From an optimization exercise on the open Yosys and OpenROAD flow, aimed at small area and a short achievable clock period; shortcuts taken in it are not production practice. At most, simulation tests tie the RTL to the original design; equivalence was not proved. Some runs may be left out. An edit can pass the tests and still lose a function that they never use. The RTL of runs 3 to 6, 8 to 12 and 20 was laid out without a check of its function. No activity file was given, so power comes from the tool's default toggle rates.

## design/flow/config.mk

```make
export PLATFORM = sky130hd
export DESIGN_NAME = topmodule
export DESIGN_NICKNAME = topmodule
export VERILOG_FILES = /design/flow/design.v
export SDC_FILE = /design/flow/constraint.sdc
export NUM_CORES = 4
export LEC_CHECK = 0
export CAP_MARGIN = 20
export CORE_MARGIN = 2
export CORE_UTILIZATION = 40
export SLEW_MARGIN = 20
```

## design/flow/constraint.sdc

```tcl
create_clock -name core_clock -period 6.5 [get_ports {clk}]
set_input_delay 1.3000 -clock core_clock [delete_from_list [all_inputs] [get_ports {clk}]]
set_output_delay 1.3000 -clock core_clock [all_outputs]
set_load 0.01 [all_outputs]
```

## design/flow/design.v

```verilog
module alu(input [31:0] aluIn1, input [31:0] aluIn2, input [4:0] func, input aluOp, input iCarry, output reg [31:0] aluOut, output reg carry, output reg overflow, output reg zero, output reg neg);
always@(*)
	begin
		aluOut = 32'b0;
		zero = 1'b0;
		overflow=1'b0;
		carry=1'b0;
		case(aluOp) 
			1'b0:
			begin 
			aluOut = aluIn1 + aluIn2;
			if(aluIn1[31]==0 && aluIn2[31]==0 && aluOut[31]==1)
				overflow=1'b1;
			else if(aluIn1[31]==1 && aluIn2[31]==1 && aluOut[31]==0)
				overflow=1'b1;
			end
			1'b1:
			begin
				case(func)
				5'b00101: begin
			          aluOut = aluIn2 - aluIn1 - iCarry;
			          if(aluIn1[31]==0 && aluIn2[31]==1 && aluOut[31]==1)
				          overflow=1'b1;
			          else if(aluIn1[31]==1 && aluIn2[31]==0 && aluOut[31]==0)
			           	overflow=1'b1;
			           end
				5'b01001: begin
			          aluOut = aluIn2 >> aluIn1;
			          end
				5'b00110: begin
			          aluOut = ~aluIn2; 
			          end
				endcase 			
			end		 
		endcase
		if(aluIn1[31]==0 && aluIn2[31]==1 && aluOut[31]==0)
			carry=1'b1;
		else if(aluIn1[31]==1 && aluIn2[31]==0 && aluOut[31]==0)
			carry=1'b1;
		else if(aluIn1[31]==1 && aluIn2[31]==1)
			carry=1'b1;
		if (aluOut == 0)
			zero = 1'b1;
		neg = aluOut[31];
	end
endmodule
module adder(input [31:0] in1, input [31:0] in2, output reg [31:0] adder_out, output reg overflow);
	always@(*)
	begin
		overflow = 1'b0;
		adder_out = in1 +in2;
		if(in1[31]==0 && in2[31]==0 && adder_out[31]==1)
			overflow=1'b1;
		else if(in1[31]==1 && in2[31]==1 && adder_out[31]==0)
			overflow=1'b1;
		end
endmodule
module simple_adder(input [31:0] in1, input [31:0] in2, output reg [31:0] adder_out);
	always@(*)
	begin
		adder_out = in1 + in2;
	end
endmodule
module control_S (input [4:0] R_opcode, input [4:0] S_opcode,  output reg  ALU_Op,
output reg R_RegWrite, output reg S_RegWrite, output reg Mem_Write, output reg Mem_Read, output reg Branch,
output reg Jump, output reg PC_Write, output reg exception, output reg aluSrcA, output reg aluSrcB);
reg Exception1, Exception2;
always@(*)
begin
aluSrcA = 0;
aluSrcB = 0;
PC_Write = 1;
  case(S_opcode)
    5'b01010: begin  
              Exception1 = 0;
              Branch = 0;
              Jump = 0;
              S_RegWrite = 1;
              Mem_Read = 1;
              Mem_Write = 0;
              end
     5'b01011: begin  
              Exception1 = 0;
              Branch = 0;
              Jump = 0;
              S_RegWrite = 0;
              Mem_Read = 0;
              Mem_Write = 1;
              end
      5'b11100: begin  
              Exception1 = 0;
              Branch = 0;
              Jump = 1;
              S_RegWrite = 0;
              Mem_Read = 0;
              Mem_Write = 0;
              end
      5'b11010: begin  
              Exception1 = 0;
              Branch = 1;
              Jump = 0;
              S_RegWrite = 0;
              Mem_Read = 0;
              Mem_Write = 0;
              end
      default: begin
              Exception1 = 1;
              Branch = 0;
              Jump = 0;
              S_RegWrite = 0;
              Mem_Read = 0;
              Mem_Write = 0;
            end
    endcase
    case(R_opcode)
    5'b00011: begin  
              ALU_Op = 1'b0;
              Exception2= 0;
              aluSrcA = 0 ; 
              aluSrcB = 0 ; 
              R_RegWrite = 1;
              end
      5'b01000: begin  
              Exception2= 0;
              aluSrcA = 1 ; 
              aluSrcB = 1 ; 
              ALU_Op = 1'b1;
              R_RegWrite = 1;
            end
      default: begin
              Exception2= 1;
              ALU_Op = 1'b0;
              R_RegWrite = 0;
              end
   endcase
   exception = Exception1 | Exception2;
  end
endmodule
module ForwardingUnit(input [2:0] ID_EXRm,input [2:0] ID_EXRn, input [2:0] ID_EXSm, input [2:0] ID_EXSn, input [2:0] ID_EXSd, input [2:0]  EX_MEMRd, input [2:0]  EX_MEMSd, input [2:0] MEM_WBRd, input [2:0] MEM_WBSd, input ID_EXMW, input EX_MEMMW, input MEM_WBMR, input EX_MEMRRegWrite,input MEM_WBRRegWrite,input MEM_WBSRegWrite,output reg [1:0]  ForwardA, output reg [1:0] ForwardB , output reg [1:0] ForwardC,output reg [1:0] ForwardD, output reg ForwardAS, output reg ForwardLS);
 always@(*)
 begin
 if((EX_MEMRRegWrite)&&(EX_MEMRd != 0)&&(EX_MEMRd == ID_EXRm)) 
	ForwardA = 2'b01;
 else if((MEM_WBRRegWrite)&&(MEM_WBRd != 0)&&(MEM_WBRd == ID_EXRm) && !((EX_MEMRRegWrite)&&(EX_MEMRd != 0)&&(EX_MEMRd == ID_EXRm))) 
	ForwardA = 2'b10;
 else if ((MEM_WBSRegWrite) && (MEM_WBSd !=0) && (MEM_WBSd == ID_EXRm)) 
	ForwardA = 2'b11;
 else
	ForwardA=2'b00;
 end
 always@(*)
 begin
 if((EX_MEMRRegWrite)&&(EX_MEMRd != 0)&&(EX_MEMRd == ID_EXRn)) 
	ForwardB = 2'b01;
 else if((MEM_WBRRegWrite)&&(MEM_WBRd != 0)&&(MEM_WBRd == ID_EXRn) && !((EX_MEMRRegWrite)&&(EX_MEMRd != 0)&&(EX_MEMRd == ID_EXRn))) 
	ForwardB = 2'b10;
 else if ((MEM_WBSRegWrite) && (MEM_WBSd !=0) && (MEM_WBSd == ID_EXRn)) 
	ForwardB = 2'b11;
 else
	ForwardB=2'b00;
 end
 always@(*)
 begin
 if((EX_MEMRRegWrite)&&(EX_MEMRd != 0)&&(EX_MEMRd == ID_EXSm)) 
	ForwardC = 2'b01;
 else if((MEM_WBRRegWrite)&&(MEM_WBRd != 0)&&(MEM_WBRd == ID_EXSm) && !((EX_MEMRRegWrite)&&(EX_MEMRd != 0)&&(EX_MEMRd == ID_EXSm))) 
	ForwardC = 2'b10;
 else if ((MEM_WBSRegWrite) && (MEM_WBSd !=0) && (MEM_WBSd == ID_EXSm)) 
	ForwardC = 2'b11;
 else
	ForwardC=2'b00;
 end
 always@(*)
 begin
 if((EX_MEMRRegWrite)&&(EX_MEMRd != 0)&&(EX_MEMRd == ID_EXSn)) 
	ForwardD = 2'b01;
 else if((MEM_WBRRegWrite)&&(MEM_WBRd != 0)&&(MEM_WBRd == ID_EXSn) && !((EX_MEMRRegWrite)&&(EX_MEMRd != 0)&&(EX_MEMRd == ID_EXSn))) 
	ForwardD = 2'b10;
 else if ((MEM_WBSRegWrite) && (MEM_WBSd !=0) && (MEM_WBSd == ID_EXSn)) 
	ForwardD = 2'b11;
 else
	ForwardD=2'b00;
end
always@(*)
begin
	if(ID_EXMW && EX_MEMRRegWrite && (EX_MEMRd == ID_EXSd) && (EX_MEMRd != 0))
		ForwardAS = 1;
	else
		ForwardAS = 0;
end
always@(*)
	begin
  if((MEM_WBMR == EX_MEMMW) && (MEM_WBSd == EX_MEMSd) && (MEM_WBSd != 0))
		ForwardLS = 1;
	else
		ForwardLS = 0;
 end
 endmodule
module HazardDetection(input ID_EXMemRead,input [2:0] IF_IDRm, input [2:0] IF_IDRd,input [2:0] IF_IDSm,input [2:0] IF_IDSn,input [2:0] IF_IDSd, input [2:0] ID_EXSd, input Branch, output reg ControlMux,output reg PCWrite, output reg IF_IDWrite);
 always@(*)
 begin
    ControlMux=1'b1;
    PCWrite=1'b1;
    IF_IDWrite = 1'b1;
 if(Branch || ((ID_EXMemRead) && ((ID_EXSd == IF_IDRm) || (ID_EXSd == IF_IDRd) ||(ID_EXSd == IF_IDSm) || (ID_EXSd == IF_IDSn))))
  begin
    ControlMux=1'b0;
    PCWrite=1'b0;
    IF_IDWrite = 1'b0;
  end
	end
 endmodule
module D_ff_Mem (input clk, input reset, input regWrite, input decOut1b,input init, input d, output reg q);
	always @ (posedge clk)
	begin
	if(reset==1)
		q<=init;
	else
		if(regWrite == 1 && decOut1b==1) begin q<=d; end
	end
endmodule
module register1bit(input clk,input reset,input regWrite,input decOut1b,input init, input d_in, output q_out);
	D_ff_Mem dMem0 (clk,reset,regWrite,decOut1b,init,d_in,q_out);
endmodule
module register2bit(input clk,input reset,input regWrite,input decOut1b,input [1:0]init, input [1:0] d_in, output [1:0] q_out);
	D_ff_Mem dMem0 (clk,reset,regWrite,decOut1b,init[0],d_in[0],q_out[0]);
	D_ff_Mem dMem1 (clk,reset,regWrite,decOut1b,init[1],d_in[1],q_out[1]);
endmodule
module register_Mem(input clk,input reset,input regWrite,input decOut1b,input [7:0]init, input [7:0] d_in, output [7:0] q_out);
	D_ff_Mem dMem0 (clk,reset,regWrite,decOut1b,init[0],d_in[0],q_out[0]);
	D_ff_Mem dMem1 (clk,reset,regWrite,decOut1b,init[1],d_in[1],q_out[1]);
	D_ff_Mem dMem2 (clk,reset,regWrite,decOut1b,init[2],d_in[2],q_out[2]);
	D_ff_Mem dMem3 (clk,reset,regWrite,decOut1b,init[3],d_in[3],q_out[3]);
	D_ff_Mem dMem4 (clk,reset,regWrite,decOut1b,init[4],d_in[4],q_out[4]);
	D_ff_Mem dMem5 (clk,reset,regWrite,decOut1b,init[5],d_in[5],q_out[5]);
	D_ff_Mem dMem6 (clk,reset,regWrite,decOut1b,init[6],d_in[6],q_out[6]);
	D_ff_Mem dMem7 (clk,reset,regWrite,decOut1b,init[7],d_in[7],q_out[7]);
endmodule
module mux16to1( input [7:0] outR0,outR1,outR2,outR3,outR4,outR5,outR6,outR7,outR8,outR9,outR10,outR11,outR12,outR13,outR14,outR15, input [3:0] Sel, output reg [7:0] outBus );
	always@(outR0 or outR1 or outR2 or outR3 or outR4 or outR5 or outR6 or outR7 or outR8 or outR9 or outR10 or outR11 or outR12 or outR13 or outR14 or outR15 or Sel)
	case (Sel)
				4'b0000: outBus=outR0;
				4'b0001: outBus=outR1;
				4'b0010: outBus=outR2;
				4'b0011: outBus=outR3;
				4'b0100: outBus=outR4;
				4'b0101: outBus=outR5;
				4'b0110: outBus=outR6;
				4'b0111: outBus=outR7;
				4'b1000: outBus=outR8;
				4'b1001: outBus=outR9;
				4'b1010: outBus=outR10;
				4'b1011: outBus=outR11;
				4'b1100: outBus=outR12;
				4'b1101: outBus=outR13;
				4'b1110: outBus=outR14;
				4'b1111: outBus=outR15;
	endcase
endmodule
module Mem(input clk, input reset,input memWrite,input memRead, input [31:0] pc, input [7:0] dataIn,output [7:0] IR );
	wire [7:0] Qout0, Qout1, Qout2, Qout3, Qout4, Qout5, Qout6, Qout7,
					Qout8, Qout9, Qout10, Qout11, Qout12, Qout13, Qout14, Qout15;
	wire [15:0] decOut;
	decoder4to16 dec0( pc[4:1], decOut);
	register_Mem r0(clk,reset,memWrite,decOut[0],8'b0000_1111,dataIn,Qout0);  
	register_Mem r1(clk,reset,memWrite,decOut[1],8'b1010_0101,dataIn,Qout1);  
	register_Mem r2(clk,reset,memWrite,decOut[2],8'b0100_0010,dataIn,Qout2);  
	register_Mem r3(clk,reset,memWrite,decOut[3],8'b0000_0000,dataIn,Qout3);  
	register_Mem r4(clk,reset,memWrite,decOut[4],8'b0000_0000,dataIn,Qout4);  
	register_Mem r5(clk,reset,memWrite,decOut[5],8'b0000_1001,dataIn,Qout5);  
	register_Mem r6(clk,reset,memWrite,decOut[6],8'b1010_1010,dataIn,Qout6);  
	register_Mem r7(clk,reset,memWrite,decOut[7],8'b1000_0100,dataIn,Qout7);   
	register_Mem r8(clk,reset,memWrite,decOut[8],8'b1010_0000,dataIn,Qout8);  
	register_Mem r9(clk,reset,memWrite,decOut[9],8'b0100_0000,dataIn,Qout9);  
	register_Mem r10(clk,reset,memWrite,decOut[10],8'b0000_0001,dataIn,Qout10);  
	register_Mem r11(clk,reset,memWrite,decOut[11],8'b0000_0111,dataIn,Qout11);  
	register_Mem r12(clk,reset,memWrite,decOut[12],8'b0000_0000,dataIn,Qout12);	 
	register_Mem r13(clk,reset,memWrite,decOut[13],8'b1100_0000,dataIn,Qout13);  
	register_Mem r14(clk,reset,memWrite,decOut[14],8'b0010_0101,dataIn,Qout14);  
	register_Mem r15(clk,reset,memWrite,decOut[15],8'b0010_0011,dataIn,Qout15);  
	mux16to1 mMem (Qout0,Qout1,Qout2,Qout3,Qout4,Qout5,Qout6,Qout7,Qout8,Qout9,Qout10,Qout11,Qout12,Qout13,Qout14,Qout15,pc[4:1],IR);
endmodule
module D_ff (input clk, input reset, input regWrite1,input regWrite2, input decOut1b,input decOut2b, input d1,input d2, output reg q);
	always @(posedge clk)
	begin
	if(reset==1'b1)
		q<=1'b0;
	else
		if(regWrite1 == 1'b1 && decOut1b==1'b1) begin q<=d1; end
		else
		  if(regWrite2 == 1'b1 && decOut2b==1'b1) begin q<=d2; end
	end
endmodule
module register32bit( input clk, input reset, input regWrite1,input regWrite2, input decOut1b,input decOut2b, input [31:0] writeData1,input [31:0] writeData2, output  [31:0] outR );
	D_ff d0(clk, reset, regWrite1,regWrite2, decOut1b,decOut2b, writeData1[0], writeData2[0], outR[0]);
	D_ff d1(clk, reset, regWrite1,regWrite2, decOut1b,decOut2b, writeData1[1], writeData2[1], outR[1]);
	D_ff d2(clk, reset, regWrite1,regWrite2, decOut1b,decOut2b, writeData1[2], writeData2[2], outR[2]);
	D_ff d3(clk, reset, regWrite1,regWrite2, decOut1b,decOut2b, writeData1[3], writeData2[3], outR[3]);
	D_ff d4(clk, reset, regWrite1,regWrite2, decOut1b,decOut2b, writeData1[4], writeData2[4], outR[4]);
	D_ff d5(clk, reset, regWrite1,regWrite2, decOut1b,decOut2b, writeData1[5], writeData2[5], outR[5]);
	D_ff d6(clk, reset, regWrite1,regWrite2, decOut1b,decOut2b, writeData1[6], writeData2[6], outR[6]);
	D_ff d7(clk, reset, regWrite1,regWrite2, decOut1b,decOut2b, writeData1[7], writeData2[7], outR[7]);
	D_ff d8(clk, reset, regWrite1,regWrite2, decOut1b,decOut2b, writeData1[8], writeData2[8], outR[8]);
	D_ff d9(clk, reset, regWrite1,regWrite2, decOut1b,decOut2b, writeData1[9], writeData2[9], outR[9]);
	D_ff d10(clk, reset,regWrite1,regWrite2, decOut1b,decOut2b, writeData1[10],writeData2[10], outR[10]);
	D_ff d11(clk, reset,regWrite1,regWrite2, decOut1b,decOut2b, writeData1[11],writeData2[11], outR[11]);
	D_ff d12(clk, reset,regWrite1,regWrite2, decOut1b,decOut2b, writeData1[12],writeData2[12], outR[12]);
	D_ff d13(clk, reset,regWrite1,regWrite2, decOut1b,decOut2b, writeData1[13],writeData2[13], outR[13]);
	D_ff d14(clk, reset,regWrite1,regWrite2, decOut1b,decOut2b, writeData1[14],writeData2[14], outR[14]);
	D_ff d15(clk, reset,regWrite1,regWrite2, decOut1b,decOut2b, writeData1[15],writeData2[15], outR[15]);
  D_ff d16(clk, reset, regWrite1,regWrite2, decOut1b,decOut2b, writeData1[16], writeData2[16], outR[16]);
	D_ff d17(clk, reset, regWrite1,regWrite2, decOut1b,decOut2b, writeData1[17], writeData2[17], outR[17]);
	D_ff d18(clk, reset, regWrite1,regWrite2, decOut1b,decOut2b, writeData1[18], writeData2[18], outR[18]);
	D_ff d19(clk, reset, regWrite1,regWrite2, decOut1b,decOut2b, writeData1[19], writeData2[19], outR[19]);
	D_ff d20(clk, reset, regWrite1,regWrite2, decOut1b,decOut2b, writeData1[20], writeData2[20], outR[20]);
	D_ff d21(clk, reset, regWrite1,regWrite2, decOut1b,decOut2b, writeData1[21], writeData2[21], outR[21]);
	D_ff d22(clk, reset, regWrite1,regWrite2, decOut1b,decOut2b, writeData1[22], writeData2[22], outR[22]);
	D_ff d23(clk, reset, regWrite1,regWrite2, decOut1b,decOut2b, writeData1[23], writeData2[23], outR[23]);
	D_ff d24(clk, reset, regWrite1,regWrite2, decOut1b,decOut2b, writeData1[24], writeData2[24], outR[24]);
	D_ff d25(clk, reset, regWrite1,regWrite2, decOut1b,decOut2b, writeData1[25],writeData2[25], outR[25]);
	D_ff d26(clk, reset, regWrite1,regWrite2, decOut1b,decOut2b, writeData1[26],writeData2[26], outR[26]);
	D_ff d27(clk, reset, regWrite1,regWrite2, decOut1b,decOut2b, writeData1[27],writeData2[27], outR[27]);
	D_ff d28(clk, reset, regWrite1,regWrite2, decOut1b,decOut2b, writeData1[28],writeData2[28], outR[28]);
	D_ff d29(clk, reset, regWrite1,regWrite2, decOut1b,decOut2b, writeData1[29],writeData2[29], outR[29]);
	D_ff d30(clk, reset, regWrite1,regWrite2, decOut1b,decOut2b, writeData1[30],writeData2[30], outR[30]);
	D_ff d31(clk, reset, regWrite1,regWrite2, decOut1b,decOut2b, writeData1[31],writeData2[31], outR[31]);
endmodule
module registerSet( input clk, input reset, input regWrite1,input regWrite2 ,input [7:0] decOut1,
  input [7:0] decOut2, input [31:0] writeData1, input [31:0] writeData2, output [31:0] outR0,
  output [31:0] outR1,output [31:0] outR2,output [31:0] outR3,output [31:0] outR4,output [31:0] outR5,
  output [31:0] outR6,output [31:0] outR7 );
		register32bit r0 (clk, reset, 1'b0     ,1'b0     , decOut1[0] , decOut2[0] , writeData1 ,writeData2, outR0 );
		register32bit r1 (clk, reset, regWrite1,regWrite2, decOut1[1] , decOut2[1] , writeData1 ,writeData2, outR1 );
		register32bit r2 (clk, reset, regWrite1,regWrite2, decOut1[2] , decOut2[2] , writeData1 ,writeData2, outR2 );
		register32bit r3 (clk, reset, regWrite1,regWrite2, decOut1[3] , decOut2[3] , writeData1 ,writeData2, outR3 );
		register32bit r4 (clk, reset, regWrite1,regWrite2, decOut1[4] , decOut2[4] , writeData1 ,writeData2, outR4 );
		register32bit r5 (clk, reset, regWrite1,regWrite2, decOut1[5] , decOut2[5] , writeData1 ,writeData2, outR5 );
		register32bit r6 (clk, reset, regWrite1,regWrite2, decOut1[6] , decOut2[6] , writeData1 ,writeData2, outR6 );
		register32bit r7 (clk, reset, regWrite1,regWrite2, decOut1[7] , decOut2[7] , writeData1 ,writeData2, outR7 );
	endmodule
module decoder4to16(input [3:0] sel, output [15:0] decOut);
	assign decOut = 16'b1 << sel;
endmodule
module decoder3to8(input [2:0] destReg, output reg [7:0] decOut);
	always@(*)
	case(destReg)
			3'b000: decOut=8'b00000001;
			3'b001: decOut=8'b00000010;
			3'b010: decOut=8'b00000100;
			3'b011: decOut=8'b00001000;
			3'b100: decOut=8'b00010000;
			3'b101: decOut=8'b00100000;
			3'b110: decOut=8'b01000000;
			3'b111: decOut=8'b10000000;
	endcase
endmodule
module mux8to1( input [31:0] outR0,outR1,outR2,outR3,outR4,outR5,outR6,outR7, input [2:0] Sel, output reg [31:0] outBus );
	always@(outR0 or outR1 or outR2 or outR3 or outR4 or outR5 or outR6 or outR7 or Sel)
	case (Sel)
				3'b000: outBus=outR0;
				3'b001: outBus=outR1;
				3'b010: outBus=outR2;
				3'b011: outBus=outR3;
				3'b100: outBus=outR4;
				3'b101: outBus=outR5;
				3'b110: outBus=outR6;
				3'b111: outBus=outR7;
	endcase
endmodule
module registerFile(input clk, input reset, input RregWrite,input SregWrite,input [2:0] Rm, input [2:0] Rn,
		input [2:0] Rd, input [2:0] RwAddr, input [31:0] RwriteData,input [2:0] Sm, input [2:0] Sn, input [2:0] Sd, input [2:0] SwAddr,
		input [31:0] SwriteData, output [31:0] RmoutBus, output [31:0] RnoutBus, output [31:0] RdoutBus, output [31:0] SmoutBus,
		output [31:0] SnoutBus,output [31:0] SdoutBus );
	wire [7:0] RdecOut;
	wire [7:0] SdecOut;
	wire [31:0] outR0,outR1,outR2,outR3,outR4,outR5,outR6,outR7;
	decoder3to8 dec0 (RwAddr,RdecOut);
	decoder3to8 dec1 (SwAddr,SdecOut);
	registerSet RegSet(clk,reset,RregWrite,SregWrite, RdecOut,SdecOut,RwriteData,SwriteData,outR0,outR1,outR2,outR3,outR4,outR5,outR6,outR7 );
	mux8to1 m1(outR0,outR1,outR2,outR3,outR4,outR5,outR6,outR7,Rm,RmoutBus);
	mux8to1 m2(outR0,outR1,outR2,outR3,outR4,outR5,outR6,outR7,Rd,RdoutBus);
	mux8to1 m6(outR0,outR1,outR2,outR3,outR4,outR5,outR6,outR7,Rn,RnoutBus);
	mux8to1 m3(outR0,outR1,outR2,outR3,outR4,outR5,outR6,outR7,Sm,SmoutBus);
	mux8to1 m4(outR0,outR1,outR2,outR3,outR4,outR5,outR6,outR7,Sn,SnoutBus);
	mux8to1 m5(outR0,outR1,outR2,outR3,outR4,outR5,outR6,outR7,Sd,SdoutBus);
endmodule
module mux4to1_32bits(input [31:0] in1, input [31:0] in2, input [31:0] in3,input [31:0] in4, input [1:0] sel, output reg [31:0] muxout);
always @ (*)
  begin
    case(sel)
      2'b00: muxout = in1;
      2'b01: muxout = in2;
      2'b10: muxout = in3;
      2'b11: muxout = in4;
    endcase
end
endmodule
module mux2to1_32bits(input [31:0] in1, input [31:0] in2, input sel, output reg [31:0] muxout);
always@(*)
  begin
    case(sel)
      0: muxout = in1;
      1: muxout = in2;
  endcase
end
endmodule
module mux2to1_2bits(input selector, output reg [1:0] muxout);
always @(*)
begin
  case (selector)
    0: muxout = 2'b10;
    1: muxout = 2'b01;
  endcase
end
endmodule
module D_ff_reg (input clk, input reset, input regWrite , input decOut1b, input d, output reg q);
	always @ (posedge clk)
	begin
	if(reset==1'b1)
		q<=1'b0;
	else
		if(regWrite == 1'b1 && decOut1b==1'b1) begin q<=d; end
		end
endmodule
module register1bit_pipe( input clk, input reset, input regWrite, input decOut1b, input writeData, output outBus);
  D_ff_reg d0(clk, reset, regWrite, decOut1b, writeData, outBus);
endmodule
module register2bit_pipe( input clk, input reset, input regWrite, input decOut1b, input [1:0] writeData, output  [1:0] outBus);
  D_ff_reg d0(clk, reset, regWrite, decOut1b, writeData[0], outBus[0]);
	D_ff_reg d1(clk, reset, regWrite, decOut1b, writeData[1], outBus[1]);
endmodule
module register3bit_pipe( input clk, input reset, input regWrite, input decOut1b, input [2:0] writeData, output  [2:0] outBus);
  D_ff_reg d0(clk, reset, regWrite, decOut1b, writeData[0], outBus[0]);
	D_ff_reg d1(clk, reset, regWrite, decOut1b, writeData[1], outBus[1]);
  D_ff_reg d2(clk, reset, regWrite, decOut1b, writeData[2], outBus[2]);
endmodule
module register7bit_pipe( input clk, input reset, input regWrite, input decOut1b, input [6:0] writeData, output  [6:0] outBus);
  D_ff_reg d0(clk, reset, regWrite, decOut1b, writeData[0], outBus[0]);
	D_ff_reg d1(clk, reset, regWrite, decOut1b, writeData[1], outBus[1]);
  D_ff_reg d2(clk, reset, regWrite, decOut1b, writeData[2], outBus[2]);
  D_ff_reg d3(clk, reset, regWrite, decOut1b, writeData[3], outBus[3]);
	D_ff_reg d4(clk, reset, regWrite, decOut1b, writeData[4], outBus[4]);
  D_ff_reg d5(clk, reset, regWrite, decOut1b, writeData[5], outBus[5]);
  D_ff_reg d6(clk, reset, regWrite, decOut1b, writeData[6], outBus[6]);
endmodule
module register5bit_pipe( input clk, input reset, input regWrite, input decOut1b, input [4:0] writeData, output  [4:0] outBus);
  D_ff_reg d0(clk, reset, regWrite, decOut1b, writeData[0], outBus[0]);
	D_ff_reg d1(clk, reset, regWrite, decOut1b, writeData[1], outBus[1]);
  D_ff_reg d2(clk, reset, regWrite, decOut1b, writeData[2], outBus[2]);
  D_ff_reg d3(clk, reset, regWrite, decOut1b, writeData[3], outBus[3]);
	D_ff_reg d4(clk, reset, regWrite, decOut1b, writeData[4], outBus[4]);
endmodule
module register8bit_pipe( input clk, input reset, input regWrite, input decOut1b, input [7:0] writeData, output  [7:0] outBus);
  D_ff_reg d0(clk, reset, regWrite, decOut1b, writeData[0], outBus[0]);
	D_ff_reg d1(clk, reset, regWrite, decOut1b, writeData[1], outBus[1]);
  D_ff_reg d2(clk, reset, regWrite, decOut1b, writeData[2], outBus[2]);
	D_ff_reg d3(clk, reset, regWrite, decOut1b, writeData[3], outBus[3]);
  D_ff_reg d4(clk, reset, regWrite, decOut1b, writeData[4], outBus[4]);
	D_ff_reg d5(clk, reset, regWrite, decOut1b, writeData[5], outBus[5]);
  D_ff_reg d6(clk, reset, regWrite, decOut1b, writeData[6], outBus[6]);
	D_ff_reg d7(clk, reset, regWrite, decOut1b, writeData[7], outBus[7]);
endmodule
module register32bit_pipe(input clk, input reset, input regWrite, input decOut1b, input [31:0] writeData, output  [31:0] outBus);
  D_ff_reg d0(clk, reset, regWrite, decOut1b, writeData[0], outBus[0]);
	D_ff_reg d1(clk, reset, regWrite, decOut1b, writeData[1], outBus[1]);
  D_ff_reg d2(clk, reset, regWrite, decOut1b, writeData[2], outBus[2]);
	D_ff_reg d3(clk, reset, regWrite, decOut1b, writeData[3], outBus[3]);
  D_ff_reg d4(clk, reset, regWrite, decOut1b, writeData[4], outBus[4]);
	D_ff_reg d5(clk, reset, regWrite, decOut1b, writeData[5], outBus[5]);
  D_ff_reg d6(clk, reset, regWrite, decOut1b, writeData[6], outBus[6]);
	D_ff_reg d7(clk, reset, regWrite, decOut1b, writeData[7], outBus[7]);
  D_ff_reg d8(clk, reset, regWrite, decOut1b, writeData[8], outBus[8]);
	D_ff_reg d9(clk, reset, regWrite, decOut1b, writeData[9], outBus[9]);
  D_ff_reg d10(clk, reset, regWrite, decOut1b, writeData[10], outBus[10]);
	D_ff_reg d11(clk, reset, regWrite, decOut1b, writeData[11], outBus[11]);
  D_ff_reg d12(clk, reset, regWrite, decOut1b, writeData[12], outBus[12]);
	D_ff_reg d13(clk, reset, regWrite, decOut1b, writeData[13], outBus[13]);
  D_ff_reg d14(clk, reset, regWrite, decOut1b, writeData[14], outBus[14]);
	D_ff_reg d15(clk, reset, regWrite, decOut1b, writeData[15], outBus[15]);
  D_ff_reg d16(clk, reset, regWrite, decOut1b, writeData[16], outBus[16]);
	D_ff_reg d17(clk, reset, regWrite, decOut1b, writeData[17], outBus[17]);
  D_ff_reg d18(clk, reset, regWrite, decOut1b, writeData[18], outBus[18]);
	D_ff_reg d19(clk, reset, regWrite, decOut1b, writeData[19], outBus[19]);
  D_ff_reg d20(clk, reset, regWrite, decOut1b, writeData[20], outBus[20]);
	D_ff_reg d21(clk, reset, regWrite, decOut1b, writeData[21], outBus[21]);
  D_ff_reg d22(clk, reset, regWrite, decOut1b, writeData[22], outBus[22]);
	D_ff_reg d23(clk, reset, regWrite, decOut1b, writeData[23], outBus[23]);
  D_ff_reg d24(clk, reset, regWrite, decOut1b, writeData[24], outBus[24]);
	D_ff_reg d25(clk, reset, regWrite, decOut1b, writeData[25], outBus[25]);
  D_ff_reg d26(clk, reset, regWrite, decOut1b, writeData[26], outBus[26]);
	D_ff_reg d27(clk, reset, regWrite, decOut1b, writeData[27], outBus[27]);
  D_ff_reg d28(clk, reset, regWrite, decOut1b, writeData[28], outBus[28]);
	D_ff_reg d29(clk, reset, regWrite, decOut1b, writeData[29], outBus[29]);
  D_ff_reg d30(clk, reset, regWrite, decOut1b, writeData[30], outBus[30]);
	D_ff_reg d31(clk, reset, regWrite, decOut1b, writeData[31], outBus[31]);
endmodule
module pipeline0(input clk, input reset,input regWrite, input decOut1b, input pipelineFlush, input [31:0] pcOut, instr, output [31:0] p0_pcOut, p0_instr);
  register32bit_pipe PCValue(clk, reset || pipelineFlush, regWrite, decOut1b, instr, p0_instr);
  register32bit_pipe pc(clk, reset || pipelineFlush, regWrite, decOut1b, pcOut, p0_pcOut);
endmodule
module pipeline1(input clk, input reset, input regWritePipe, input memRead, input decOut1b, memWrite, R_regWrite, S_regWrite,
 aluSrcA, aluSrcB, branch,  PCWrite, input [31:0] p0_pcOut, RmoutBus, RnoutBus, RdoutBus, SmoutBus, SnoutBus, SdoutBus, input aluOp,
 input [2:0] Rm, Rn, Rd, Sm, Sn, Sd, Imm, input [4:0] func, output [31:0] p1_pcOut, p1_RmoutBus, p1_RnoutBus, p1_RdoutBus, p1_SmoutBus, p1_SnoutBus, p1_SdoutBus,
 output p1_aluOp, output [2:0] p1_Rm,  p1_Rn, p1_Rd, p1_Sm, p1_Sn, p1_Sd, p1_Imm, output p1_memWrite, p1_memRead,
  p1_S_regWrite, p1_R_regWrite, p1_branch, p1_jump, p1_aluSrcA, p1_aluSrcB, output [4:0] p1_func, output p1_PCWrite );
  register32bit_pipe pc(clk, reset, regWritePipe, decOut1b, p0_pcOut, p1_pcOut);
  register32bit_pipe regRm(clk, reset, regWritePipe, decOut1b, RmoutBus, p1_RmoutBus);
  register32bit_pipe regRd(clk, reset, regWritePipe, decOut1b, RdoutBus, p1_RdoutBus);
  register32bit_pipe regSm(clk, reset, regWritePipe, decOut1b, SmoutBus, p1_SmoutBus);
  register32bit_pipe regSn(clk, reset, regWritePipe, decOut1b, SnoutBus, p1_SnoutBus);
  register32bit_pipe regSd(clk, reset, regWritePipe, decOut1b, SdoutBus, p1_SdoutBus);
  register32bit_pipe regRn(clk, reset, regWritePipe, decOut1b, RnoutBus, p1_RnoutBus);
  register5bit_pipe funcfield (clk, reset, regWritePipe, decOut1b, func, p1_func);
  register3bit_pipe decode_Rm(clk, reset, regWritePipe, decOut1b, Rm, p1_Rm);
  register3bit_pipe decode_Rn(clk, reset, regWritePipe, decOut1b, Rn, p1_Rn);
  register3bit_pipe decode_Rd(clk, reset, regWritePipe, decOut1b, Rd, p1_Rd);
  register3bit_pipe decode_Sm(clk, reset, regWritePipe, decOut1b, Sm, p1_Sm);
  register3bit_pipe decode_Sn(clk, reset, regWritePipe, decOut1b, Sn, p1_Sn);
  register3bit_pipe decode_Sd(clk, reset, regWritePipe, decOut1b, Sd, p1_Sd);
  register3bit_pipe decode_Imm(clk, reset, regWritePipe, decOut1b, Imm, p1_Imm);
  register1bit_pipe sig_ALUOP(clk, reset, regWritePipe, decOut1b, aluOp, p1_aluOp);
  register1bit_pipe sig_memWrite(clk, reset, regWritePipe, decOut1b, memWrite, p1_memWrite);
  register1bit_pipe sig_memRead(clk, reset, regWritePipe, decOut1b, memRead, p1_memRead);
  register1bit_pipe sig_RregWrite(clk, reset, regWritePipe, decOut1b, R_regWrite, p1_R_regWrite);
  register1bit_pipe sig_SregWrite(clk, reset, regWritePipe, decOut1b, S_regWrite, p1_S_regWrite);
  register1bit_pipe sig_PCWrite(clk, reset, regWritePipe, decOut1b, PCWrite, p1_PCWrite);
  register1bit_pipe sig_ALUSRCA(clk, reset, regWritePipe, decOut1b, aluSrcA, p1_aluSrcA);
  register1bit_pipe sig_ALUSRCb(clk, reset, regWritePipe, decOut1b, aluSrcB, p1_aluSrcB);
  register1bit_pipe sig_branch(clk, reset, regWritePipe, decOut1b, branch, p1_branch);
  assign p1_jump = 1'b0;
endmodule
module pipeline2(input clk, input reset,input regWritePipe, input decOut1b, input [31:0] aluOut, p1_SdoutBus, input [7:0] flag , input carry,
input p1_memRead, p1_PCWrite, p1_branch,  input p1_memWrite,input p1_S_regWrite, p1_R_regWrite , input [2:0] p1_Rd, p1_Sd,
input [31:0] adderOut, output p2_memRead, output p2_memWrite,
	output p2_S_regWrite, p2_R_regWrite, output [31:0] p2_aluOut, output [7:0] p2_flag, output p2_carry, output [2:0] p2_Rd, p2_Sd, output p2_PCWrite, p2_branch, output [31:0] p2_adderOut, p2_SdoutBus);
  register3bit_pipe decode2_Rd(clk, reset, regWritePipe, decOut1b, p1_Rd, p2_Rd);
  register3bit_pipe decode2_Sd(clk, reset, regWritePipe, decOut1b, p1_Sd, p2_Sd);
  register8bit_pipe flagRegister(clk, reset, regWritePipe, decOut1b, flag, p2_flag);
  register32bit_pipe regOfSd(clk, reset, regWritePipe, decOut1b, p1_SdoutBus, p2_SdoutBus);
  register32bit_pipe aluoutreg(clk, reset, regWritePipe, decOut1b, aluOut, p2_aluOut);
  register32bit_pipe adderoutreg(clk, reset, regWritePipe, decOut1b, adderOut, p2_adderOut);
  register1bit_pipe sig2_R_regWrite(clk, reset, regWritePipe, decOut1b, p1_R_regWrite, p2_R_regWrite);
  register1bit_pipe sig2_S_regWrite(clk, reset, regWritePipe, decOut1b, p1_S_regWrite, p2_S_regWrite);
  register1bit_pipe sig2_readMem(clk, reset, regWritePipe, decOut1b, p1_memRead, p2_memRead);
  register1bit_pipe sig2_writeMem(clk, reset, regWritePipe, decOut1b, p1_memWrite, p2_memWrite);
  register1bit_pipe sig2_PCWrite(clk, reset, regWritePipe, decOut1b, p1_PCWrite, p2_PCWrite);
  register1bit_pipe sig2_branch(clk, reset, regWritePipe, decOut1b, p1_branch, p2_branch);
  register1bit_pipe sig2_carry(clk, reset, regWritePipe, decOut1b, carry, p2_carry);
endmodule
module pipeline3(input clk, input reset,input regWritePipe, input decOut1b, p2_MR, input [2:0] p2_Rd, p2_Sd, input [31:0] p2_aluOut, input [31:0] memOut,input p2_S_regWrite,p2_R_regWrite, output p3_MR, p3_R_regWrite, p3_S_regWrite, output [2:0] p3_Sd, p3_Rd,output [31:0] p3_aluOut, p3_memOut);
	register32bit_pipe ALUOUT(clk, reset, regWritePipe, decOut1b, p2_aluOut, p3_aluOut );
	register32bit_pipe MEMORY(clk, reset, regWritePipe, decOut1b, memOut, p3_memOut);
	register3bit_pipe decode_Rd(clk, reset, regWritePipe, decOut1b, p2_Rd, p3_Rd);
	register3bit_pipe decode_Sd(clk, reset, regWritePipe, decOut1b, p2_Sd, p3_Sd);
	  register1bit_pipe MR(clk, reset, regWritePipe, decOut1b, p2_MR, p3_MR);
	register1bit_pipe sig3_R_regWrite( clk, reset, regWritePipe, decOut1b, p2_R_regWrite, p3_R_regWrite );
  register1bit_pipe sig3_S_regWrite( clk, reset, regWritePipe, decOut1b, p2_S_regWrite, p3_S_regWrite );
endmodule
module signExt8to32( input [7:0] offset, output reg [31:0] signExtOffset);
	always@(*)
	begin
			signExtOffset={{24{offset[7]}},offset[7:0]};
	end
endmodule
module signExt11to32( input [10:0] offset, output reg [31:0] signExtOffset);
	always@(*)
	begin
			signExtOffset={{21{offset[7]}},offset[7:0]};
	end
endmodule
module zeroExt8to32( input [7:0] offset, output reg [31:0] zeroExtOffset);
	always@(*)
	begin
			zeroExtOffset = {24'b0, offset};
	end
endmodule
module topmodule (input clk, input reset,
	output [31:0] imem_addr, input [31:0] imem_data,
	output rf_r_we, output [2:0] rf_r_addr, output [31:0] rf_r_data,
	output rf_s_we, output [2:0] rf_s_addr, output [31:0] rf_s_data,
	output dm_we, output [3:0] dm_addr, output [7:0] dm_wdata,
	output [31:0] epc, output [1:0] cause);
	wire [31:0] muxout8, muxout9, PCadder_out, PC_out,  Jump_add, Branch_add, Exception_add, muxout1, muxout2, muxout3, muxout4, muxout5, muxout6, muxout7, instr, p0_instr, p0_pcOut, p1_pcOut;
	wire [31:0] RwriteData, SwriteData,RmoutBus, RdoutBus, SmoutBus, RnoutBus,SnoutBus,SdoutBus, p1_RmoutBus, p1_RnoutBus,
 p1_RdoutBus, p1_SmoutBus, p1_SnoutBus, p1_SdoutBus, p2_SdoutBus;
	wire [31:0] p3_memOut;
	wire [31:0] branch_signExtOffset,jump_signExtOffset, S_type_out, aluOut, p2_aluOut, p2_S_type_out, p3_aluOut, zero_Memout;
	wire p1_PCWrite, ALU_Op, R_RegWrite, S_RegWrite, Mem_Write, Mem_Read, branch, jump, PC_Write, exception, aluSrcA, aluSrcB, p1_aluOp, p1_memWrite, p1_memRead, p1_S_regWrite, p1_R_regWrite, p1_branch, p1_jump, p1_aluSrcA, p1_aluSrcB, p2_memRead,  p2_memWrite, p2_S_regWrite, p2_R_regWrite, p2_PCWrite, p2_branch, p3_memRead, p3_R_regWrite, p3_S_regWrite;
	wire [2:0] p1_Rm,  p1_Rn, p1_Rd, p1_Sm, p1_Sn, p1_Sd, p1_Imm, p2_Rd, p2_Sd, p3_Rd, p3_Sd;
	wire S_carry,S_overflow, carry, overflow, zero, neg, p2_carry;
	wire carryOut = 1'b0;
	wire [1:0] ForwardA, ForwardB , ForwardC,ForwardD;
	wire [7:0] flag, p2_flag, Memout;
	assign flag = 8'b0;
	wire [4:0] p1_func;
	wire ControlMux, hduPCWrite, IF_IDWrite, ForwardAS, ForwardLS;
	wire [1:0] causeWrite;
	wire [1:0] cause_out;
	wire [31:0] EPC_out;
	register32bit_pipe PC(clk, reset, PC_Write && hduPCWrite, 1'b1, muxout3, PC_out);
	simple_adder A_PC(PC_out, 32'b00000000000000000000000000000100, PCadder_out);
	simple_adder A_jump(jump_signExtOffset<<1, PC_out, Jump_add);
	simple_adder A_branch(branch_signExtOffset<<1, PC_out, Branch_add);
	mux2to1_32bits M1(PCadder_out, Jump_add, jump, muxout1);
	mux2to1_32bits M2(muxout1, Branch_add, branch && p2_carry, muxout2);
	mux2to1_32bits M3(muxout2, 32'b1111_1111_1111_1100, exception || overflow, muxout3);
	assign imem_addr = PC_out;
	assign instr = imem_data;
	pipeline0 p0 (clk,  reset,1'b1,1'b1, branch && p2_carry,PC_out, instr, p0_pcOut, p0_instr);
	registerFile R1(clk, reset,  p3_R_regWrite, p3_S_regWrite,p0_instr[8:6], p0_instr[5:3], p0_instr[2:0], p3_Rd, p3_aluOut , p0_instr[24:22], p0_instr[21:19], p0_instr[18:16], p3_Sd, p3_memOut, RmoutBus, RdoutBus, RnoutBus, SmoutBus, SnoutBus,SdoutBus);
	signExt8to32 sExt_branch(p0_instr[23:16], branch_signExtOffset);
	signExt11to32 sExt_jump (p0_instr[26:16] , jump_signExtOffset);
	control_S control (p0_instr[15:11], p0_instr[31:27],  ALU_Op, R_RegWrite, S_RegWrite, Mem_Write, Mem_Read, branch, jump, PC_Write, exception, aluSrcA, aluSrcB);
	pipeline1 p1(clk, reset,1'b1, Mem_Read, 1'b1, Mem_Write, R_RegWrite, S_RegWrite, aluSrcA, aluSrcB, branch,	 PC_Write && hduPCWrite, p0_pcOut, RmoutBus, RnoutBus, RdoutBus, SmoutBus, SnoutBus, SdoutBus, ALU_Op, p0_instr[8:6], p0_instr[5:3], p0_instr[2:0], p0_instr[24:22], p0_instr[21:19], p0_instr[18:16], p0_instr[8:6], p0_instr[10:6], p1_pcOut, p1_RmoutBus, p1_RnoutBus, p1_RdoutBus, p1_SmoutBus, p1_SnoutBus, p1_SdoutBus, p1_aluOp, p1_Rm,  p1_Rn, p1_Rd, p1_Sm, p1_Sn, p1_Sd, p1_Imm, p1_memWrite, p1_memRead,
  p1_S_regWrite, p1_R_regWrite, p1_branch, p1_jump, p1_aluSrcA, p1_aluSrcB, p1_func, p1_PCWrite);
	ForwardingUnit FU(p1_Rm, p1_Rn, p1_Sm, p1_Sn, p1_Sd, p2_Rd, p2_Sd, p3_Rd, p3_Sd, p1_memWrite, p2_memWrite, p3_memRead, p2_R_regWrite, p3_R_regWrite, p3_S_regWrite, ForwardA, ForwardB , ForwardC, ForwardD, ForwardAS, ForwardLS);
	HazardDetection hdu(p1_memRead, p0_instr[5:3], p0_instr[2:0], p0_instr[24:22], p0_instr[21:19], p0_instr[18:16], p1_Sd, branch || jump, ControlMux, hduPCWrite, IF_IDWrite);
	mux4to1_32bits M4 (p1_RmoutBus, p2_aluOut, p3_aluOut, p3_memOut, ForwardA, muxout4);
	mux4to1_32bits M5 (p1_RnoutBus, p2_aluOut, p3_aluOut, p3_memOut, ForwardB, muxout5);
	mux4to1_32bits M6 (p1_SmoutBus, p2_aluOut, p3_aluOut, p3_memOut, ForwardC, muxout6);
	mux4to1_32bits M7 (p1_SnoutBus, p2_aluOut, p3_aluOut, p3_memOut, ForwardD, muxout7);
	adder S_type(muxout6, muxout7, S_type_out, S_overflow);
	mux2to1_32bits M8(muxout4, p1_Imm, p1_aluSrcA, muxout8);
	mux2to1_32bits M9(muxout5, p1_RdoutBus, p1_aluSrcB, muxout9);
	alu A1(muxout8, muxout9, p1_func, p1_aluOp, carryOut, aluOut, carry, overflow, zero, neg);
	mux2to1_2bits causemux(exception, causeWrite);
	register32bit_pipe EPC(clk, reset, exception || overflow, 1'b1, p1_pcOut, EPC_out);
	register2bit CauseReg(clk,reset,exception || overflow,1'b1,2'b00, causeWrite, cause_out);  
	pipeline2 p2(clk, reset,1'b1, 1'b1, aluOut, p1_SdoutBus, flag , carry, p1_memRead, p1_PCWrite, p1_branch,  p1_memWrite, p1_S_regWrite, p1_R_regWrite, p1_Rd, p1_Sd, S_type_out,	 p2_memRead, p2_memWrite, p2_S_regWrite, p2_R_regWrite,  p2_aluOut, p2_flag, p2_carry, p2_Rd, p2_Sd, p2_PCWrite, p2_branch, p2_S_type_out, p2_SdoutBus);
	Mem DM(clk, reset,p2_memWrite,p2_memRead, p2_S_type_out, p2_SdoutBus [7:0],Memout);
	zeroExt8to32 zExt(Memout, zero_Memout);
	pipeline3 p3(clk, reset,1'b1,1'b1, p2_memRead, p2_Rd, p2_Sd, p2_aluOut, zero_Memout,p2_S_regWrite,p2_R_regWrite, p3_memRead, p3_R_regWrite, p3_S_regWrite, p3_Sd, p3_Rd,p3_aluOut, p3_memOut);
	assign rf_r_we = p3_R_regWrite;
	assign rf_r_addr = p3_Rd;
	assign rf_r_data = p3_aluOut;
	assign rf_s_we = p3_S_regWrite;
	assign rf_s_addr = p3_Sd;
	assign rf_s_data = p3_memOut;
	assign dm_we = p2_memWrite;
	assign dm_addr = p2_S_type_out[4:1];
	assign dm_wdata = p2_SdoutBus[7:0];
	assign epc = EPC_out;
	assign cause = cause_out;
endmodule
```

## design/flow/run.sh

```bash
#!/bin/bash
# synth_recipe.tcl (not shown) runs the flow's synth.tcl, then flattens the netlist and writes it again
# the make line also repeats each setting of config.mk as NAME=value (left out here)
make -C /OpenROAD-flow-scripts/flow DESIGN_CONFIG=/design/flow/config.mk WORK_HOME=/design/flow/orfs CLKGATE_MAP_FILE= SYNTH_SCRIPT=/design/flow/synth_recipe.tcl finish
```

==> flow_summary_export.csv, run 1 <==
group,metric,value,unit
power,p_leak,18.0,nW
grt,antenna_found_initial,4,
synthesis,synth.distinct_cells,101,
synthesis,synthTopCellsByArea,"dfxtp_1 (35%), nor2_1 (5.8%), a22oi_1 (4.7%)",
sta,finalSetupViolCount,0,
sta,skew,0.0429,ns
clock_tree,cts_tree,"done",
worst_setup_path,critPathKind,"flip-flop to flip-flop",
synthesis,synthCells,5282,
layout,final_cell_count_no_fill,6586,
synthesis,synth_top_area_share,0.351,
die,ioPinCount,185,
worst_setup_path,required,7.05,ns
die,die_h,334,um
min_path,hold_class,"flip-flop to flip-flop",
worst_setup_path,worstSetupEndpointType,"flip-flop",
worst_setup_path,crit_fanout,16,
sta,relSlewSlack,0.218,
clock_tree,worst_skew_pair.late_latency,0.68,ns
placed_design,pre_cts_ws,-0.0792,ns
clock_tree,cts_root_buffer,"clkbuf_16",
layout,fillers,10500,
power,p_int,7.90,mW
sta,timing.final.max_slew_violations,0,
worst_setup_path,start_kind,"flip-flop",
status,status,"finished clean",
die,die_w,334,um
routing,wl_per_cell,25.2,um
die,placeableCoreArea,107000,um2
routing,drt_iter0_markers,5164,
die,start_util,0.405,
synthesis,async_flop_share,0,
routing,totalWireLength,166000,um
sta,min_period_over_period,0.952,
routing,antenna_left,0,
synthesis,synth-seq-area-share,0.351,
die,num_rows,120,
layout,final_cell_mix,"dfxtp_1 (746), nor2_1 (666), nand2_1 (440), a21oi_1 (363), a22oi_1 (271)",
synthesis,synth-main-ff-cell,"dfxtp_1",
placed_design,dpl.cell_count,6434,
synthesis,yosysTopAreaCell,"dfxtp_1",
power,power_frac_comb,0.088,
sta,hold_violations,0,
layout,final_common_cell,"dfxtp_1",
placed_design,io_buffers,156,
placed_design,hpwl,113000,um
clock_tree,clockBufferDepth,3,
power,ir_worst_vdd,0.212,mV
synthesis,syn_area,43400,um2
clock_tree,cts-htree-levels,3,
sta,worstMarginPinSlew,1.17,ns
grt,grt_pass1_vias,38100,
routing,drc,0,
clock_tree,numCtsBuffers,83,
clock_tree,ctsHoldBuffers,0,
run,maxCapViolCount,0,
routing,dr.pass1.iters,6,
layout,nets,5253,
layout,multi_input_area,25100,um2
grt,grt_usage,0.286,
placed_design,place_congestion,0.958,
power,total_power,10.7,mW
die,die-area,111000,um2
power,p_switching,2.81,mW
synthesis,synth.avg_cell_area,8.22,um2
clock_tree,clkSlewWorstSetupHoldPaths,0.06,ns
layout,area_delta_synth_final,11.3,%
layout,layout-drive-gt1-share,0.112,
synthesis,yosysWarnings,19,
routing,vias,40800,
layout,register_area,15300,um2
synthesis,ys_ff_latch,762,
worst_setup_path,cp.arrival,6.74,ns
grt,grt_pass1_wl,247000,um
routing,via_per_inst,6.19,
clock_tree,post_cts_buffers,0,
power,p_clk_frac,0.460,
grt,grt_overflow,0,
sta,clock.fmax,162,MHz
synthesis,synth_edf_count,0,
power,switching_share,0.263,
grt,grt_max_degree,79,
sta,rsz0062_at_grt,"no",
==> run 1: synthesized netlist by cell type, drive strengths merged, types with 12 or more instances <==
master / number
nand3: 207
o21ai: 178
o21a: 19
xnor2: 82
mux2: 133
nand2: 440
a22o: 42
a21oi: 372
dfxtp: 762
a22oi: 272
a32oi: 13
inv: 108
buf: 248
a2bb2oi: 14
a41oi: 13
and3: 23
nand2b: 35
o211ai: 37
a311oi: 65
o221ai: 12
a31oi: 42
nor4: 31
ha: 99
clkbuf: 345
xor2: 45
a211oi: 24
a21o: 31
nor3: 83
and2: 80
o22ai: 50
o21bai: 20
mux2i: 184
nor2: 671
o31ai: 20
or3: 12
or2: 13
mux4: 57
nor2b: 156
nand4: 32
a221oi: 67
==> run 1: power by group through the flow <==
stage,combinational [mW],sequential (mW),clock (mW)
floorplan,0.670,4.85,0
global placement,0.914,4.93,0
detailed placement,0.916,4.93,0
CTS,0.921,4.83,4.98
global route,1.00,4.84,5.16
finish,0.946,4.83,4.93
==> run 1: cell type report <==
| cell class | instances | area share |
|---|---|---|
| Sequential cell | 762 | 0.316 |
| Antenna cell | 2 | 0.000104 |
| Clock buffer | 111 | 0.0480 |
| Clock inverter | 39 | 0.0115 |
| Tap cell | 1403 | 0.0363 |
| Multi-Input combinational cell | 3842 | 0.520 |
| Timing Repair Buffer | 317 | 0.0592 |
| Inverter | 110 | 0.00859 |
==> run 1: repair_timing <==
action / 4_1_cts / 5_1_grt
pin swaps: 0 / 0
resized for setup: 1 / 11
endpoints found under the setup margin: 17 / 62
==> run 1: layer usage <==
| layer | routed length [um] | up-vias | track usage | share of wire |
|---|---|---|---|---|
| met2 | 70600 | 2353 | 0.426 | 0.43 |
| met1 | 71200 | 19500 | 0.403 | 0.43 |
| met4 | 6320 | 4 | 0.114 | 0.038 |
| met3 | 17700 | 384 | 0.0594 | 0.11 |
| met5 | 29 | - | 0 | 0.00017 |
| li1 | - | 18500 | - | - |
==> run 1: final timing paths <==
check                                        from         endpoint  slack, ns  cells after the start
worst max-delay path            p3.decode_Sd.d0.q         PC.d16.q       0.31                     18
worst min-delay path                p1.regSd.d3.q  p2.regOfSd.d3.q       0.42                      1
worst max register to register  p3.decode_Sd.d0.q         PC.d16.q       0.31                     18
worst min register to register      p1.regSd.d3.q  p2.regOfSd.d3.q       0.42                      1
==> run 1: through the flow <==
| stage | area (um2) | hold WS (ns) |
|---|---|---|
| after CTS | 48300 | 0.418 |
| after floorplan | 43500 | 0.398 |
| final | 48300 | 0.421 |
| after global routing | 48300 | 0.435 |
| after global placement | 45400 | 0.416 |
| after detailed placement | 45400 | 0.420 |
==> run 1: critical path, cell delays in order, from the launching register on <==
cell and delay, ns:
dfxtp_1 0.32, o31ai_2 0.53, or4_1 0.35, and3_2 0.45, nand2_1 0.10, a2bb2oi_1 0.78
ha_1 0.39, buf_4 0.18, nand4b_1 0.22, a211oi_1 0.33, a21o_1 0.24, o221ai_1 0.28
mux2_2 0.39, or4_4 0.57, a21boi_1 0.16, buf_4 0.16, nor2_1 0.05, buf_4 0.20
o311ai_0 0.35
==> run 1: kinds of logic (layout without fill, tap and decap cells) <==
group                      count (synthesis)  in the layout  synth area share
xor gates and xnor gates                 127            127            0.0262
adders and majority gates                103            103            0.0304
and+or+nand+nor                         1824           1824             0.193
muxes                                    374            374             0.106
DFF                                      762            762             0.351
buffers and inverters                    703            577            0.0754
AOI/OAI and AO/OA                       1388           1388             0.217
other                                      1             28         0.0000864
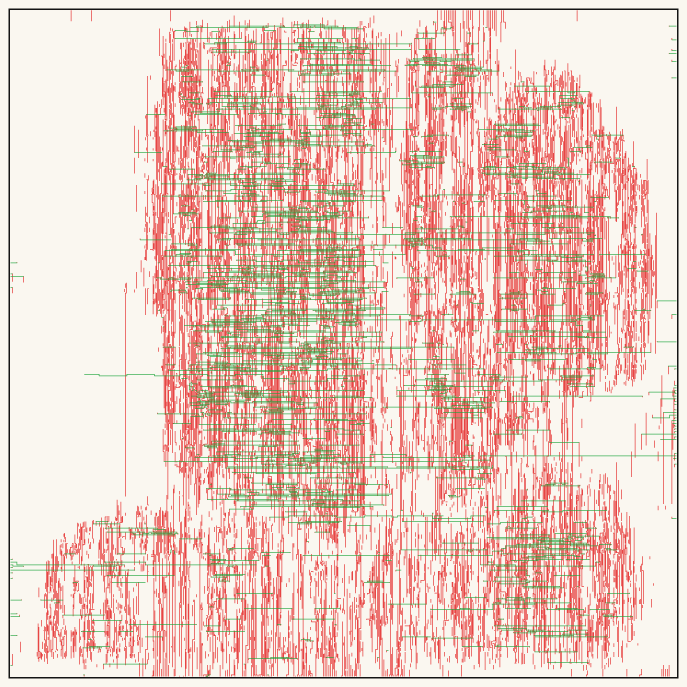
*Wiring by layer, run 1*
Scale: 2 px per um. Two of the layers only.
| color | layer | wire length |
|---|---|---|
| green | M3 | 17,700 um |
| red | M2 | 70.6 mm |

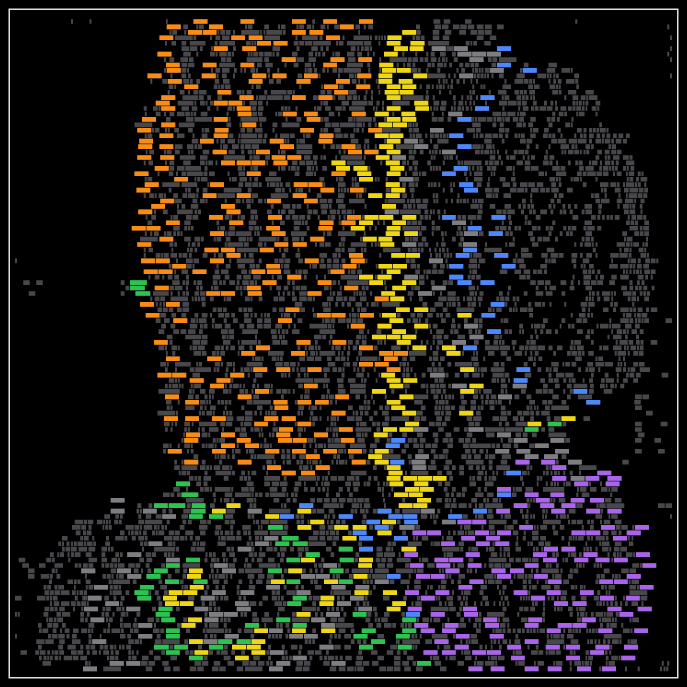
*Hierarchy map of the flops, run 1*
Scale: 2 px per um. Other sequential cells in the stronger gray, the rest of the logic in the fainter gray.
| color | scope | placed flops |
|---|---|---|
| yellow | `p1` | 169 |
| blue | `p2` | 54 |
| green | `p0` | 61 |
| orange | `R1` | 238 |
| purple | `DM` | 128 |
not colored: 112

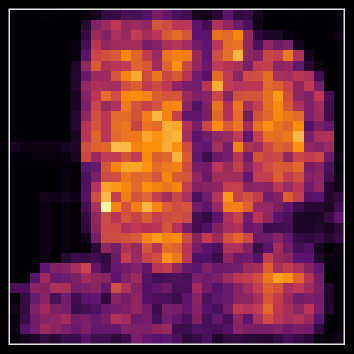
*Signal metal coverage by tile, run 1*
Scale: 1 px per um. 33 x 33 tiles, from black (low) to pale yellow (high), scaled to the fullest tile. Values are wire area over tile area, all layers added.
fullest tile: 0.78
tiles over half the peak: 26%
nearly empty tiles: 19%

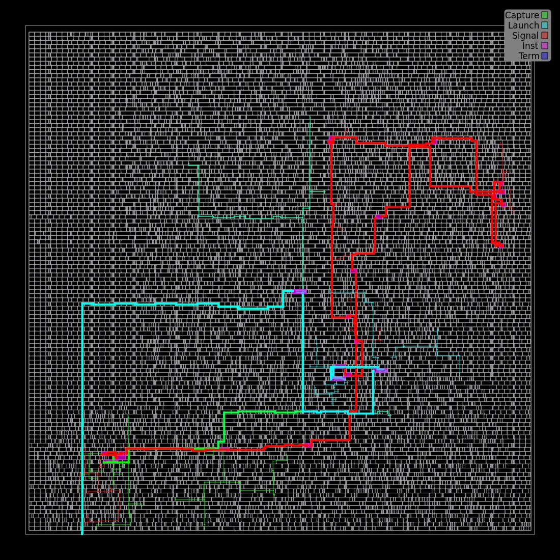
*Critical path on the layout, run 1*
post-route setup slack: 0.310 ns
setup TNS: 0 ns
Final Util: 0.450
fin crit period: 6.19 ns

### Drive-strength map, run 1

Scale: 1.5 px per um.
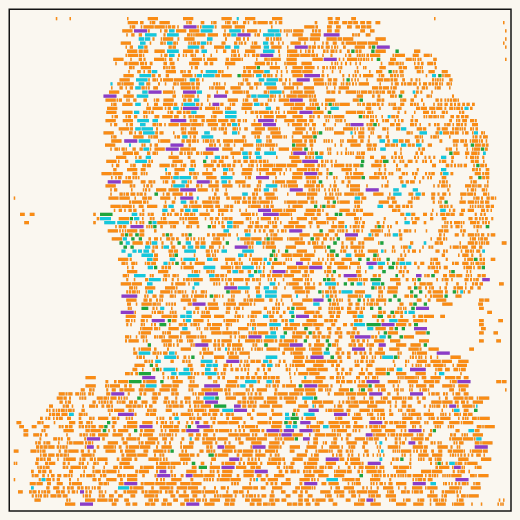

## Run 2: files that changed since run 1, shown whole
==> design/flow/design.v <==
module topmodule (input clk, input reset,
	output [31:0] imem_addr, input [31:0] imem_data,
	output rf_r_we, output [2:0] rf_r_addr, output [31:0] rf_r_data,
	output rf_s_we, output [2:0] rf_s_addr, output [31:0] rf_s_data,
	output dm_we, output [3:0] dm_addr, output [7:0] dm_wdata,
	output [31:0] epc, output [1:0] cause);
	reg  [31:2] pc;                  
	reg  [31:0] ir;                  
	reg  [31:2] id_pc;               
	reg  [31:2] ex_pc;
	reg  [31:0] ex_a, ex_b;          
	reg         ex_fa, ex_fb;        
	reg  [4:0]  ex_sm, ex_sn;        
	reg         ex_fc, ex_fd;
	reg  [7:0]  ex_sdat;             
	reg         ex_op1, ex_ovf1, ex_c1;
	reg  [2:0]  ex_rd, ex_sd;
	reg         ex_rwe, ex_ld, ex_st;
	reg  [31:0] mem_alu;
	reg         mem_carry;
	reg  [2:0]  mem_rd, mem_sd;
	reg         mem_rwe, mem_ld, mem_st;
	reg  [3:0]  mem_addr;
	reg  [7:0]  mem_sdat;
	reg  [31:0] wb_alu;
	reg  [7:0]  wb_mem;
	reg  [2:0]  wb_rd, wb_sd;
	reg         wb_rwe, wb_swe;
	reg  [31:2] epc_q;
	reg  [1:0]  cause_q;
	reg  [31:0] rf1, rf2, rf3, rf4, rf5, rf6, rf7;
	reg  [7:0]  dm0, dm1, dm2, dm3, dm4, dm5, dm6, dm7, dm8, dm9, dm10, dm11, dm12, dm13, dm14, dm15;
	wire [4:0] sop  = ir[31:27];
	wire [4:0] rop  = ir[15:11];
	wire [4:0] func = ir[10:6];
	wire [2:0] f_rm = ir[8:6];
	wire [2:0] f_rn = ir[5:3];
	wire [2:0] f_rd = ir[2:0];
	wire [2:0] f_sm = ir[24:22];
	wire [2:0] f_sn = ir[21:19];
	wire [2:0] f_sd = ir[18:16];
	wire is_ld  = sop == 5'b01010;
	wire is_st  = sop == 5'b01011;
	wire is_br  = sop == 5'b11010;
	wire is_jp  = sop == 5'b11100;
	wire is_add = rop == 5'b00011;
	wire is_op1 = rop == 5'b01000;
	wire exc    = ~(is_ld | is_st | is_br | is_jp) | ~(is_add | is_op1);
	wire stall = is_br | is_jp |
		(ex_ld & ((ex_sd == f_rn) | (ex_sd == f_rd) | (ex_sd == f_sm) | (ex_sd == f_sn)));
	wire flush = is_br & mem_carry;
	reg [31:0] rd_a, rd_b;
	reg [4:0]  rd_sm, rd_sn;
	reg [7:0]  rd_sd;
	wire [2:0] a_b = is_op1 ? f_rn : f_rd;
	always @(*) begin
		case (f_rm)
			3'd1: rd_a = rf1; 3'd2: rd_a = rf2; 3'd3: rd_a = rf3; 3'd4: rd_a = rf4;
			3'd5: rd_a = rf5; 3'd6: rd_a = rf6; 3'd7: rd_a = rf7; default: rd_a = 32'd0;
		endcase
		case (a_b)
			3'd1: rd_b = rf1; 3'd2: rd_b = rf2; 3'd3: rd_b = rf3; 3'd4: rd_b = rf4;
			3'd5: rd_b = rf5; 3'd6: rd_b = rf6; 3'd7: rd_b = rf7; default: rd_b = 32'd0;
		endcase
		case (f_sm)
			3'd1: rd_sm = rf1[4:0]; 3'd2: rd_sm = rf2[4:0]; 3'd3: rd_sm = rf3[4:0]; 3'd4: rd_sm = rf4[4:0];
			3'd5: rd_sm = rf5[4:0]; 3'd6: rd_sm = rf6[4:0]; 3'd7: rd_sm = rf7[4:0]; default: rd_sm = 5'd0;
		endcase
		case (f_sn)
			3'd1: rd_sn = rf1[4:0]; 3'd2: rd_sn = rf2[4:0]; 3'd3: rd_sn = rf3[4:0]; 3'd4: rd_sn = rf4[4:0];
			3'd5: rd_sn = rf5[4:0]; 3'd6: rd_sn = rf6[4:0]; 3'd7: rd_sn = rf7[4:0]; default: rd_sn = 5'd0;
		endcase
		case (f_sd)
			3'd1: rd_sd = rf1[7:0]; 3'd2: rd_sd = rf2[7:0]; 3'd3: rd_sd = rf3[7:0]; 3'd4: rd_sd = rf4[7:0];
			3'd5: rd_sd = rf5[7:0]; 3'd6: rd_sd = rf6[7:0]; 3'd7: rd_sd = rf7[7:0]; default: rd_sd = 8'd0;
		endcase
	end
	reg [7:0] memout;
	always @(*) begin
		case (mem_addr)
			4'd0: memout = dm0;   4'd1: memout = dm1;   4'd2: memout = dm2;   4'd3: memout = dm3;
			4'd4: memout = dm4;   4'd5: memout = dm5;   4'd6: memout = dm6;   4'd7: memout = dm7;
			4'd8: memout = dm8;   4'd9: memout = dm9;   4'd10: memout = dm10; 4'd11: memout = dm11;
			4'd12: memout = dm12; 4'd13: memout = dm13; 4'd14: memout = dm14; default: memout = dm15;
		endcase
	end
	wire m2_a = ex_rwe & (ex_rd != 3'd0) & (ex_rd == f_rm);
	wire m2_b = ex_rwe & (ex_rd != 3'd0) & (ex_rd == f_rn);
	wire m2_c = ex_rwe & (ex_rd != 3'd0) & (ex_rd == f_sm);
	wire m2_d = ex_rwe & (ex_rd != 3'd0) & (ex_rd == f_sn);
	wire m3r_a = mem_rwe & (mem_rd != 3'd0) & (mem_rd == f_rm);
	wire m3r_b = mem_rwe & (mem_rd != 3'd0) & (mem_rd == f_rn);
	wire m3r_c = mem_rwe & (mem_rd != 3'd0) & (mem_rd == f_sm);
	wire m3r_d = mem_rwe & (mem_rd != 3'd0) & (mem_rd == f_sn);
	wire m3s_a = mem_ld & (mem_sd != 3'd0) & (mem_sd == f_rm);
	wire m3s_b = mem_ld & (mem_sd != 3'd0) & (mem_sd == f_rn);
	wire m3s_c = mem_ld & (mem_sd != 3'd0) & (mem_sd == f_sm);
	wire m3s_d = mem_ld & (mem_sd != 3'd0) & (mem_sd == f_sn);
	wire [31:0] pre_a = m3r_a ? mem_alu : m3s_a ? {24'd0, memout} : rd_a;
	wire [31:0] pre_b = m3r_b ? mem_alu : m3s_b ? {24'd0, memout} : rd_b;
	wire [4:0]  pre_c = m3r_c ? mem_alu[4:0] : m3s_c ? memout[4:0] : rd_sm;
	wire [4:0]  pre_d = m3r_d ? mem_alu[4:0] : m3s_d ? memout[4:0] : rd_sn;
	wire [31:0] sub_r = rd_b - {29'd0, f_rm};
	wire [31:0] lsr_r = rd_b >> f_rm;
	wire f_sub = func == 5'b00101;
	wire f_lsr = func == 5'b01001;
	wire f_neg = func == 5'b00110;
	wire [31:0] op1_r = f_sub ? sub_r : f_lsr ? lsr_r : f_neg ? ~rd_b : 32'd0;
	wire op1_ovf = f_sub & rd_b[31] & sub_r[31];
	wire op1_c   = rd_b[31] & ~op1_r[31];
	wire [31:0] in1 = ex_fa ? mem_alu : ex_a;
	wire [31:0] in2 = ex_fb ? mem_alu : ex_b;
	wire [32:0] sum = {1'b0, in1} + {1'b0, in2};
	wire ovf_add = (in1[31] == in2[31]) & (sum[31] != in1[31]);
	wire ovf   = ex_op1 ? ex_ovf1 : ovf_add;
	wire carry = ex_op1 ? ex_c1 : sum[32];
	wire [4:0] s1 = ex_fc ? mem_alu[4:0] : ex_sm;
	wire [4:0] s2 = ex_fd ? mem_alu[4:0] : ex_sn;
	wire [4:0] s_sum = s1 + s2;
	wire trap = exc | ovf;
	always @(posedge clk) begin
		if (reset) pc <= 30'd0;
		else if (!stall) pc <= trap ? 30'h3fff : pc + 30'd1;
		if (reset | flush) begin
			ir <= 32'd0;
			id_pc <= 30'd0;
		end else begin
			ir <= imem_data;
			id_pc <= pc;
		end
		if (reset) begin
			ex_pc <= 30'd0; ex_a <= 32'd0; ex_b <= 32'd0; ex_fa <= 1'b0; ex_fb <= 1'b0;
			ex_sm <= 5'd0; ex_sn <= 5'd0; ex_fc <= 1'b0; ex_fd <= 1'b0; ex_sdat <= 8'd0;
			ex_op1 <= 1'b0; ex_ovf1 <= 1'b0; ex_c1 <= 1'b0; ex_rd <= 3'd0; ex_sd <= 3'd0;
			ex_rwe <= 1'b0; ex_ld <= 1'b0; ex_st <= 1'b0;
		end else begin
			ex_pc <= id_pc;
			ex_a <= is_op1 ? op1_r : pre_a;
			ex_b <= is_op1 ? 32'd0 : pre_b;
			ex_fa <= ~is_op1 & m2_a;
			ex_fb <= ~is_op1 & m2_b;
			ex_sm <= pre_c; ex_sn <= pre_d; ex_fc <= m2_c; ex_fd <= m2_d;
			ex_sdat <= rd_sd;
			ex_op1 <= is_op1; ex_ovf1 <= op1_ovf; ex_c1 <= op1_c;
			ex_rd <= f_rd; ex_sd <= f_sd;
			ex_rwe <= is_add | is_op1; ex_ld <= is_ld; ex_st <= is_st;
		end
		if (reset) begin
			mem_alu <= 32'd0; mem_carry <= 1'b0; mem_rd <= 3'd0; mem_sd <= 3'd0;
			mem_rwe <= 1'b0; mem_ld <= 1'b0; mem_st <= 1'b0; mem_addr <= 4'd0; mem_sdat <= 8'd0;
		end else begin
			mem_alu <= sum[31:0]; mem_carry <= carry; mem_rd <= ex_rd; mem_sd <= ex_sd;
			mem_rwe <= ex_rwe; mem_ld <= ex_ld; mem_st <= ex_st; mem_addr <= s_sum[4:1]; mem_sdat <= ex_sdat;
		end
		if (reset) begin
			wb_alu <= 32'd0; wb_mem <= 8'd0; wb_rd <= 3'd0; wb_sd <= 3'd0; wb_rwe <= 1'b0; wb_swe <= 1'b0;
		end else begin
			wb_alu <= mem_alu; wb_mem <= memout; wb_rd <= mem_rd; wb_sd <= mem_sd;
			wb_rwe <= mem_rwe; wb_swe <= mem_ld;
		end
		if (reset) begin
			epc_q <= 30'd0; cause_q <= 2'b00;
		end else if (trap) begin
			epc_q <= ex_pc; cause_q <= exc ? 2'b01 : 2'b10;
		end
	end
	wire [7:0] wr_r = {8{wb_rwe}} & {wb_rd == 3'd7, wb_rd == 3'd6, wb_rd == 3'd5, wb_rd == 3'd4,
		wb_rd == 3'd3, wb_rd == 3'd2, wb_rd == 3'd1, 1'b0};
	wire [7:0] wr_s = {8{wb_swe}} & {wb_sd == 3'd7, wb_sd == 3'd6, wb_sd == 3'd5, wb_sd == 3'd4,
		wb_sd == 3'd3, wb_sd == 3'd2, wb_sd == 3'd1, 1'b0};
	wire [31:0] wb_mem32 = {24'd0, wb_mem};
	always @(posedge clk) begin
		if (reset) rf1 <= 32'd0; else if (wr_r[1]) rf1 <= wb_alu; else if (wr_s[1]) rf1 <= wb_mem32;
		if (reset) rf2 <= 32'd0; else if (wr_r[2]) rf2 <= wb_alu; else if (wr_s[2]) rf2 <= wb_mem32;
		if (reset) rf3 <= 32'd0; else if (wr_r[3]) rf3 <= wb_alu; else if (wr_s[3]) rf3 <= wb_mem32;
		if (reset) rf4 <= 32'd0; else if (wr_r[4]) rf4 <= wb_alu; else if (wr_s[4]) rf4 <= wb_mem32;
		if (reset) rf5 <= 32'd0; else if (wr_r[5]) rf5 <= wb_alu; else if (wr_s[5]) rf5 <= wb_mem32;
		if (reset) rf6 <= 32'd0; else if (wr_r[6]) rf6 <= wb_alu; else if (wr_s[6]) rf6 <= wb_mem32;
		if (reset) rf7 <= 32'd0; else if (wr_r[7]) rf7 <= wb_alu; else if (wr_s[7]) rf7 <= wb_mem32;
	end
	wire [15:0] dm_sel = {15'd0, mem_st} << mem_addr;
	always @(posedge clk) begin
		if (reset) dm0  <= 8'h0f; else if (dm_sel[0])  dm0  <= mem_sdat;
		if (reset) dm1  <= 8'ha5; else if (dm_sel[1])  dm1  <= mem_sdat;
		if (reset) dm2  <= 8'h42; else if (dm_sel[2])  dm2  <= mem_sdat;
		if (reset) dm3  <= 8'h00; else if (dm_sel[3])  dm3  <= mem_sdat;
		if (reset) dm4  <= 8'h00; else if (dm_sel[4])  dm4  <= mem_sdat;
		if (reset) dm5  <= 8'h09; else if (dm_sel[5])  dm5  <= mem_sdat;
		if (reset) dm6  <= 8'haa; else if (dm_sel[6])  dm6  <= mem_sdat;
		if (reset) dm7  <= 8'h84; else if (dm_sel[7])  dm7  <= mem_sdat;
		if (reset) dm8  <= 8'ha0; else if (dm_sel[8])  dm8  <= mem_sdat;
		if (reset) dm9  <= 8'h40; else if (dm_sel[9])  dm9  <= mem_sdat;
		if (reset) dm10 <= 8'h01; else if (dm_sel[10]) dm10 <= mem_sdat;
		if (reset) dm11 <= 8'h07; else if (dm_sel[11]) dm11 <= mem_sdat;
		if (reset) dm12 <= 8'h00; else if (dm_sel[12]) dm12 <= mem_sdat;
		if (reset) dm13 <= 8'hc0; else if (dm_sel[13]) dm13 <= mem_sdat;
		if (reset) dm14 <= 8'h25; else if (dm_sel[14]) dm14 <= mem_sdat;
		if (reset) dm15 <= 8'h23; else if (dm_sel[15]) dm15 <= mem_sdat;
	end
	assign imem_addr = {pc, 2'b00};
	assign rf_r_we   = wb_rwe;
	assign rf_r_addr = wb_rd;
	assign rf_r_data = wb_alu;
	assign rf_s_we   = wb_swe;
	assign rf_s_addr = wb_sd;
	assign rf_s_data = {24'd0, wb_mem};
	assign dm_we     = mem_st;
	assign dm_addr   = mem_addr;
	assign dm_wdata  = mem_sdat;
	assign epc       = {epc_q, 2'b00};
	assign cause     = cause_q;
endmodule
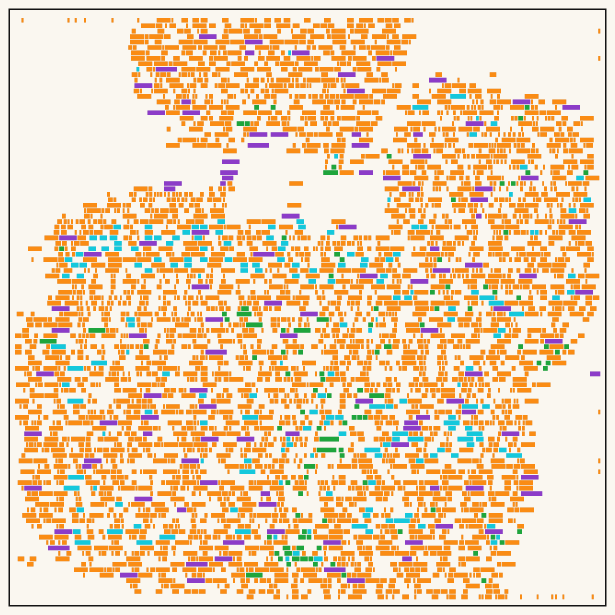
*Drive-strength map, run 2*
Scale: 2 px per um.
| color | size | cells | share | most used |
|---|---|---|---|---|
| purple | x6 and larger | 112 | 2.8% | clkbuf_16 |
| green | x3 and x4 | 106 | 2.7% | buf_4 |
| cyan | x2 | 187 | 4.7% | mux2_2 |
| orange | x1 and smaller | 3,556 | 90% | dfxtp_1 |

==> run 2 against run 1 <==
  * Synthesized cell count is 26% lower
  * Fmax is 22% higher
  * Critical path depth is 4 lower
  * Final area is 18% lower
  * Clock power is 4.1% lower
  * Sequential share of layout area is 3.9 points higher
  * Clock skew is 0.0017 ns lower
  * Worst hold slack better by 0.00077 ns
  * Combinational power is about 40% lower
  * Critical path type unchanged
  * Critical endpoint is now pc[25]
  * Largest cell class unchanged
==> flow_summary_export.csv, run 2 <==
group,metric,value,unit
placed_design,place_area,36900,um2
synthesis,synth-seq-area-share,0.409,
sta,finalSetupViolCount,0,
layout,nets,3976,
routing,antenna_left,0,
grt,grt_overflow,0,
synthesis,syn_area,34500,um2
synthesis,netlist_top_cells_count,"dfxtp_1 (704), nor2_1 (575), mux2i_1 (269), clkbuf_1 (251), nand2_1 (224)",
routing,dr.pass1.iters,11,
synthesis,synthCells,3886,
worst_setup_path,worstPathCellList,"mux2i_1, inv_1, ha_1, a211o_1, a2111oi_0, o221ai_1, and3b_1, o211ai_1, nor3_1, mux2i_1, o21ai_0, buf_4, nand2_1, nor2_1",
layout,final_area,39700,um2
clock_tree,ctsHoldBuffers,0,
sta,rsz0062_at_grt,"no",
sta,timing.final.max_slew_violations,0,
sta,skew,0.0412,ns
worst_setup_path,cp.arrival,5.55,ns
sta,worstMarginPinSlew,1.23,ns
routing,drc,0,
worst_setup_path,max_stage_delay,0.70,ns
placed_design,place_congestion,0.931,
die,die-area,88500,um2
worst_setup_path,critPathKind,"flip-flop to flip-flop",
grt,grt_usage,0.263,
worst_setup_path,slowest_stage,"a2111oi_0",
clock_tree,clkSlewWorstSetupHoldPaths,0.06,ns
synthesis,yosysWarnings,1,
worst_setup_path,r2r-start,"ex_fb",
clock_tree,clockBufferDepth,3,
synthesis,synth.avg_cell_area,8.87,um2
die,num_rows,107,
layout,final_common_cell,"dfxtp_1",
min_path,hold_class,"flip-flop to flip-flop",
run,maxCapViolCount,0,
die,die_h,298,um
status,status,"finished clean",
min_path,worst_hold_startpoint,"id_pc[13]",
sta,hold_violations,0,
grt,grt_max_degree,186,
clock_tree,cts_tree,"done",
synthesis,yosysMostFrequentCell,"dfxtp_1",
sta,min_period_over_period,0.782,
clock_tree,worst_skew_pair.late_latency,0.65,ns
layout,final_cell_mix,"dfxtp_1 (698), nor2_1 (558), mux2i_1 (269), nand2_1 (224), a22oi_1 (223)",
grt,antenna_found_initial,2,
clock_tree,post_cts_buffers,0,
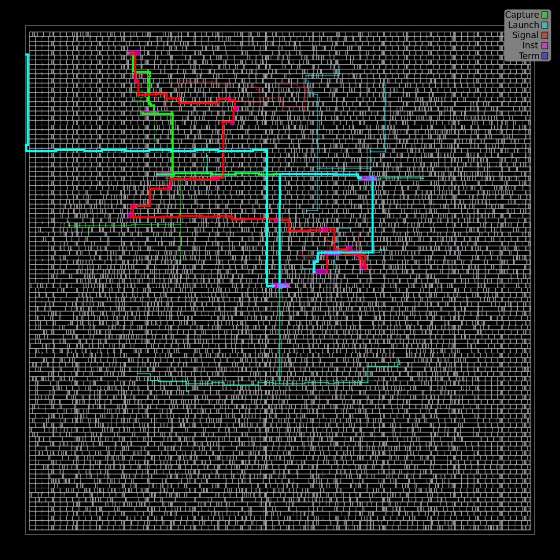
*Critical path on the layout, run 2*
post-route insts no fill: 5,107
post-route setup slack: 1.42 ns
fin crit period: 5.08 ns

==> run 2: changes by cell type in the layout (fill, tap and decap cells not counted), moves of 74 or more <==
cell      change
nor2_1      -108
buf_4        -74
nand3_1     -116
nand2_1     -216
a211oi_1     +74
a21oi_1     -156
mux2i_1      +85
==> run 2: critical path: cells and delay by family, from the launching register on <==
family | cells | cell delay (ns)
mux | 2 | 0.77
flops | 1 | 0.56
compound gates | 5 | 1.98
simple gates | 4 | 1.01
buf+inv | 2 | 0.29
fa+ha+maj | 1 | 0.31
==> run 2: worst paths after layout <==
path / slack, ns / cells past startpoint / to
setup reg to reg: 1.42 / 14 / pc[25]
hold / removal: 0.42 / 1 / ex_pc[13]
hold reg to reg: 0.42 / 1 / ex_pc[13]
setup / recovery: 1.42 / 14 / pc[25]
==> run 2: layout make-up <==
type	count	area, um2	area share
multi-input combinational	2834	19100	0.481
antenna	2	5.00	0.000126
sequential	704	14100	0.355
inverter	44	165	0.00416
clock inverter	31	455	0.0115
clock buffer	112	2270	0.0573
timing repair buffer	236	2190	0.0551
tap	1144	1430	0.0360
==> run 2: logic make-up (layout without fill, tap and decap cells) <==
group	Yosys count	after routing	synth area share
flip-flops	704	704	0.409
other	1	30	0.000109
multiplexers	405	405	0.131
adder cells (fa/ha/maj)	42	42	0.0159
XOR/XNOR	109	109	0.0277
AO/OA/AOI/OAI	966	966	0.196
buffers and inverters	375	423	0.0453
AND/OR/NAND/NOR	1284	1284	0.175
==> run 2: routing by layer <==
metal / global-route usage / up-vias / share of wire
met5: 0 / - / 0.000091
met4: 0.126 / 2 / 0.051
met3: 0.0532 / 323 / 0.090
met2: 0.405 / 1528 / 0.44
met1: 0.350 / 14700 / 0.42
li1: - / 14100 / -
==> run 2: where the power goes <==
part           total (mW)  internal, mW  leakage, nW  switching (mW)
combinational       0.568         0.193         7.63           0.375
sequential           4.45          4.36         5.70          0.0869
clock                4.73          2.82         1.33            1.91
==> run 2: stage by stage <==
stage,worst slack (ns),util,power (mW),std cells
6_report,1.42,0.466,9.75,5107
5_1_grt,0.901,0.466,10.0,5106
2_1_floorplan,2.03,-,4.87,3913
3_3_place_gp,1.40,0.433,5.09,4960
3_5_place_dp,1.39,0.433,5.10,4960
4_1_cts,1.32,0.465,9.81,5103
### Signal metal coverage by tile, run 2

Scale: 1 px per um. 30 x 30 tiles, from black (low) to pale yellow (high), scaled to the fullest tile. Values are wire area over tile area, all layers added.
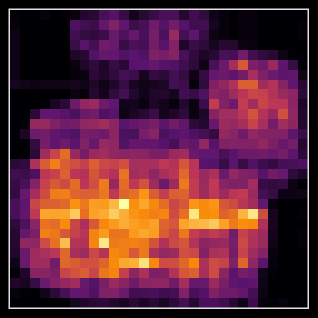

## Run 3: files that changed since run 2, shown whole
==> design/flow/design.v <==
module topmodule (input clk, input reset,
	output [31:0] imem_addr, input [31:0] imem_data,
	output rf_r_we, output [2:0] rf_r_addr, output [31:0] rf_r_data,
	output rf_s_we, output [2:0] rf_s_addr, output [31:0] rf_s_data,
	output dm_we, output [3:0] dm_addr, output [7:0] dm_wdata,
	output [31:0] epc, output [1:0] cause);
	reg  [31:2] pc;                  
	reg  [31:0] ir;                  
	reg  [31:2] id_pc;               
	reg  [31:2] ex_pc;
	reg  [31:0] ex_a, ex_b;          
	reg         ex_fa, ex_fb;        
	reg  [4:0]  ex_sm, ex_sn;        
	reg         ex_fc, ex_fd;
	reg  [7:0]  ex_sdat;             
	reg         ex_op1, ex_sub, ex_rb31;
	reg  [2:0]  ex_rd, ex_sd;
	reg         ex_rwe, ex_ld, ex_st;
	reg  [31:0] mem_alu;
	reg         mem_carry;
	reg  [2:0]  mem_rd, mem_sd;
	reg         mem_rwe, mem_ld, mem_st;
	reg  [3:0]  mem_addr;
	reg  [7:0]  mem_sdat;
	reg  [31:0] wb_alu;
	reg  [7:0]  wb_mem;
	reg  [2:0]  wb_rd, wb_sd;
	reg         wb_rwe, wb_swe;
	reg  [31:2] epc_q;
	reg  [1:0]  cause_q;
	reg  [31:0] rf1, rf2, rf3, rf4, rf5, rf6, rf7;
	reg  [7:0]  dm0, dm1, dm2, dm3, dm4, dm5, dm6, dm7, dm8, dm9, dm10, dm11, dm12, dm13, dm14, dm15;
	wire [4:0] sop  = ir[31:27];
	wire [4:0] rop  = ir[15:11];
	wire [4:0] func = ir[10:6];
	wire [2:0] f_rm = ir[8:6];
	wire [2:0] f_rn = ir[5:3];
	wire [2:0] f_rd = ir[2:0];
	wire [2:0] f_sm = ir[24:22];
	wire [2:0] f_sn = ir[21:19];
	wire [2:0] f_sd = ir[18:16];
	wire is_ld  = sop == 5'b01010;
	wire is_st  = sop == 5'b01011;
	wire is_br  = sop == 5'b11010;
	wire is_jp  = sop == 5'b11100;
	wire is_add = rop == 5'b00011;
	wire is_op1 = rop == 5'b01000;
	wire exc    = ~(is_ld | is_st | is_br | is_jp) | ~(is_add | is_op1);
	wire stall = is_br | is_jp |
		(ex_ld & ((ex_sd == f_rn) | (ex_sd == f_rd) | (ex_sd == f_sm) | (ex_sd == f_sn)));
	wire flush = is_br & mem_carry;
	wire [2:0] a_b = is_op1 ? f_rn : f_rd;
	wire [7:1] s_a, s_b, s_sm, s_sn, s_sd;
	genvar gi;
	generate for (gi = 1; gi < 8; gi = gi + 1) begin : dec
		assign s_a[gi]  = f_rm == gi;
		assign s_b[gi]  = a_b  == gi;
		assign s_sm[gi] = f_sm == gi;
		assign s_sn[gi] = f_sn == gi;
		assign s_sd[gi] = f_sd == gi;
	end endgenerate
	wire [31:0] rd_a = ({32{s_a[1]}} & rf1) | ({32{s_a[2]}} & rf2) | ({32{s_a[3]}} & rf3) |
		({32{s_a[4]}} & rf4) | ({32{s_a[5]}} & rf5) | ({32{s_a[6]}} & rf6) | ({32{s_a[7]}} & rf7);
	wire [31:0] rd_b = ({32{s_b[1]}} & rf1) | ({32{s_b[2]}} & rf2) | ({32{s_b[3]}} & rf3) |
		({32{s_b[4]}} & rf4) | ({32{s_b[5]}} & rf5) | ({32{s_b[6]}} & rf6) | ({32{s_b[7]}} & rf7);
	wire [4:0] rd_sm = ({5{s_sm[1]}} & rf1[4:0]) | ({5{s_sm[2]}} & rf2[4:0]) | ({5{s_sm[3]}} & rf3[4:0]) |
		({5{s_sm[4]}} & rf4[4:0]) | ({5{s_sm[5]}} & rf5[4:0]) | ({5{s_sm[6]}} & rf6[4:0]) | ({5{s_sm[7]}} & rf7[4:0]);
	wire [4:0] rd_sn = ({5{s_sn[1]}} & rf1[4:0]) | ({5{s_sn[2]}} & rf2[4:0]) | ({5{s_sn[3]}} & rf3[4:0]) |
		({5{s_sn[4]}} & rf4[4:0]) | ({5{s_sn[5]}} & rf5[4:0]) | ({5{s_sn[6]}} & rf6[4:0]) | ({5{s_sn[7]}} & rf7[4:0]);
	wire [7:0] rd_sd = ({8{s_sd[1]}} & rf1[7:0]) | ({8{s_sd[2]}} & rf2[7:0]) | ({8{s_sd[3]}} & rf3[7:0]) |
		({8{s_sd[4]}} & rf4[7:0]) | ({8{s_sd[5]}} & rf5[7:0]) | ({8{s_sd[6]}} & rf6[7:0]) | ({8{s_sd[7]}} & rf7[7:0]);
	wire [15:0] s_m;
	generate for (gi = 0; gi < 16; gi = gi + 1) begin : mdec
		assign s_m[gi] = mem_addr == gi;
	end endgenerate
	wire [7:0] memout =
		({8{s_m[0]}}  & dm0)  | ({8{s_m[1]}}  & dm1)  | ({8{s_m[2]}}  & dm2)  | ({8{s_m[3]}}  & dm3)  |
		({8{s_m[4]}}  & dm4)  | ({8{s_m[5]}}  & dm5)  | ({8{s_m[6]}}  & dm6)  | ({8{s_m[7]}}  & dm7)  |
		({8{s_m[8]}}  & dm8)  | ({8{s_m[9]}}  & dm9)  | ({8{s_m[10]}} & dm10) | ({8{s_m[11]}} & dm11) |
		({8{s_m[12]}} & dm12) | ({8{s_m[13]}} & dm13) | ({8{s_m[14]}} & dm14) | ({8{s_m[15]}} & dm15);
	wire m2_a = ex_rwe & (ex_rd != 3'd0) & (ex_rd == f_rm);
	wire m2_b = ex_rwe & (ex_rd != 3'd0) & (ex_rd == f_rn);
	wire m2_c = ex_rwe & (ex_rd != 3'd0) & (ex_rd == f_sm);
	wire m2_d = ex_rwe & (ex_rd != 3'd0) & (ex_rd == f_sn);
	wire m3r_a = mem_rwe & (mem_rd != 3'd0) & (mem_rd == f_rm);
	wire m3r_b = mem_rwe & (mem_rd != 3'd0) & (mem_rd == f_rn);
	wire m3r_c = mem_rwe & (mem_rd != 3'd0) & (mem_rd == f_sm);
	wire m3r_d = mem_rwe & (mem_rd != 3'd0) & (mem_rd == f_sn);
	wire m3s_a = mem_ld & (mem_sd != 3'd0) & (mem_sd == f_rm);
	wire m3s_b = mem_ld & (mem_sd != 3'd0) & (mem_sd == f_rn);
	wire m3s_c = mem_ld & (mem_sd != 3'd0) & (mem_sd == f_sm);
	wire m3s_d = mem_ld & (mem_sd != 3'd0) & (mem_sd == f_sn);
	wire [31:0] pre_a = m3r_a ? mem_alu : m3s_a ? {24'd0, memout} : rd_a;
	wire [31:0] pre_b = m3r_b ? mem_alu : m3s_b ? {24'd0, memout} : rd_b;
	wire [4:0]  pre_c = m3r_c ? mem_alu[4:0] : m3s_c ? memout[4:0] : rd_sm;
	wire [4:0]  pre_d = m3r_d ? mem_alu[4:0] : m3s_d ? memout[4:0] : rd_sn;
	wire f_sub = func == 5'b00101;
	wire f_lsr = func == 5'b01001;
	wire f_neg = func == 5'b00110;
	wire [31:0] neg_imm = {{29{f_rm != 3'd0}}, 3'd0 - f_rm};
	wire [31:0] lsr_r = rd_b >> f_rm;
	wire [31:0] op1_a = f_sub ? neg_imm : f_lsr ? lsr_r : f_neg ? ~rd_b : 32'd0;
	wire [31:0] in1 = ex_fa ? mem_alu : ex_a;
	wire [31:0] in2 = ex_fb ? mem_alu : ex_b;
	wire [32:0] sum = {1'b0, in1} + {1'b0, in2};
	wire ovf_add = (in1[31] == in2[31]) & (sum[31] != in1[31]);
	wire ovf   = ex_op1 ? (ex_sub & ex_rb31 & sum[31]) : ovf_add;
	wire carry = ex_op1 ? (ex_rb31 & ~sum[31]) : sum[32];
	wire [4:0] s1 = ex_fc ? mem_alu[4:0] : ex_sm;
	wire [4:0] s2 = ex_fd ? mem_alu[4:0] : ex_sn;
	wire [4:0] s_sum = s1 + s2;
	wire trap = exc | ovf;
	always @(posedge clk) begin
		if (reset) pc <= 30'd0;
		else if (!stall) pc <= trap ? 30'h3fff : pc + 30'd1;
		if (reset | flush) begin
			ir <= 32'd0;
			id_pc <= 30'd0;
		end else begin
			ir <= imem_data;
			id_pc <= pc;
		end
		if (reset) begin
			ex_pc <= 30'd0; ex_a <= 32'd0; ex_b <= 32'd0; ex_fa <= 1'b0; ex_fb <= 1'b0;
			ex_op1 <= 1'b0; ex_rwe <= 1'b0; ex_ld <= 1'b0; ex_st <= 1'b0;
		end else begin
			ex_pc <= id_pc;
			ex_a <= is_op1 ? op1_a : pre_a;
			ex_b <= is_op1 ? (f_sub ? rd_b : 32'd0) : pre_b;
			ex_fa <= ~is_op1 & m2_a;
			ex_fb <= ~is_op1 & m2_b;
			ex_op1 <= is_op1;
			ex_rwe <= is_add | is_op1; ex_ld <= is_ld; ex_st <= is_st;
		end
		ex_sm <= pre_c; ex_sn <= pre_d; ex_fc <= m2_c; ex_fd <= m2_d;
		ex_sdat <= rd_sd;
		ex_sub <= f_sub; ex_rb31 <= rd_b[31];
		ex_rd <= f_rd; ex_sd <= f_sd;
		if (reset) begin
			mem_rwe <= 1'b0; mem_ld <= 1'b0; mem_st <= 1'b0;
		end else begin
			mem_rwe <= ex_rwe; mem_ld <= ex_ld; mem_st <= ex_st;
		end
		mem_alu <= sum[31:0]; mem_carry <= carry; mem_rd <= ex_rd; mem_sd <= ex_sd;
		mem_addr <= s_sum[4:1]; mem_sdat <= ex_sdat;
		if (reset) begin
			wb_rwe <= 1'b0; wb_swe <= 1'b0;
		end else begin
			wb_rwe <= mem_rwe; wb_swe <= mem_ld;
		end
		wb_alu <= mem_alu; wb_mem <= memout; wb_rd <= mem_rd; wb_sd <= mem_sd;
		if (reset) begin
			epc_q <= 30'd0; cause_q <= 2'b00;
		end else if (trap) begin
			epc_q <= ex_pc; cause_q <= exc ? 2'b01 : 2'b10;
		end
	end
	wire [7:1] hit_r, hit_s, w_r, w_s, keep;
	generate for (gi = 1; gi < 8; gi = gi + 1) begin : rfc
		assign hit_r[gi] = wb_rwe & (wb_rd == gi);
		assign hit_s[gi] = wb_swe & (wb_sd == gi);
		assign w_r[gi]   = ~reset & hit_r[gi];
		assign w_s[gi]   = ~reset & ~hit_r[gi] & hit_s[gi];
		assign keep[gi]  = ~reset & ~hit_r[gi] & ~hit_s[gi];
	end endgenerate
	always @(posedge clk) begin
		rf1 <= ({32{w_r[1]}} & wb_alu) | ({32{w_s[1]}} & {24'd0, wb_mem}) | ({32{keep[1]}} & rf1);
		rf2 <= ({32{w_r[2]}} & wb_alu) | ({32{w_s[2]}} & {24'd0, wb_mem}) | ({32{keep[2]}} & rf2);
		rf3 <= ({32{w_r[3]}} & wb_alu) | ({32{w_s[3]}} & {24'd0, wb_mem}) | ({32{keep[3]}} & rf3);
		rf4 <= ({32{w_r[4]}} & wb_alu) | ({32{w_s[4]}} & {24'd0, wb_mem}) | ({32{keep[4]}} & rf4);
		rf5 <= ({32{w_r[5]}} & wb_alu) | ({32{w_s[5]}} & {24'd0, wb_mem}) | ({32{keep[5]}} & rf5);
		rf6 <= ({32{w_r[6]}} & wb_alu) | ({32{w_s[6]}} & {24'd0, wb_mem}) | ({32{keep[6]}} & rf6);
		rf7 <= ({32{w_r[7]}} & wb_alu) | ({32{w_s[7]}} & {24'd0, wb_mem}) | ({32{keep[7]}} & rf7);
	end
	wire [15:0] dw, dk;
	generate for (gi = 0; gi < 16; gi = gi + 1) begin : dmc
		assign dw[gi] = ~reset & mem_st & s_m[gi];
		assign dk[gi] = ~reset & ~(mem_st & s_m[gi]);
	end endgenerate
	always @(posedge clk) begin
		dm0  <= ({8{dw[0]}}  & mem_sdat) | ({8{dk[0]}}  & dm0)  | ({8{reset}} & 8'h0f);
		dm1  <= ({8{dw[1]}}  & mem_sdat) | ({8{dk[1]}}  & dm1)  | ({8{reset}} & 8'ha5);
		dm2  <= ({8{dw[2]}}  & mem_sdat) | ({8{dk[2]}}  & dm2)  | ({8{reset}} & 8'h42);
		dm3  <= ({8{dw[3]}}  & mem_sdat) | ({8{dk[3]}}  & dm3)  | ({8{reset}} & 8'h00);
		dm4  <= ({8{dw[4]}}  & mem_sdat) | ({8{dk[4]}}  & dm4)  | ({8{reset}} & 8'h00);
		dm5  <= ({8{dw[5]}}  & mem_sdat) | ({8{dk[5]}}  & dm5)  | ({8{reset}} & 8'h09);
		dm6  <= ({8{dw[6]}}  & mem_sdat) | ({8{dk[6]}}  & dm6)  | ({8{reset}} & 8'haa);
		dm7  <= ({8{dw[7]}}  & mem_sdat) | ({8{dk[7]}}  & dm7)  | ({8{reset}} & 8'h84);
		dm8  <= ({8{dw[8]}}  & mem_sdat) | ({8{dk[8]}}  & dm8)  | ({8{reset}} & 8'ha0);
		dm9  <= ({8{dw[9]}}  & mem_sdat) | ({8{dk[9]}}  & dm9)  | ({8{reset}} & 8'h40);
		dm10 <= ({8{dw[10]}} & mem_sdat) | ({8{dk[10]}} & dm10) | ({8{reset}} & 8'h01);
		dm11 <= ({8{dw[11]}} & mem_sdat) | ({8{dk[11]}} & dm11) | ({8{reset}} & 8'h07);
		dm12 <= ({8{dw[12]}} & mem_sdat) | ({8{dk[12]}} & dm12) | ({8{reset}} & 8'h00);
		dm13 <= ({8{dw[13]}} & mem_sdat) | ({8{dk[13]}} & dm13) | ({8{reset}} & 8'hc0);
		dm14 <= ({8{dw[14]}} & mem_sdat) | ({8{dk[14]}} & dm14) | ({8{reset}} & 8'h25);
		dm15 <= ({8{dw[15]}} & mem_sdat) | ({8{dk[15]}} & dm15) | ({8{reset}} & 8'h23);
	end
	assign imem_addr = {pc, 2'b00};
	assign rf_r_we   = wb_rwe;
	assign rf_r_addr = wb_rd;
	assign rf_r_data = wb_alu;
	assign rf_s_we   = wb_swe;
	assign rf_s_addr = wb_sd;
	assign rf_s_data = {24'd0, wb_mem};
	assign dm_we     = mem_st;
	assign dm_addr   = mem_addr;
	assign dm_wdata  = mem_sdat;
	assign epc       = {epc_q, 2'b00};
	assign cause     = cause_q;
endmodule
==> design/flow/config.mk <==
export PLATFORM = sky130hd
export DESIGN_NAME = topmodule
export DESIGN_NICKNAME = topmodule
export VERILOG_FILES = /design/flow/design.v
export SDC_FILE = /design/flow/constraint.sdc
export NUM_CORES = 4
export LEC_CHECK = 0
export CAP_MARGIN = 20
export CORE_MARGIN = 2
export CORE_UTILIZATION = 40
export SETUP_SLACK_MARGIN = 2.5
export SLEW_MARGIN = 20
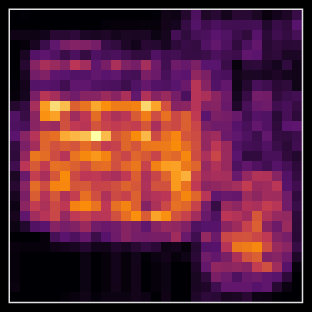
*Signal metal coverage by tile, run 3*
Scale: 1 px per um. 29 x 29 tiles, from black (low) to pale yellow (high), scaled to the fullest tile. Values are wire area over tile area, all layers added.
tiles over half the peak: 22%
densest ninth of the die: center
emptiest ninth of the die: south-west
mean over tiles: 0.24
nearly empty tiles: 14%
fullest tile: 0.81
Routed WL per cell: 24.8 um
vias: 29,400
routed wire length: 119,000 um
Tot GR Track Use: 0.269

==> run 3 against run 2 <==
  * Critical path type unchanged
  * Wire length down 1.7%
  * Still clean on timing, DRC and antenna
  * Utilization up 0.71 points
  * Final cell count fell by 6.1%
  * Sequential share of layout area increased by 0.88 points
==> flow_summary_export.csv, run 3 <==
group,metric,value,unit
grt,grt_max_degree,93,
layout,multi_input_area,17600,um2
sta,tns,0,ns
sta,worstMarginPinSlew,1.17,ns
grt,antenna_found_initial,1,
layout,register_area,14100,um2
clock_tree,clockBufferDepth,3,
layout,final_common_cell,"dfxtp_1",
synthesis,yosysMostFrequentCell,"dfxtp_1",
die,die_h,292,um
die,die-area,85100,um2
clock_tree,clkSlewWorstSetupHoldPaths,0.06,ns
synthesis,yosysWarnings,1,
synthesis,netlist_top_cells_count,"dfxtp_1 (704), nand2_1 (321), clkbuf_1 (221), a21oi_1 (206), nor2_1 (204)",
sta,skew,0.0287,ns
grt,grt_overflow,0,
routing,antenna_left,0,
clock_tree,worst_skew_pair.late_latency,0.66,ns
synthesis,syn_area,33100,um2
grt,grt_pass1_wl,177000,um
routing,dr.pass1.iters,10,
synthesis,async_flop_share,0,
worst_setup_path,critPathTopFamily,"compound AO/OA/AOI/OAI gates",
sta,hold_violations,0,
worst_setup_path,slowest_stage,"dfxtp_1",
layout,final_cell_mix,"dfxtp_1 (700), nand2_1 (320), a21oi_1 (204), nor2_1 (198), a22o_1 (180)",
layout,nets,3739,
synthesis,synth_edf_count,0,
synthesis,synth-seq-area-share,0.426,
placed_design,place_congestion,0.923,
clock_tree,cts-htree-levels,3,
min_path,hold_class,"flip-flop to flip-flop",
clock_tree,numCtsBuffers,80,
sta,finalSetupViolCount,0,
die,num_rows,105,
synthesis,synth_top_area_share,0.426,
worst_setup_path,max_stage_delay,0.70,ns
sta,timing.final.max_slew_violations,0,
synthesis,synth.avg_cell_area,9.21,um2
routing,drc,0,
run,maxCapViolCount,0,
sta,rsz0062_at_grt,"yes",
synthesis,synthCells,3593,
worst_setup_path,critPathKind,"flip-flop to flip-flop",
sta,min_period_over_period,0.617,
worst_setup_path,worstPathCellList,"inv_1, a211oi_1, or2_1, a21oi_1, a21oi_1, nor2_1, a221o_1, a221o_1",
worst_setup_path,cp.arrival,4.53,ns
clock_tree,cts_tree,"done",
worst_setup_path,crit_buf_inv,1,
status,status,"finished clean",
clock_tree,cts_sinks,704,
worst_setup_path,start_kind,"flip-flop",
placed_design,pre_cts_ws,1.63,ns
routing,via_per_inst,6.14,
sta,clock.fmax,250,MHz
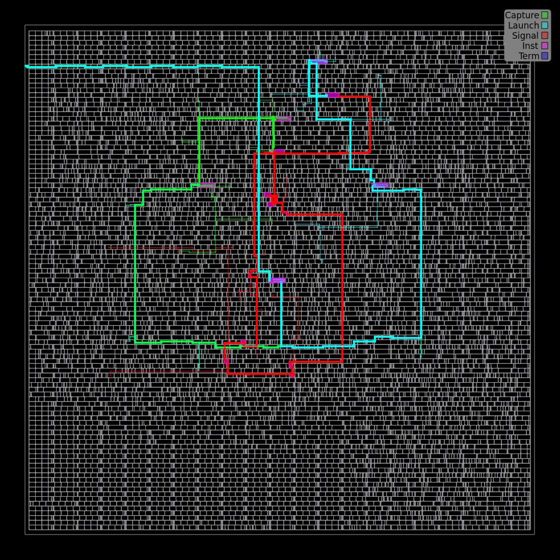
*Critical path on the layout, run 3*
fin crit period: 4.01 ns
post-route setup slack: 2.49 ns

run 3: cell types whose count changed after synthesis, sizes merged, moves of 24 or more:
cell / delta
a222oi: +47
mux2: +46
clkbuf: -31
nand2: +96
a22oi: -153
mux2i: -126
nor2b: -58
xor2: -28
nor2: -369
o21ai: +24
a22o: +165
nand3: +40
inv: +77
a211oi: -42
run 3: per-stage QoR:
step | std cells | utilization | power (mW) | cell area (um2) | hold slack (ns)
floorplan | 3620 | - | 5.02 | 33200 | 0.310
global placement | 4627 | 0.435 | 5.37 | 35600 | 0.310
detailed placement | 4629 | 0.435 | 5.38 | 35700 | 0.312
CTS | 4778 | 0.470 | 10.0 | 38500 | 0.323
global route | 4796 | 0.473 | 10.3 | 38700 | 0.323
finish | 4797 | 0.473 | 10.0 | 38800 | 0.324
run 3: area by class of cell:
type,instances,area share
multi-input combinational,2486,0.453
sequential,704,0.364
timing repair buffer,268,0.0651
clock buffer,107,0.0592
tap,1070,0.0345
clock inverter,40,0.0123
inverter,121,0.0117
antenna,1,0.0000646
run 3: power breakdown:
| part | internal [mW] | switching (mW) |
|---|---|---|
| Combinational | 0.264 | 0.515 |
| Sequential | 4.39 | 0.140 |
| Clock | 2.72 | 1.97 |
| Total | 7.38 | 2.62 |
run 3: worst register-to-register path, cell delays in order, from the launching register on:
cell	delay [ns]
dfxtp_1	0.70
inv_1	0.32
a211oi_1	0.45
or2_1	0.67
a21oi_1	0.16
a21oi_1	0.62
nor2_1	0.22
a221o_1	0.36
a221o_1	0.37
run 3: worst paths after layout:
kind / start / end / slack [ns] / cells past startpoint
worst max-delay path: ir[1] / ex_a[7] / 2.49 / 8
worst min-delay path: ex_sdat[3] / mem_sdat[3] / 0.32 / 0
worst max register to register: ir[1] / ex_a[7] / 2.49 / 8
worst min register to register: ex_sdat[3] / mem_sdat[3] / 0.32 / 0
run 3: cell families after synthesis:
kind of cell,count (synthesis),synth area share
flops,704,0.426
compound gates,1033,0.230
mux,317,0.108
simple gates,967,0.140
xor+xnor,97,0.0257
other cells,1,0.000113
buf+inv,430,0.0535
fa+ha+maj,44,0.0171
run 3: layer usage:
layer  GRT usage  vias to the layer above  share of wire  routed length [um]
met4       0.137                        0          0.051                6100
met1       0.351                    14200           0.41               48400
met5           0                        -              0                   0
met2       0.424                     1634           0.45               53500
met3      0.0508                      306          0.091               10800
li1            -                    13300              -                   -
run 3: timing repair:
item / CTS / global route
resized for setup: 8 / 8
hold endpoints to repair: 0 / 0
setup buffers: 2 / 16
hold buffers: 0 / 0
pin swaps: 2 / 2
endpoints found under the setup margin: 71 / 82
### Drive-strength map, run 3

Scale: 2 px per um.
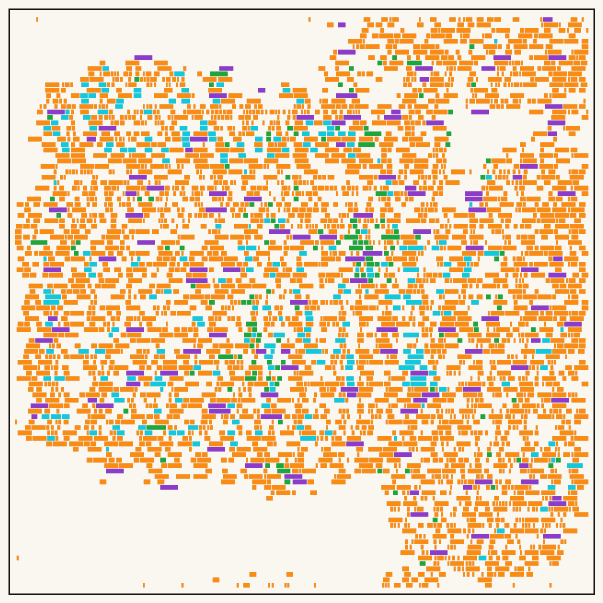

==> inputs of run 4 (changes only) <==
--- a/design/flow/config.mk
+++ b/design/flow/config.mk
@@ -7,6 +7,6 @@
 export LEC_CHECK = 0
 export CAP_MARGIN = 20
 export CORE_MARGIN = 2
-export CORE_UTILIZATION = 40
+export CORE_UTILIZATION = 65
 export SETUP_SLACK_MARGIN = 2.5
 export SLEW_MARGIN = 20
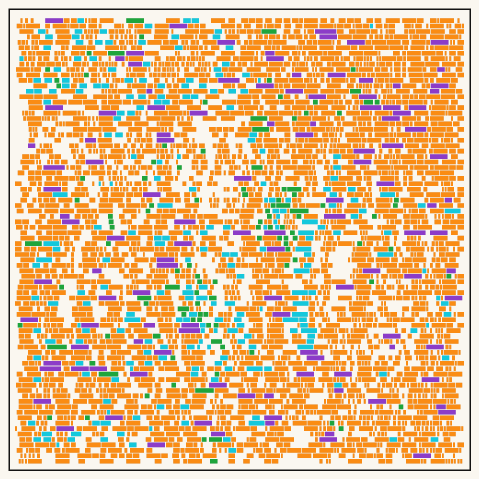
*Drive-strength map, run 4*
Scale: 2 px per um.
| color | size | cells | share | most used |
|---|---|---|---|---|
| orange | x1 and smaller | 3,223 | 87% | dfxtp_1 |
| green | x3 and x4 | 113 | 3.1% | buf_4 |
| cyan | x2 | 239 | 6.5% | mux2_2 |
| purple | x6 and larger | 118 | 3.2% | clkbuf_16 |
synthesis-to-finish area growth: 14.9%
cell area after layout: 38,000 um2

==> run 4 against run 3 <==
  * Die area down 38%
  * Worst setup slack worse by 0.069 ns
  * Final area down 1.9%
  * Wire length up 1.5%
  * Still clean on timing, DRC and antenna
  * First-iteration DRC count up 17%
  * Register-to-register slack worse by 0.07 ns
  * Power down 0.10%
  * Utilization up 29 points
  * Sequential share of layout area up 0.70 points
  * Combinational power down 2%
==> flow_summary_export.csv, run 4 <==
group,metric,value,unit
status,status,"finished clean",
routing,via_per_inst,7.10,
sta,timing.final.max_slew_violations,0,
layout,fin_util,0.758,
sta,tns,0,ns
clock_tree,cts_tree,"done",
routing,totalWireLength,121000,um
clock_tree,ctsHoldBuffers,0,
synthesis,synth_top_family_by_area,"compound AO/OA/AOI/OAI gates",
clock_tree,numCtsBuffers,73,
worst_setup_path,cp.arrival,4.55,ns
synthesis,synth_edf_count,0,
grt,grt_pass1_wl,179000,um
worst_setup_path,r2r-start,"ir[15]",
layout,final_cell_count_no_fill,4366,
synthesis,synth-simple-area-share,0.140,
die,die-area,52800,um2
grt,grt_max_degree,105,
placed_design,place_congestion,0.984,
worst_setup_path,r2r-end,"ex_a[26]",
layout,final_cell_mix,"dfxtp_1 (698), nand2_1 (319), a21oi_1 (204), nor2_1 (197), a22o_1 (180)",
worst_setup_path,ff2ff_path_depth,8,
worst_setup_path,regToRegSetupSlack,2.42,ns
synthesis,synth_mux_area_frac,0.108,
worst_setup_path,critPathTopFamily,"compound AO/OA/AOI/OAI gates",
sta,skew,0.0248,ns
placed_design,dpl.cell_count,4219,
synthesis,yosysMostFrequentCell,"dfxtp_1",
layout,register_area,14100,um2
clock_tree,cts-htree-levels,3,
worst_setup_path,slowest_stage,"o22ai_1",
worst_setup_path,critPathKind,"flip-flop to flip-flop",
synthesis,yosysWarnings,1,
routing,wl_per_cell,27.6,um
worst_setup_path,worstPathCellList,"or2_1, o21ai_4, o22ai_2, a221o_1, o22ai_1, mux2i_1, a221oi_1, a211oi_1",
clock_tree,worst_skew_pair.late_latency,0.65,ns
min_path,hold_class,"flip-flop to flip-flop",
synthesis,synth-seq-area-share,0.426,
layout,final_common_cell,"dfxtp_1",
sta,min_period_over_period,0.627,
die,num_rows,82,
synthesis,synthAdderAreaFrac,0.0171,
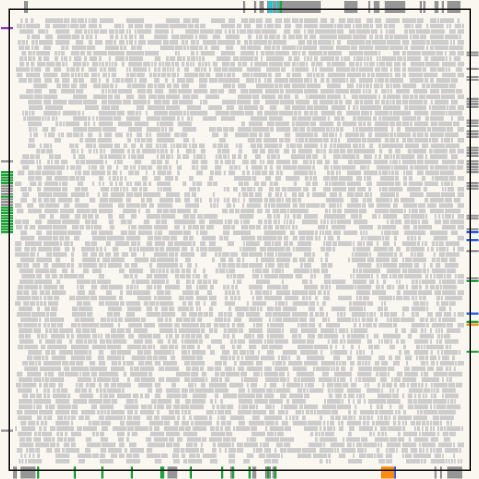
*Pin placement, run 4*
Scale: 2 px per um. Pins as bars across the die edge, other pins in gray.
| color | port | pins | direction | edge |
|---|---|---|---|---|
| purple | `clk` | 1 | input | west |
| green | `rf_r_data` | 32 | output | 16 west, 12 south, 3 east, 1 north |
| cyan | `rf_r_addr` | 3 | output | north |
| blue | `dm_addr` | 4 | output | 3 east, 1 south |
| orange | `dm_wdata` | 8 | output | 7 south, 1 east |
all pins by edge: 69 north, 51 south, 39 east, 26 west
Buffers on Ports: 154
Die Y: 230 um
die width: 230 um

-- run 4: cell types whose count changed in the layout (fill, tap and decap cells not counted), moves of 3 or more --
cell and change:
nor2_2 +5, clkinvlp_4 -4, clkbuf_8 -3, clkbuf_16 -5, buf_16 -3, bufinv_16 +9
nor2_4 -4, clkinv_4 -6, buf_4 -18, clkinv_2 -4
-- run 4: cell type report --
cell class | count | area share
Clock buffer | 99 | 0.0554
Antenna cell | 1 | 0.0000658
Inverter | 121 | 0.0119
Sequential cell | 704 | 0.371
Clock inverter | 34 | 0.0153
Multi-Input combinational cell | 2486 | 0.463
Tap cell | 672 | 0.0221
Timing Repair Buffer | 249 | 0.0611
-- run 4: kinds of logic (layout without fill, tap and decap cells) --
group / count (synthesis) / in the layout
flip-flops: 704 / 704
AND/OR/NAND/NOR: 967 / 967
AO/OA/AOI/OAI: 1033 / 1033
multiplexers: 317 / 317
adder cells (fa/ha/maj): 44 / 44
other: 1 / 29
buffers and inverters: 430 / 503
XOR/XNOR: 97 / 97
-- run 4: per-stage QoR --
step	hold WS [ns]	area [um2]	worst slack, ns
after floorplan	0.310	33200	2.87
after global placement	0.311	35000	1.65
after detailed placement	0.312	35000	1.87
after CTS	0.327	37800	2.47
after global routing	0.328	38000	2.47
final	0.326	38000	2.42
-- run 4: how the worst max path moves through the flow --
stage	cells past startpoint	from	slack, ns	to
after detailed placement	11	ex_fb	1.87	pc[21]
final	8	ir[15]	2.42	ex_a[26]
after floorplan	15	ex_fa	2.87	pc[22]
after global routing	9	ir[1]	2.47	ex_a[7]
after CTS	9	ir[12]	2.47	ex_a[25]
after global placement	12	ex_fb	1.65	pc[15]
-- run 4: routing by layer --
layer | GRT usage | share of wire | wire length (um) | vias to the layer above
li1 | - | - | - | 13300
met1 | 0.516 | 0.35 | 42000 | 14700
met2 | 0.688 | 0.45 | 54200 | 2323
met3 | 0.100 | 0.11 | 13100 | 687
met4 | 0.358 | 0.093 | 11300 | 0
met5 | 0 | 0 | 0 | -
-- run 4: report_power, final --
part           switching [mW]  leakage (nW)  internal, mW
clock                    1.83          1.32          2.85
sequential              0.157          5.72          4.39
combinational           0.506          7.57         0.258
total                    2.49          14.6          7.50
-- run 4: what timing repair did --
action	CTS	global route
cloned	0	2
buffers inserted	2	8
endpoints found under the setup margin	88	105
pin swaps	1	5
gates resized for setup	16	12
### Signal metal coverage by tile, run 4

Scale: 1.5 px per um. 23 x 23 tiles, from black (low) to pale yellow (high), scaled to the fullest tile. Values are wire area over tile area, all layers added.
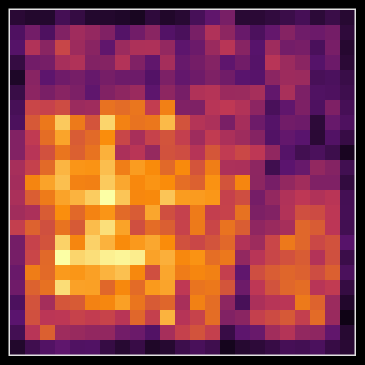

==> inputs of run 5 (changes only) <==
--- a/design/flow/config.mk
+++ b/design/flow/config.mk
@@ -7,6 +7,6 @@
 export LEC_CHECK = 0
 export CAP_MARGIN = 20
 export CORE_MARGIN = 2
-export CORE_UTILIZATION = 65
-export SETUP_SLACK_MARGIN = 2.5
+export CORE_UTILIZATION = 40
+export SETUP_SLACK_MARGIN = 3.5
 export SLEW_MARGIN = 20
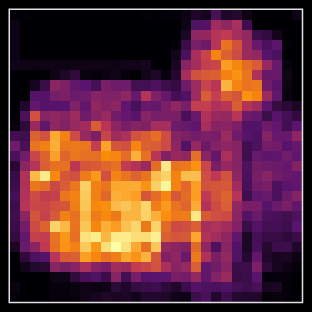
*Signal metal coverage by tile, run 5*
Scale: 1 px per um. 29 x 29 tiles, from black (low) to pale yellow (high), scaled to the fullest tile. Values are wire area over tile area, all layers added.
tiles over half the peak: 29%
emptiest ninth of the die: north-west
nearly empty tiles: 17%

==> run 5 against run 4 <==
  * Final area increased by 11%
  * Via count rose by 0.42%
  * Worst setup slack better by 0.57 ns
  * Utilization shrank 24 points
  * Sequential power barely moved
  * Clock skew is 0.016 ns higher
  * Register-to-register slack better by 0.57 ns
  * Non-clock buffer count is 178 higher
  * Final cell count up 13%
==> flow_summary_export.csv, run 5 <==
group,metric,value,unit
status,status,"finished clean",
die,placeableCoreArea,82000,um2
layout,nets,3899,
worst_setup_path,ff2ff_path_depth,16,
worst_setup_path,critPathKind,"flip-flop to flip-flop",
synthesis,yosysTopAreaCell,"dfxtp_1",
synthesis,synthCells,3593,
die,start_util,0.404,
min_path,hold_class,"flip-flop to flip-flop",
routing,drc,0,
worst_setup_path,required,7.01,ns
layout,final_cell_mix,"dfxtp_1 (636), nand2_1 (313), buf_4 (203), nor2_1 (193), a21oi_1 (182)",
worst_setup_path,crit_fanout,7,
routing,vias,31100,
grt,grt_overflow,0,
grt,grt_pass1_vias,29600,
clock_tree,cts_root_buffer,"clkbuf_16",
power,total_power,10.3,mW
sta,min_period_over_period,0.539,
clock_tree,worst_skew_pair.late_latency,0.65,ns
worst_setup_path,r2r-start,"ex_fa",
grt,grt_pass1_wl,189000,um
clock_tree,clkSlewWorstSetupHoldPaths,0.06,ns
clock_tree,cts_sinks,704,
worst_setup_path,crit_start,"ex_fa",
grt,antenna_found_initial,2,
sta,relSlewSlack,0.258,
worst_setup_path,cp.arrival,4.02,ns
routing,wl_per_cell,26.0,um
layout,final_common_cell,"dfxtp_1",
placed_design,dpl.cell_count,4614,
clock_tree,ctsHoldBuffers,0,
layout,layout-drive-gt1-share,0.228,
sta,clock.fmax,285,MHz
sta,tns,0,ns
power,p_per_area,244,nW/um2
sta,worstMarginPinSlew,1.09,ns
routing,antenna_left,0,
synthesis,synthTopCellsByArea,"dfxtp_1 (43%), mux2_2 (5.3%), a22o_1 (4.8%)",
layout,diodes,0,
sta,timing.final.max_slew_violations,0,
power,ir_worst_vdd,0.186,mV
sta,fin_hold_ws,0.323,ns
layout,area_delta_synth_final,28.0,%
placed_design,io_buffers,154,
synthesis,synth.distinct_cells,94,
clock_tree,numCtsBuffers,78,
synthesis,synth-main-ff-cell,"dfxtp_1",
synthesis,synth-seq-area-share,0.426,
sta,skew,0.0413,ns
routing,via_per_inst,6.28,
synthesis,syn_area,33100,um2
sta,rsz0062_at_grt,"yes",
clock_tree,cts-htree-levels,3,
synthesis,synth_edf_count,0,
synthesis,ys_ff_latch,704,
placed_design,hpwl,78000,um
run,maxCapViolCount,0,
synthesis,synth.avg_cell_area,9.21,um2
synthesis,yosysMostFrequentCell,"dfxtp_1",
synthesis,yosysWarnings,1,
worst_setup_path,r2r-end,"epc_q[18]",
grt,grt_max_degree,100,
sta,hold_violations,0,
worst_setup_path,regToRegSetupSlack,2.99,ns
die,ioPinCount,185,
synthesis,synth_top_area_share,0.426,
sta,finalCriticalPeriod,3.51,ns
synthesis,async_flop_share,0,
worst_setup_path,crit_end,"epc_q[18]",
die,num_rows,105,
worst_setup_path,start_kind,"flip-flop",
die,die-area,85100,um2
clock_tree,cts_tree,"done",
power,p_leak,16.1,nW
routing,drt_iter0_markers,4309,
clock_tree,clockBufferDepth,3,
layout,final_cell_count_no_fill,4953,
routing,totalWireLength,129000,um
placed_design,place_congestion,0.938,
sta,finalSetupViolCount,0,
grt,grt_usage,0.289,
synthesis,netlist_top_cells_count,"dfxtp_1 (704), nand2_1 (321), clkbuf_1 (221), a21oi_1 (206), nor2_1 (204)",
routing,dr.pass1.iters,10,
worst_setup_path,worstSetupEndpointType,"flip-flop",
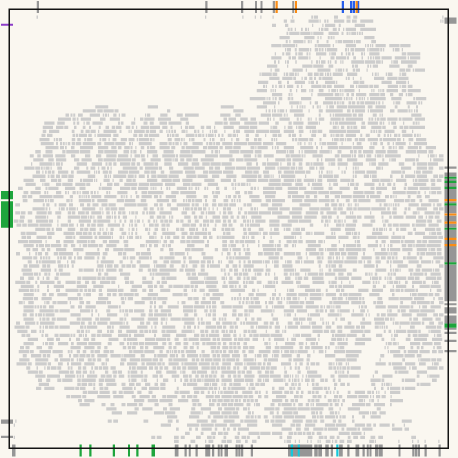
*Pin placement, run 5*
Scale: 1.5 px per um. Pins as bars across the die edge, other pins in gray.
| color | port | pins | direction | edge |
|---|---|---|---|---|
| blue | `dm_addr` | 4 | output | north |
| purple | `clk` | 1 | input | west |
| orange | `dm_wdata` | 8 | output | 5 east, 3 north |
| green | `rf_r_data` | 32 | output | 17 west, 8 east, 7 south |
| cyan | `rf_r_addr` | 3 | output | south |
all pins by edge: 81 east, 69 south, 21 west, 14 north
Die Y: 292 um
die width: 292 um

==> run 5: cell types whose count changed in the layout (fill, tap and decap cells not counted), sizes merged, moves of 6 or more <==
cell | before | now
buf | 95 | 264
clkdlybuf4s50 | 153 | 125
dlygate4sd2 | 0 | 22
bufbuf | 0 | 8
clkinvlp | 1 | 9
clkbuf | 100 | 106
dlymetal6s2s | 0 | 6
==> run 5: cell families after synthesis <==
logic type               count (synthesis)  synth area share
flip-flops                             704             0.426
AND/OR/NAND/NOR                        967             0.140
multiplexers                           317             0.108
other                                    1          0.000113
adder cells (fa/ha/maj)                 44            0.0171
buffers and inverters                  430            0.0535
AO/OA/AOI/OAI                         1033             0.230
XOR/XNOR                                97            0.0257
==> run 5: worst min path at each step <==
stage,end,startpoint,cells after the start,slack [ns]
floorplan,mem_sdat[0],ex_sdat[0],0,0.31
CTS,mem_sdat[0],ex_sdat[0],0,0.32
global route,mem_sdat[4],ex_sdat[4],0,0.33
finish,mem_sdat[6],ex_sdat[6],0,0.32
global placement,mem_sdat[3],ex_sdat[3],0,0.31
detailed placement,mem_sdat[0],ex_sdat[0],0,0.31
==> run 5: area by class of cell <==
class | count | area [um2]
well taps | 1070 | 1340
inverters | 121 | 469
clock buffers | 104 | 2190
fillers | 7428 | 39600
multi-input cells | 2489 | 19100
repair buffers | 427 | 4430
clock inverters | 38 | 599
flip-flops and latches | 704 | 14300
==> run 5: report_power, final <==
part,internal [mW],leakage (nW),switching (mW),total (mW)
registers,4.39,5.75,0.154,4.54
logic,0.378,9.02,0.581,0.959
clock network,2.91,1.35,1.92,4.82
==> run 5: through the flow <==
step                      utilization  area, um2  setup WS [ns]
after CTS                       0.503      41200           3.05
after detailed placement        0.438      35900           1.95
after floorplan                     -      33700           3.50
after global placement          0.438      35900           1.99
final                           0.517      42400           2.99
after global routing            0.517      42400           2.89
==> run 5: critical path, stage by stage, from the launching register on <==
cell and delay, ns:
dfxtp_4 0.42, buf_12 0.14, buf_16 0.14, buf_6 0.11, mux2_4 0.31, ha_4 0.33
nand2_4 0.07, o221ai_4 0.24, a21oi_4 0.10, a211oi_4 0.36, nor4b_4 0.10, nor4bb_4 0.33
buf_12 0.20, buf_12 0.12, buf_16 0.13, mux2i_1 0.18, nor2_1 0.05
==> run 5: repair_timing <==
| action | CTS | global route |
|---|---|---|
| gates cloned | 17 | 2 |
| buffers inserted | 123 | 54 |
| pin swaps | 58 | 60 |
| endpoints found under the hold margin | 0 | 0 |
| endpoints found under the setup margin | 216 | 181 |
| gates resized for setup | 296 | 141 |
==> run 5: routing by layer <==
layer  GRT usage  share of wire  vias up
met5           0        0.00021        -
met4       0.180          0.066        4
met3      0.0600           0.10      483
met2       0.445           0.44     1984
met1       0.369           0.39    15000
li1            -              -    13700
### Wiring by layer, run 5

Scale: 2 px per um. Two of the layers only.
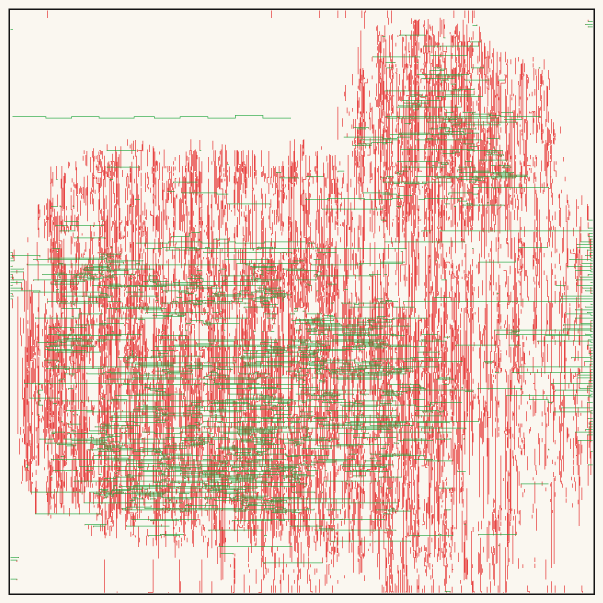

==> inputs of run 6 (changes only) <==
--- a/design/flow/config.mk
+++ b/design/flow/config.mk
@@ -8,5 +8,7 @@
 export CAP_MARGIN = 20
 export CORE_MARGIN = 2
 export CORE_UTILIZATION = 40
-export SETUP_SLACK_MARGIN = 3.5
+export CTS_CLUSTER_DIAMETER = 60
+export CTS_CLUSTER_SIZE = 30
+export SETUP_SLACK_MARGIN = 2.5
 export SLEW_MARGIN = 20
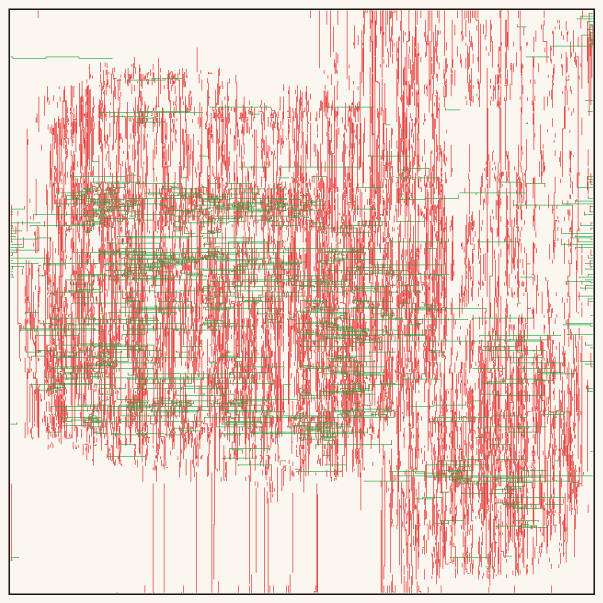
*Wiring by layer, run 6*
Scale: 2 px per um. Two of the layers only.
| color | layer | wire length |
|---|---|---|
| green | M3 | 10,200 um |
| red | M2 | 53.6 mm |
vias: 29,300
Routed WL per cell: 24.9 um
Tot GR Track Use: 0.269
routed wire length: 119,000 um

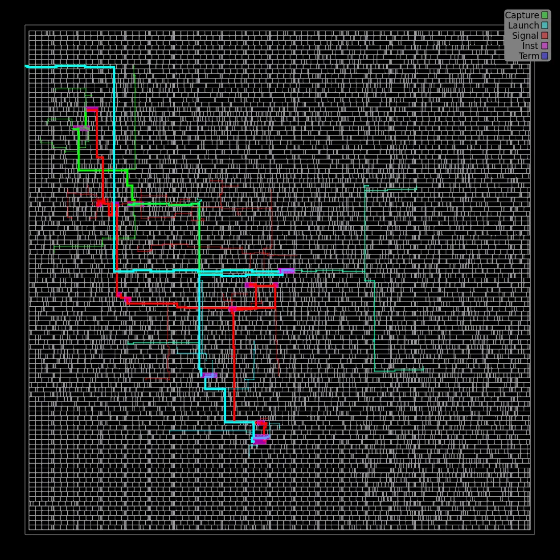
*Critical path on the layout, run 6*
Final Util: 0.468
post-route insts no fill: 4,770
post-route setup slack: 2.55 ns
fin crit period: 3.95 ns

==> run 6 against run 5 <==
  * Still clean
  * Combinational power down 19%
  * Worst setup slack got worse by 0.45 ns
  * Power is 6.4% lower
  * Clock power fell by 9.5%
  * Flip-flop and latch count is the same
  * Final cell count shrank 3.7%
  * First-iteration DRC count shrank 12%
  * Largest power group is now registers
==> flow_summary_export.csv, run 6 <==
group,metric,value,unit
clock_tree,cts-htree-levels,3,
die,die_w,292,um
routing,dr.pass1.iters,9,
worst_setup_path,max_stage_delay,0.77,ns
synthesis,synth-seq-area-share,0.426,
synthesis,synth_edf_count,0,
sta,min_period_over_period,0.608,
grt,grt_overflow,0,
grt,met1_usage,0.352,
layout,layout-drive-gt1-share,0.129,
power,ir_worst_vdd,0.208,mV
worst_setup_path,crit_buf_inv,1,
die,die_h,292,um
layout,area_delta_synth_final,15.9,%
power,pwr-share-seq,0.468,
synthesis,synth_top_area_share,0.426,
worst_setup_path,cp.arrival,4.44,ns
synthesis,yosysTopAreaCell,"dfxtp_1",
worst_setup_path,required,6.98,ns
die,ioPinCount,185,
power,p_per_area,252,nW/um2
synthesis,async_flop_share,0,
routing,via_per_inst,6.14,
placed_design,io_buffers,154,
worst_setup_path,worstPathCellList,"or3b_4, nor2_4, o31ai_2, buf_4, a221o_1, o22ai_1, mux2i_1, a221oi_1, a211oi_1",
power,p_int,6.90,mW
run,maxCapViolCount,0,
grt,top_usage_layer,"met2",
synthesis,synthCells,3593,
sta,timing.final.max_slew_violations,0,
grt,antenna_found_initial,0,
synthesis,synthTopCellsByArea,"dfxtp_1 (43%), mux2_2 (5.3%), a22o_1 (4.8%)",
routing,drc,0,
clock_tree,clkSlewWorstSetupHoldPaths,0.07,ns
layout,final_area,38400,um2
sta,worstMarginPinSlew,1.13,ns
grt,grt_max_degree,93,
die,placeableCoreArea,82000,um2
placed_design,hpwl,79000,um
synthesis,yosysMostFrequentCell,"dfxtp_1",
routing,drt_iter0_markers,3771,
power,switching_share,0.285,
clock_tree,clockBufferDepth,3,
synthesis,netlist_top_cells_count,"dfxtp_1 (704), nand2_1 (321), clkbuf_1 (221), a21oi_1 (206), nor2_1 (204)",
clock_tree,cts_root_buffer,"clkbuf_16",
layout,multi_input_area,17500,um2
clock_tree,cts_sinks,704,
worst_setup_path,worstSetupEndpointType,"flip-flop",
die,num_rows,105,
die,start_util,0.404,
grt,grt_pass1_wl,177000,um
worst_setup_path,critPathTopFamily,"compound AO/OA/AOI/OAI gates",
clock_tree,worst_skew_pair.late_latency,0.66,ns
layout,final_common_cell,"dfxtp_1",
grt,grt_pass1_vias,27300,
sta,relSlewSlack,0.244,
sta,clock.fmax,253,MHz
sta,finalSetupViolCount,0,
grt,grtUsageMet3,0.0489,
placed_design,dpl.cell_count,4629,
status,status,"finished clean",
synthesis,synth.avg_cell_area,9.21,um2
power,p_clk_frac,0.451,
clock_tree,numCtsBuffers,68,
grt,gr-usage-met2,0.422,
worst_setup_path,crit_fanout,34,
power,p_leak,14.5,nW
worst_setup_path,slowest_stage,"nor2_4",
worst_setup_path,start_kind,"flip-flop",
layout,nets,3721,
placed_design,place_congestion,0.923,
power,power_frac_comb,0.081,
clock_tree,cts_tree,"done",
sta,rsz0062_at_grt,"yes",
placed_design,place_area,35700,um2
layout,register_area,14100,um2
synthesis,ys_ff_latch,704,
layout,final_cell_mix,"dfxtp_1 (700), nand2_1 (320), a21oi_1 (204), nor2_1 (198), a22o_1 (180)",
die,die-area,85100,um2
power,p_switching,2.76,mW
synthesis,syn_area,33100,um2
min_path,hold_class,"flip-flop to flip-flop",
synthesis,yosysWarnings,1,
synthesis,synth.distinct_cells,94,
sta,tns,0,ns
sta,skew,0.0410,ns
sta,hold_violations,0,
synthesis,synth-main-ff-cell,"dfxtp_1",
worst_setup_path,critPathKind,"flip-flop to flip-flop",
layout,fillers,7885,
routing,antenna_left,0,
[run 6: worst paths after layout]
kind              startpoint     endpoint  slack, ns  cells after the start
hold reg to reg   ex_sdat[1]  mem_sdat[1]       0.31                      0
setup reg to reg      ir[12]     ex_a[26]       2.55                      9
hold / removal    ex_sdat[1]  mem_sdat[1]       0.31                      0
setup / recovery      ir[12]     ex_a[26]       2.55                      9
[run 6: routing by layer]
metal | vias to the layer above | routed length, um
met2 | 1565 | 53600
met4 | 0 | 6260
met3 | 290 | 10200
met5 | - | 0
met1 | 14200 | 48900
li1 | 13300 | -
[run 6: cell families (layout without fill, tap and decap cells)]
family / count (synthesis) / after routing / share of synthesized area
AOI/OAI and AO/OA: 1033 / 1033 / 0.230
other: 1 / 29 / 0.000113
and+or+nand+nor: 967 / 967 / 0.140
adders and majority gates: 44 / 44 / 0.0171
DFF: 704 / 704 / 0.426
buffers and inverters: 430 / 509 / 0.0535
muxes: 317 / 317 / 0.108
xor gates and xnor gates: 97 / 97 / 0.0257
[run 6: power by group through the flow]
stage	Sequential (mW)	Clock [mW]	Combinational (mW)
5_1_grt	4.54	4.59	0.815
3_5_place_dp	4.62	0	0.752
6_report	4.53	4.36	0.779
4_1_cts	4.52	4.42	0.755
3_3_place_gp	4.62	0	0.748
2_1_floorplan	4.56	0	0.453
[run 6: worst reg2reg max path, stage by stage (launching register included)]
cell and delay [ns]:
dfxtp_1 0.34, or3b_4 0.53, nor2_4 0.78, o31ai_2 0.35, buf_4 0.29, a221o_1 0.31
o22ai_1 0.43, mux2i_1 0.21, a221oi_1 0.38, a211oi_1 0.20
[run 6: cell type report]
cell class	count	share of cell area
flip-flops and latches	704	0.368
clock inverters	52	0.0179
multi-input cells	2486	0.457
inverters	121	0.0118
diodes	1	0.0000652
well taps	1070	0.0349
clock buffers	74	0.0462
repair buffers	262	0.0641
[run 6: repair_timing]
action / in CTS / in global routing
endpoints found under the setup margin: 72 / 87
resized for setup: 8 / 7
hold endpoints to repair: 0 / 0
hold buffers: 0 / 0
pin swaps: 2 / 2
buffers inserted: 2 / 10
[run 6: metrics by stage]
| step | hold WS [ns] | worst slack, ns | util | total power [mW] |
|---|---|---|---|---|
| detailed placement | 0.312 | 1.63 | 0.435 | 5.38 |
| floorplan | 0.310 | 2.87 | - | 5.02 |
| finish | 0.312 | 2.55 | 0.468 | 9.66 |
| global route | 0.311 | 2.49 | 0.468 | 9.94 |
| CTS | 0.305 | 2.52 | 0.466 | 9.69 |
| global placement | 0.310 | 1.68 | 0.435 | 5.37 |
### Drive-strength map, run 6

Scale: 2 px per um.
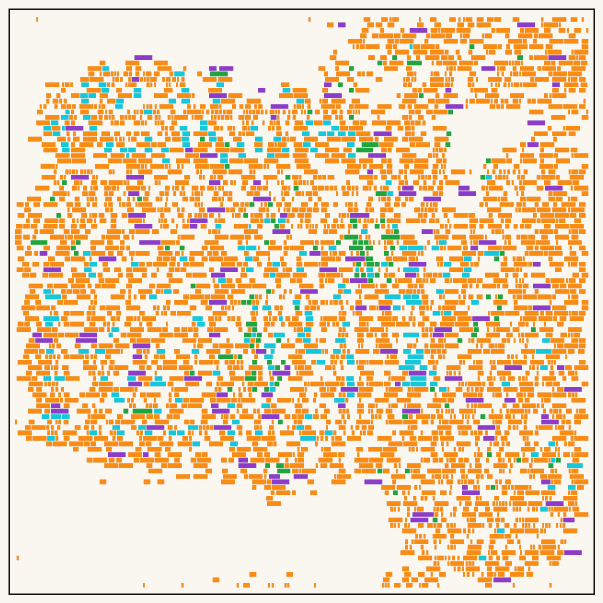

==> inputs of run 7 (changes only) <==
--- a/design/flow/design.v
+++ b/design/flow/design.v
@@ -4,7 +4,8 @@
 	output rf_s_we, output [2:0] rf_s_addr, output [31:0] rf_s_data,
 	output dm_we, output [3:0] dm_addr, output [7:0] dm_wdata,
 	output [31:0] epc, output [1:0] cause);
-	reg  [31:2] pc;                  
+	reg  [31:2] pcb;                 
+	reg         pct;                 
 	reg  [31:0] ir;                  
 	reg  [31:2] id_pc;               
 	reg  [31:2] ex_pc;
@@ -30,6 +31,7 @@
 	reg  [1:0]  cause_q;
 	reg  [31:0] rf1, rf2, rf3, rf4, rf5, rf6, rf7;
 	reg  [7:0]  dm0, dm1, dm2, dm3, dm4, dm5, dm6, dm7, dm8, dm9, dm10, dm11, dm12, dm13, dm14, dm15;
+	wire [31:2] pc = pct ? 30'h3fff : pcb;
 	wire [4:0] sop  = ir[31:27];
 	wire [4:0] rop  = ir[15:11];
 	wire [4:0] func = ir[10:6];
@@ -111,8 +113,11 @@
 	wire [4:0] s_sum = s1 + s2;
 	wire trap = exc | ovf;
 	always @(posedge clk) begin
-		if (reset) pc <= 30'd0;
-		else if (!stall) pc <= trap ? 30'h3fff : pc + 30'd1;
+		if (reset) begin
+			pcb <= 30'd0; pct <= 1'b0;
+		end else if (!stall) begin
+			pcb <= pc + 30'd1; pct <= trap;
+		end
 		if (reset | flush) begin
 			ir <= 32'd0;
 			id_pc <= 30'd0;
==> design/flow/config.mk (replaced) <==
export PLATFORM = sky130hd
export DESIGN_NAME = topmodule
export DESIGN_NICKNAME = topmodule
export VERILOG_FILES = /design/flow/design.v
export SDC_FILE = /design/flow/constraint.sdc
export NUM_CORES = 4
export LEC_CHECK = 0
export ABC_AREA = 1
export CAP_MARGIN = 20
export CORE_MARGIN = 2
export CORE_UTILIZATION = 40
export SETUP_SLACK_MARGIN = 3.0
export SLEW_MARGIN = 20
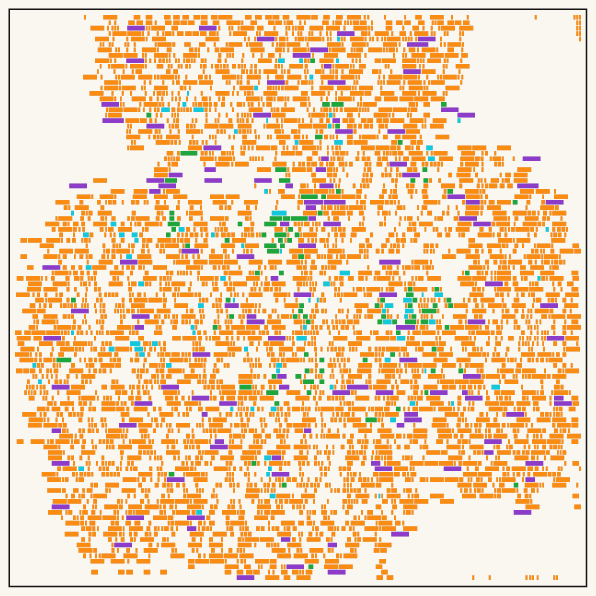
*Drive-strength map, run 7*
Scale: 2 px per um.
| color | size | cells | share | most used |
|---|---|---|---|---|
| orange | x1 and smaller | 4,207 | 93% | dfxtp_1 |
| green | x3 and x4 | 100 | 2.2% | buf_4 |
| purple | x6 and larger | 123 | 2.7% | clkbuf_16 |
| cyan | x2 | 86 | 1.9% | o21ai_2 |
synthesis-to-finish area growth: 17.1%
Non-clock buffers: 234

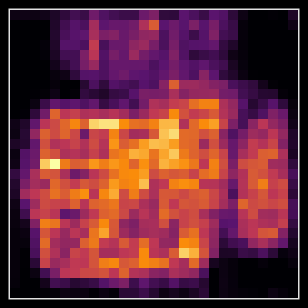
*Signal metal coverage by tile, run 7*
Scale: 1 px per um. 29 x 29 tiles, from black (low) to pale yellow (high), scaled to the fullest tile. Values are wire area over tile area, all layers added.
nearly empty tiles: 16%
mean over tiles: 0.28
fullest tile: 0.84

==> run 7 against run 6 <==
  * Global-route usage is 4.3 points higher
  * Worst hold slack better by 0.013 ns
  * Die area shrank 2.6%
  * Sequential share of layout area grew 0.66 points
  * Flip-flop and latch count up 1
  * Critical endpoint is now ex_a[7]
  * Largest cell class unchanged
==> flow_summary_export.csv, run 7 <==
group,metric,value,unit
die,ioPinCount,185,
worst_setup_path,r2r-start,"ir[6]",
die,die-area,82900,um2
worst_setup_path,r2r-end,"ex_a[7]",
synthesis,synth_edf_count,0,
synthesis,async_flop_share,0,
die,num_rows,104,
layout,fin_util,0.471,
sta,clock.fmax,288,MHz
worst_setup_path,required,7.03,ns
synthesis,synth-main-ff-cell,"dfxtp_1",
min_path,hold_class,"flip-flop to flip-flop",
layout,final_cell_count_no_fill,5578,
worst_setup_path,ff2ff_path_depth,12,
clock_tree,cts_sinks,705,
sta,hold_violations,0,
synthesis,synthTopCellsByArea,"dfxtp_1 (44%), inv_1 (8.1%), nand2_1 (7.7%)",
power,total_power,9.64,mW
clock_tree,worst_skew_pair.late_latency,0.66,ns
die,die_w,288,um
status,status,"finished clean",
routing,vias,32500,
layout,final_common_cell,"dfxtp_1",
sta,finalCriticalPeriod,3.47,ns
routing,antenna_left,0,
sta,timing.final.max_slew_violations,0,
synthesis,synth-seq-area-share,0.438,
synthesis,yosysTopAreaCell,"dfxtp_1",
layout,nets,4539,
synthesis,netlist_top_cells_count,"dfxtp_1 (705), inv_1 (694), nand2_1 (657), nor2_1 (497), o22ai_1 (382)",
die,placeableCoreArea,80200,um2
clock_tree,cts-htree-levels,3,
clock_tree,cts_tree,"done",
min_path,min_to,"mem_sdat[6]",
die,die_h,288,um
placed_design,io_buffers,154,
synthesis,yosysWarnings,1,
placed_design,hpwl,86500,um
die,start_util,0.402,
run,maxCapViolCount,0,
sta,skew,0.0419,ns
placed_design,dpl.cell_count,5418,
routing,drt_iter0_markers,3798,
clock_tree,numCtsBuffers,78,
grt,grt_overflow,0,
layout,fillers,8101,
routing,dr.pass1.iters,8,
worst_setup_path,crit_fanout,40,
clock_tree,clockBufferDepth,3,
synthesis,synth_top_area_share,0.438,
sta,tns,0,ns
worst_setup_path,critPathKind,"flip-flop to flip-flop",
clock_tree,cts_root_buffer,"clkbuf_16",
worst_setup_path,crit_start,"ir[6]",
placed_design,pre_cts_ws,1.91,ns
synthesis,ys_ff_latch,705,
min_path,worst_hold_startpoint,"ex_sdat[6]",
sta,fin_ws,3.03,ns
grt,grt_max_degree,65,
worst_setup_path,cp.arrival,4.00,ns
grt,antenna_found_initial,4,
synthesis,synth.avg_cell_area,7.41,um2
grt,grt_usage,0.311,
worst_setup_path,start_kind,"flip-flop",
sta,min_period_over_period,0.535,
min_path,whs_path_depth,0,
synthesis,syn_area,32200,um2
synthesis,yosysMostFrequentCell,"dfxtp_1",
sta,worstMarginPinSlew,1.21,ns
placed_design,place_congestion,0.977,
grt,grt_pass1_vias,30300,
sta,rsz0062_at_grt,"yes",
layout,final_cell_mix,"dfxtp_1 (701), inv_1 (684), nand2_1 (644), nor2_1 (495), o22ai_1 (382)",
synthesis,synth.distinct_cells,59,
routing,totalWireLength,134000,um
worst_setup_path,worstSetupEndpointType,"flip-flop",
clock_tree,clkSlewWorstSetupHoldPaths,0.06,ns
routing,wl_per_cell,24.1,um
sta,relSlewSlack,0.191,
sta,finalSetupViolCount,0,
synthesis,synthCells,4350,
routing,via_per_inst,5.83,
worst_setup_path,regToRegSetupSlack,3.03,ns
power,p_leak,14.2,nW
layout,layout-drive-gt1-share,0.0684,
grt,grt_pass1_wl,194000,um
power,ir_worst_vdd,0.206,mV
power,p_per_area,255,nW/um2
routing,drc,0,
[run 7: changes by cell type after synthesis, sizes merged, moves of 64 or more]
cell / change
o21ai: +137
o221ai: +64
nor2b: -69
mux2i: -143
o22ai: +355
inv: +577
mux2: -157
a22o: -179
clkbuf: -102
and2: -77
nand2: +341
nand4: +93
a222oi: -80
nor2: +295
[run 7: power breakdown]
group | total, mW | leakage, nW | internal, mW | switching (mW)
clock network | 4.54 | 1.26 | 2.63 | 1.90
registers | 4.45 | 5.71 | 4.38 | 0.0634
logic | 0.655 | 7.26 | 0.179 | 0.477
total | 9.64 | 14.2 | 7.20 | 2.44
[run 7: cell type report]
cell class	count	area, um2	area share
Antenna cell	2	5.00	0.000133
Tap cell	1060	1330	0.0351
Clock buffer	107	2210	0.0586
Sequential cell	705	14100	0.374
Clock inverter	28	372	0.00985
Inverter	706	2670	0.0708
Multi-Input combinational cell	2736	14700	0.390
Timing Repair Buffer	234	2310	0.0612
[run 7: cell families after synthesis]
family | Yosys count | share of synthesized area
AOI/OAI and AO/OA | 1054 | 0.204
buffers and inverters | 939 | 0.118
and+or+nand+nor | 1539 | 0.204
xor gates and xnor gates | 68 | 0.0185
DFF | 705 | 0.438
other | 1 | 0.000116
adders and majority gates | 44 | 0.0175
[run 7: worst max-delay path by stage]
stage	end	slack [ns]	cells after the start
6_report	ex_a[7]	3.03	12
5_1_grt	ex_a[4]	2.98	14
4_1_cts	ex_b[0]	3.00	9
3_5_place_dp	mem_alu[30]	1.91	14
3_3_place_gp	mem_alu[30]	1.96	14
2_1_floorplan	mem_alu[30]	3.23	16
[run 7: timing repair]
item | CTS | global route
hold buffers | 0 | 0
setup endpoints to repair | 120 | 133
gates resized for setup | 30 | 38
endpoints found under the hold margin | 0 | 0
setup buffers | 8 | 8
pin swaps | 5 | 4
cloned | 3 | 3
[run 7: layer usage]
metal	routed length [um]	GRT usage	share of wire
met1	51900	0.390	0.39
met2	58500	0.486	0.44
met3	13500	0.0621	0.10
met4	10300	0.204	0.077
met5	13	0	0.000097
[run 7: critical path, cell delays in order, from the launching register on]
cell and delay (ns):
dfxtp_2 0.33, clkbuf_8 0.39, clkinvlp_4 0.29, ha_1 0.28, nand2_2 0.43, buf_4 0.45, o22ai_1 0.13, a2111oi_0 0.50
nand2_1 0.12, nand3_1 0.11, o21ai_0 0.10, o21ai_0 0.17, a21oi_1 0.06
[run 7: per-stage QoR]
stage	hold slack [ns]	cell area, um2
global route	0.329	37700
CTS	0.326	37400
detailed placement	0.312	34600
global placement	0.310	34600
finish	0.325	37700
floorplan	0.310	32300
### Critical path on the layout, run 7

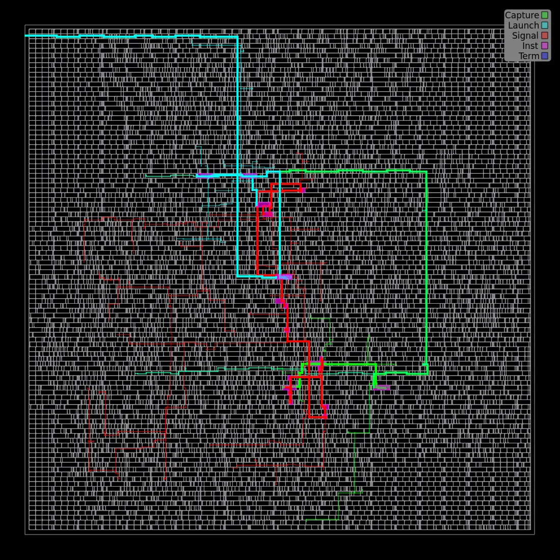

==> inputs of run 8 (changes only) <==
--- a/design/flow/design.v
+++ b/design/flow/design.v
@@ -10,7 +10,7 @@
 	reg  [31:2] id_pc;               
 	reg  [31:2] ex_pc;
 	reg  [31:0] ex_a, ex_b;          
-	reg         ex_fa, ex_fb;        
+	reg  [3:0]  ex_fa, ex_fb;        
 	reg  [4:0]  ex_sm, ex_sn;        
 	reg         ex_fc, ex_fd;
 	reg  [7:0]  ex_sdat;             
@@ -18,7 +18,7 @@
 	reg  [2:0]  ex_rd, ex_sd;
 	reg         ex_rwe, ex_ld, ex_st;
 	reg  [31:0] mem_alu;
-	reg         mem_carry;
+	reg         mem_g, mem_p;        
 	reg  [2:0]  mem_rd, mem_sd;
 	reg         mem_rwe, mem_ld, mem_st;
 	reg  [3:0]  mem_addr;
@@ -50,6 +50,7 @@
 	wire exc    = ~(is_ld | is_st | is_br | is_jp) | ~(is_add | is_op1);
 	wire stall = is_br | is_jp |
 		(ex_ld & ((ex_sd == f_rn) | (ex_sd == f_rd) | (ex_sd == f_sm) | (ex_sd == f_sn)));
+	wire mem_carry = mem_g | (mem_p & ~mem_alu[31]);
 	wire flush = is_br & mem_carry;
 	wire [2:0] a_b = is_op1 ? f_rn : f_rd;
 	wire [7:1] s_a, s_b, s_sm, s_sn, s_sd;
@@ -80,8 +81,8 @@
 		({8{s_m[4]}}  & dm4)  | ({8{s_m[5]}}  & dm5)  | ({8{s_m[6]}}  & dm6)  | ({8{s_m[7]}}  & dm7)  |
 		({8{s_m[8]}}  & dm8)  | ({8{s_m[9]}}  & dm9)  | ({8{s_m[10]}} & dm10) | ({8{s_m[11]}} & dm11) |
 		({8{s_m[12]}} & dm12) | ({8{s_m[13]}} & dm13) | ({8{s_m[14]}} & dm14) | ({8{s_m[15]}} & dm15);
-	wire m2_a = ex_rwe & (ex_rd != 3'd0) & (ex_rd == f_rm);
-	wire m2_b = ex_rwe & (ex_rd != 3'd0) & (ex_rd == f_rn);
+	wire eq_a = ex_rd == f_rm;
+	wire eq_b = ex_rd == f_rn;
 	wire m2_c = ex_rwe & (ex_rd != 3'd0) & (ex_rd == f_sm);
 	wire m2_d = ex_rwe & (ex_rd != 3'd0) & (ex_rd == f_sn);
 	wire m3r_a = mem_rwe & (mem_rd != 3'd0) & (mem_rd == f_rm);
@@ -102,12 +103,16 @@
 	wire [31:0] neg_imm = {{29{f_rm != 3'd0}}, 3'd0 - f_rm};
 	wire [31:0] lsr_r = rd_b >> f_rm;
 	wire [31:0] op1_a = f_sub ? neg_imm : f_lsr ? lsr_r : f_neg ? ~rd_b : 32'd0;
-	wire [31:0] in1 = ex_fa ? mem_alu : ex_a;
-	wire [31:0] in2 = ex_fb ? mem_alu : ex_b;
+	wire [31:0] in1, in2;
+	generate for (gi = 0; gi < 4; gi = gi + 1) begin : fwd
+		assign in1[8*gi+7:8*gi] = ex_fa[gi] ? mem_alu[8*gi+7:8*gi] : ex_a[8*gi+7:8*gi];
+		assign in2[8*gi+7:8*gi] = ex_fb[gi] ? mem_alu[8*gi+7:8*gi] : ex_b[8*gi+7:8*gi];
+	end endgenerate
 	wire [32:0] sum = {1'b0, in1} + {1'b0, in2};
 	wire ovf_add = (in1[31] == in2[31]) & (sum[31] != in1[31]);
 	wire ovf   = ex_op1 ? (ex_sub & ex_rb31 & sum[31]) : ovf_add;
-	wire carry = ex_op1 ? (ex_rb31 & ~sum[31]) : sum[32];
+	wire cy_g = ~ex_op1 & in1[31] & in2[31];
+	wire cy_p = ex_op1 ? ex_rb31 : (in1[31] ^ in2[31]);
 	wire [4:0] s1 = ex_fc ? mem_alu[4:0] : ex_sm;
 	wire [4:0] s2 = ex_fd ? mem_alu[4:0] : ex_sn;
 	wire [4:0] s_sum = s1 + s2;
@@ -126,14 +131,16 @@
 			id_pc <= pc;
 		end
 		if (reset) begin
-			ex_pc <= 30'd0; ex_a <= 32'd0; ex_b <= 32'd0; ex_fa <= 1'b0; ex_fb <= 1'b0;
+			ex_pc <= 30'd0; ex_a <= 32'd0; ex_b <= 32'd0; ex_fa <= 4'd0; ex_fb <= 4'd0;
 			ex_op1 <= 1'b0; ex_rwe <= 1'b0; ex_ld <= 1'b0; ex_st <= 1'b0;
 		end else begin
 			ex_pc <= id_pc;
 			ex_a <= is_op1 ? op1_a : pre_a;
 			ex_b <= is_op1 ? (f_sub ? rd_b : 32'd0) : pre_b;
-			ex_fa <= ~is_op1 & m2_a;
-			ex_fb <= ~is_op1 & m2_b;
+			ex_fa <= {4{~is_op1 & ex_rwe}} & {eq_a & (ex_rd != 3'd0) & (f_rm != 3'd0), eq_a & (|(ex_rd | f_rm)),
+				eq_a & (f_rm != 3'd0), eq_a & (ex_rd != 3'd0)};
+			ex_fb <= {4{~is_op1 & ex_rwe}} & {eq_b & (ex_rd != 3'd0) & (f_rn != 3'd0), eq_b & (|(ex_rd | f_rn)),
+				eq_b & (f_rn != 3'd0), eq_b & (ex_rd != 3'd0)};
 			ex_op1 <= is_op1;
 			ex_rwe <= is_add | is_op1; ex_ld <= is_ld; ex_st <= is_st;
 		end
@@ -146,7 +153,7 @@
 		end else begin
 			mem_rwe <= ex_rwe; mem_ld <= ex_ld; mem_st <= ex_st;
 		end
-		mem_alu <= sum[31:0]; mem_carry <= carry; mem_rd <= ex_rd; mem_sd <= ex_sd;
+		mem_alu <= sum[31:0]; mem_g <= cy_g; mem_p <= cy_p; mem_rd <= ex_rd; mem_sd <= ex_sd;
 		mem_addr <= s_sum[4:1]; mem_sdat <= ex_sdat;
 		if (reset) begin
 			wb_rwe <= 1'b0; wb_swe <= 1'b0;
==> design/flow/flow/run.sh (new file) <==
#!/bin/bash
# Own layout flow: the standard flow (standard.sh), unchanged except that the port
# buffers are sky130_fd_sc_hd__buf_2 cells instead of the delay cells buffer_ports picks by
# default. The synthesis is the standard one. Each step's output goes to a log file in this
# folder, and ORFS keeps its own per-step logs under orfs/logs.
set -euo pipefail
W=$(pwd)
export BUFFER_PORTS_ARGS="-buffer_cell sky130_fd_sc_hd__buf_2"
bash standard.sh synth > $W/flow_synth.log 2>&1
bash standard.sh > $W/flow_layout.log 2>&1
==> design/flow/standard.sh (new file) <==
#!/bin/bash
# synth_recipe.tcl (not shown) runs the flow's synth.tcl, then flattens the netlist and writes it again
# the make line also repeats each setting of config.mk as NAME=value (left out here)
make -C /OpenROAD-flow-scripts/flow DESIGN_CONFIG=/design/flow/config.mk WORK_HOME=/design/flow/orfs CLKGATE_MAP_FILE= SYNTH_SCRIPT=/design/flow/synth_recipe.tcl "${@:-finish}"
--- a/design/flow/config.mk
+++ b/design/flow/config.mk
@@ -9,5 +9,5 @@
 export CAP_MARGIN = 20
 export CORE_MARGIN = 2
 export CORE_UTILIZATION = 40
-export SETUP_SLACK_MARGIN = 3.0
+export SETUP_SLACK_MARGIN = 3.5
 export SLEW_MARGIN = 20
removed: design/flow/run.sh
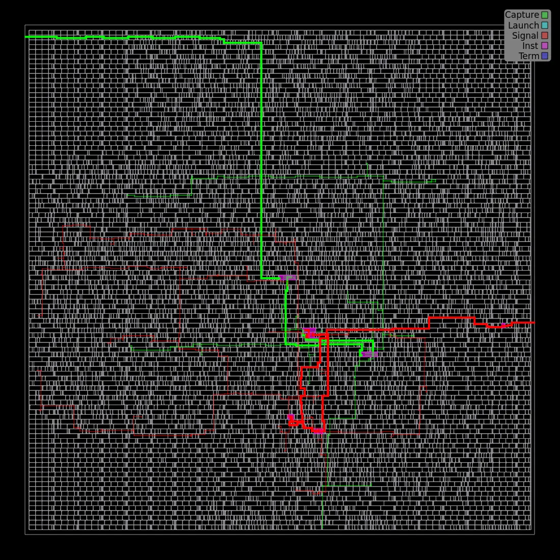
*Critical path on the layout, run 8*
fin crit period: 2.99 ns
Final Util: 0.479

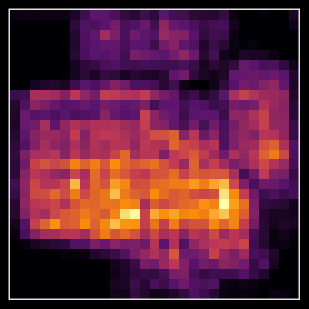
*Signal metal coverage by tile, run 8*
Scale: 1 px per um. 29 x 29 tiles, from black (low) to pale yellow (high), scaled to the fullest tile. Values are wire area over tile area, all layers added.
densest ninth of the die: center
fullest tile: 0.98
nearly empty tiles: 15%
mean over tiles: 0.29
emptiest ninth of the die: north-west
Tot GR Track Use: 0.309
Routed WL per cell: 23.9 um
routed wire length: 135,000 um

==> run 8 against run 7 <==
  * Utilization rose by 0.79 points
  * Sequential power grew 0.9%
  * Highest routed layer unchanged
  * Still clean
  * Largest power group unchanged
  * Clock-buffer cell count increased by 2
  * Worst setup slack better by 0.49 ns
  * First-iteration DRC count up 9.7%
  * Clock skew is 0.022 ns lower
  * Critical endpoint is now rf2[7]
  * Power grew 2.0%
  * Synthesized cell count increased by 0.74%
  * Global-route usage is 0.19 points lower
  * Largest cell class unchanged
==> flow_summary_export.csv, run 8 <==
group,metric,value,unit
clock_tree,clkSlewWorstSetupHoldPaths,0.06,ns
layout,diodes,0,
die,start_util,0.403,
power,p_leak,15.0,nW
status,status,"finished clean",
grt,antenna_found_initial,1,
clock_tree,cts_root_buffer,"clkbuf_16",
sta,skew,0.0198,ns
power,p_switching,2.47,mW
die,num_rows,104,
die,placeableCoreArea,80400,um2
routing,vias,33400,
grt,grt_pass1_wl,194000,um
synthesis,synthCells,4382,
power,p_per_area,255,nW/um2
worst_setup_path,start_kind,"primary input",
routing,drt_iter0_markers,4167,
synthesis,synthTopCellsByArea,"dfxtp_1 (44%), inv_1 (8.0%), nand2_1 (7.5%)",
power,pwr-share-seq,0.457,
worst_setup_path,slowest_stage,"buf_4",
layout,final_cell_mix,"dfxtp_1 (694), inv_1 (674), nand2_1 (620), nor2_1 (462), o22ai_1 (378)",
synthesis,synth.avg_cell_area,7.39,um2
sta,worstMarginPinSlew,1.24,ns
power,ir_worst_vdd,0.204,mV
synthesis,synth_edf_count,0,
power,p_int,7.37,mW
min_path,hold_class,"flip-flop to flip-flop",
layout,area_delta_synth_final,18.8,%
synthesis,synth-seq-area-share,0.440,
synthesis,ys_ff_latch,712,
placed_design,io_buffers,154,
die,die_h,289,um
worst_setup_path,critPathKind,"primary input to flip-flop",
power,power_frac_comb,0.070,
synthesis,yosysWarnings,1,
synthesis,yosysTopAreaCell,"dfxtp_1",
worst_setup_path,max_stage_delay,0.55,ns
sta,hold_violations,0,
synthesis,netlist_top_cells_count,"dfxtp_1 (712), inv_1 (691), nand2_1 (645), nor2_1 (484), o22ai_1 (378)",
layout,final_common_cell,"dfxtp_1",
worst_setup_path,cp.arrival,3.45,ns
synthesis,synth-main-ff-cell,"dfxtp_1",
worst_setup_path,required,6.96,ns
## run 8: changes by cell type after synthesis, sizes merged, moves of 9 or more
cell,delta
nand2,-12
clkbuf,+27
nor2,-16
buf,-16
nor3,+9
nand4,+26
o21ai,+20
a211oi,-10
## run 8: power groups by stage
| stage | clock network (mW) | registers (mW) | logic (mW) |
|---|---|---|---|
| 2_1_floorplan | 0 | 4.56 | 0.372 |
| 3_3_place_gp | 0 | 4.59 | 0.560 |
| 3_5_place_dp | 0 | 4.59 | 0.563 |
| 4_1_cts | 4.70 | 4.49 | 0.619 |
| 5_1_grt | 4.86 | 4.50 | 0.715 |
| 6_report | 4.66 | 4.49 | 0.686 |
## run 8: cells by family (layout without fill, tap and decap cells)
family,Yosys count,in the layout,synth area share
simple gates,1536,1542,0.203
compound gates,1074,1075,0.204
buf+inv,943,1130,0.116
flops,712,712,0.440
xor+xnor,67,67,0.0181
fa+ha+maj,49,49,0.0194
other cells,1,28,0.000116
## run 8: path summary, 6_finish.rpt
path	startpoint	endpoint	slack, ns	cells after the start
max reg2reg	ex_fa[1]	mem_alu[29]	3.52	10
max	reset	rf2[7]	3.51	5
min reg2reg	ex_sdat[7]	mem_sdat[7]	0.32	0
min	ex_sdat[7]	mem_sdat[7]	0.32	0
## run 8: metrics by stage
stage / worst slack [ns] / cell area, um2 / hold WS (ns)
after detailed placement: 2.10 / 33900 / 0.312
after CTS: 3.50 / 37600 / 0.320
final: 3.51 / 38500 / 0.324
after global routing: 3.43 / 38500 / 0.328
after global placement: 2.11 / 33900 / 0.311
after floorplan: 3.73 / 32500 / 0.310
## run 8: final cells by class
| cell class | instances | area, um2 |
|---|---|---|
| flip-flops and latches | 712 | 14300 |
| well taps | 1060 | 1330 |
| inverters | 699 | 2660 |
| fillers | 8103 | 41900 |
| clock inverters | 28 | 410 |
| clock buffers | 109 | 2230 |
| multi-input cells | 2761 | 15300 |
| repair buffers | 294 | 2250 |
## run 8: critical path: cells and delay by family
kind	cells	cell delay, ns
AO/OA/AOI/OAI	1	0.19
AND/OR/NAND/NOR	1	0.50
buffers and inverters	3	1.42
## run 8: routing by layer
layer / GRT usage / wire length, um / vias up
li1: - / - / 15200
met1: 0.392 / 52800 / 15700
met2: 0.465 / 56600 / 2076
met3: 0.0778 / 15200 / 502
met4: 0.206 / 10500 / 2
met5: 0 / 11 / -
## run 8: what timing repair did
item	in CTS	in global routing
buffers inserted	39	39
hold buffers	0	0
setup endpoints to repair	245	171
hold endpoints to repair	0	0
gates cloned	9	6
gates resized for setup	135	127
pin swaps	17	40
### Wiring by layer, run 8

Scale: 2 px per um. Two of the layers only.
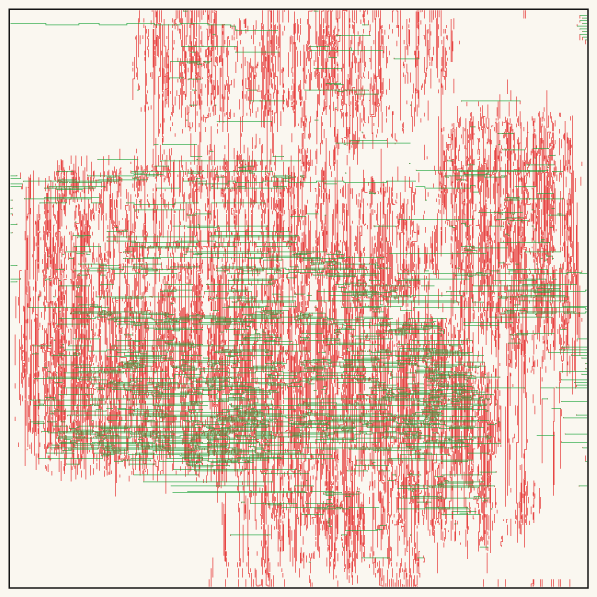

==> inputs of run 9 (changes only) <==
--- a/design/flow/design.v
+++ b/design/flow/design.v
@@ -7,6 +7,7 @@
 	reg  [31:2] pcb;                 
 	reg         pct;                 
 	reg  [31:0] ir;                  
+	reg  [7:1]  ir_sa, ir_sb;        
 	reg  [31:2] id_pc;               
 	reg  [31:2] ex_pc;
 	reg  [31:0] ex_a, ex_b;          
@@ -27,7 +28,8 @@
 	reg  [7:0]  wb_mem;
 	reg  [2:0]  wb_rd, wb_sd;
 	reg         wb_rwe, wb_swe;
-	reg  [31:2] epc_q;
+	reg  [31:2] epc_a, epc_b;        
+	reg         epc_s;
 	reg  [1:0]  cause_q;
 	reg  [31:0] rf1, rf2, rf3, rf4, rf5, rf6, rf7;
 	reg  [7:0]  dm0, dm1, dm2, dm3, dm4, dm5, dm6, dm7, dm8, dm9, dm10, dm11, dm12, dm13, dm14, dm15;
@@ -52,12 +54,13 @@
 		(ex_ld & ((ex_sd == f_rn) | (ex_sd == f_rd) | (ex_sd == f_sm) | (ex_sd == f_sn)));
 	wire mem_carry = mem_g | (mem_p & ~mem_alu[31]);
 	wire flush = is_br & mem_carry;
-	wire [2:0] a_b = is_op1 ? f_rn : f_rd;
-	wire [7:1] s_a, s_b, s_sm, s_sn, s_sd;
+	wire [7:1] s_a, s_b, s_sm, s_sn, s_sd, nx_sa, nx_sb;
 	genvar gi;
 	generate for (gi = 1; gi < 8; gi = gi + 1) begin : dec
-		assign s_a[gi]  = f_rm == gi;
-		assign s_b[gi]  = a_b  == gi;
+		assign s_a[gi]  = ir_sa[gi];
+		assign s_b[gi]  = ir_sb[gi];
+		assign nx_sa[gi] = imem_data[8:6] == gi;
+		assign nx_sb[gi] = (imem_data[15:11] == 5'b01000 ? imem_data[5:3] : imem_data[2:0]) == gi;
 		assign s_sm[gi] = f_sm == gi;
 		assign s_sn[gi] = f_sn == gi;
 		assign s_sd[gi] = f_sd == gi;
@@ -125,9 +128,11 @@
 		end
 		if (reset | flush) begin
 			ir <= 32'd0;
+			ir_sa <= 7'd0; ir_sb <= 7'd0;
 			id_pc <= 30'd0;
 		end else begin
 			ir <= imem_data;
+			ir_sa <= nx_sa; ir_sb <= nx_sb;
 			id_pc <= pc;
 		end
 		if (reset) begin
@@ -162,10 +167,13 @@
 		end
 		wb_alu <= mem_alu; wb_mem <= memout; wb_rd <= mem_rd; wb_sd <= mem_sd;
 		if (reset) begin
-			epc_q <= 30'd0; cause_q <= 2'b00;
-		end else if (trap) begin
-			epc_q <= ex_pc; cause_q <= exc ? 2'b01 : 2'b10;
-		end
+			epc_a <= 30'd0; epc_b <= 30'd0; epc_s <= 1'b0;
+		end else begin
+			if (epc_s) epc_a <= ex_pc; else epc_b <= ex_pc;
+			epc_s <= epc_s ^ trap;
+		end
+		if (reset) cause_q <= 2'b00;
+		else if (trap) cause_q <= exc ? 2'b01 : 2'b10;
 	end
 	wire [7:1] hit_r, hit_s, w_r, w_s, keep;
 	generate for (gi = 1; gi < 8; gi = gi + 1) begin : rfc
@@ -217,6 +225,6 @@
 	assign dm_we     = mem_st;
 	assign dm_addr   = mem_addr;
 	assign dm_wdata  = mem_sdat;
-	assign epc       = {epc_q, 2'b00};
+	assign epc       = {epc_s ? epc_b : epc_a, 2'b00};
 	assign cause     = cause_q;
 endmodule
--- a/design/flow/config.mk
+++ b/design/flow/config.mk
@@ -9,5 +9,5 @@
 export CAP_MARGIN = 20
 export CORE_MARGIN = 2
 export CORE_UTILIZATION = 40
-export SETUP_SLACK_MARGIN = 3.5
+export SETUP_SLACK_MARGIN = 3.0
 export SLEW_MARGIN = 20
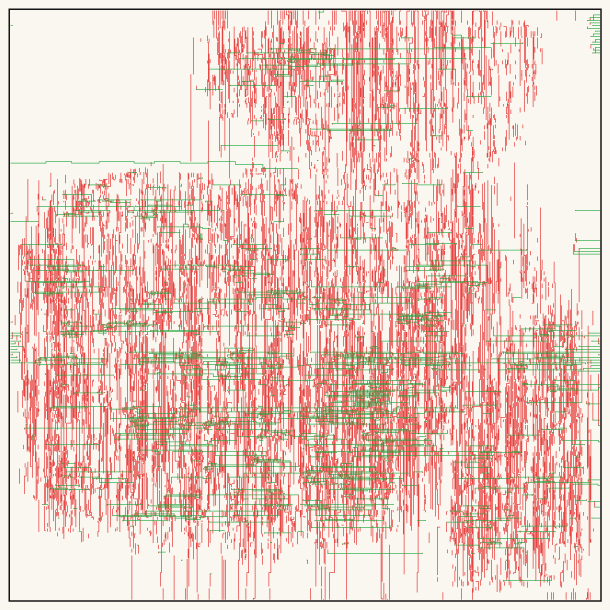
*Wiring by layer, run 9*
Scale: 2 px per um. Two of the layers only.
| color | layer | wire length |
|---|---|---|
| green | M3 | 10,600 um |
| red | M2 | 56.4 mm |

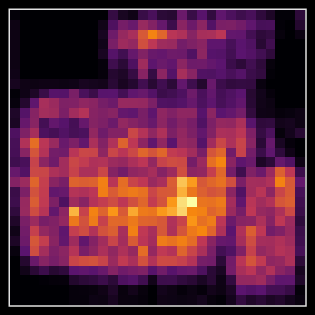
*Signal metal coverage by tile, run 9*
Scale: 1 px per um. 30 x 30 tiles, from black (low) to pale yellow (high), scaled to the fullest tile. Values are wire area over tile area, all layers added.
densest ninth of the die: center
emptiest ninth of the die: north-west
nearly empty tiles: 14%
mean over tiles: 0.25
fullest tile: 0.84
tiles over half the peak: 18%

==> run 9 against run 8 <==
  * Register-to-register slack lost 0.39 ns
  * Final cell count grew 4.5%
  * Non-clock buffer count down 97
  * Fmax is 14% lower
  * Worst hold slack lost 0.00097 ns
  * Largest power group is now registers
  * Highest routed layer unchanged
==> flow_summary_export.csv, run 9 <==
group,metric,value,unit
status,status,"finished clean",
worst_setup_path,required,7.04,ns
placed_design,pre_cts_ws,2.60,ns
routing,wl_per_cell,21.5,um
layout,final_common_cell,"nand2_1",
layout,area_delta_synth_final,13.2,%
layout,multi_input_area,15700,um2
power,p_per_area,263,nW/um2
routing,drt_iter0_markers,3649,
die,num_rows,106,
die,start_util,0.405,
worst_setup_path,cp.arrival,4.02,ns
clock_tree,numCtsBuffers,83,
sta,hold_violations,0,
min_path,whs_path_depth,0,
grt,grt_pass1_wl,190000,um
synthesis,netlist_top_cells_count,"nand2_1 (1,121), dfxtp_1 (757), inv_1 (564), nor2_1 (366), o21ai_0 (282)",
die,ioPinCount,185,
power,pwr-share-seq,0.476,
grt,grt_usage,0.284,
layout,final_cell_mix,"nand2_1 (1,115), dfxtp_1 (749), inv_1 (560), nor2_1 (362), o21ai_0 (282)",
worst_setup_path,crit_buf_inv,2,
synthesis,synth-seq-area-share,0.447,
min_path,hold_class,"flip-flop to flip-flop",
synthesis,yosysTopAreaCell,"dfxtp_1",
layout,register_area,15200,um2
synthesis,synth_edf_count,0,
worst_setup_path,ff2ff_path_depth,10,
grt,antenna_found_initial,5,
power,p_int,7.58,mW
clock_tree,cts-htree-levels,3,
routing,vias,32900,
clock_tree,clkSlewWorstSetupHoldPaths,0.06,ns
worst_setup_path,max_stage_delay,1.01,ns
die,die_h,295,um
synthesis,ys_ff_latch,757,
die,placeableCoreArea,83800,um2
worst_setup_path,crit_cells,4,
worst_setup_path,critPathKind,"primary input to flip-flop",
placed_design,io_buffers,154,
routing,via_per_inst,5.56,
synthesis,yosysWarnings,1,
sta,fin_ws,3.01,ns
power,ir_worst_vdd,0.209,mV
synthesis,synth.avg_cell_area,7.30,um2
sta,skew,0.0374,ns
synthesis,synth-main-ff-cell,"dfxtp_1",
worst_setup_path,crit_fanout,68,
worst_setup_path,critPathTopFamily,"buffers and inverters",
power,power_frac_comb,0.052,
routing,totalWireLength,127000,um
synthesis,synthTopCellsByArea,"dfxtp_1 (45%), nand2_1 (12%), inv_1 (6.2%)",
synthesis,async_flop_share,0,
sta,finalCriticalPeriod,3.49,ns
synthesis,synthCells,4645,
sta,timing.final.max_slew_violations,0,
layout,fillers,8553,
power,p_switching,2.50,mW
[run 9: changes by cell type after synthesis, sizes merged, moves of 21 or more]
cell    delta
nand3     +70
nand4     -99
xor2      +21
o22ai    -108
a21oi     +85
dfxtp     +45
buf       -23
nor2     -107
inv      -118
o221ai    -31
nand2    +475
[run 9: cells by family after synthesis]
family	after synthesis	share of synthesized area
AOI/OAI and AO/OA	1060	0.187
xor gates and xnor gates	82	0.0212
adders and majority gates	47	0.0178
buffers and inverters	817	0.0952
DFF	757	0.447
muxes	10	0.00332
other	1	0.000111
and+or+nand+nor	1871	0.228
[run 9: worst register-to-register path, stage by stage (launching register included)]
cell and delay (ns):
dfxtp_2 0.62, buf_4 0.41, ha_1 0.20, inv_1 0.04, nor2_1 0.11, nand2_1 0.07, buf_4 0.26, or2_2 0.33
nand2_1 0.45, clkinv_2 0.46, a21oi_1 0.31
[run 9: area by class of cell]
type                            count  area share
Antenna cell                        5    0.000326
Clock buffer                      112      0.0609
Clock inverter                     36      0.0103
Inverter                          581      0.0571
Multi-Input combinational cell   3098       0.410
Sequential cell                   757       0.395
Tap cell                         1134      0.0370
Timing Repair Buffer              197      0.0288
[run 9: worst paths after layout]
| check | start | end | slack [ns] |
|---|---|---|---|
| worst max register to register | ir[6] | ex_a[19] | 3.13 |
| worst max-delay path | reset | rf1[3] | 3.01 |
| worst min register to register | ex_sdat[2] | mem_sdat[2] | 0.32 |
| worst min-delay path | ex_sdat[2] | mem_sdat[2] | 0.32 |
[run 9: routing by layer]
layer  vias up  GRT usage  part of all wire
met5         -          0           0.00010
met4         2      0.159             0.059
met3       379     0.0472             0.083
met2      1589      0.447              0.44
met1     15400      0.371              0.41
li1      15600          -                 -
[run 9: power groups by stage]
stage | combinational (mW) | clock (mW) | sequential [mW]
after global routing | 0.569 | 4.99 | 4.80
after detailed placement | 0.511 | 0 | 4.90
after floorplan | 0.347 | 0 | 4.85
final | 0.527 | 4.75 | 4.80
after global placement | 0.508 | 0 | 4.90
after CTS | 0.516 | 4.80 | 4.80
[run 9: per-stage QoR]
step	total power, mW	utilization	area [um2]	hold WS (ns)
floorplan	5.20	-	34000	0.310
global placement	5.40	0.424	35600	0.310
detailed placement	5.41	0.424	35600	0.312
CTS	10.1	0.457	38300	0.325
global route	10.4	0.458	38400	0.333
finish	10.1	0.458	38400	0.323
[run 9: what timing repair did]
action	CTS	global route
resized for setup	4	6
hold buffers	0	0
setup buffers	3	0
endpoints found under the setup margin	39	32
pin swaps	0	0
### Pin placement, run 9

Scale: 1.5 px per um. Pins as bars across the die edge, other pins in gray.
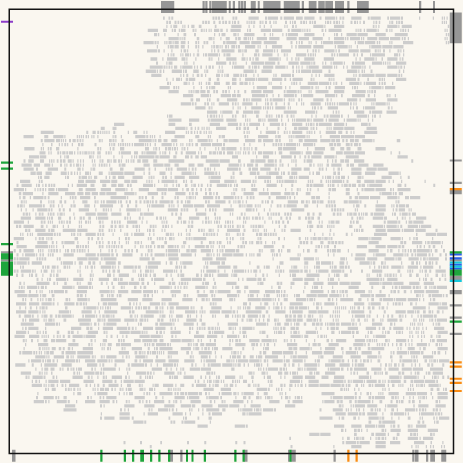

==> inputs of run 10 (changes only) <==
--- a/design/flow/config.mk
+++ b/design/flow/config.mk
@@ -9,5 +9,5 @@
 export CAP_MARGIN = 20
 export CORE_MARGIN = 2
 export CORE_UTILIZATION = 40
-export SETUP_SLACK_MARGIN = 3.0
+export SETUP_SLACK_MARGIN = 3.5
 export SLEW_MARGIN = 20
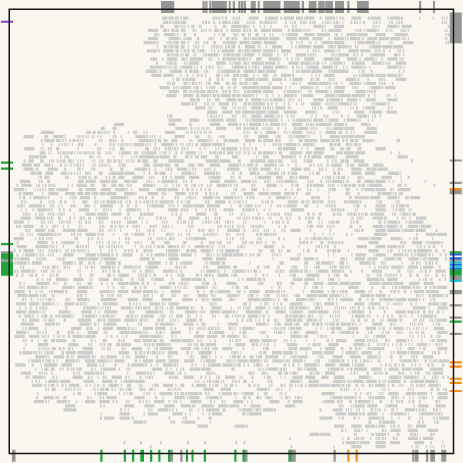
*Pin placement, run 10*
Scale: 1.5 px per um. Pins as bars across the die edge, other pins in gray.
| color | port | pins | direction | edge |
|---|---|---|---|---|
| purple | `clk` | 1 | input | west |
| orange | `dm_wdata` | 8 | output | 6 east, 2 south |
| green | `rf_r_data` | 32 | output | 14 south, 13 west, 5 east |
| blue | `dm_addr` | 4 | output | east |
| cyan | `rf_r_addr` | 3 | output | east |
all pins by edge: 86 north, 45 east, 38 south, 16 west

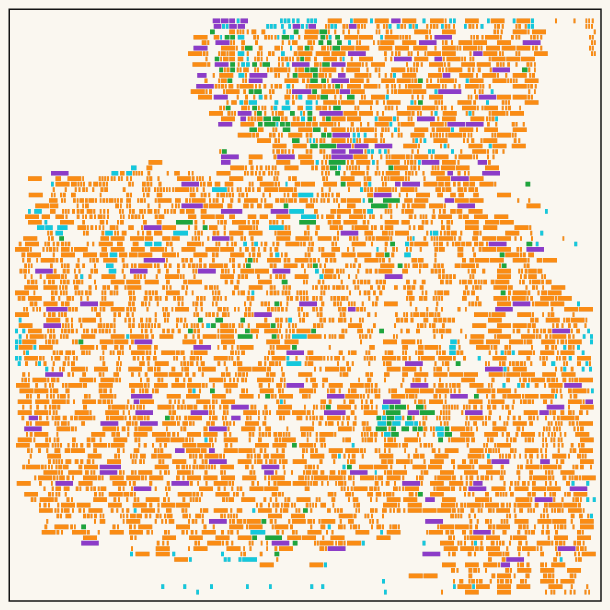
*Drive-strength map, run 10*
Scale: 2 px per um.
| color | size | cells | share | most used |
|---|---|---|---|---|
| cyan | x2 | 249 | 5.1% | buf_2 |
| green | x3 and x4 | 134 | 2.8% | buf_4 |
| orange | x1 and smaller | 4,306 | 89% | nand2_1 |
| purple | x6 and larger | 146 | 3.0% | clkbuf_16 |
cell area after layout: 39,400 um2
post-route setup slack: 3.39 ns
Non-clock buffers: 247

==> run 10 against run 9 <==
  * Fmax is 12% higher
  * Clock skew down 0.0047 ns
  * Highest routed layer is now met4
  * Sequential share of layout area decreased by 0.97 points
  * Power rose by 0.76%
  * Die area is the same
  * Still clean on timing, DRC and antenna
  * Synthesized area is the same
  * Clock power about the same
  * Utilization is 1.2 points higher
  * Critical endpoint is now imem_addr[27]
==> flow_summary_export.csv, run 10 <==
group,metric,value,unit
routing,dr.pass1.iters,6,
layout,area_delta_synth_final,16.2,%
die,die_h,295,um
clock_tree,numCtsBuffers,83,
power,ir_worst_vdd,0.209,mV
layout,final_cell_count_no_fill,5974,
sta,finalCriticalPeriod,3.11,ns
grt,grt_pass1_wl,191000,um
sta,min_period_over_period,0.479,
synthesis,synthCells,4645,
clock_tree,cts_tree,"done",
min_path,worst_hold_startpoint,"ex_sdat[2]",
grt,grt_max_degree,99,
die,die-area,87100,um2
worst_setup_path,cp.arrival,1.81,ns
sta,finalSetupViolCount,0,
routing,antenna_left,0,
clock_tree,cts_root_buffer,"clkbuf_16",
synthesis,yosysMostFrequentCell,"nand2_1",
die,start_util,0.405,
synthesis,synth_edf_count,0,
die,ioPinCount,185,
sta,relSlewSlack,0.212,
synthesis,synth-seq-area-share,0.447,
synthesis,synth.distinct_cells,58,
synthesis,synth.avg_cell_area,7.30,um2
placed_design,io_buffers,154,
power,total_power,10.2,mW
clock_tree,ctsHoldBuffers,0,
routing,vias,33400,
worst_setup_path,critPathKind,"flip-flop to output port",
grt,grt_overflow,0,
layout,layout-drive-gt1-share,0.109,
die,placeableCoreArea,83800,um2
synthesis,async_flop_share,0,
synthesis,netlist_top_cells_count,"nand2_1 (1,121), dfxtp_1 (757), inv_1 (564), nor2_1 (366), o21ai_0 (282)",
die,num_rows,106,
placed_design,place_area,35600,um2
clock_tree,worst_skew_pair.late_latency,0.65,ns
synthesis,yosysTopAreaCell,"dfxtp_1",
layout,final_common_cell,"nand2_1",
status,status,"finished clean",
synthesis,syn_area,33900,um2
worst_setup_path,required,5.20,ns
clock_tree,clkSlewWorstSetupHoldPaths,0.06,ns
synthesis,ys_ff_latch,757,
routing,drc,0,
worst_setup_path,crit_start,"pct",
grt,grt_usage,0.287,
placed_design,dpl.cell_count,5763,
worst_setup_path,r2r-start,"ir_sa[1]",
synthesis,synth-main-ff-cell,"dfxtp_1",
layout,final_cell_mix,"nand2_1 (1,103), dfxtp_1 (740), inv_1 (548), nor2_1 (351), o21ai_0 (280)",
sta,rsz0062_at_grt,"yes",
sta,timing.final.max_slew_violations,0,
sta,skew,0.0326,ns
sta,worstMarginPinSlew,1.17,ns
routing,totalWireLength,129000,um
worst_setup_path,start_kind,"flip-flop",
synthesis,synth_top_area_share,0.447,
sta,fin_hold_ws,0.321,ns
worst_setup_path,crit_fanout,6,
routing,drt_iter0_markers,3748,
routing,wl_per_cell,21.7,um
synthesis,synthTopCellsByArea,"dfxtp_1 (45%), nand2_1 (12%), inv_1 (6.2%)",
routing,via_per_inst,5.58,
clock_tree,cts-htree-levels,3,
die,die_w,295,um
layout,fillers,8426,
placed_design,place_congestion,0.947,
placed_design,hpwl,86200,um
synthesis,yosysWarnings,1,
sta,hold_violations,0,
sta,clock.fmax,321,MHz
layout,nets,4853,
min_path,hold_class,"flip-flop to flip-flop",
clock_tree,clockBufferDepth,3,
power,p_per_area,258,nW/um2
sta,tns,0,ns
worst_setup_path,worstSetupEndpointType,"output port",
grt,antenna_found_initial,5,
clock_tree,cts_sinks,757,
power,p_leak,15.8,nW
run,maxCapViolCount,0,
grt,grt_pass1_vias,30600,
-- run 10: cell counts after synthesis --
No cell type changed its count.
-- run 10: final cells by class --
class,instances,area [um2],share of cell area
timing repair inverter,4,37.5,0.000952
tap,1134,1420,0.0360
clock buffer,112,2340,0.0593
timing repair buffer,247,1730,0.0439
inverter,581,2250,0.0571
sequential,757,15200,0.385
multi-input combinational,3098,16000,0.407
antenna,5,12.5,0.000317
clock inverter,36,397,0.0101
-- run 10: repair_timing --
item                                    in CTS  in global routing
cloned                                       5                  5
pin swaps                                    6                  3
gates resized for setup                     64                 80
endpoints found under the setup margin     118                100
buffers inserted                            11                 36
-- run 10: power by group --
part	total [mW]	leakage (nW)	internal (mW)	switching, mW
logic	0.600	8.35	0.177	0.423
clock network	4.76	1.35	2.74	2.02
registers	4.80	6.14	4.71	0.0902
-- run 10: critical path, stage by stage, from the launching register on --
cell	delay, ns
dfxtp_4	0.35
buf_4	0.16
bufbuf_16	0.29
nor2_4	0.21
buf_2	0.17
-- run 10: cell families (layout without fill, tap and decap cells) --
kind of cell,Yosys count,count (layout),synth area share
buffers and inverters,817,980,0.0952
flip-flops,757,757,0.447
AO/OA/AOI/OAI,1060,1060,0.187
AND/OR/NAND/NOR,1871,1871,0.228
other,1,33,0.000111
adder cells (fa/ha/maj),47,47,0.0178
XOR/XNOR,82,82,0.0212
multiplexers,10,10,0.00332
-- run 10: final timing paths --
path,to,slack [ns],cells past startpoint
min,mem_sdat[2],0.32,0
max reg2reg,ex_a[10],3.55,6
min reg2reg,mem_sdat[2],0.32,0
max,imem_addr[27],3.39,4
-- run 10: routing by layer --
metal	vias up	routed length, um	global-route usage
met1	15600	52800	0.376
met5	-	0	0
met4	0	8180	0.167
met3	415	11500	0.0462
li1	15700	-	-
met2	1700	56900	0.448
-- run 10: metrics by stage --
stage / util / setup slack (ns)
3_3_place_gp: 0.424 / 2.60
3_5_place_dp: 0.424 / 2.60
6_report: 0.470 / 3.39
4_1_cts: 0.462 / 3.37
5_1_grt: 0.470 / 3.36
2_1_floorplan: - / 3.86
### Signal metal coverage by tile, run 10

Scale: 1 px per um. 30 x 30 tiles, from black (low) to pale yellow (high), scaled to the fullest tile. Values are wire area over tile area, all layers added.
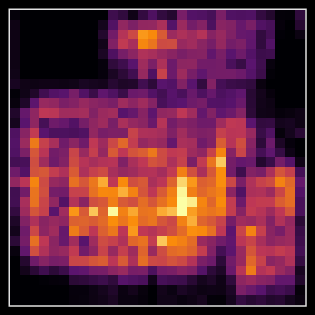

==> inputs of run 11 (changes only) <==
==> design/flow/run.sh (new file) <==
#!/bin/bash
# synth_recipe.tcl (not shown) runs the flow's synth.tcl, then flattens the netlist and writes it again
# the make line also repeats each setting of config.mk as NAME=value (left out here)
make -C /OpenROAD-flow-scripts/flow DESIGN_CONFIG=/design/flow/config.mk WORK_HOME=/design/flow/orfs CLKGATE_MAP_FILE= SYNTH_SCRIPT=/design/flow/synth_recipe.tcl finish
--- a/design/flow/config.mk
+++ b/design/flow/config.mk
@@ -9,5 +9,5 @@
 export CAP_MARGIN = 20
 export CORE_MARGIN = 2
 export CORE_UTILIZATION = 40
-export SETUP_SLACK_MARGIN = 3.5
+export SETUP_SLACK_MARGIN = 3.0
 export SLEW_MARGIN = 20
removed: design/flow/flow/run.sh
removed: design/flow/standard.sh
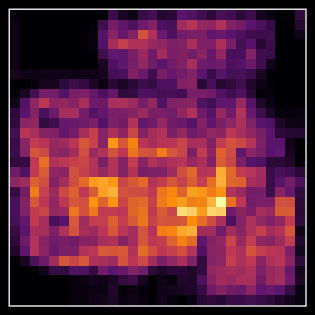
*Signal metal coverage by tile, run 11*
Scale: 1 px per um. 30 x 30 tiles, from black (low) to pale yellow (high), scaled to the fullest tile. Values are wire area over tile area, all layers added.
nearly empty tiles: 13%
emptiest ninth of the die: north-west
tiles over half the peak: 19%
mean over tiles: 0.25
densest ninth of the die: center
fullest tile: 0.80
Routed WL per cell: 21.4 um
vias: 33,100
routed wire length: 127,000 um
Tot GR Track Use: 0.283

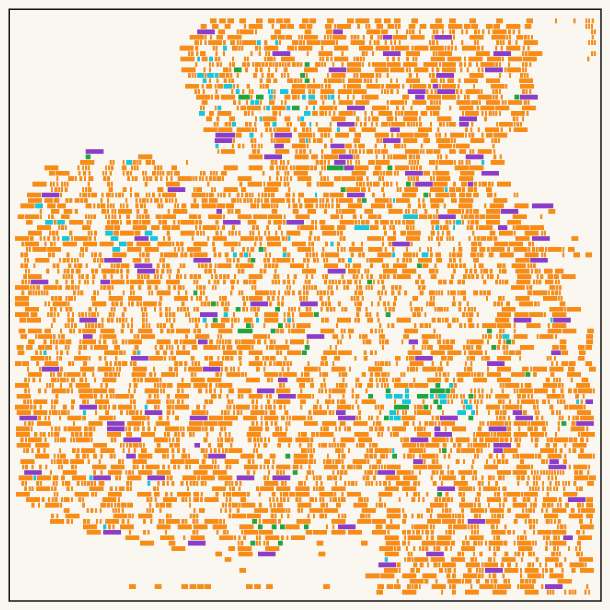
*Drive-strength map, run 11*
Scale: 2 px per um.
| color | size | cells | share | most used |
|---|---|---|---|---|
| cyan | x2 | 97 | 2.0% | clkinv_2 |
| purple | x6 and larger | 120 | 2.5% | clkbuf_16 |
| green | x3 and x4 | 62 | 1.3% | buf_4 |
| orange | x1 and smaller | 4,510 | 94% | nand2_1 |
synthesis-to-finish area growth: 15.7%
Non-clock buffers: 204
post-route setup slack: 2.98 ns
cell area after layout: 39,200 um2

==> run 11 against run 10 <==
  * Still clean
  * Power down 1.3%
  * Synthesized cell count unchanged
  * Sequential share of layout area rose by 0.11 points
  * Clock-buffer cell count is 6 higher
  * Utilization fell by 0.23 points
  * Fmax decreased by 12%
  * Flip-flop and latch count unchanged
  * First-iteration DRC count fell by 12%
  * Final area shrank 0.49%
  * Clock skew down 0.0045 ns
  * Clock power fell by 2%
  * Global-route usage shrank 0.46 points
  * Largest power group unchanged
  * Highest routed layer unchanged
==> flow_summary_export.csv, run 11 <==
group,metric,value,unit
status,status,"finished clean",
sta,rsz0062_at_grt,"yes",
routing,drc,0,
power,pwr-share-seq,0.478,
sta,timing.final.max_slew_violations,0,
die,die_h,295,um
clock_tree,cts_root_buffer,"clkbuf_16",
synthesis,ys_ff_latch,757,
worst_setup_path,required,5.20,ns
synthesis,synth.avg_cell_area,7.30,um2
sta,fin_hold_ws,0.325,ns
die,ioPinCount,185,
synthesis,syn_area,33900,um2
worst_setup_path,ff2ff_path_depth,6,
min_path,hold_class,"flip-flop to flip-flop",
min_path,whs_path_depth,0,
grt,grt_overflow,0,
synthesis,synthTopCellsByArea,"dfxtp_1 (45%), nand2_1 (12%), inv_1 (6.2%)",
clock_tree,numCtsBuffers,84,
layout,nets,4808,
placed_design,pre_cts_ws,2.75,ns
worst_setup_path,crit_fanout,24,
power,p_per_area,256,nW/um2
die,placeableCoreArea,83800,um2
placed_design,place_congestion,0.963,
die,num_rows,106,
layout,final_common_cell,"nand2_1",
synthesis,netlist_top_cells_count,"nand2_1 (1,121), dfxtp_1 (757), inv_1 (564), nor2_1 (366), o21ai_0 (282)",
power,switching_share,0.245,
synthesis,synth-seq-area-share,0.447,
run,maxCapViolCount,0,
die,start_util,0.405,
power,p_clk_frac,0.465,
grt,grt_max_degree,94,
synthesis,synthCells,4645,
sta,min_period_over_period,0.542,
power,ir_worst_vdd,0.229,mV
synthesis,synth.distinct_cells,58,
synthesis,synth-simple-area-share,0.228,
power,p_switching,2.46,mW
routing,drt_iter0_markers,3308,
worst_setup_path,worstSetupEndpointType,"output port",
clock_tree,ctsHoldBuffers,0,
sta,tns,0,ns
die,die-area,87100,um2
layout,final_cell_mix,"nand2_1 (1,111), dfxtp_1 (754), inv_1 (560), nor2_1 (363), o21ai_0 (282)",
power,p_int,7.56,mW
sta,skew,0.0281,ns
placed_design,hpwl,86400,um
worst_setup_path,start_kind,"flip-flop",
synthesis,synth-main-ff-cell,"dfxtp_1",
sta,hold_violations,0,
clock_tree,worst_skew_pair.late_latency,0.65,ns
grt,antenna_found_initial,6,
layout,layout-drive-gt1-share,0.0583,
synthesis,synth_xor_area_frac,0.0212,
sta,worstMarginPinSlew,1.21,ns
routing,antenna_left,0,
synthesis,yosysWarnings,1,
power,p_leak,15.3,nW
synthesis,synth_compound_area_frac,0.187,
synthesis,async_flop_share,0,
placed_design,io_buffers,154,
synthesis,yosysTopAreaCell,"dfxtp_1",
clock_tree,clockBufferDepth,3,
clock_tree,cts-htree-levels,3,
sta,finalCriticalPeriod,3.52,ns
routing,via_per_inst,5.58,
synthesis,synth_edf_count,0,
sta,relSlewSlack,0.185,
clock_tree,cts_sinks,757,
sta,clock.fmax,284,MHz
clock_tree,cts_tree,"done",
worst_setup_path,cp.arrival,2.22,ns
==> run 11: cell counts after synthesis <==
Identical to the previous run, type by type.
==> run 11: kinds of logic after synthesis <==
kind of cell / after synthesis
XOR/XNOR: 82
other: 1
buffers and inverters: 817
AO/OA/AOI/OAI: 1060
multiplexers: 10
AND/OR/NAND/NOR: 1871
adder cells (fa/ha/maj): 47
flip-flops: 757
==> run 11: worst paths after layout <==
path,to,slack (ns),from
setup / recovery,imem_addr[30],2.98,pct
hold / removal,mem_sdat[1],0.33,ex_sdat[1]
setup reg to reg,rf1[1],3.12,wb_sd[1]
hold reg to reg,mem_sdat[1],0.33,ex_sdat[1]
==> run 11: worst max-delay path, stage by stage (launching register included) <==
cell	delay, ns
dfxtp_1	0.36
buf_12	0.19
clkinvlp_4	0.11
buf_4	0.18
nand2_1	0.18
inv_1	0.07
clkdlybuf4s50_1	0.47
==> run 11: what timing repair did <==
action,in CTS,in global routing
resized for setup,17,7
buffers inserted,2,0
gates cloned,0,3
setup endpoints to repair,65,56
==> run 11: power by group through the flow <==
stage | Clock (mW) | Sequential [mW] | Combinational, mW
final | 4.66 | 4.79 | 0.575
after global routing | 4.92 | 4.80 | 0.617
after CTS | 4.72 | 4.79 | 0.555
after detailed placement | 0 | 4.89 | 0.549
after global placement | 0 | 4.89 | 0.547
after floorplan | 0 | 4.85 | 0.347
==> run 11: layout make-up <==
class,instances,area [um2]
Antenna cell,5,12.5
Clock buffer,118,2460
Clock inverter,30,218
Fill cell,8508,44600
Inverter,581,2200
Multi-Input combinational cell,3098,15700
Sequential cell,757,15200
Tap cell,1134,1420
Timing Repair Buffer,204,1990
Timing Repair inverter,1,8.76
==> run 11: layer usage <==
| layer | global-route usage | wire length (um) | vias up | share of wire |
|---|---|---|---|---|
| met3 | 0.0397 | 10600 | 339 | 0.083 |
| li1 | - | - | 15600 | - |
| met4 | 0.152 | 7190 | 0 | 0.057 |
| met2 | 0.437 | 55300 | 1607 | 0.44 |
| met1 | 0.382 | 54000 | 15500 | 0.42 |
| met5 | 0 | 0 | - | 0 |
==> run 11: stage by stage <==
| step | instances | instance area [um2] |
|---|---|---|
| after floorplan | 4672 | 34000 |
| after global placement | 5769 | 36400 |
| after detailed placement | 5770 | 36400 |
| after CTS | 5920 | 39100 |
| after global routing | 5926 | 39200 |
| final | 5928 | 39200 |
### Pin placement, run 11

Scale: 1.5 px per um. Pins as bars across the die edge, other pins in gray.
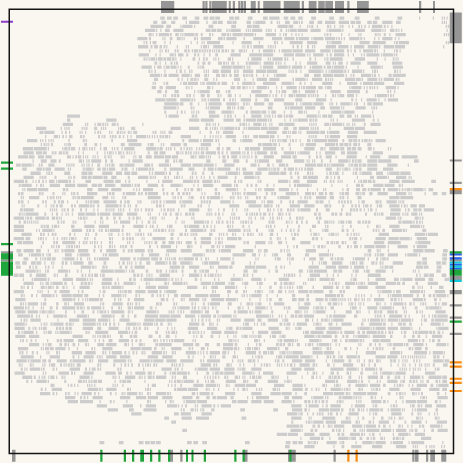

==> inputs of run 12 (changes only) <==
==> design/flow/flow/run.sh (new file) <==
#!/bin/bash
# Own layout flow: the standard flow (standard.sh) with two layout changes: the port
# buffers are sky130_fd_sc_hd__buf_2 cells instead of the delay cells buffer_ports picks by
# default, and the clock tree uses larger sink clusters and no dummy loads. The synthesis is
# the standard one. Each step's output goes to a log file in this folder, and ORFS keeps its
# own per-step logs under orfs/logs.
set -euo pipefail
W=$(pwd)
export BUFFER_PORTS_ARGS="-buffer_cell sky130_fd_sc_hd__buf_2"
export CTS_ARGS="-sink_clustering_enable -repair_clock_nets -dont_use_dummy_load -sink_clustering_size 24 -sink_clustering_max_diameter 100"
bash standard.sh synth > $W/flow_synth.log 2>&1
bash standard.sh > $W/flow_layout.log 2>&1
==> design/flow/standard.sh (new file) <==
#!/bin/bash
# synth_recipe.tcl (not shown) runs the flow's synth.tcl, then flattens the netlist and writes it again
# the make line also repeats each setting of config.mk as NAME=value (left out here)
make -C /OpenROAD-flow-scripts/flow DESIGN_CONFIG=/design/flow/config.mk WORK_HOME=/design/flow/orfs CLKGATE_MAP_FILE= SYNTH_SCRIPT=/design/flow/synth_recipe.tcl "${@:-finish}"
--- a/design/flow/config.mk
+++ b/design/flow/config.mk
@@ -9,5 +9,5 @@
 export CAP_MARGIN = 20
 export CORE_MARGIN = 2
 export CORE_UTILIZATION = 40
-export SETUP_SLACK_MARGIN = 3.0
+export SETUP_SLACK_MARGIN = 3.5
 export SLEW_MARGIN = 20
removed: design/flow/run.sh
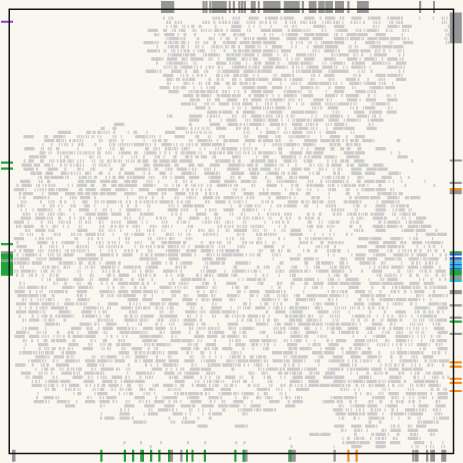
*Pin placement, run 12*
Scale: 1.5 px per um. Pins as bars across the die edge, other pins in gray.
| color | port | pins | direction | edge |
|---|---|---|---|---|
| blue | `dm_addr` | 4 | output | east |
| purple | `clk` | 1 | input | west |
| cyan | `rf_r_addr` | 3 | output | east |
| orange | `dm_wdata` | 8 | output | 6 east, 2 south |
| green | `rf_r_data` | 32 | output | 14 south, 13 west, 5 east |
all pins by edge: 86 north, 45 east, 38 south, 16 west
Die Y: 295 um
die width: 295 um

==> run 12 against run 11 <==
  * Sequential power about the same
  * Fmax up 13%
  * Combinational power down 2%
  * Critical endpoint is now imem_addr[23]
  * Critical path depth up 1
  * Synthesized area unchanged
  * Clock skew up 0.050 ns
  * Die area unchanged
  * Flip-flop and latch count unchanged
  * Largest cell class unchanged
==> flow_summary_export.csv, run 12 <==
group,metric,value,unit
status,status,"finished clean",
synthesis,async_flop_share,0,
grt,grt_overflow,0,
synthesis,ys_ff_latch,757,
worst_setup_path,cp.arrival,1.81,ns
clock_tree,cts_tree,"done",
layout,nets,4776,
routing,drc,0,
run,maxCapViolCount,0,
placed_design,hpwl,86200,um
routing,wl_per_cell,21.8,um
synthesis,synth-main-ff-cell,"dfxtp_1",
routing,via_per_inst,5.61,
layout,area_delta_synth_final,9.73,%
placed_design,place_area,35600,um2
clock_tree,numCtsBuffers,39,
layout,final_area,37200,um2
routing,antenna_left,0,
die,ioPinCount,185,
routing,drt_iter0_markers,3645,
routing,vias,32700,
sta,skew,0.0779,ns
synthesis,netlist_top_cells_count,"nand2_1 (1,121), dfxtp_1 (757), inv_1 (564), nor2_1 (366), o21ai_0 (282)",
sta,relSlewSlack,0.173,
synthesis,synth.avg_cell_area,7.30,um2
sta,rsz0062_at_grt,"yes",
synthesis,yosysWarnings,1,
synthesis,synth.distinct_cells,58,
sta,worstMarginPinSlew,1.23,ns
worst_setup_path,worstSetupEndpointType,"output port",
die,num_rows,106,
min_path,hold_class,"flip-flop to flip-flop",
power,p_leak,14.8,nW
clock_tree,cts_sinks,757,
worst_setup_path,crit_fanout,9,
grt,grt_usage,0.283,
sta,clock.fmax,322,MHz
die,start_util,0.405,
sta,fin_hold_ws,0.334,ns
die,placeableCoreArea,83800,um2
placed_design,place_congestion,0.947,
power,p_per_area,214,nW/um2
placed_design,io_buffers,154,
clock_tree,clockBufferDepth,3,
sta,finalCriticalPeriod,3.11,ns
clock_tree,ctsHoldBuffers,0,
grt,antenna_found_initial,5,
synthesis,synthCells,4645,
synthesis,synth-seq-area-share,0.447,
sta,hold_violations,0,
grt,grt_max_degree,99,
layout,final_cell_mix,"nand2_1 (1,104), dfxtp_1 (740), inv_1 (551), nor2_1 (352), o21ai_0 (281)",
worst_setup_path,required,5.20,ns
worst_setup_path,start_kind,"flip-flop",
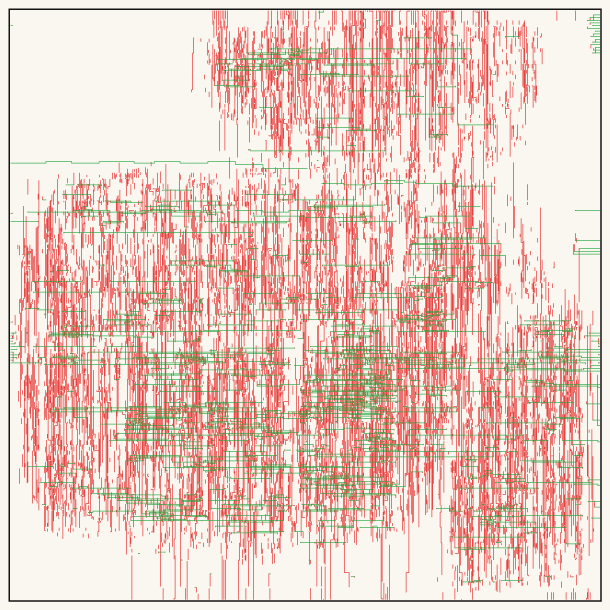
*Wiring by layer, run 12*
Scale: 2 px per um. Two of the layers only.
| color | layer | wire length |
|---|---|---|
| red | M2 | 55.7 mm |
| green | M3 | 11,100 um |

[run 12: changes by cell type in the layout (fill, tap and decap cells not counted), moves of 9 or more]
cell	delta
dfxtp_1	-14
clkdlybuf4s50_1	-150
clkbuf_8	-21
clkbuf_1	-12
nand2_4	+11
nor2_1	-11
clkbuf_16	-46
buf_2	+152
inv_1	-9
clkinv_2	-19
[run 12: critical path, stage by stage, from the launching register on]
cell,delay (ns)
dfxtp_4,0.40
buf_12,0.13
clkinvlp_4,0.09
buf_12,0.16
buf_12,0.13
nand2_8,0.07
inv_1,0.07
buf_2,0.14
[run 12: repair_timing]
item / CTS / global route
resized for setup: 55 / 54
buffers inserted: 7 / 11
gates cloned: 4 / 2
setup endpoints to repair: 117 / 130
pin swaps: 2 / 2
[run 12: path summary, 6_finish.rpt]
check | from | endpoint | slack, ns | cells past startpoint
min | ex_sdat[4] | mem_sdat[4] | 0.33 | 0
max reg2reg | mem_sd[0] | ex_a[5] | 3.57 | 10
max | pct | imem_addr[23] | 3.39 | 7
min reg2reg | ex_sdat[4] | mem_sdat[4] | 0.33 | 0
[run 12: kinds of logic after synthesis]
family,count (synthesis),synth area share
simple gates,1871,0.228
compound gates,1060,0.187
buf+inv,817,0.0952
flops,757,0.447
xor+xnor,82,0.0212
fa+ha+maj,47,0.0178
mux,10,0.00332
other cells,1,0.000111
[run 12: stage by stage]
step / utilization / worst slack, ns / std cells
finish: 0.444 / 3.39 / 5831
global route: 0.444 / 3.34 / 5830
CTS: 0.440 / 3.35 / 5813
detailed placement: 0.424 / 2.60 / 5763
global placement: 0.424 / 2.60 / 5763
floorplan: - / 3.86 / 4672
[run 12: cell type report]
type / count / area, um2
Fill cell: 8641 / 46600
Antenna cell: 4 / 10.0
Inverter: 581 / 2230
Timing Repair Buffer: 216 / 1400
Tap cell: 1134 / 1420
Multi-Input combinational cell: 3098 / 16000
Timing Repair inverter: 2 / 12.5
Clock buffer: 39 / 976
Sequential cell: 757 / 15200
[run 12: report_power, final]
part | switching (mW) | total (mW) | internal, mW
clock | 1.54 | 2.61 | 1.08
sequential | 0.0906 | 4.80 | 4.71
combinational | 0.406 | 0.564 | 0.158
total | 2.03 | 7.97 | 5.94
[run 12: per-layer routing]
layer / global-route usage / routed length (um) / up-vias / part of all wire
li1: - / - / 15400 / -
met1: 0.374 / 52100 / 15300 / 0.41
met2: 0.441 / 55700 / 1633 / 0.44
met3: 0.0447 / 11100 / 357 / 0.088
met4: 0.159 / 8050 / 2 / 0.063
met5: 0 / 13 / - / 0.00010
### Drive-strength map, run 12

Scale: 2 px per um.
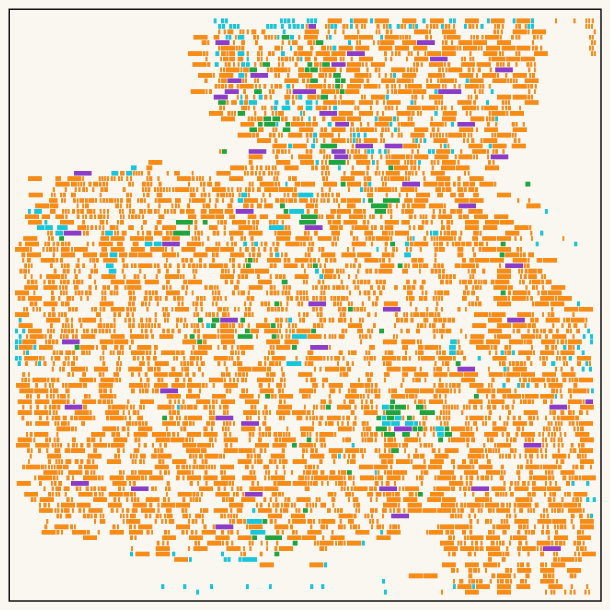

==> inputs of run 13 (changes only) <==
--- a/design/flow/design.v
+++ b/design/flow/design.v
@@ -6,6 +6,7 @@
 	output [31:0] epc, output [1:0] cause);
 	reg  [31:2] pcb;                 
 	reg         pct;                 
+	reg  [2:0]  pct_o;               
 	reg  [31:0] ir;                  
 	reg  [7:1]  ir_sa, ir_sb;        
 	reg  [31:2] id_pc;               
@@ -120,11 +121,16 @@
 	wire [4:0] s2 = ex_fd ? mem_alu[4:0] : ex_sn;
 	wire [4:0] s_sum = s1 + s2;
 	wire trap = exc | ovf;
+	wire ovf_s = ex_op1 & ex_sub & ex_rb31 & sum[31];
+	wire ovf_a = ~ex_op1 & ovf_add;
+	wire trap_b = (exc | ovf_s) | ovf_a;
+	wire trap_c = exc | (ovf_s | ovf_a);
+	wire trap_d = (exc | ovf_a) | ovf_s;
 	always @(posedge clk) begin
 		if (reset) begin
-			pcb <= 30'd0; pct <= 1'b0;
+			pcb <= 30'd0; pct <= 1'b0; pct_o <= 3'd0;
 		end else if (!stall) begin
-			pcb <= pc + 30'd1; pct <= trap;
+			pcb <= pc + 30'd1; pct <= trap; pct_o <= {trap_d, trap_c, trap_b};
 		end
 		if (reset | flush) begin
 			ir <= 32'd0;
@@ -215,7 +221,8 @@
 		dm14 <= ({8{dw[14]}} & mem_sdat) | ({8{dk[14]}} & dm14) | ({8{reset}} & 8'h25);
 		dm15 <= ({8{dw[15]}} & mem_sdat) | ({8{dk[15]}} & dm15) | ({8{reset}} & 8'h23);
 	end
-	assign imem_addr = {pc, 2'b00};
+	assign imem_addr = {pct_o[2] ? 8'h00 : pcb[31:24], pct_o[1] ? 8'h00 : pcb[23:16],
+		pct_o[0] ? 14'h3fff : pcb[15:2], 2'b00};
 	assign rf_r_we   = wb_rwe;
 	assign rf_r_addr = wb_rd;
 	assign rf_r_data = wb_alu;
--- a/design/flow/config.mk
+++ b/design/flow/config.mk
@@ -9,5 +9,5 @@
 export CAP_MARGIN = 20
 export CORE_MARGIN = 2
 export CORE_UTILIZATION = 40
-export SETUP_SLACK_MARGIN = 3.5
+export SETUP_SLACK_MARGIN = 4.0
 export SLEW_MARGIN = 20
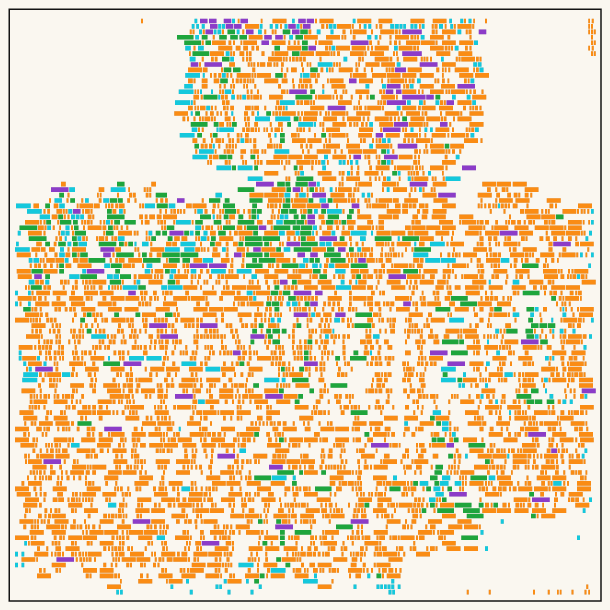
*Drive-strength map, run 13*
Scale: 2 px per um.
| color | size | cells | share | most used |
|---|---|---|---|---|
| purple | x6 and larger | 114 | 2.4% | buf_6 |
| orange | x1 and smaller | 3,949 | 83% | nand2_1 |
| cyan | x2 | 396 | 8.3% | buf_2 |
| green | x3 and x4 | 314 | 6.6% | buf_4 |

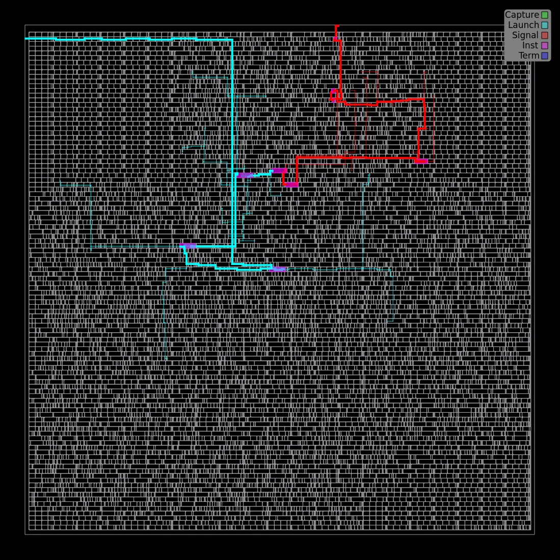
*Critical path on the layout, run 13*
post-route setup slack: 3.62 ns
Final Util: 0.473
post-route insts no fill: 5,910
fin crit period: 2.88 ns

==> run 13 against run 12 <==
  * Clock skew up 0.035 ns
  * Via count up 1.1%
  * Final cell count up 1.4%
  * Final area up 6.5%
  * Global-route usage up 0.38 points
  * Die area about the same
  * Still clean
  * Combinational power up 14%
  * Critical path type unchanged
  * Clock power about the same
==> flow_summary_export.csv, run 13 <==
group,metric,value,unit
status,status,"finished clean",
worst_setup_path,slowest_stage,"dfxtp_4",
placed_design,hpwl,87000,um
synthesis,yosysWarnings,1,
sta,hold_violations,0,
die,die_w,295,um
die,start_util,0.405,
sta,rsz0062_at_grt,"yes",
min_path,whs_path_depth,0,
clock_tree,clockBufferDepth,3,
grt,grt_max_degree,96,
placed_design,dpl.cell_count,5727,
synthesis,synth.avg_cell_area,7.36,um2
power,p_per_area,203,nW/um2
sta,clock.fmax,347,MHz
sta,relSlewSlack,0.229,
grt,grt_usage,0.287,
worst_setup_path,r2r-end,"mem_alu[25]",
routing,via_per_inst,5.59,
worst_setup_path,required,5.20,ns
worst_setup_path,ff2ff_path_depth,19,
synthesis,netlist_top_cells_count,"nand2_1 (1,073), dfxtp_1 (760), inv_1 (544), nor2_1 (386), o22ai_1 (279)",
layout,nets,4856,
die,ioPinCount,185,
synthesis,synth-main-ff-cell,"dfxtp_1",
die,die_h,295,um
worst_setup_path,cp.arrival,1.58,ns
clock_tree,cts_sinks,760,
run,maxCapViolCount,0,
routing,drt_iter0_markers,3713,
placed_design,place_congestion,0.986,
worst_setup_path,critPathTopFamily,"flip-flops",
sta,skew,0.113,ns
layout,final_cell_mix,"nand2_1 (982), dfxtp_1 (664), inv_1 (510), nor2_1 (349), o22ai_1 (279)",
worst_setup_path,r2r-start,"ex_fa[0]",
sta,fin_hold_ws,0.287,ns
min_path,worst_hold_startpoint,"mem_alu[21]",
layout,area_delta_synth_final,16.9,%
routing,wl_per_cell,22.2,um
layout,fillers,8414,
die,num_rows,106,
clock_tree,numCtsBuffers,39,
grt,antenna_found_initial,9,
min_path,min_to,"wb_alu[21]",
placed_design,pre_cts_ws,2.66,ns
grt,grt_overflow,0,
sta,worstMarginPinSlew,1.15,ns
synthesis,ys_ff_latch,760,
worst_setup_path,max_stage_delay,0.45,ns
synthesis,synth.distinct_cells,67,
worst_setup_path,worstPathCellList,"buf_12, inv_16, nand2_2, nand2_1, buf_2",
die,placeableCoreArea,83800,um2
run 13: cell count changes in the layout (fill, tap and decap cells not counted), sizes merged, moves of 14 or more:
| cell | before | now |
|---|---|---|
| nand2 | 1125 | 1090 |
| nand3 | 223 | 208 |
| a221oi | 48 | 29 |
| nor2 | 380 | 405 |
| a211oi | 15 | 29 |
| a31oi | 28 | 10 |
| buf | 212 | 326 |
run 13: power breakdown:
| part | switching (mW) | internal, mW |
|---|---|---|
| Combinational | 0.436 | 0.207 |
| Clock | 1.53 | 1.08 |
| Sequential | 0.0933 | 4.72 |
run 13: routing by layer:
metal | track usage | vias up | routed length, um | part of all wire
met5 | 0 | - | 8 | 0.000061
met4 | 0.146 | 2 | 7160 | 0.055
met3 | 0.0421 | 339 | 10200 | 0.078
met2 | 0.472 | 1503 | 60500 | 0.46
met1 | 0.366 | 15600 | 53400 | 0.41
li1 | - | 15600 | - | -
run 13: cell families (layout without fill, tap and decap cells):
family / after synthesis / count (layout) / share of synthesized area
other cells: 1 / 31 / 0.000111
simple gates: 1861 / 1861 / 0.230
xor+xnor: 83 / 83 / 0.0214
buf+inv: 810 / 946 / 0.0964
compound gates: 1048 / 1048 / 0.186
fa+ha+maj: 47 / 47 / 0.0178
flops: 760 / 760 / 0.449
run 13: worst max-delay path by stage:
stage	from	end	slack, ns	depth (start not counted)
after global routing	epc_s	epc[24]	3.58	5
after detailed placement	reset	ex_b[6]	2.66	5
after CTS	epc_s	epc[4]	3.61	5
final	epc_s	epc[24]	3.62	5
after global placement	reset	ex_b[2]	2.68	5
after floorplan	reset	rf7[2]	3.93	5
run 13: final cells by class:
| type | instances | area (um2) | share of cell area |
|---|---|---|---|
| multi-input combinational | 3067 | 16900 | 0.425 |
| sequential | 760 | 15500 | 0.390 |
| timing repair buffer | 331 | 2650 | 0.0669 |
| inverter | 571 | 2220 | 0.0560 |
| tap | 1134 | 1420 | 0.0358 |
| clock buffer | 39 | 976 | 0.0246 |
| timing repair inverter | 5 | 48.8 | 0.00123 |
| antenna | 3 | 7.51 | 0.000189 |
run 13: what timing repair did:
action / CTS / global route
endpoints found under the hold margin: 0 / 0
resized for setup: 317 / 298
endpoints found under the setup margin: 587 / 248
pin swaps: 45 / 84
setup buffers: 57 / 72
cloned: 10 / 2
### Pin placement, run 13

Scale: 1.5 px per um. Pins as bars across the die edge, other pins in gray.
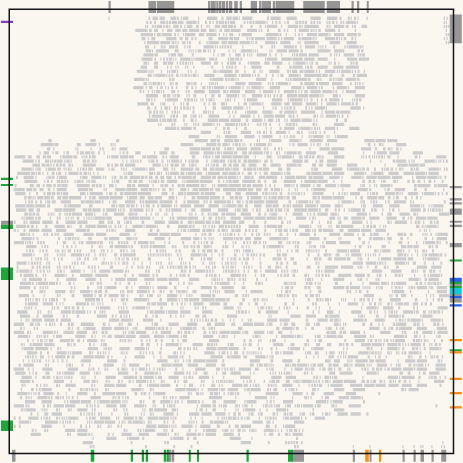

==> inputs of run 14 (changes only) <==
--- a/design/flow/config.mk
+++ b/design/flow/config.mk
@@ -9,5 +9,5 @@
 export CAP_MARGIN = 20
 export CORE_MARGIN = 2
 export CORE_UTILIZATION = 40
-export SETUP_SLACK_MARGIN = 4.0
+export SETUP_SLACK_MARGIN = 3.25
 export SLEW_MARGIN = 20
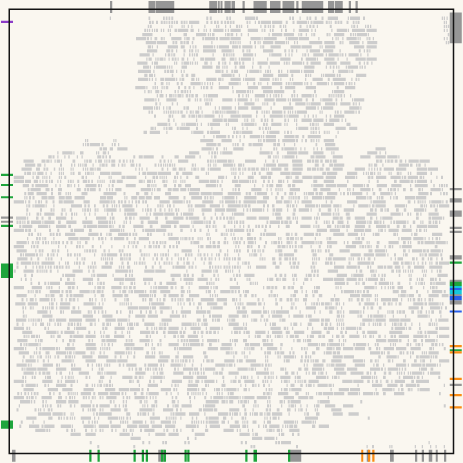
*Pin placement, run 14*
Scale: 1.5 px per um. Pins as bars across the die edge, other pins in gray.
| color | port | pins | direction | edge |
|---|---|---|---|---|
| orange | `dm_wdata` | 8 | output | 5 east, 3 south |
| green | `rf_r_data` | 32 | output | 15 west, 13 south, 4 east |
| blue | `dm_addr` | 4 | output | east |
| cyan | `rf_r_addr` | 3 | output | east |
| purple | `clk` | 1 | input | west |
all pins by edge: 83 north, 46 east, 38 south, 18 west
Die Y: 295 um
die width: 295 um

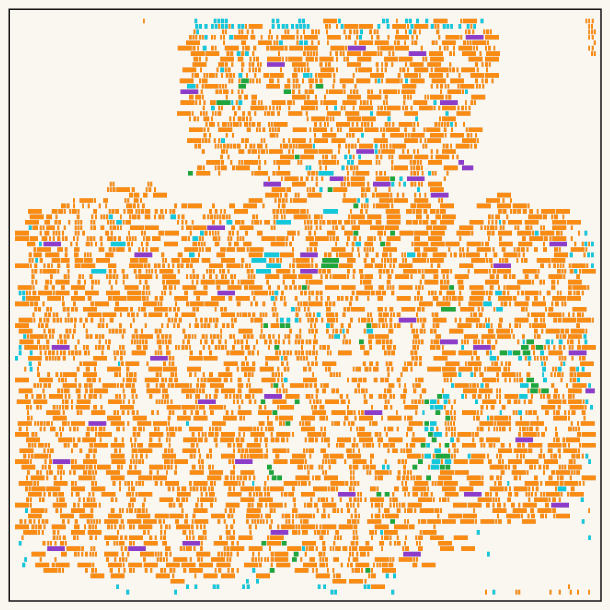
*Drive-strength map, run 14*
Scale: 2 px per um.
| color | size | cells | share | most used |
|---|---|---|---|---|
| purple | x6 and larger | 44 | 0.95% | clkbuf_16 |
| orange | x1 and smaller | 4,275 | 92% | nand2_1 |
| green | x3 and x4 | 67 | 1.4% | buf_4 |
| cyan | x2 | 252 | 5.4% | buf_2 |

==> run 14 against run 13 <==
  * Still clean on timing, DRC and antenna
  * Final cell count is 2.3% lower
  * Sequential share of layout area up 2.6 points
  * Power shrank 0.93%
  * Clock-buffer cell count increased by 1
  * Largest cell class unchanged
  * Worst setup slack lost 0.32 ns
  * Die area stayed put
  * Sequential power is essentially flat
  * Wire length down 4.9%
  * Register-to-register slack worse by 0.61 ns
  * Final area is 7.6% lower
  * Synthesized area unchanged
==> flow_summary_export.csv, run 14 <==
group,metric,value,unit
status,status,"finished clean",
worst_setup_path,critPathKind,"flip-flop to flip-flop",
sta,tns,0,ns
synthesis,synthCells,4610,
clock_tree,cts_tree,"done",
grt,grt_pass1_vias,30000,
synthesis,synth_top_area_share,0.449,
power,ir_worst_vdd,0.183,mV
layout,layout-drive-gt1-share,0.0783,
synthesis,synth-main-ff-cell,"dfxtp_1",
routing,antenna_left,0,
placed_design,io_buffers,154,
worst_setup_path,required,6.84,ns
run,maxCapViolCount,0,
routing,drc,0,
sta,clock.fmax,312,MHz
sta,fin_hold_ws,0.294,ns
die,num_rows,106,
layout,area_delta_synth_final,7.96,%
die,placeableCoreArea,83800,um2
sta,worstMarginPinSlew,1.20,ns
routing,wl_per_cell,21.6,um
min_path,hold_class,"flip-flop to flip-flop",
layout,final_common_cell,"nand2_1",
layout,fillers,8716,
clock_tree,clkSlewWorstSetupHoldPaths,0.10,ns
clock_tree,ctsHoldBuffers,0,
synthesis,yosysMostFrequentCell,"nand2_1",
worst_setup_path,crit_start,"ir[6]",
worst_setup_path,r2r-start,"ir[6]",
placed_design,place_congestion,1.00,
clock_tree,clockBufferDepth,3,
die,die-area,87100,um2
worst_setup_path,crit_top_cell,"buf_4",
sta,rsz0062_at_grt,"yes",
clock_tree,cts_sinks,760,
routing,dr.pass1.iters,6,
power,p_leak,14.4,nW
grt,grt_pass1_wl,185000,um
worst_setup_path,worstSetupEndpointType,"flip-flop",
worst_setup_path,max_stage_delay,1.02,ns
worst_setup_path,slowest_stage,"nor4_1",
synthesis,synth.avg_cell_area,7.36,um2
worst_setup_path,cp.arrival,3.54,ns
die,ioPinCount,185,
worst_setup_path,crit_buf_inv,3,
synthesis,synth-seq-area-share,0.449,
sta,relSlewSlack,0.194,
sta,skew,0.117,ns
routing,vias,32300,
sta,min_period_over_period,0.492,
routing,totalWireLength,125000,um
worst_setup_path,crit_fanout,40,
placed_design,place_area,35500,um2
synthesis,synthTopCellsByArea,"dfxtp_1 (45%), nand2_1 (12%), inv_1 (6.0%)",
synthesis,yosysWarnings,1,
synthesis,async_flop_share,0,
worst_setup_path,start_kind,"flip-flop",
grt,grt_max_degree,77,
clock_tree,cts-htree-levels,2,
sta,finalSetupViolCount,0,
synthesis,netlist_top_cells_count,"nand2_1 (1,073), dfxtp_1 (760), inv_1 (544), nor2_1 (386), o22ai_1 (279)",
synthesis,syn_area,33900,um2
synthesis,ys_ff_latch,760,
synthesis,synth.distinct_cells,67,
power,p_per_area,218,nW/um2
routing,drt_iter0_markers,3389,
grt,grt_overflow,0,
grt,grt_usage,0.278,
die,start_util,0.405,
sta,finalCriticalPeriod,3.20,ns
worst_setup_path,critPathTopFamily,"simple AND/OR/NAND/NOR gates",
sta,timing.final.max_slew_violations,0,
layout,nets,4721,
clock_tree,cts_root_buffer,"clkbuf_16",
synthesis,yosysTopAreaCell,"dfxtp_1",
layout,final_area,36600,um2
worst_setup_path,worstPathCellList,"buf_4, inv_1, buf_4, ha_1, or3_1, nor4_1",
clock_tree,worst_skew_pair.late_latency,0.64,ns
synthesis,synth_edf_count,0,
clock_tree,numCtsBuffers,40,
layout,final_cell_mix,"nand2_1 (1,066), dfxtp_1 (749), inv_1 (541), nor2_1 (382), o22ai_1 (279)",
grt,antenna_found_initial,6,
placed_design,hpwl,86100,um
min_path,worst_hold_startpoint,"mem_alu[20]",
sta,hold_violations,0,
routing,via_per_inst,5.59,
-- run 14: worst paths after layout --
kind	end	slack [ns]	cells past startpoint
max	ex_fa[2]	3.30	6
min	wb_alu[20]	0.29	0
max reg2reg	ex_fa[2]	3.30	6
min reg2reg	wb_alu[20]	0.29	0
-- run 14: cell families after synthesis --
logic type | Yosys count | share of synthesized area
AND/OR/NAND/NOR | 1861 | 0.230
AO/OA/AOI/OAI | 1048 | 0.186
buffers and inverters | 810 | 0.0964
flip-flops | 760 | 0.449
XOR/XNOR | 83 | 0.0214
adder cells (fa/ha/maj) | 47 | 0.0178
other | 1 | 0.000111
-- run 14: report_power, final --
group / internal, mW / leakage (nW) / switching, mW
Sequential: 4.73 / 6.16 / 0.0882
Combinational: 0.140 / 7.75 / 0.390
Clock: 1.10 / 0.493 / 1.54
Total: 5.97 / 14.4 / 2.02
-- run 14: metrics by stage --
step	power, mW	worst slack [ns]	std cells	util
4_1_cts	8.02	3.25	5769	0.436
3_3_place_gp	5.43	2.55	5729	0.423
5_1_grt	8.25	3.22	5774	0.437
3_5_place_dp	5.43	2.51	5729	0.423
2_1_floorplan	5.24	3.82	4637	-
6_report	7.99	3.30	5776	0.437
-- run 14: what timing repair did --
action                                 4_1_cts  5_1_grt
setup endpoints to repair                   77      167
buffers inserted                             0        2
gates resized for setup                      7       28
gates cloned                                 0        1
endpoints found under the hold margin        0        0
-- run 14: area by class of cell --
class,count,area (um2),area share
Inverter,571,2180,0.0595
Multi-Input combinational cell,3067,15600,0.427
Clock buffer,40,1000,0.0273
Sequential cell,760,15200,0.416
Tap cell,1134,1420,0.0388
Timing Repair Buffer,199,1130,0.0309
Timing Repair inverter,1,5.00,0.000137
Antenna cell,4,10.0,0.000273
-- run 14: worst register-to-register path, cell delays in order, from the launching register on --
cell	delay, ns
dfxtp_1	0.33
buf_4	0.38
inv_1	0.14
buf_4	0.30
ha_1	0.33
or3_1	0.41
nor4_1	1.02
-- run 14: metal layers --
metal | part of all wire | track usage | wire length, um
met1 | 0.41 | 0.360 | 51500
met5 | 0.000088 | 0 | 11
met3 | 0.073 | 0.0322 | 9100
met4 | 0.065 | 0.165 | 8090
met2 | 0.45 | 0.447 | 56100
### Signal metal coverage by tile, run 14

Scale: 1 px per um. 30 x 30 tiles, from black (low) to pale yellow (high), scaled to the fullest tile. Values are wire area over tile area, all layers added.
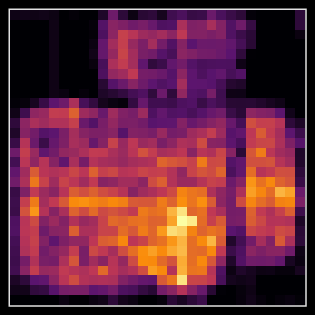

==> inputs of run 15 (changes only) <==
--- a/design/flow/config.mk
+++ b/design/flow/config.mk
@@ -9,5 +9,7 @@
 export CAP_MARGIN = 20
 export CORE_MARGIN = 2
 export CORE_UTILIZATION = 40
-export SETUP_SLACK_MARGIN = 3.25
+export GPL_ROUTABILITY_DRIVEN = 0
+export PLACE_DENSITY = 0.7
+export SETUP_SLACK_MARGIN = 3.5
 export SLEW_MARGIN = 20
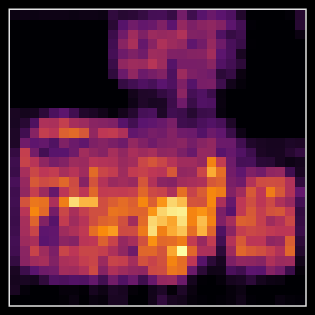
*Signal metal coverage by tile, run 15*
Scale: 1 px per um. 30 x 30 tiles, from black (low) to pale yellow (high), scaled to the fullest tile. Values are wire area over tile area, all layers added.
tiles over half the peak: 20%
nearly empty tiles: 25%
densest ninth of the die: south
fullest tile: 0.88
mean over tiles: 0.24
routed wire length: 120,000 um
vias: 32,900
Routed WL per cell: 20.8 um

==> run 15 against run 14 <==
  * Clock skew fell by 0.031 ns
  * Clock-buffer cell count shrank 3
  * Register-to-register slack better by 0.22 ns
  * Die area unchanged
  * Highest routed layer is now met4
  * Critical path depth shrank 2
  * Final cell count is essentially flat
  * Worst hold slack better by 0.023 ns
  * Synthesized area stayed put
  * Synthesized cell count stayed put
  * Worst setup slack gained 0.22 ns
  * Largest cell class unchanged
  * Sequential power about the same
  * Flip-flop and latch count stayed put
==> flow_summary_export.csv, run 15 <==
group,metric,value,unit
status,status,"finished clean",
synthesis,synth-main-ff-cell,"dfxtp_1",
routing,drc,0,
synthesis,synth.avg_cell_area,7.36,um2
run,maxCapViolCount,0,
clock_tree,clockBufferDepth,3,
power,p_int,5.90,mW
layout,layout-drive-gt1-share,0.0832,
die,num_rows,106,
grt,top_usage_layer,"met2",
grt,grt_overflow,0,
grt,grt_usage,0.265,
min_path,min_to,"wb_alu[27]",
worst_setup_path,r2r-end,"rf2[2]",
worst_setup_path,required,7.01,ns
power,p_clk_frac,0.321,
synthesis,yosysMostFrequentCell,"nand2_1",
die,placeableCoreArea,83800,um2
worst_setup_path,cp.arrival,3.49,ns
synthesis,synth_edf_count,0,
power,p_switching,1.99,mW
worst_setup_path,start_kind,"primary input",
worst_setup_path,regToRegSetupSlack,3.52,ns
grt,gr-usage-met2,0.404,
clock_tree,cts_tree,"done",
sta,worstMarginPinSlew,1.15,ns
clock_tree,cts_root_buffer,"clkbuf_16",
routing,antenna_left,0,
power,p_leak,14.4,nW
power,p_per_area,215,nW/um2
synthesis,async_flop_share,0,
min_path,worst_hold_startpoint,"mem_alu[27]",
placed_design,hpwl,82100,um
synthesis,synth.distinct_cells,67,
synthesis,syn_area,33900,um2
grt,grtUsageMet3,0.0435,
routing,drt_iter0_markers,4462,
layout,final_area,36700,um2
grt,antenna_found_initial,9,
grt,grt_pass1_vias,30100,
grt,met1_usage,0.351,
synthesis,synthCells,4610,
synthesis,synth-seq-area-share,0.449,
synthesis,netlist_top_cells_count,"nand2_1 (1,073), dfxtp_1 (760), inv_1 (544), nor2_1 (386), o22ai_1 (279)",
layout,nets,4720,
routing,via_per_inst,5.69,
worst_setup_path,ff2ff_path_depth,6,
placed_design,io_buffers,154,
grt,grt_max_degree,97,
die,ioPinCount,185,
layout,fin_util,0.438,
clock_tree,clkSlewWorstSetupHoldPaths,0.10,ns
sta,clock.fmax,335,MHz
synthesis,ys_ff_latch,760,
worst_setup_path,crit_fanout,12,
layout,area_delta_synth_final,8.27,%
layout,final_cell_mix,"nand2_1 (1,063), dfxtp_1 (744), inv_1 (536), nor2_1 (383), o22ai_1 (279)",
power,power_frac_comb,0.068,
sta,skew,0.0859,ns
clock_tree,cts-htree-levels,2,
synthesis,yosysTopAreaCell,"dfxtp_1",
power,pwr-share-seq,0.611,
clock_tree,worst_skew_pair.late_latency,0.63,ns
grt,grt_pass1_wl,179000,um
routing,dr.pass1.iters,6,
die,die-area,87100,um2
sta,tns,0,ns
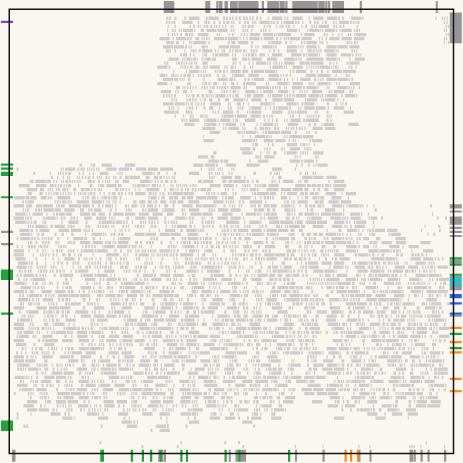
*Pin placement, run 15*
Scale: 1.5 px per um. Pins as bars across the die edge, other pins in gray.
| color | port | pins | direction | edge |
|---|---|---|---|---|
| purple | `clk` | 1 | input | west |
| orange | `dm_wdata` | 8 | output | 5 east, 3 south |
| cyan | `rf_r_addr` | 3 | output | east |
| green | `rf_r_data` | 32 | output | 16 west, 11 south, 5 east |
| blue | `dm_addr` | 4 | output | east |
all pins by edge: 81 north, 49 east, 36 south, 19 west

-- run 15: cell count changes in the layout (fill, tap and decap cells not counted), moves of 4 or more --
cell     delta
buf_4       -5
inv_1       -5
dfxtp_4     +6
buf_6       +4
dfxtp_1     -5
diode_2     +5
-- run 15: how the worst max path moves through the flow --
stage | start | end | cells after the start
2_1_floorplan | ex_fb[0] | mem_alu[20] | 12
3_3_place_gp | reset | rf2[7] | 4
3_5_place_dp | reset | rf2[2] | 4
4_1_cts | epc_s | epc[21] | 5
5_1_grt | mem_alu[0] | mem_alu[20] | 11
6_report | reset | rf2[2] | 4
-- run 15: power by group through the flow --
stage | combinational, mW | clock, mW | sequential [mW]
detailed placement | 0.501 | 0 | 4.92
global placement | 0.495 | 0 | 4.92
finish | 0.538 | 2.53 | 4.82
floorplan | 0.363 | 0 | 4.87
CTS | 0.516 | 2.56 | 4.82
global route | 0.577 | 2.71 | 4.82
-- run 15: cell type report --
class                   instances  area [um2]
diodes                          9        22.5
clock buffers                  37         926
fillers                      8596       47100
inverters                     571        2180
multi-input cells            3067       15700
flip-flops and latches        760       15300
well taps                    1134        1420
repair buffers                199        1180
repair inverters                3        23.8
-- run 15: timing repair --
action | 4_1_cts | 5_1_grt
hold buffers | 0 | 0
gates resized for setup | 29 | 36
cloned | 3 | 2
buffers inserted | 0 | 6
setup endpoints to repair | 122 | 100
pin swaps | 0 | 1
-- run 15: kinds of logic (layout without fill, tap and decap cells) --
family,after synthesis,after routing,share of synthesized area
AOI/OAI and AO/OA,1048,1048,0.186
xor gates and xnor gates,83,83,0.0214
adders and majority gates,47,47,0.0178
buffers and inverters,810,810,0.0964
DFF,760,760,0.449
other,1,37,0.000111
and+or+nand+nor,1861,1861,0.230
-- run 15: stage by stage --
step | setup WS (ns) | power (mW)
floorplan | 3.82 | 5.24
global placement | 2.73 | 5.42
detailed placement | 2.69 | 5.42
CTS | 3.50 | 7.89
global route | 3.46 | 8.11
finish | 3.52 | 7.88
-- run 15: worst max-delay path, cell delays in order --
cell	delay [ns]
buf_4	0.18
nor3_4	0.88
clkinvlp_4	0.77
o221ai_1	0.35
-- run 15: routing by layer --
layer  part of all wire  vias up
li1                   -    15300
met1               0.39    15300
met2               0.43     1935
met3               0.11      398
met4              0.069        0
met5                  0        -
### Drive-strength map, run 15

Scale: 2 px per um.
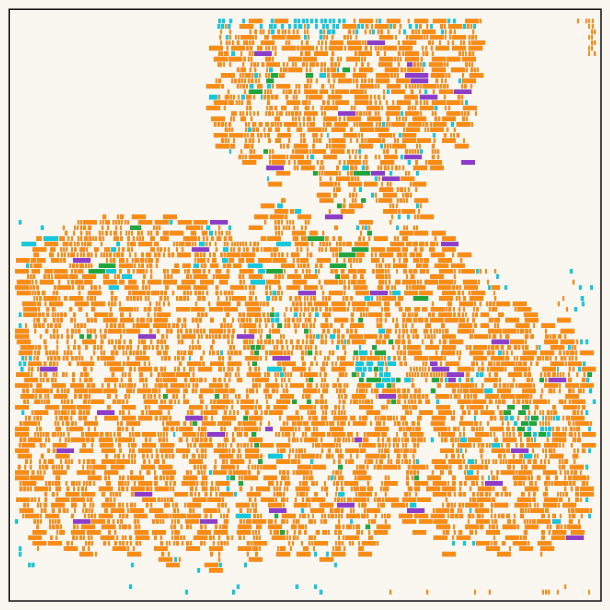

==> inputs of run 16 (changes only) <==
--- a/design/flow/config.mk
+++ b/design/flow/config.mk
@@ -8,8 +8,6 @@
 export ABC_AREA = 1
 export CAP_MARGIN = 20
 export CORE_MARGIN = 2
-export CORE_UTILIZATION = 40
-export GPL_ROUTABILITY_DRIVEN = 0
-export PLACE_DENSITY = 0.7
+export CORE_UTILIZATION = 30
 export SETUP_SLACK_MARGIN = 3.5
 export SLEW_MARGIN = 20
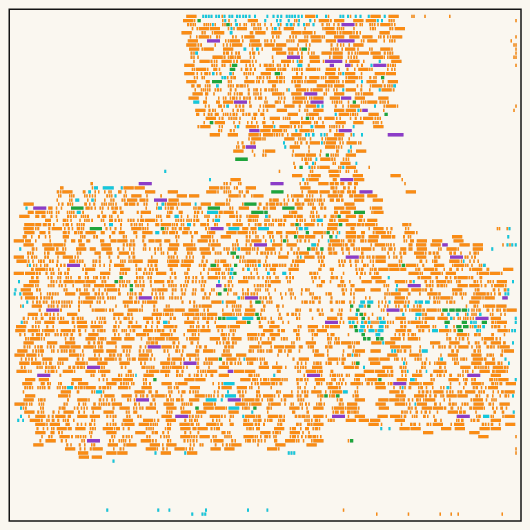
*Drive-strength map, run 16*
Scale: 1.5 px per um.
| color | size | cells | share | most used |
|---|---|---|---|---|
| green | x3 and x4 | 84 | 1.8% | buf_4 |
| purple | x6 and larger | 52 | 1.1% | clkbuf_16 |
| cyan | x2 | 273 | 5.9% | buf_2 |
| orange | x1 and smaller | 4,243 | 91% | nand2_1 |

==> run 16 against run 15 <==
  * First-iteration DRC count shrank 17%
  * Clock power grew 3%
  * Flip-flop and latch count is the same
  * Largest cell class unchanged
  * Clock-buffer cell count grew 1
  * Power grew 1.2%
  * Still clean
  * Non-clock buffer count grew 15
  * Worst setup slack lost 0.0058 ns
  * Combinational power grew 3%
  * Worst hold slack lost 0.0064 ns
==> flow_summary_export.csv, run 16 <==
group,metric,value,unit
synthesis,yosysMostFrequentCell,"nand2_1",
routing,dr.pass1.iters,5,
sta,min_period_over_period,0.460,
sta,worstMarginPinSlew,1.14,ns
routing,antenna_left,0,
synthesis,synthTopCellsByArea,"dfxtp_1 (45%), nand2_1 (12%), inv_1 (6.0%)",
die,ioPinCount,185,
worst_setup_path,crit_fanout,9,
routing,vias,32500,
clock_tree,clkSlewWorstSetupHoldPaths,0.10,ns
worst_setup_path,start_kind,"flip-flop",
sta,clock.fmax,334,MHz
clock_tree,cts_root_buffer,"clkbuf_16",
grt,grt_max_degree,66,
worst_setup_path,crit_buf_inv,1,
layout,final_common_cell,"nand2_1",
clock_tree,cts-htree-levels,2,
min_path,whs_path_depth,0,
grt,grt_overflow,0,
grt,grt_pass1_vias,30200,
grt,top_usage_layer,"met2",
synthesis,synth_xor_area_frac,0.0214,
sta,relSlewSlack,0.235,
synthesis,synth_compound_area_frac,0.186,
die,placeableCoreArea,112000,um2
min_path,min_to,"wb_alu[18]",
grt,grt_usage,0.214,
worst_setup_path,slowest_stage,"dfxtp_1",
layout,fillers,12200,
grt,met1_usage,0.290,
grt,grt_pass1_wl,191000,um
synthesis,synth.avg_cell_area,7.36,um2
synthesis,ys_ff_latch,760,
layout,area_delta_synth_final,10.2,%
power,p_per_area,214,nW/um2
clock_tree,cts_tree,"done",
routing,drc,0,
power,p_leak,14.5,nW
worst_setup_path,r2r-end,"ex_fa[2]",
placed_design,place_congestion,0.964,
sta,rsz0062_at_grt,"yes",
routing,totalWireLength,129000,um
routing,drt_iter0_markers,3690,
worst_setup_path,cp.arrival,1.69,ns
grt,gr-usage-met2,0.334,
synthesis,synth_edf_count,0,
power,ir_worst_vdd,0.155,mV
worst_setup_path,critPathKind,"flip-flop to output port",
routing,wl_per_cell,21.0,um
worst_setup_path,regToRegSetupSlack,3.53,ns
synthesis,yosysTopAreaCell,"dfxtp_1",
synthesis,synth-main-ff-cell,"dfxtp_1",
layout,final_cell_mix,"nand2_1 (1,057), dfxtp_1 (742), inv_1 (536), nor2_1 (381), o22ai_1 (279)",
grt,grtUsageMet3,0.0280,
synthesis,async_flop_share,0,
synthesis,syn_area,33900,um2
min_path,worst_hold_startpoint,"mem_alu[18]",
die,die_w,340,um
clock_tree,cts_sinks,760,
power,total_power,7.98,mW
sta,skew,0.0771,ns
synthesis,yosysWarnings,1,
worst_setup_path,ff2ff_path_depth,6,
worst_setup_path,critPathTopFamily,"flip-flops",
sta,finalCriticalPeriod,2.99,ns
synthesis,synth_mux_area_frac,0,
sta,finalSetupViolCount,0,
worst_setup_path,worstPathCellList,"buf_2",
synthesis,synthAdderAreaFrac,0.0178,
worst_setup_path,worstSetupEndpointType,"output port",
synthesis,synthCells,4610,
layout,nets,4735,
synthesis,synth-seq-area-share,0.449,
synthesis,synth_top_area_share,0.449,
placed_design,io_buffers,154,
sta,fin_hold_ws,0.310,ns
worst_setup_path,required,5.20,ns
routing,via_per_inst,5.28,
synthesis,synth_top_family_by_area,"simple AND/OR/NAND/NOR gates",
worst_setup_path,r2r-start,"ir[6]",
die,die-area,116000,um2
synthesis,netlist_top_cells_count,"nand2_1 (1,073), dfxtp_1 (760), inv_1 (544), nor2_1 (386), o22ai_1 (279)",
layout,layout-drive-gt1-share,0.0879,
min_path,hold_class,"flip-flop to flip-flop",
worst_setup_path,max_stage_delay,0.82,ns
worst_setup_path,crit_start,"mem_sdat[0]",
clock_tree,ctsHoldBuffers,0,
placed_design,hpwl,88500,um
synthesis,synth-simple-area-share,0.230,
clock_tree,worst_skew_pair.late_latency,0.63,ns
layout,fin_util,0.333,
die,num_rows,123,
sta,tns,0,ns
run,maxCapViolCount,0,
status,status,"finished clean",
grt,antenna_found_initial,13,
clock_tree,numCtsBuffers,38,
synthesis,synth.distinct_cells,67,
clock_tree,clockBufferDepth,3,
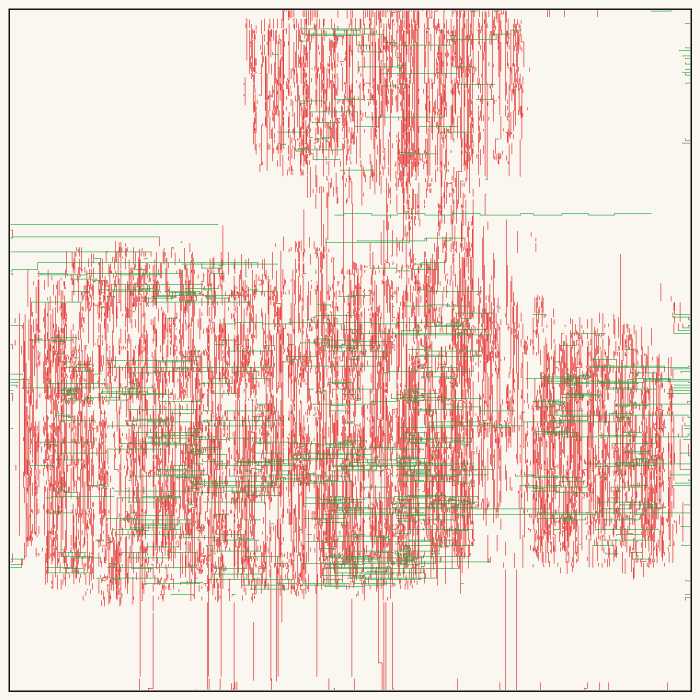
*Wiring by layer, run 16*
Scale: 2 px per um. Two of the layers only.
| color | layer | wire length |
|---|---|---|
| red | M2 | 57.1 mm |
| green | M3 | 10,600 um |

-- run 16: per-layer routing --
layer,share of wire,vias up
met5,0,-
met4,0.053,0
met3,0.082,312
met2,0.44,1566
met1,0.42,15300
li1,-,15300
-- run 16: layout make-up --
type / instances / area, um2 / area share
inverter: 571 / 2190 / 0.0587
antenna: 6 / 15.0 / 0.000402
clock buffer: 38 / 951 / 0.0254
timing repair buffer: 214 / 1350 / 0.0362
timing repair inverter: 2 / 20.0 / 0.000536
tap: 1500 / 1880 / 0.0502
multi-input combinational: 3067 / 15700 / 0.420
sequential: 760 / 15300 / 0.408
-- run 16: repair_timing --
item,in CTS,in global routing
setup buffers,5,10
resized for setup,29,45
setup endpoints to repair,160,109
pin swaps,0,1
gates cloned,3,2
-- run 16: through the flow --
step,setup slack (ns),instances,area [um2]
detailed placement,2.59,6094,35900
finish,3.51,6158,37400
global route,3.45,6156,37400
floorplan,3.82,4637,34000
global placement,2.59,6094,35900
CTS,3.47,6140,37100
-- run 16: worst max path at each step --
stage	end	slack, ns	cells after the start
floorplan	mem_alu[20]	3.82	12
global placement	ir_sb[4]	2.59	7
detailed placement	ir_sb[4]	2.59	7
CTS	epc[21]	3.47	5
global route	pct_o[0]	3.45	14
finish	dm_wdata[0]	3.51	1
-- run 16: kinds of logic (layout without fill, tap and decap cells) --
group                    count (synthesis)  after routing
flip-flops                             760            760
AO/OA/AOI/OAI                         1048           1048
other                                    1             34
AND/OR/NAND/NOR                       1861           1861
adder cells (fa/ha/maj)                 47             47
buffers and inverters                  810            825
XOR/XNOR                                83             83
-- run 16: power breakdown --
group | switching [mW] | total [mW] | internal [mW]
registers | 0.0964 | 4.82 | 4.72
clock network | 1.56 | 2.61 | 1.05
logic | 0.395 | 0.552 | 0.158
total | 2.05 | 7.98 | 5.93
### Signal metal coverage by tile, run 16

Scale: 1 px per um. 34 x 34 tiles, from black (low) to pale yellow (high), scaled to the fullest tile. Values are wire area over tile area, all layers added.
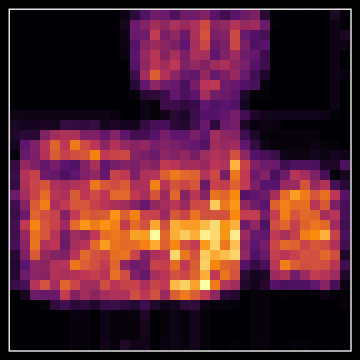

==> inputs of run 17 (changes only) <==
--- a/design/flow/config.mk
+++ b/design/flow/config.mk
@@ -8,6 +8,6 @@
 export ABC_AREA = 1
 export CAP_MARGIN = 20
 export CORE_MARGIN = 2
-export CORE_UTILIZATION = 30
+export CORE_UTILIZATION = 55
 export SETUP_SLACK_MARGIN = 3.5
 export SLEW_MARGIN = 20
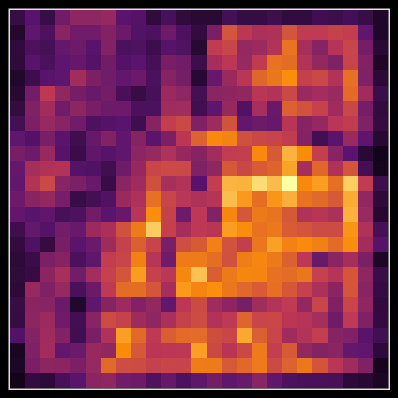
*Signal metal coverage by tile, run 17*
Scale: 1.5 px per um. 25 x 25 tiles, from black (low) to pale yellow (high), scaled to the fullest tile. Values are wire area over tile area, all layers added.
emptiest ninth of the die: north-west
fullest tile: 0.81
tiles over half the peak: 33%
mean over tiles: 0.33

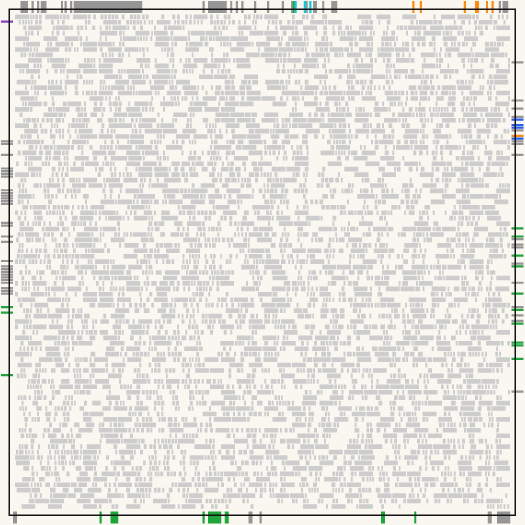
*Pin placement, run 17*
Scale: 2 px per um. Pins as bars across the die edge, other pins in gray.
| color | port | pins | direction | edge |
|---|---|---|---|---|
| green | `rf_r_data` | 32 | output | 18 south, 10 east, 3 west, 1 north |
| cyan | `rf_r_addr` | 3 | output | north |
| orange | `dm_wdata` | 8 | output | 7 north, 1 east |
| purple | `clk` | 1 | input | west |
| blue | `dm_addr` | 4 | output | east |

==> run 17 against run 16 <==
  * Still clean on timing, DRC and antenna
  * Clock skew shrank 0.043 ns
  * Power is 0.75% lower
  * Wire length down 4.7%
  * Synthesized cell count is the same
  * Final area decreased by 2.6%
  * Fmax shrank 0.70%
  * Via count decreased by 0.25%
  * Synthesized area stayed put
  * Combinational power decreased by 2%
  * Flip-flop and latch count unchanged
  * Highest routed layer is now met5
==> flow_summary_export.csv, run 17 <==
group,metric,value,unit
worst_setup_path,critPathKind,"flip-flop to output port",
grt,grt_overflow,0,
grt,gr-usage-met2,0.555,
placed_design,io_buffers,154,
layout,final_common_cell,"nand2_1",
layout,nets,4740,
worst_setup_path,start_kind,"flip-flop",
grt,grt_pass1_vias,29300,
die,ioPinCount,185,
synthesis,synthTopCellsByArea,"dfxtp_1 (45%), nand2_1 (12%), inv_1 (6.0%)",
clock_tree,cts-htree-levels,2,
die,num_rows,91,
power,total_power,7.92,mW
synthesis,async_flop_share,0,
sta,relSlewSlack,0.199,
routing,vias,32400,
worst_setup_path,worstSetupEndpointType,"output port",
die,placeableCoreArea,61400,um2
sta,tns,0,ns
grt,top_usage_layer,"met2",
sta,finalSetupViolCount,0,
grt,antenna_found_initial,5,
clock_tree,ctsHoldBuffers,0,
synthesis,synth-seq-area-share,0.449,
routing,wl_per_cell,22.6,um
power,switching_share,0.252,
routing,totalWireLength,123000,um
grt,grt_max_degree,80,
grt,grt_usage,0.376,
synthesis,syn_area,33900,um2
synthesis,synth-main-ff-cell,"dfxtp_1",
power,pwr-share-seq,0.608,
synthesis,synth_edf_count,0,
layout,final_cell_count_no_fill,5449,
grt,met1_usage,0.532,
routing,drt_iter0_markers,4112,
synthesis,synth.distinct_cells,67,
synthesis,ys_ff_latch,760,
synthesis,synth.avg_cell_area,7.36,um2
status,status,"finished clean",
synthesis,yosysWarnings,1,
layout,final_cell_mix,"nand2_1 (1,067), dfxtp_1 (744), inv_1 (537), nor2_1 (383), o22ai_1 (279)",
run,maxCapViolCount,0,
clock_tree,cts_sinks,760,
power,p_switching,2.00,mW
clock_tree,worst_skew_pair.late_latency,0.61,ns
synthesis,synthCells,4610,
placed_design,place_area,35100,um2
sta,rsz0062_at_grt,"yes",
placed_design,hpwl,83800,um
grt,grtUsageMet3,0.106,
min_path,hold_class,"flip-flop to flip-flop",
power,power_frac_comb,0.068,
placed_design,dpl.cell_count,5395,
synthesis,yosysMostFrequentCell,"nand2_1",
worst_setup_path,cp.arrival,1.71,ns
sta,skew,0.0342,ns
power,p_leak,14.5,nW
routing,dr.pass1.iters,6,
clock_tree,cts_root_buffer,"clkbuf_16",
routing,drc,0,
power,p_clk_frac,0.324,
clock_tree,cts_tree,"done",
layout,area_delta_synth_final,7.31,%
power,ir_worst_vdd,0.213,mV
-- run 17: cell counts after synthesis --
No cell type changed its count.
-- run 17: logic make-up (layout without fill, tap and decap cells) --
group,after synthesis,after routing,share of synthesized area
AND/OR/NAND/NOR,1861,1861,0.230
other,1,30,0.000111
AO/OA/AOI/OAI,1048,1048,0.186
flip-flops,760,760,0.449
buffers and inverters,810,830,0.0964
adder cells (fa/ha/maj),47,47,0.0178
XOR/XNOR,83,83,0.0214
-- run 17: final timing paths --
check        startpoint  cells past startpoint           to  slack (ns)
max               epc_s                      4      epc[21]        3.49
max reg2reg    ir_sb[1]                      8     ex_a[22]        3.50
min reg2reg  ex_sdat[5]                      0  mem_sdat[5]        0.33
min          ex_sdat[5]                      0  mem_sdat[5]        0.33
-- run 17: layer usage --
metal  vias to the layer above  wire (um)
met5                         -         13
met4                         2       3880
met3                       226      15600
met2                      1818      51600
met1                     15100      52100
li1                      15300          -
-- run 17: timing repair --
item | 4_1_cts | 5_1_grt
cloned | 3 | 0
setup buffers | 3 | 7
pin swaps | 0 | 1
setup endpoints to repair | 182 | 130
resized for setup | 33 | 30
-- run 17: stage by stage --
step                      worst slack (ns)  hold slack, ns
final                                 3.49           0.333
after global routing                  3.45           0.343
after CTS                             3.45           0.333
after detailed placement              2.59           0.314
after global placement                2.61           0.311
after floorplan                       3.82           0.310
-- run 17: critical path, cell delays in order (launching register included) --
cell and delay (ns):
dfxtp_4 0.48, buf_12 0.20, nand2_1 0.09, nand2_1 0.17, buf_2 0.16
-- run 17: area by class of cell --
cell class,count,area [um2],area share
inverters,571,2180,0.0600
repair inverters,1,7.51,0.000206
well taps,790,988,0.0272
flip-flops and latches,760,15300,0.419
multi-input cells,3067,15700,0.430
clock buffers,38,951,0.0261
diodes,2,5.00,0.000138
repair buffers,220,1340,0.0368
-- run 17: power by group through the flow --
| stage | sequential (mW) | clock [mW] | combinational [mW] |
|---|---|---|---|
| 2_1_floorplan | 4.87 | 0 | 0.363 |
| 3_3_place_gp | 4.92 | 0 | 0.510 |
| 6_report | 4.81 | 2.57 | 0.542 |
| 5_1_grt | 4.82 | 2.75 | 0.585 |
| 3_5_place_dp | 4.92 | 0 | 0.513 |
| 4_1_cts | 4.81 | 2.60 | 0.527 |
### Drive-strength map, run 17

Scale: 2 px per um.
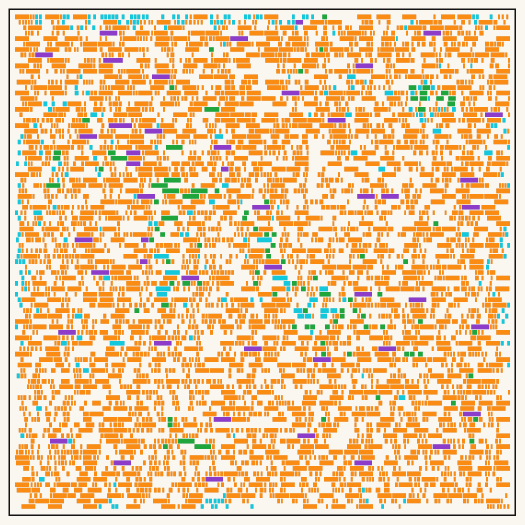

==> inputs of run 18 (changes only) <==
--- a/design/flow/config.mk
+++ b/design/flow/config.mk
@@ -8,6 +8,6 @@
 export ABC_AREA = 1
 export CAP_MARGIN = 20
 export CORE_MARGIN = 2
-export CORE_UTILIZATION = 55
+export CORE_UTILIZATION = 40
 export SETUP_SLACK_MARGIN = 3.5
 export SLEW_MARGIN = 20
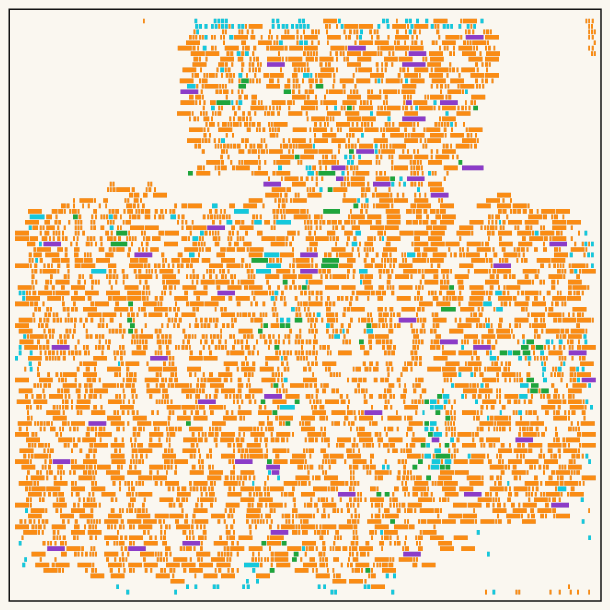
*Drive-strength map, run 18*
Scale: 2 px per um.
| color | size | cells | share | most used |
|---|---|---|---|---|
| purple | x6 and larger | 50 | 1.1% | clkbuf_16 |
| green | x3 and x4 | 78 | 1.7% | buf_4 |
| orange | x1 and smaller | 4,259 | 92% | nand2_1 |
| cyan | x2 | 261 | 5.6% | buf_2 |
synthesis-to-finish area growth: 8.62%
post-route setup slack: 3.57 ns
cell area after layout: 36,800 um2
Non-clock buffers: 208

==> run 18 against run 17 <==
  * Still clean on timing, DRC and antenna
  * Clock power increased by 3%
  * Die area increased by 37%
  * Final cell count increased by 6.2%
  * Critical path depth decreased by 3
  * Synthesized cell count unchanged
  * Worst hold slack got worse by 0.033 ns
  * Register-to-register slack improved by 0.16 ns
  * Wire length increased by 2.0%
  * Utilization decreased by 15 points
  * Sequential power about the same
  * Power increased by 1.1%
  * Clock skew increased by 0.079 ns
  * Largest cell class unchanged
  * Highest routed layer unchanged
==> flow_summary_export.csv, run 18 <==
group,metric,value,unit
worst_setup_path,max_stage_delay,0.78,ns
synthesis,synth.distinct_cells,67,
worst_setup_path,worstSetupEndpointType,"output port",
synthesis,synth_top_family_by_area,"simple AND/OR/NAND/NOR gates",
min_path,hold_class,"flip-flop to flip-flop",
worst_setup_path,crit_buf_inv,1,
synthesis,synthCells,4610,
synthesis,syn_area,33900,um2
sta,relSlewSlack,0.254,
grt,grt_overflow,0,
placed_design,dpl.cell_count,5729,
power,p_leak,14.5,nW
grt,gr-usage-met2,0.450,
grt,grtUsageMet3,0.0322,
power,pwr-share-seq,0.601,
routing,drt_iter0_markers,3216,
routing,totalWireLength,126000,um
worst_setup_path,worstPathCellList,"buf_2",
clock_tree,cts_root_buffer,"clkbuf_16",
grt,met1_usage,0.362,
layout,register_area,15200,um2
power,switching_share,0.253,
clock_tree,cts-htree-levels,2,
synthesis,synthTopCellsByArea,"dfxtp_1 (45%), nand2_1 (12%), inv_1 (6.0%)",
power,p_switching,2.03,mW
power,power_frac_comb,0.069,
clock_tree,cts_sinks,760,
sta,tns,0,ns
grt,top_usage_layer,"met2",
status,status,"finished clean",
synthesis,synth_compound_area_frac,0.186,
die,ioPinCount,185,
power,total_power,8.01,mW
worst_setup_path,crit_cells,1,
min_path,worst_hold_startpoint,"mem_alu[17]",
placed_design,io_buffers,154,
synthesis,synth-main-ff-cell,"dfxtp_1",
grt,grt_pass1_vias,30100,
layout,final_cell_count_no_fill,5785,
grt,grt_max_degree,77,
worst_setup_path,slowest_stage,"dfxtp_1",
min_path,whs_path_depth,0,
worst_setup_path,r2r-start,"mem_alu[3]",
worst_setup_path,cp.arrival,1.63,ns
synthesis,synth_mux_area_frac,0,
synthesis,yosysWarnings,1,
worst_setup_path,crit_end,"dm_wdata[0]",
sta,rsz0062_at_grt,"yes",
worst_setup_path,regToRegSetupSlack,3.66,ns
placed_design,hpwl,86100,um
grt,grt_usage,0.280,
placed_design,pre_cts_ws,2.51,ns
worst_setup_path,critPathTopFamily,"flip-flops",
layout,final_common_cell,"nand2_1",
routing,dr.pass1.iters,6,
synthesis,synth-simple-area-share,0.230,
grt,antenna_found_initial,7,
clock_tree,worst_skew_pair.late_latency,0.64,ns
routing,drc,0,
power,ir_worst_vdd,0.181,mV
layout,final_cell_mix,"nand2_1 (1,064), dfxtp_1 (745), inv_1 (537), nor2_1 (382), o22ai_1 (279)",
worst_setup_path,critPathKind,"flip-flop to output port",
layout,nets,4731,
worst_setup_path,start_kind,"flip-flop",
synthesis,synth_xor_area_frac,0.0214,
power,p_clk_frac,0.330,
routing,wl_per_cell,21.7,um
routing,vias,32300,
layout,multi_input_area,15700,um2
synthesis,synth_edf_count,0,
synthesis,async_flop_share,0,
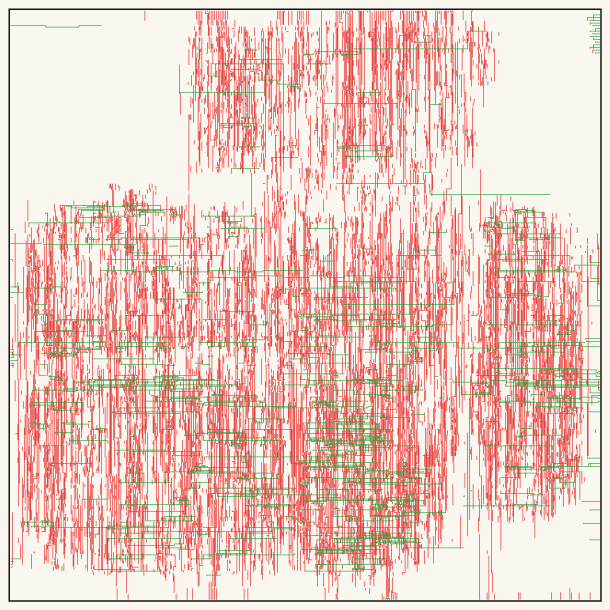
*Wiring by layer, run 18*
Scale: 2 px per um. Two of the layers only.
| color | layer | wire length |
|---|---|---|
| green | M3 | 9,350 um |
| red | M2 | 56.5 mm |

==> run 18: cell counts after synthesis <==
No cell type changed its count.
==> run 18: worst min path at each step <==
stage | endpoint
after floorplan | mem_sdat[0]
after detailed placement | mem_sdat[0]
final | wb_alu[17]
after CTS | wb_alu[20]
after global placement | mem_sdat[3]
after global routing | wb_alu[20]
==> run 18: cells by family after synthesis <==
family / count (synthesis)
XOR/XNOR: 83
adder cells (fa/ha/maj): 47
AO/OA/AOI/OAI: 1048
AND/OR/NAND/NOR: 1861
flip-flops: 760
buffers and inverters: 810
other: 1
==> run 18: cell type report <==
cell class,count,area share
repair buffers,208,0.0347
clock buffers,40,0.0272
flip-flops and latches,760,0.414
well taps,1134,0.0385
diodes,3,0.000204
multi-input cells,3067,0.426
repair inverters,2,0.000442
inverters,571,0.0595
==> run 18: timing repair <==
action	CTS	global route
buffers inserted	0	9
pin swaps	0	1
gates cloned	3	1
setup endpoints to repair	271	90
resized for setup	29	33
==> run 18: layer usage <==
layer	share of wire	wire [um]	up-vias
met1	0.41	51700	15200
li1	-	-	15300
met3	0.074	9350	331
met5	0.000088	11	-
met2	0.45	56500	1512
met4	0.064	8090	2
==> run 18: power groups by stage <==
| stage | registers (mW) | logic, mW | clock network [mW] |
|---|---|---|---|
| floorplan | 4.87 | 0.363 | 0 |
| detailed placement | 4.92 | 0.514 | 0 |
| finish | 4.81 | 0.549 | 2.65 |
| CTS | 4.81 | 0.531 | 2.69 |
| global placement | 4.92 | 0.511 | 0 |
| global route | 4.82 | 0.592 | 2.86 |
==> run 18: per-stage QoR <==
step	util	hold WS, ns
final	0.439	0.300
after global routing	0.439	0.303
after CTS	0.437	0.307
after detailed placement	0.423	0.312
after global placement	0.423	0.310
after floorplan	-	0.310
### Pin placement, run 18

Scale: 1.5 px per um. Pins as bars across the die edge, other pins in gray.
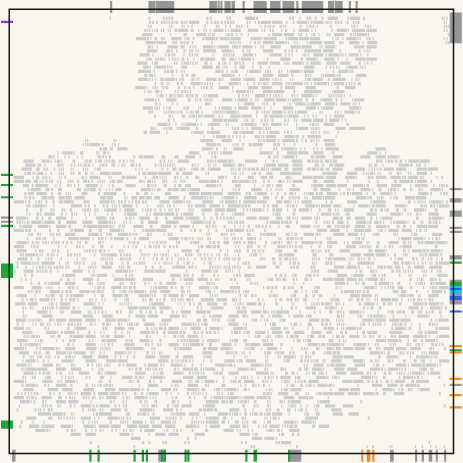

==> inputs of run 19 (changes only) <==
--- a/design/flow/config.mk
+++ b/design/flow/config.mk
@@ -6,8 +6,8 @@
 export NUM_CORES = 4
 export LEC_CHECK = 0
 export ABC_AREA = 1
-export CAP_MARGIN = 20
+export CAP_MARGIN = 0
 export CORE_MARGIN = 2
 export CORE_UTILIZATION = 40
 export SETUP_SLACK_MARGIN = 3.5
-export SLEW_MARGIN = 20
+export SLEW_MARGIN = 0
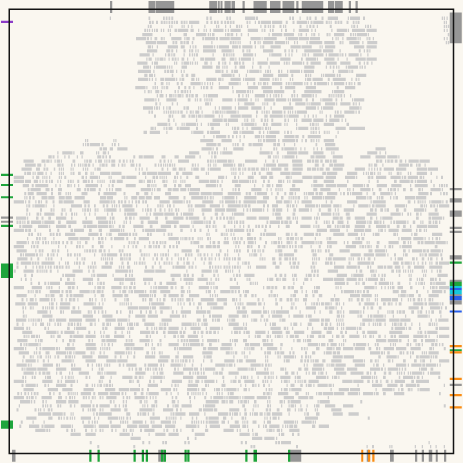
*Pin placement, run 19*
Scale: 1.5 px per um. Pins as bars across the die edge, other pins in gray.
| color | port | pins | direction | edge |
|---|---|---|---|---|
| green | `rf_r_data` | 32 | output | 15 west, 13 south, 4 east |
| blue | `dm_addr` | 4 | output | east |
| cyan | `rf_r_addr` | 3 | output | east |
| purple | `clk` | 1 | input | west |
| orange | `dm_wdata` | 8 | output | 5 east, 3 south |

==> run 19 against run 18 <==
  * Still clean
  * Die area stayed put
  * Sequential power about the same
  * Synthesized cell count stayed put
  * Power is essentially flat
  * Critical path depth up 4
  * Final area is essentially flat
  * Worst hold slack about the same
  * Clock power hardly changed
  * Combinational power about the same
  * Sequential share of layout area about the same
  * First-iteration DRC count up 0.28%
  * Synthesized area unchanged
  * Critical path type unchanged
  * Critical endpoint is now epc[19]
==> flow_summary_export.csv, run 19 <==
group,metric,value,unit
power,p_leak,14.5,nW
clock_tree,cts_root_buffer,"clkbuf_16",
routing,dr.pass1.iters,6,
clock_tree,worst_skew_pair.late_latency,0.64,ns
clock_tree,numCtsBuffers,40,
synthesis,synth_compound_area_frac,0.186,
power,ir_worst_vdd,0.181,mV
sta,relSlewSlack,0.222,
worst_setup_path,regToRegSetupSlack,3.65,ns
clock_tree,cts_sinks,760,
worst_setup_path,start_kind,"flip-flop",
routing,drc,0,
worst_setup_path,max_stage_delay,0.40,ns
clock_tree,cts-htree-levels,2,
sta,rsz0062_at_grt,"yes",
min_path,hold_class,"flip-flop to flip-flop",
synthesis,synth_edf_count,0,
worst_setup_path,cp.arrival,1.62,ns
routing,totalWireLength,126000,um
grt,grt_pass1_vias,30100,
worst_setup_path,worstPathCellList,"buf_12, clkinv_16, nand2_1, nand2_1, buf_2",
layout,final_cell_mix,"nand2_1 (1,064), dfxtp_1 (745), inv_1 (537), nor2_1 (382), o22ai_1 (279)",
layout,final_common_cell,"nand2_1",
routing,wl_per_cell,21.7,um
synthesis,synth-main-ff-cell,"dfxtp_1",
worst_setup_path,critPathKind,"flip-flop to output port",
synthesis,async_flop_share,0,
synthesis,syn_area,33900,um2
grt,grt_max_degree,77,
layout,fin_util,0.439,
synthesis,synthCells,4610,
worst_setup_path,worstSetupEndpointType,"output port",
routing,vias,32300,
synthesis,synth.distinct_cells,67,
sta,tns,0,ns
status,status,"finished clean",
synthesis,synth_mux_area_frac,0,
layout,nets,4731,
routing,drt_iter0_markers,3225,
worst_setup_path,critPathTopFamily,"buffers and inverters",
layout,final_area,36800,um2
synthesis,synth-simple-area-share,0.230,
synthesis,yosysWarnings,1,
die,die-area,87100,um2
layout,area_delta_synth_final,8.60,%
grt,antenna_found_initial,7,
synthesis,synth_xor_area_frac,0.0214,
placed_design,io_buffers,154,
grt,grt_usage,0.280,
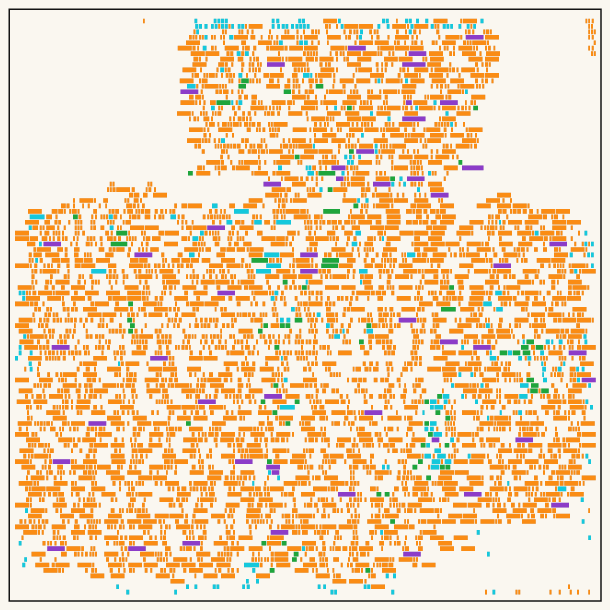
*Drive-strength map, run 19*
Scale: 2 px per um.
| color | size | cells | share | most used |
|---|---|---|---|---|
| cyan | x2 | 262 | 5.6% | buf_2 |
| purple | x6 and larger | 50 | 1.1% | clkbuf_16 |
| green | x3 and x4 | 77 | 1.7% | buf_4 |
| orange | x1 and smaller | 4,259 | 92% | nand2_1 |

run 19: cell counts after synthesis:
No cell type changed its count.
run 19: kinds of logic after synthesis:
kind of cell	count (synthesis)
other	1
AOI/OAI and AO/OA	1048
adders and majority gates	47
DFF	760
xor gates and xnor gates	83
buffers and inverters	810
and+or+nand+nor	1861
run 19: cell type report:
class,instances,area (um2),share of cell area
sequential,760,15200,0.414
timing repair buffer,208,1280,0.0347
tap,1134,1420,0.0385
antenna,3,7.51,0.000204
inverter,571,2190,0.0595
multi-input combinational,3067,15700,0.425
clock buffer,40,1000,0.0272
timing repair inverter,2,16.3,0.000442
run 19: final timing paths:
| check | from | end | cells past startpoint |
|---|---|---|---|
| max | epc_s | epc[19] | 5 |
| min | mem_alu[17] | wb_alu[17] | 0 |
| max reg2reg | mem_alu[3] | pct_o[0] | 16 |
| min reg2reg | mem_alu[17] | wb_alu[17] | 0 |
run 19: routing by layer:
metal | vias to the layer above | share of wire | track usage | routed length, um
met4 | 2 | 0.065 | 0.165 | 8130
li1 | 15300 | - | - | -
met1 | 15200 | 0.41 | 0.362 | 51700
met5 | - | 0.000087 | 0 | 11
met2 | 1489 | 0.45 | 0.450 | 56500
met3 | 334 | 0.074 | 0.0322 | 9350
run 19: what timing repair did:
item,CTS,global route
setup endpoints to repair,271,88
gates resized for setup,29,33
pin swaps,0,1
cloned,3,1
buffers inserted,0,9
run 19: report_power, final:
part	leakage [nW]	internal, mW	switching, mW	total (mW)
Sequential	6.17	4.73	0.0890	4.81
Clock	0.493	1.10	1.54	2.64
Combinational	7.83	0.152	0.397	0.549
Total	14.5	5.98	2.03	8.01
run 19: per-stage QoR:
stage	std cells	setup slack, ns	hold WS, ns
3_5_place_dp	5729	2.51	0.312
4_1_cts	5772	3.51	0.307
2_1_floorplan	4637	3.82	0.310
6_report	5785	3.58	0.300
5_1_grt	5784	3.45	0.303
3_3_place_gp	5729	2.55	0.310
### Critical path on the layout, run 19

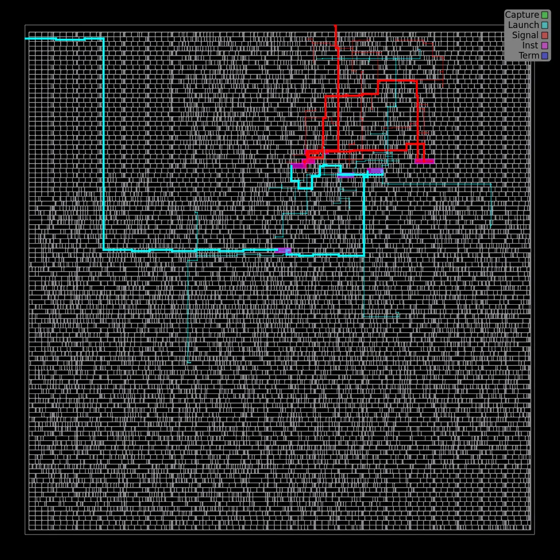

==> inputs of run 20 (changes only) <==
--- a/design/flow/design.v
+++ b/design/flow/design.v
@@ -29,8 +29,7 @@
 	reg  [7:0]  wb_mem;
 	reg  [2:0]  wb_rd, wb_sd;
 	reg         wb_rwe, wb_swe;
-	reg  [31:2] epc_a, epc_b;        
-	reg         epc_s;
+	reg  [31:2] epc_q;
 	reg  [1:0]  cause_q;
 	reg  [31:0] rf1, rf2, rf3, rf4, rf5, rf6, rf7;
 	reg  [7:0]  dm0, dm1, dm2, dm3, dm4, dm5, dm6, dm7, dm8, dm9, dm10, dm11, dm12, dm13, dm14, dm15;
@@ -173,13 +172,10 @@
 		end
 		wb_alu <= mem_alu; wb_mem <= memout; wb_rd <= mem_rd; wb_sd <= mem_sd;
 		if (reset) begin
-			epc_a <= 30'd0; epc_b <= 30'd0; epc_s <= 1'b0;
-		end else begin
-			if (epc_s) epc_a <= ex_pc; else epc_b <= ex_pc;
-			epc_s <= epc_s ^ trap;
-		end
-		if (reset) cause_q <= 2'b00;
-		else if (trap) cause_q <= exc ? 2'b01 : 2'b10;
+			epc_q <= 30'd0; cause_q <= 2'b00;
+		end else if (trap) begin
+			epc_q <= ex_pc; cause_q <= exc ? 2'b01 : 2'b10;
+		end
 	end
 	wire [7:1] hit_r, hit_s, w_r, w_s, keep;
 	generate for (gi = 1; gi < 8; gi = gi + 1) begin : rfc
@@ -232,6 +228,6 @@
 	assign dm_we     = mem_st;
 	assign dm_addr   = mem_addr;
 	assign dm_wdata  = mem_sdat;
-	assign epc       = {epc_s ? epc_b : epc_a, 2'b00};
+	assign epc       = {epc_q, 2'b00};
 	assign cause     = cause_q;
 endmodule
--- a/design/flow/config.mk
+++ b/design/flow/config.mk
@@ -6,8 +6,8 @@
 export NUM_CORES = 4
 export LEC_CHECK = 0
 export ABC_AREA = 1
-export CAP_MARGIN = 0
+export CAP_MARGIN = 20
 export CORE_MARGIN = 2
 export CORE_UTILIZATION = 40
 export SETUP_SLACK_MARGIN = 3.5
-export SLEW_MARGIN = 0
+export SLEW_MARGIN = 20
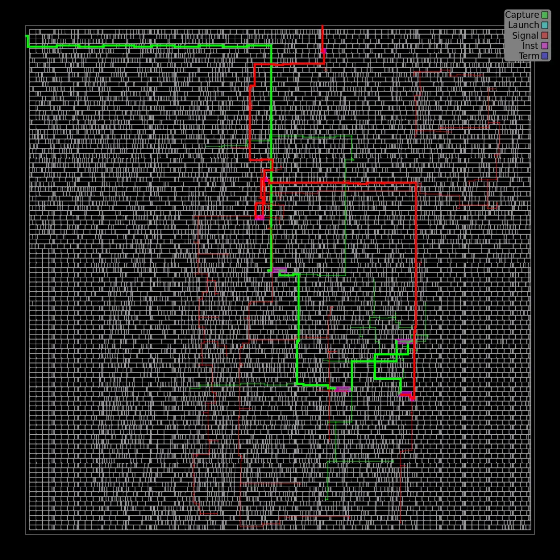
*Critical path on the layout, run 20*
post-route setup slack: 3.42 ns
post-route insts no fill: 5,667

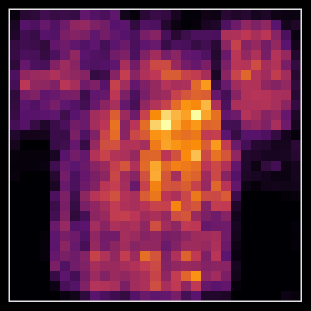
*Signal metal coverage by tile, run 20*
Scale: 1 px per um. 29 x 29 tiles, from black (low) to pale yellow (high), scaled to the fullest tile. Values are wire area over tile area, all layers added.
mean over tiles: 0.24
tiles over half the peak: 16%
emptiest ninth of the die: south-east
densest ninth of the die: center
nearly empty tiles: 16%
fullest tile: 0.82

==> run 20 against run 19 <==
  * Still clean on timing, DRC and antenna
  * Via count decreased by 1.8%
  * Die area is 3.1% lower
  * Sequential share of layout area shrank 0.65 points
  * Critical path depth unchanged
  * Register-to-register slack got worse by 0.09 ns
==> flow_summary_export.csv, run 20 <==
group,metric,value,unit
status,status,"finished clean",
worst_setup_path,slowest_stage,"nand2_2",
die,placeableCoreArea,81700,um2
synthesis,synth.distinct_cells,63,
placed_design,dpl.cell_count,5597,
worst_setup_path,max_stage_delay,0.78,ns
synthesis,netlist_top_cells_count,"nand2_1 (1,011), dfxtp_1 (729), inv_1 (578), nor2_1 (433), o22ai_1 (288)",
synthesis,yosysWarnings,1,
grt,grt_usage,0.276,
routing,via_per_inst,5.60,
power,ir_worst_vdd,0.208,mV
power,p_switching,1.94,mW
worst_setup_path,worstPathCellList,"buf_4, clkinv_2, buf_4, nand2_2, o21ai_0",
worst_setup_path,crit_start,"reset",
synthesis,synthCells,4525,
die,ioPinCount,185,
grt,grt_pass1_vias,29200,
grt,grt_max_degree,79,
worst_setup_path,critPathTopFamily,"buffers and inverters",
sta,worstMarginPinSlew,1.14,ns
clock_tree,worst_skew_pair.late_latency,0.64,ns
power,power_frac_comb,0.066,
layout,nets,4674,
die,num_rows,105,
min_path,hold_class,"flip-flop to flip-flop",
sta,timing.final.max_slew_violations,0,
sta,skew,0.108,ns
sta,finalCriticalPeriod,3.08,ns
synthesis,syn_area,32900,um2
layout,final_area,35900,um2
layout,layout-drive-gt1-share,0.0812,
worst_setup_path,critPathKind,"primary input to flip-flop",
layout,final_common_cell,"nand2_1",
die,die_w,291,um
sta,tns,0,ns
synthesis,synth-main-ff-cell,"dfxtp_1",
routing,dr.pass1.iters,7,
sta,finalSetupViolCount,0,
power,switching_share,0.253,
min_path,worst_hold_startpoint,"mem_alu[9]",
sta,fin_hold_ws,0.307,ns
sta,rsz0062_at_grt,"yes",
worst_setup_path,r2r-start,"mem_st",
layout,final_cell_mix,"nand2_1 (1,002), dfxtp_1 (717), inv_1 (571), nor2_1 (425), o22ai_1 (288)",
worst_setup_path,start_kind,"primary input",
worst_setup_path,cp.arrival,3.50,ns
die,start_util,0.402,
run,maxCapViolCount,0,
grt,grt_overflow,0,
placed_design,hpwl,81900,um
sta,relSlewSlack,0.233,
die,die-area,84400,um2
worst_setup_path,crit_buf_inv,3,
synthesis,synthTopCellsByArea,"dfxtp_1 (44%), nand2_1 (12%), inv_1 (6.6%)",
synthesis,synth-seq-area-share,0.444,
clock_tree,clockBufferDepth,3,
power,p_per_area,213,nW/um2
grt,antenna_found_initial,3,
routing,totalWireLength,122000,um
power,p_clk_frac,0.332,
die,die_h,291,um
sta,clock.fmax,325,MHz
clock_tree,cts-htree-levels,2,
synthesis,ys_ff_latch,729,
power,p_int,5.71,mW
power,p_leak,14.3,nW
clock_tree,cts_tree,"done",
synthesis,synth_edf_count,0,
placed_design,io_buffers,154,
placed_design,place_congestion,0.983,
worst_setup_path,worstSetupEndpointType,"flip-flop",
routing,wl_per_cell,21.5,um
sta,min_period_over_period,0.474,
clock_tree,ctsHoldBuffers,0,
worst_setup_path,crit_top_cell,"buf_4",
synthesis,yosysTopAreaCell,"dfxtp_1",
clock_tree,cts_root_buffer,"clkbuf_16",
routing,drt_iter0_markers,3785,
synthesis,yosysMostFrequentCell,"nand2_1",
grt,grt_pass1_wl,181000,um
synthesis,synth.avg_cell_area,7.26,um2
clock_tree,cts_sinks,729,
layout,fillers,8521,
layout,area_delta_synth_final,9.24,%
clock_tree,clkSlewWorstSetupHoldPaths,0.10,ns
placed_design,place_area,34500,um2
worst_setup_path,crit_fanout,32,
routing,drc,0,
routing,antenna_left,0,
synthesis,async_flop_share,0,
clock_tree,numCtsBuffers,38,
power,pwr-share-seq,0.602,
routing,vias,31800,
layout,fin_util,0.439,
sta,hold_violations,0,
worst_setup_path,required,6.92,ns
synthesis,synth_top_area_share,0.444,
[run 20: power by group through the flow]
stage                     Clock, mW  Combinational [mW]  Sequential (mW)
after floorplan                   0               0.328             4.67
after global placement            0               0.482             4.71
after detailed placement          0               0.485             4.71
after CTS                      2.59               0.490             4.61
after global routing           2.73               0.545             4.61
final                          2.54               0.507             4.61
[run 20: logic make-up after synthesis]
family,Yosys count,share of synthesized area
adder cells (fa/ha/maj),47,0.0184
XOR/XNOR,67,0.0179
AND/OR/NAND/NOR,1854,0.235
buffers and inverters,816,0.0992
other,1,0.000114
flip-flops,729,0.444
AO/OA/AOI/OAI,1011,0.185
[run 20: final cells by class]
type / count / area [um2] / area share
multi-input cells: 3010 / 15400 / 0.428
flip-flops and latches: 729 / 14600 / 0.408
inverters: 591 / 2250 / 0.0627
well taps: 1070 / 1340 / 0.0373
repair buffers: 222 / 1330 / 0.0371
clock buffers: 38 / 951 / 0.0265
diodes: 6 / 15.0 / 0.000418
repair inverters: 1 / 7.51 / 0.000209
[run 20: timing repair]
action,4_1_cts,5_1_grt
setup endpoints to repair,170,287
gates cloned,4,0
gates resized for setup,35,32
buffers inserted,6,16
pin swaps,1,10
[run 20: worst paths after layout]
kind	slack [ns]	end	cells past startpoint
worst max-delay path	3.42	rf6[17]	5
worst min-delay path	0.31	wb_alu[9]	0
worst max register to register	3.56	dm11[0]	5
worst min register to register	0.31	wb_alu[9]	0
[run 20: stage by stage]
step | setup slack [ns] | power [mW]
after floorplan | 3.86 | 5.00
final | 3.42 | 7.65
after detailed placement | 2.56 | 5.19
after CTS | 3.48 | 7.68
after global routing | 3.34 | 7.89
after global placement | 2.56 | 5.19
[run 20: per-layer routing]
layer  vias to the layer above  global-route usage  share of wire
met1                     14900               0.362           0.42
li1                      15100                   -              -
met4                         2               0.103          0.039
met2                      1470               0.447           0.45
met3                       283              0.0578          0.089
met5                         -                   0        0.00011

separate check: timing with driven ports:
In the flow no input, the clock included, has a driving cell. The finished layouts below were timed again as built, in two steps. Step 1: set_driving_cell puts a clkbuf_16 on clk and a buf_2 on each other input, an assumption about the parent block. Step 2 moves the port delays by t, midway between the first and last clock arrival at a register: inputs arrive t later, outputs are due t later. That takes back most of the time a late clock gives input paths. Three values: ideal ports, drivers, drivers and shift; two values: the first two.
run | t, ns | slack for setup (ns) | clock arrival spread, ns | cell pins on the clock port's net
run 1 | 0.732 | 0.310 / 0.310 / 0.310 | 0.045 / 0.046 | 1
run 2 | 0.688 | 1.418 / 1.418 / 1.418 | 0.043 / 0.043 | 1
run 3 | 0.707 | 2.492 / 2.492 / 2.492 | 0.034 / 0.034 | 1
run 4 | 0.699 | 2.423 / 2.423 / 2.423 | 0.028 / 0.028 | 1
run 5 | 0.691 | 2.995 / 2.995 / 2.919 | 0.042 / 0.043 | 1
run 6 | 0.705 | 2.546 / 2.546 / 2.546 | 0.042 / 0.042 | 1
run 7 | 0.710 | 3.026 / 3.026 / 2.534 | 0.043 / 0.043 | 1
run 8 | 0.700 | 3.514 / 3.467 / 2.844 | 0.021 / 0.021 | 1
run 9 | 0.701 | 3.014 / 3.046 / 2.345 | 0.039 / 0.039 | 1
run 10 | 0.702 | 3.388 / 3.326 / 2.759 | 0.041 / 0.041 | 1
run 11 | 0.693 | 2.976 / 2.915 / 2.424 | 0.032 / 0.032 | 1
run 12 | 0.639 | 3.393 / 3.331 / 2.832 | 0.095 / 0.095 | 1
run 13 | 0.643 | 3.621 / 3.553 / 3.424 | 0.115 / 0.114 | 1
run 14 | 0.649 | 3.300 / 3.300 / 2.725 | 0.120 / 0.120 | 1
run 15 | 0.659 | 3.516 / 3.524 / 2.901 | 0.087 / 0.087 | 1
run 16 | 0.655 | 3.510 / 3.443 / 3.008 | 0.078 / 0.078 | 1
run 17 | 0.657 | 3.489 / 3.422 / 2.930 | 0.036 / 0.035 | 1
run 18 | 0.650 | 3.570 / 3.504 / 2.957 | 0.117 / 0.117 | 1
run 19 | 0.650 | 3.582 / 3.516 / 2.974 | 0.117 / 0.117 | 1
run 20 | 0.666 | 3.422 / 3.468 / 2.802 | 0.109 / 0.108 | 1
After both steps setup and hold are still met in every run listed. For run 8, which loses most, drivers alone change the setup slack by -0.047 ns; drivers and shift together by -0.670 ns.
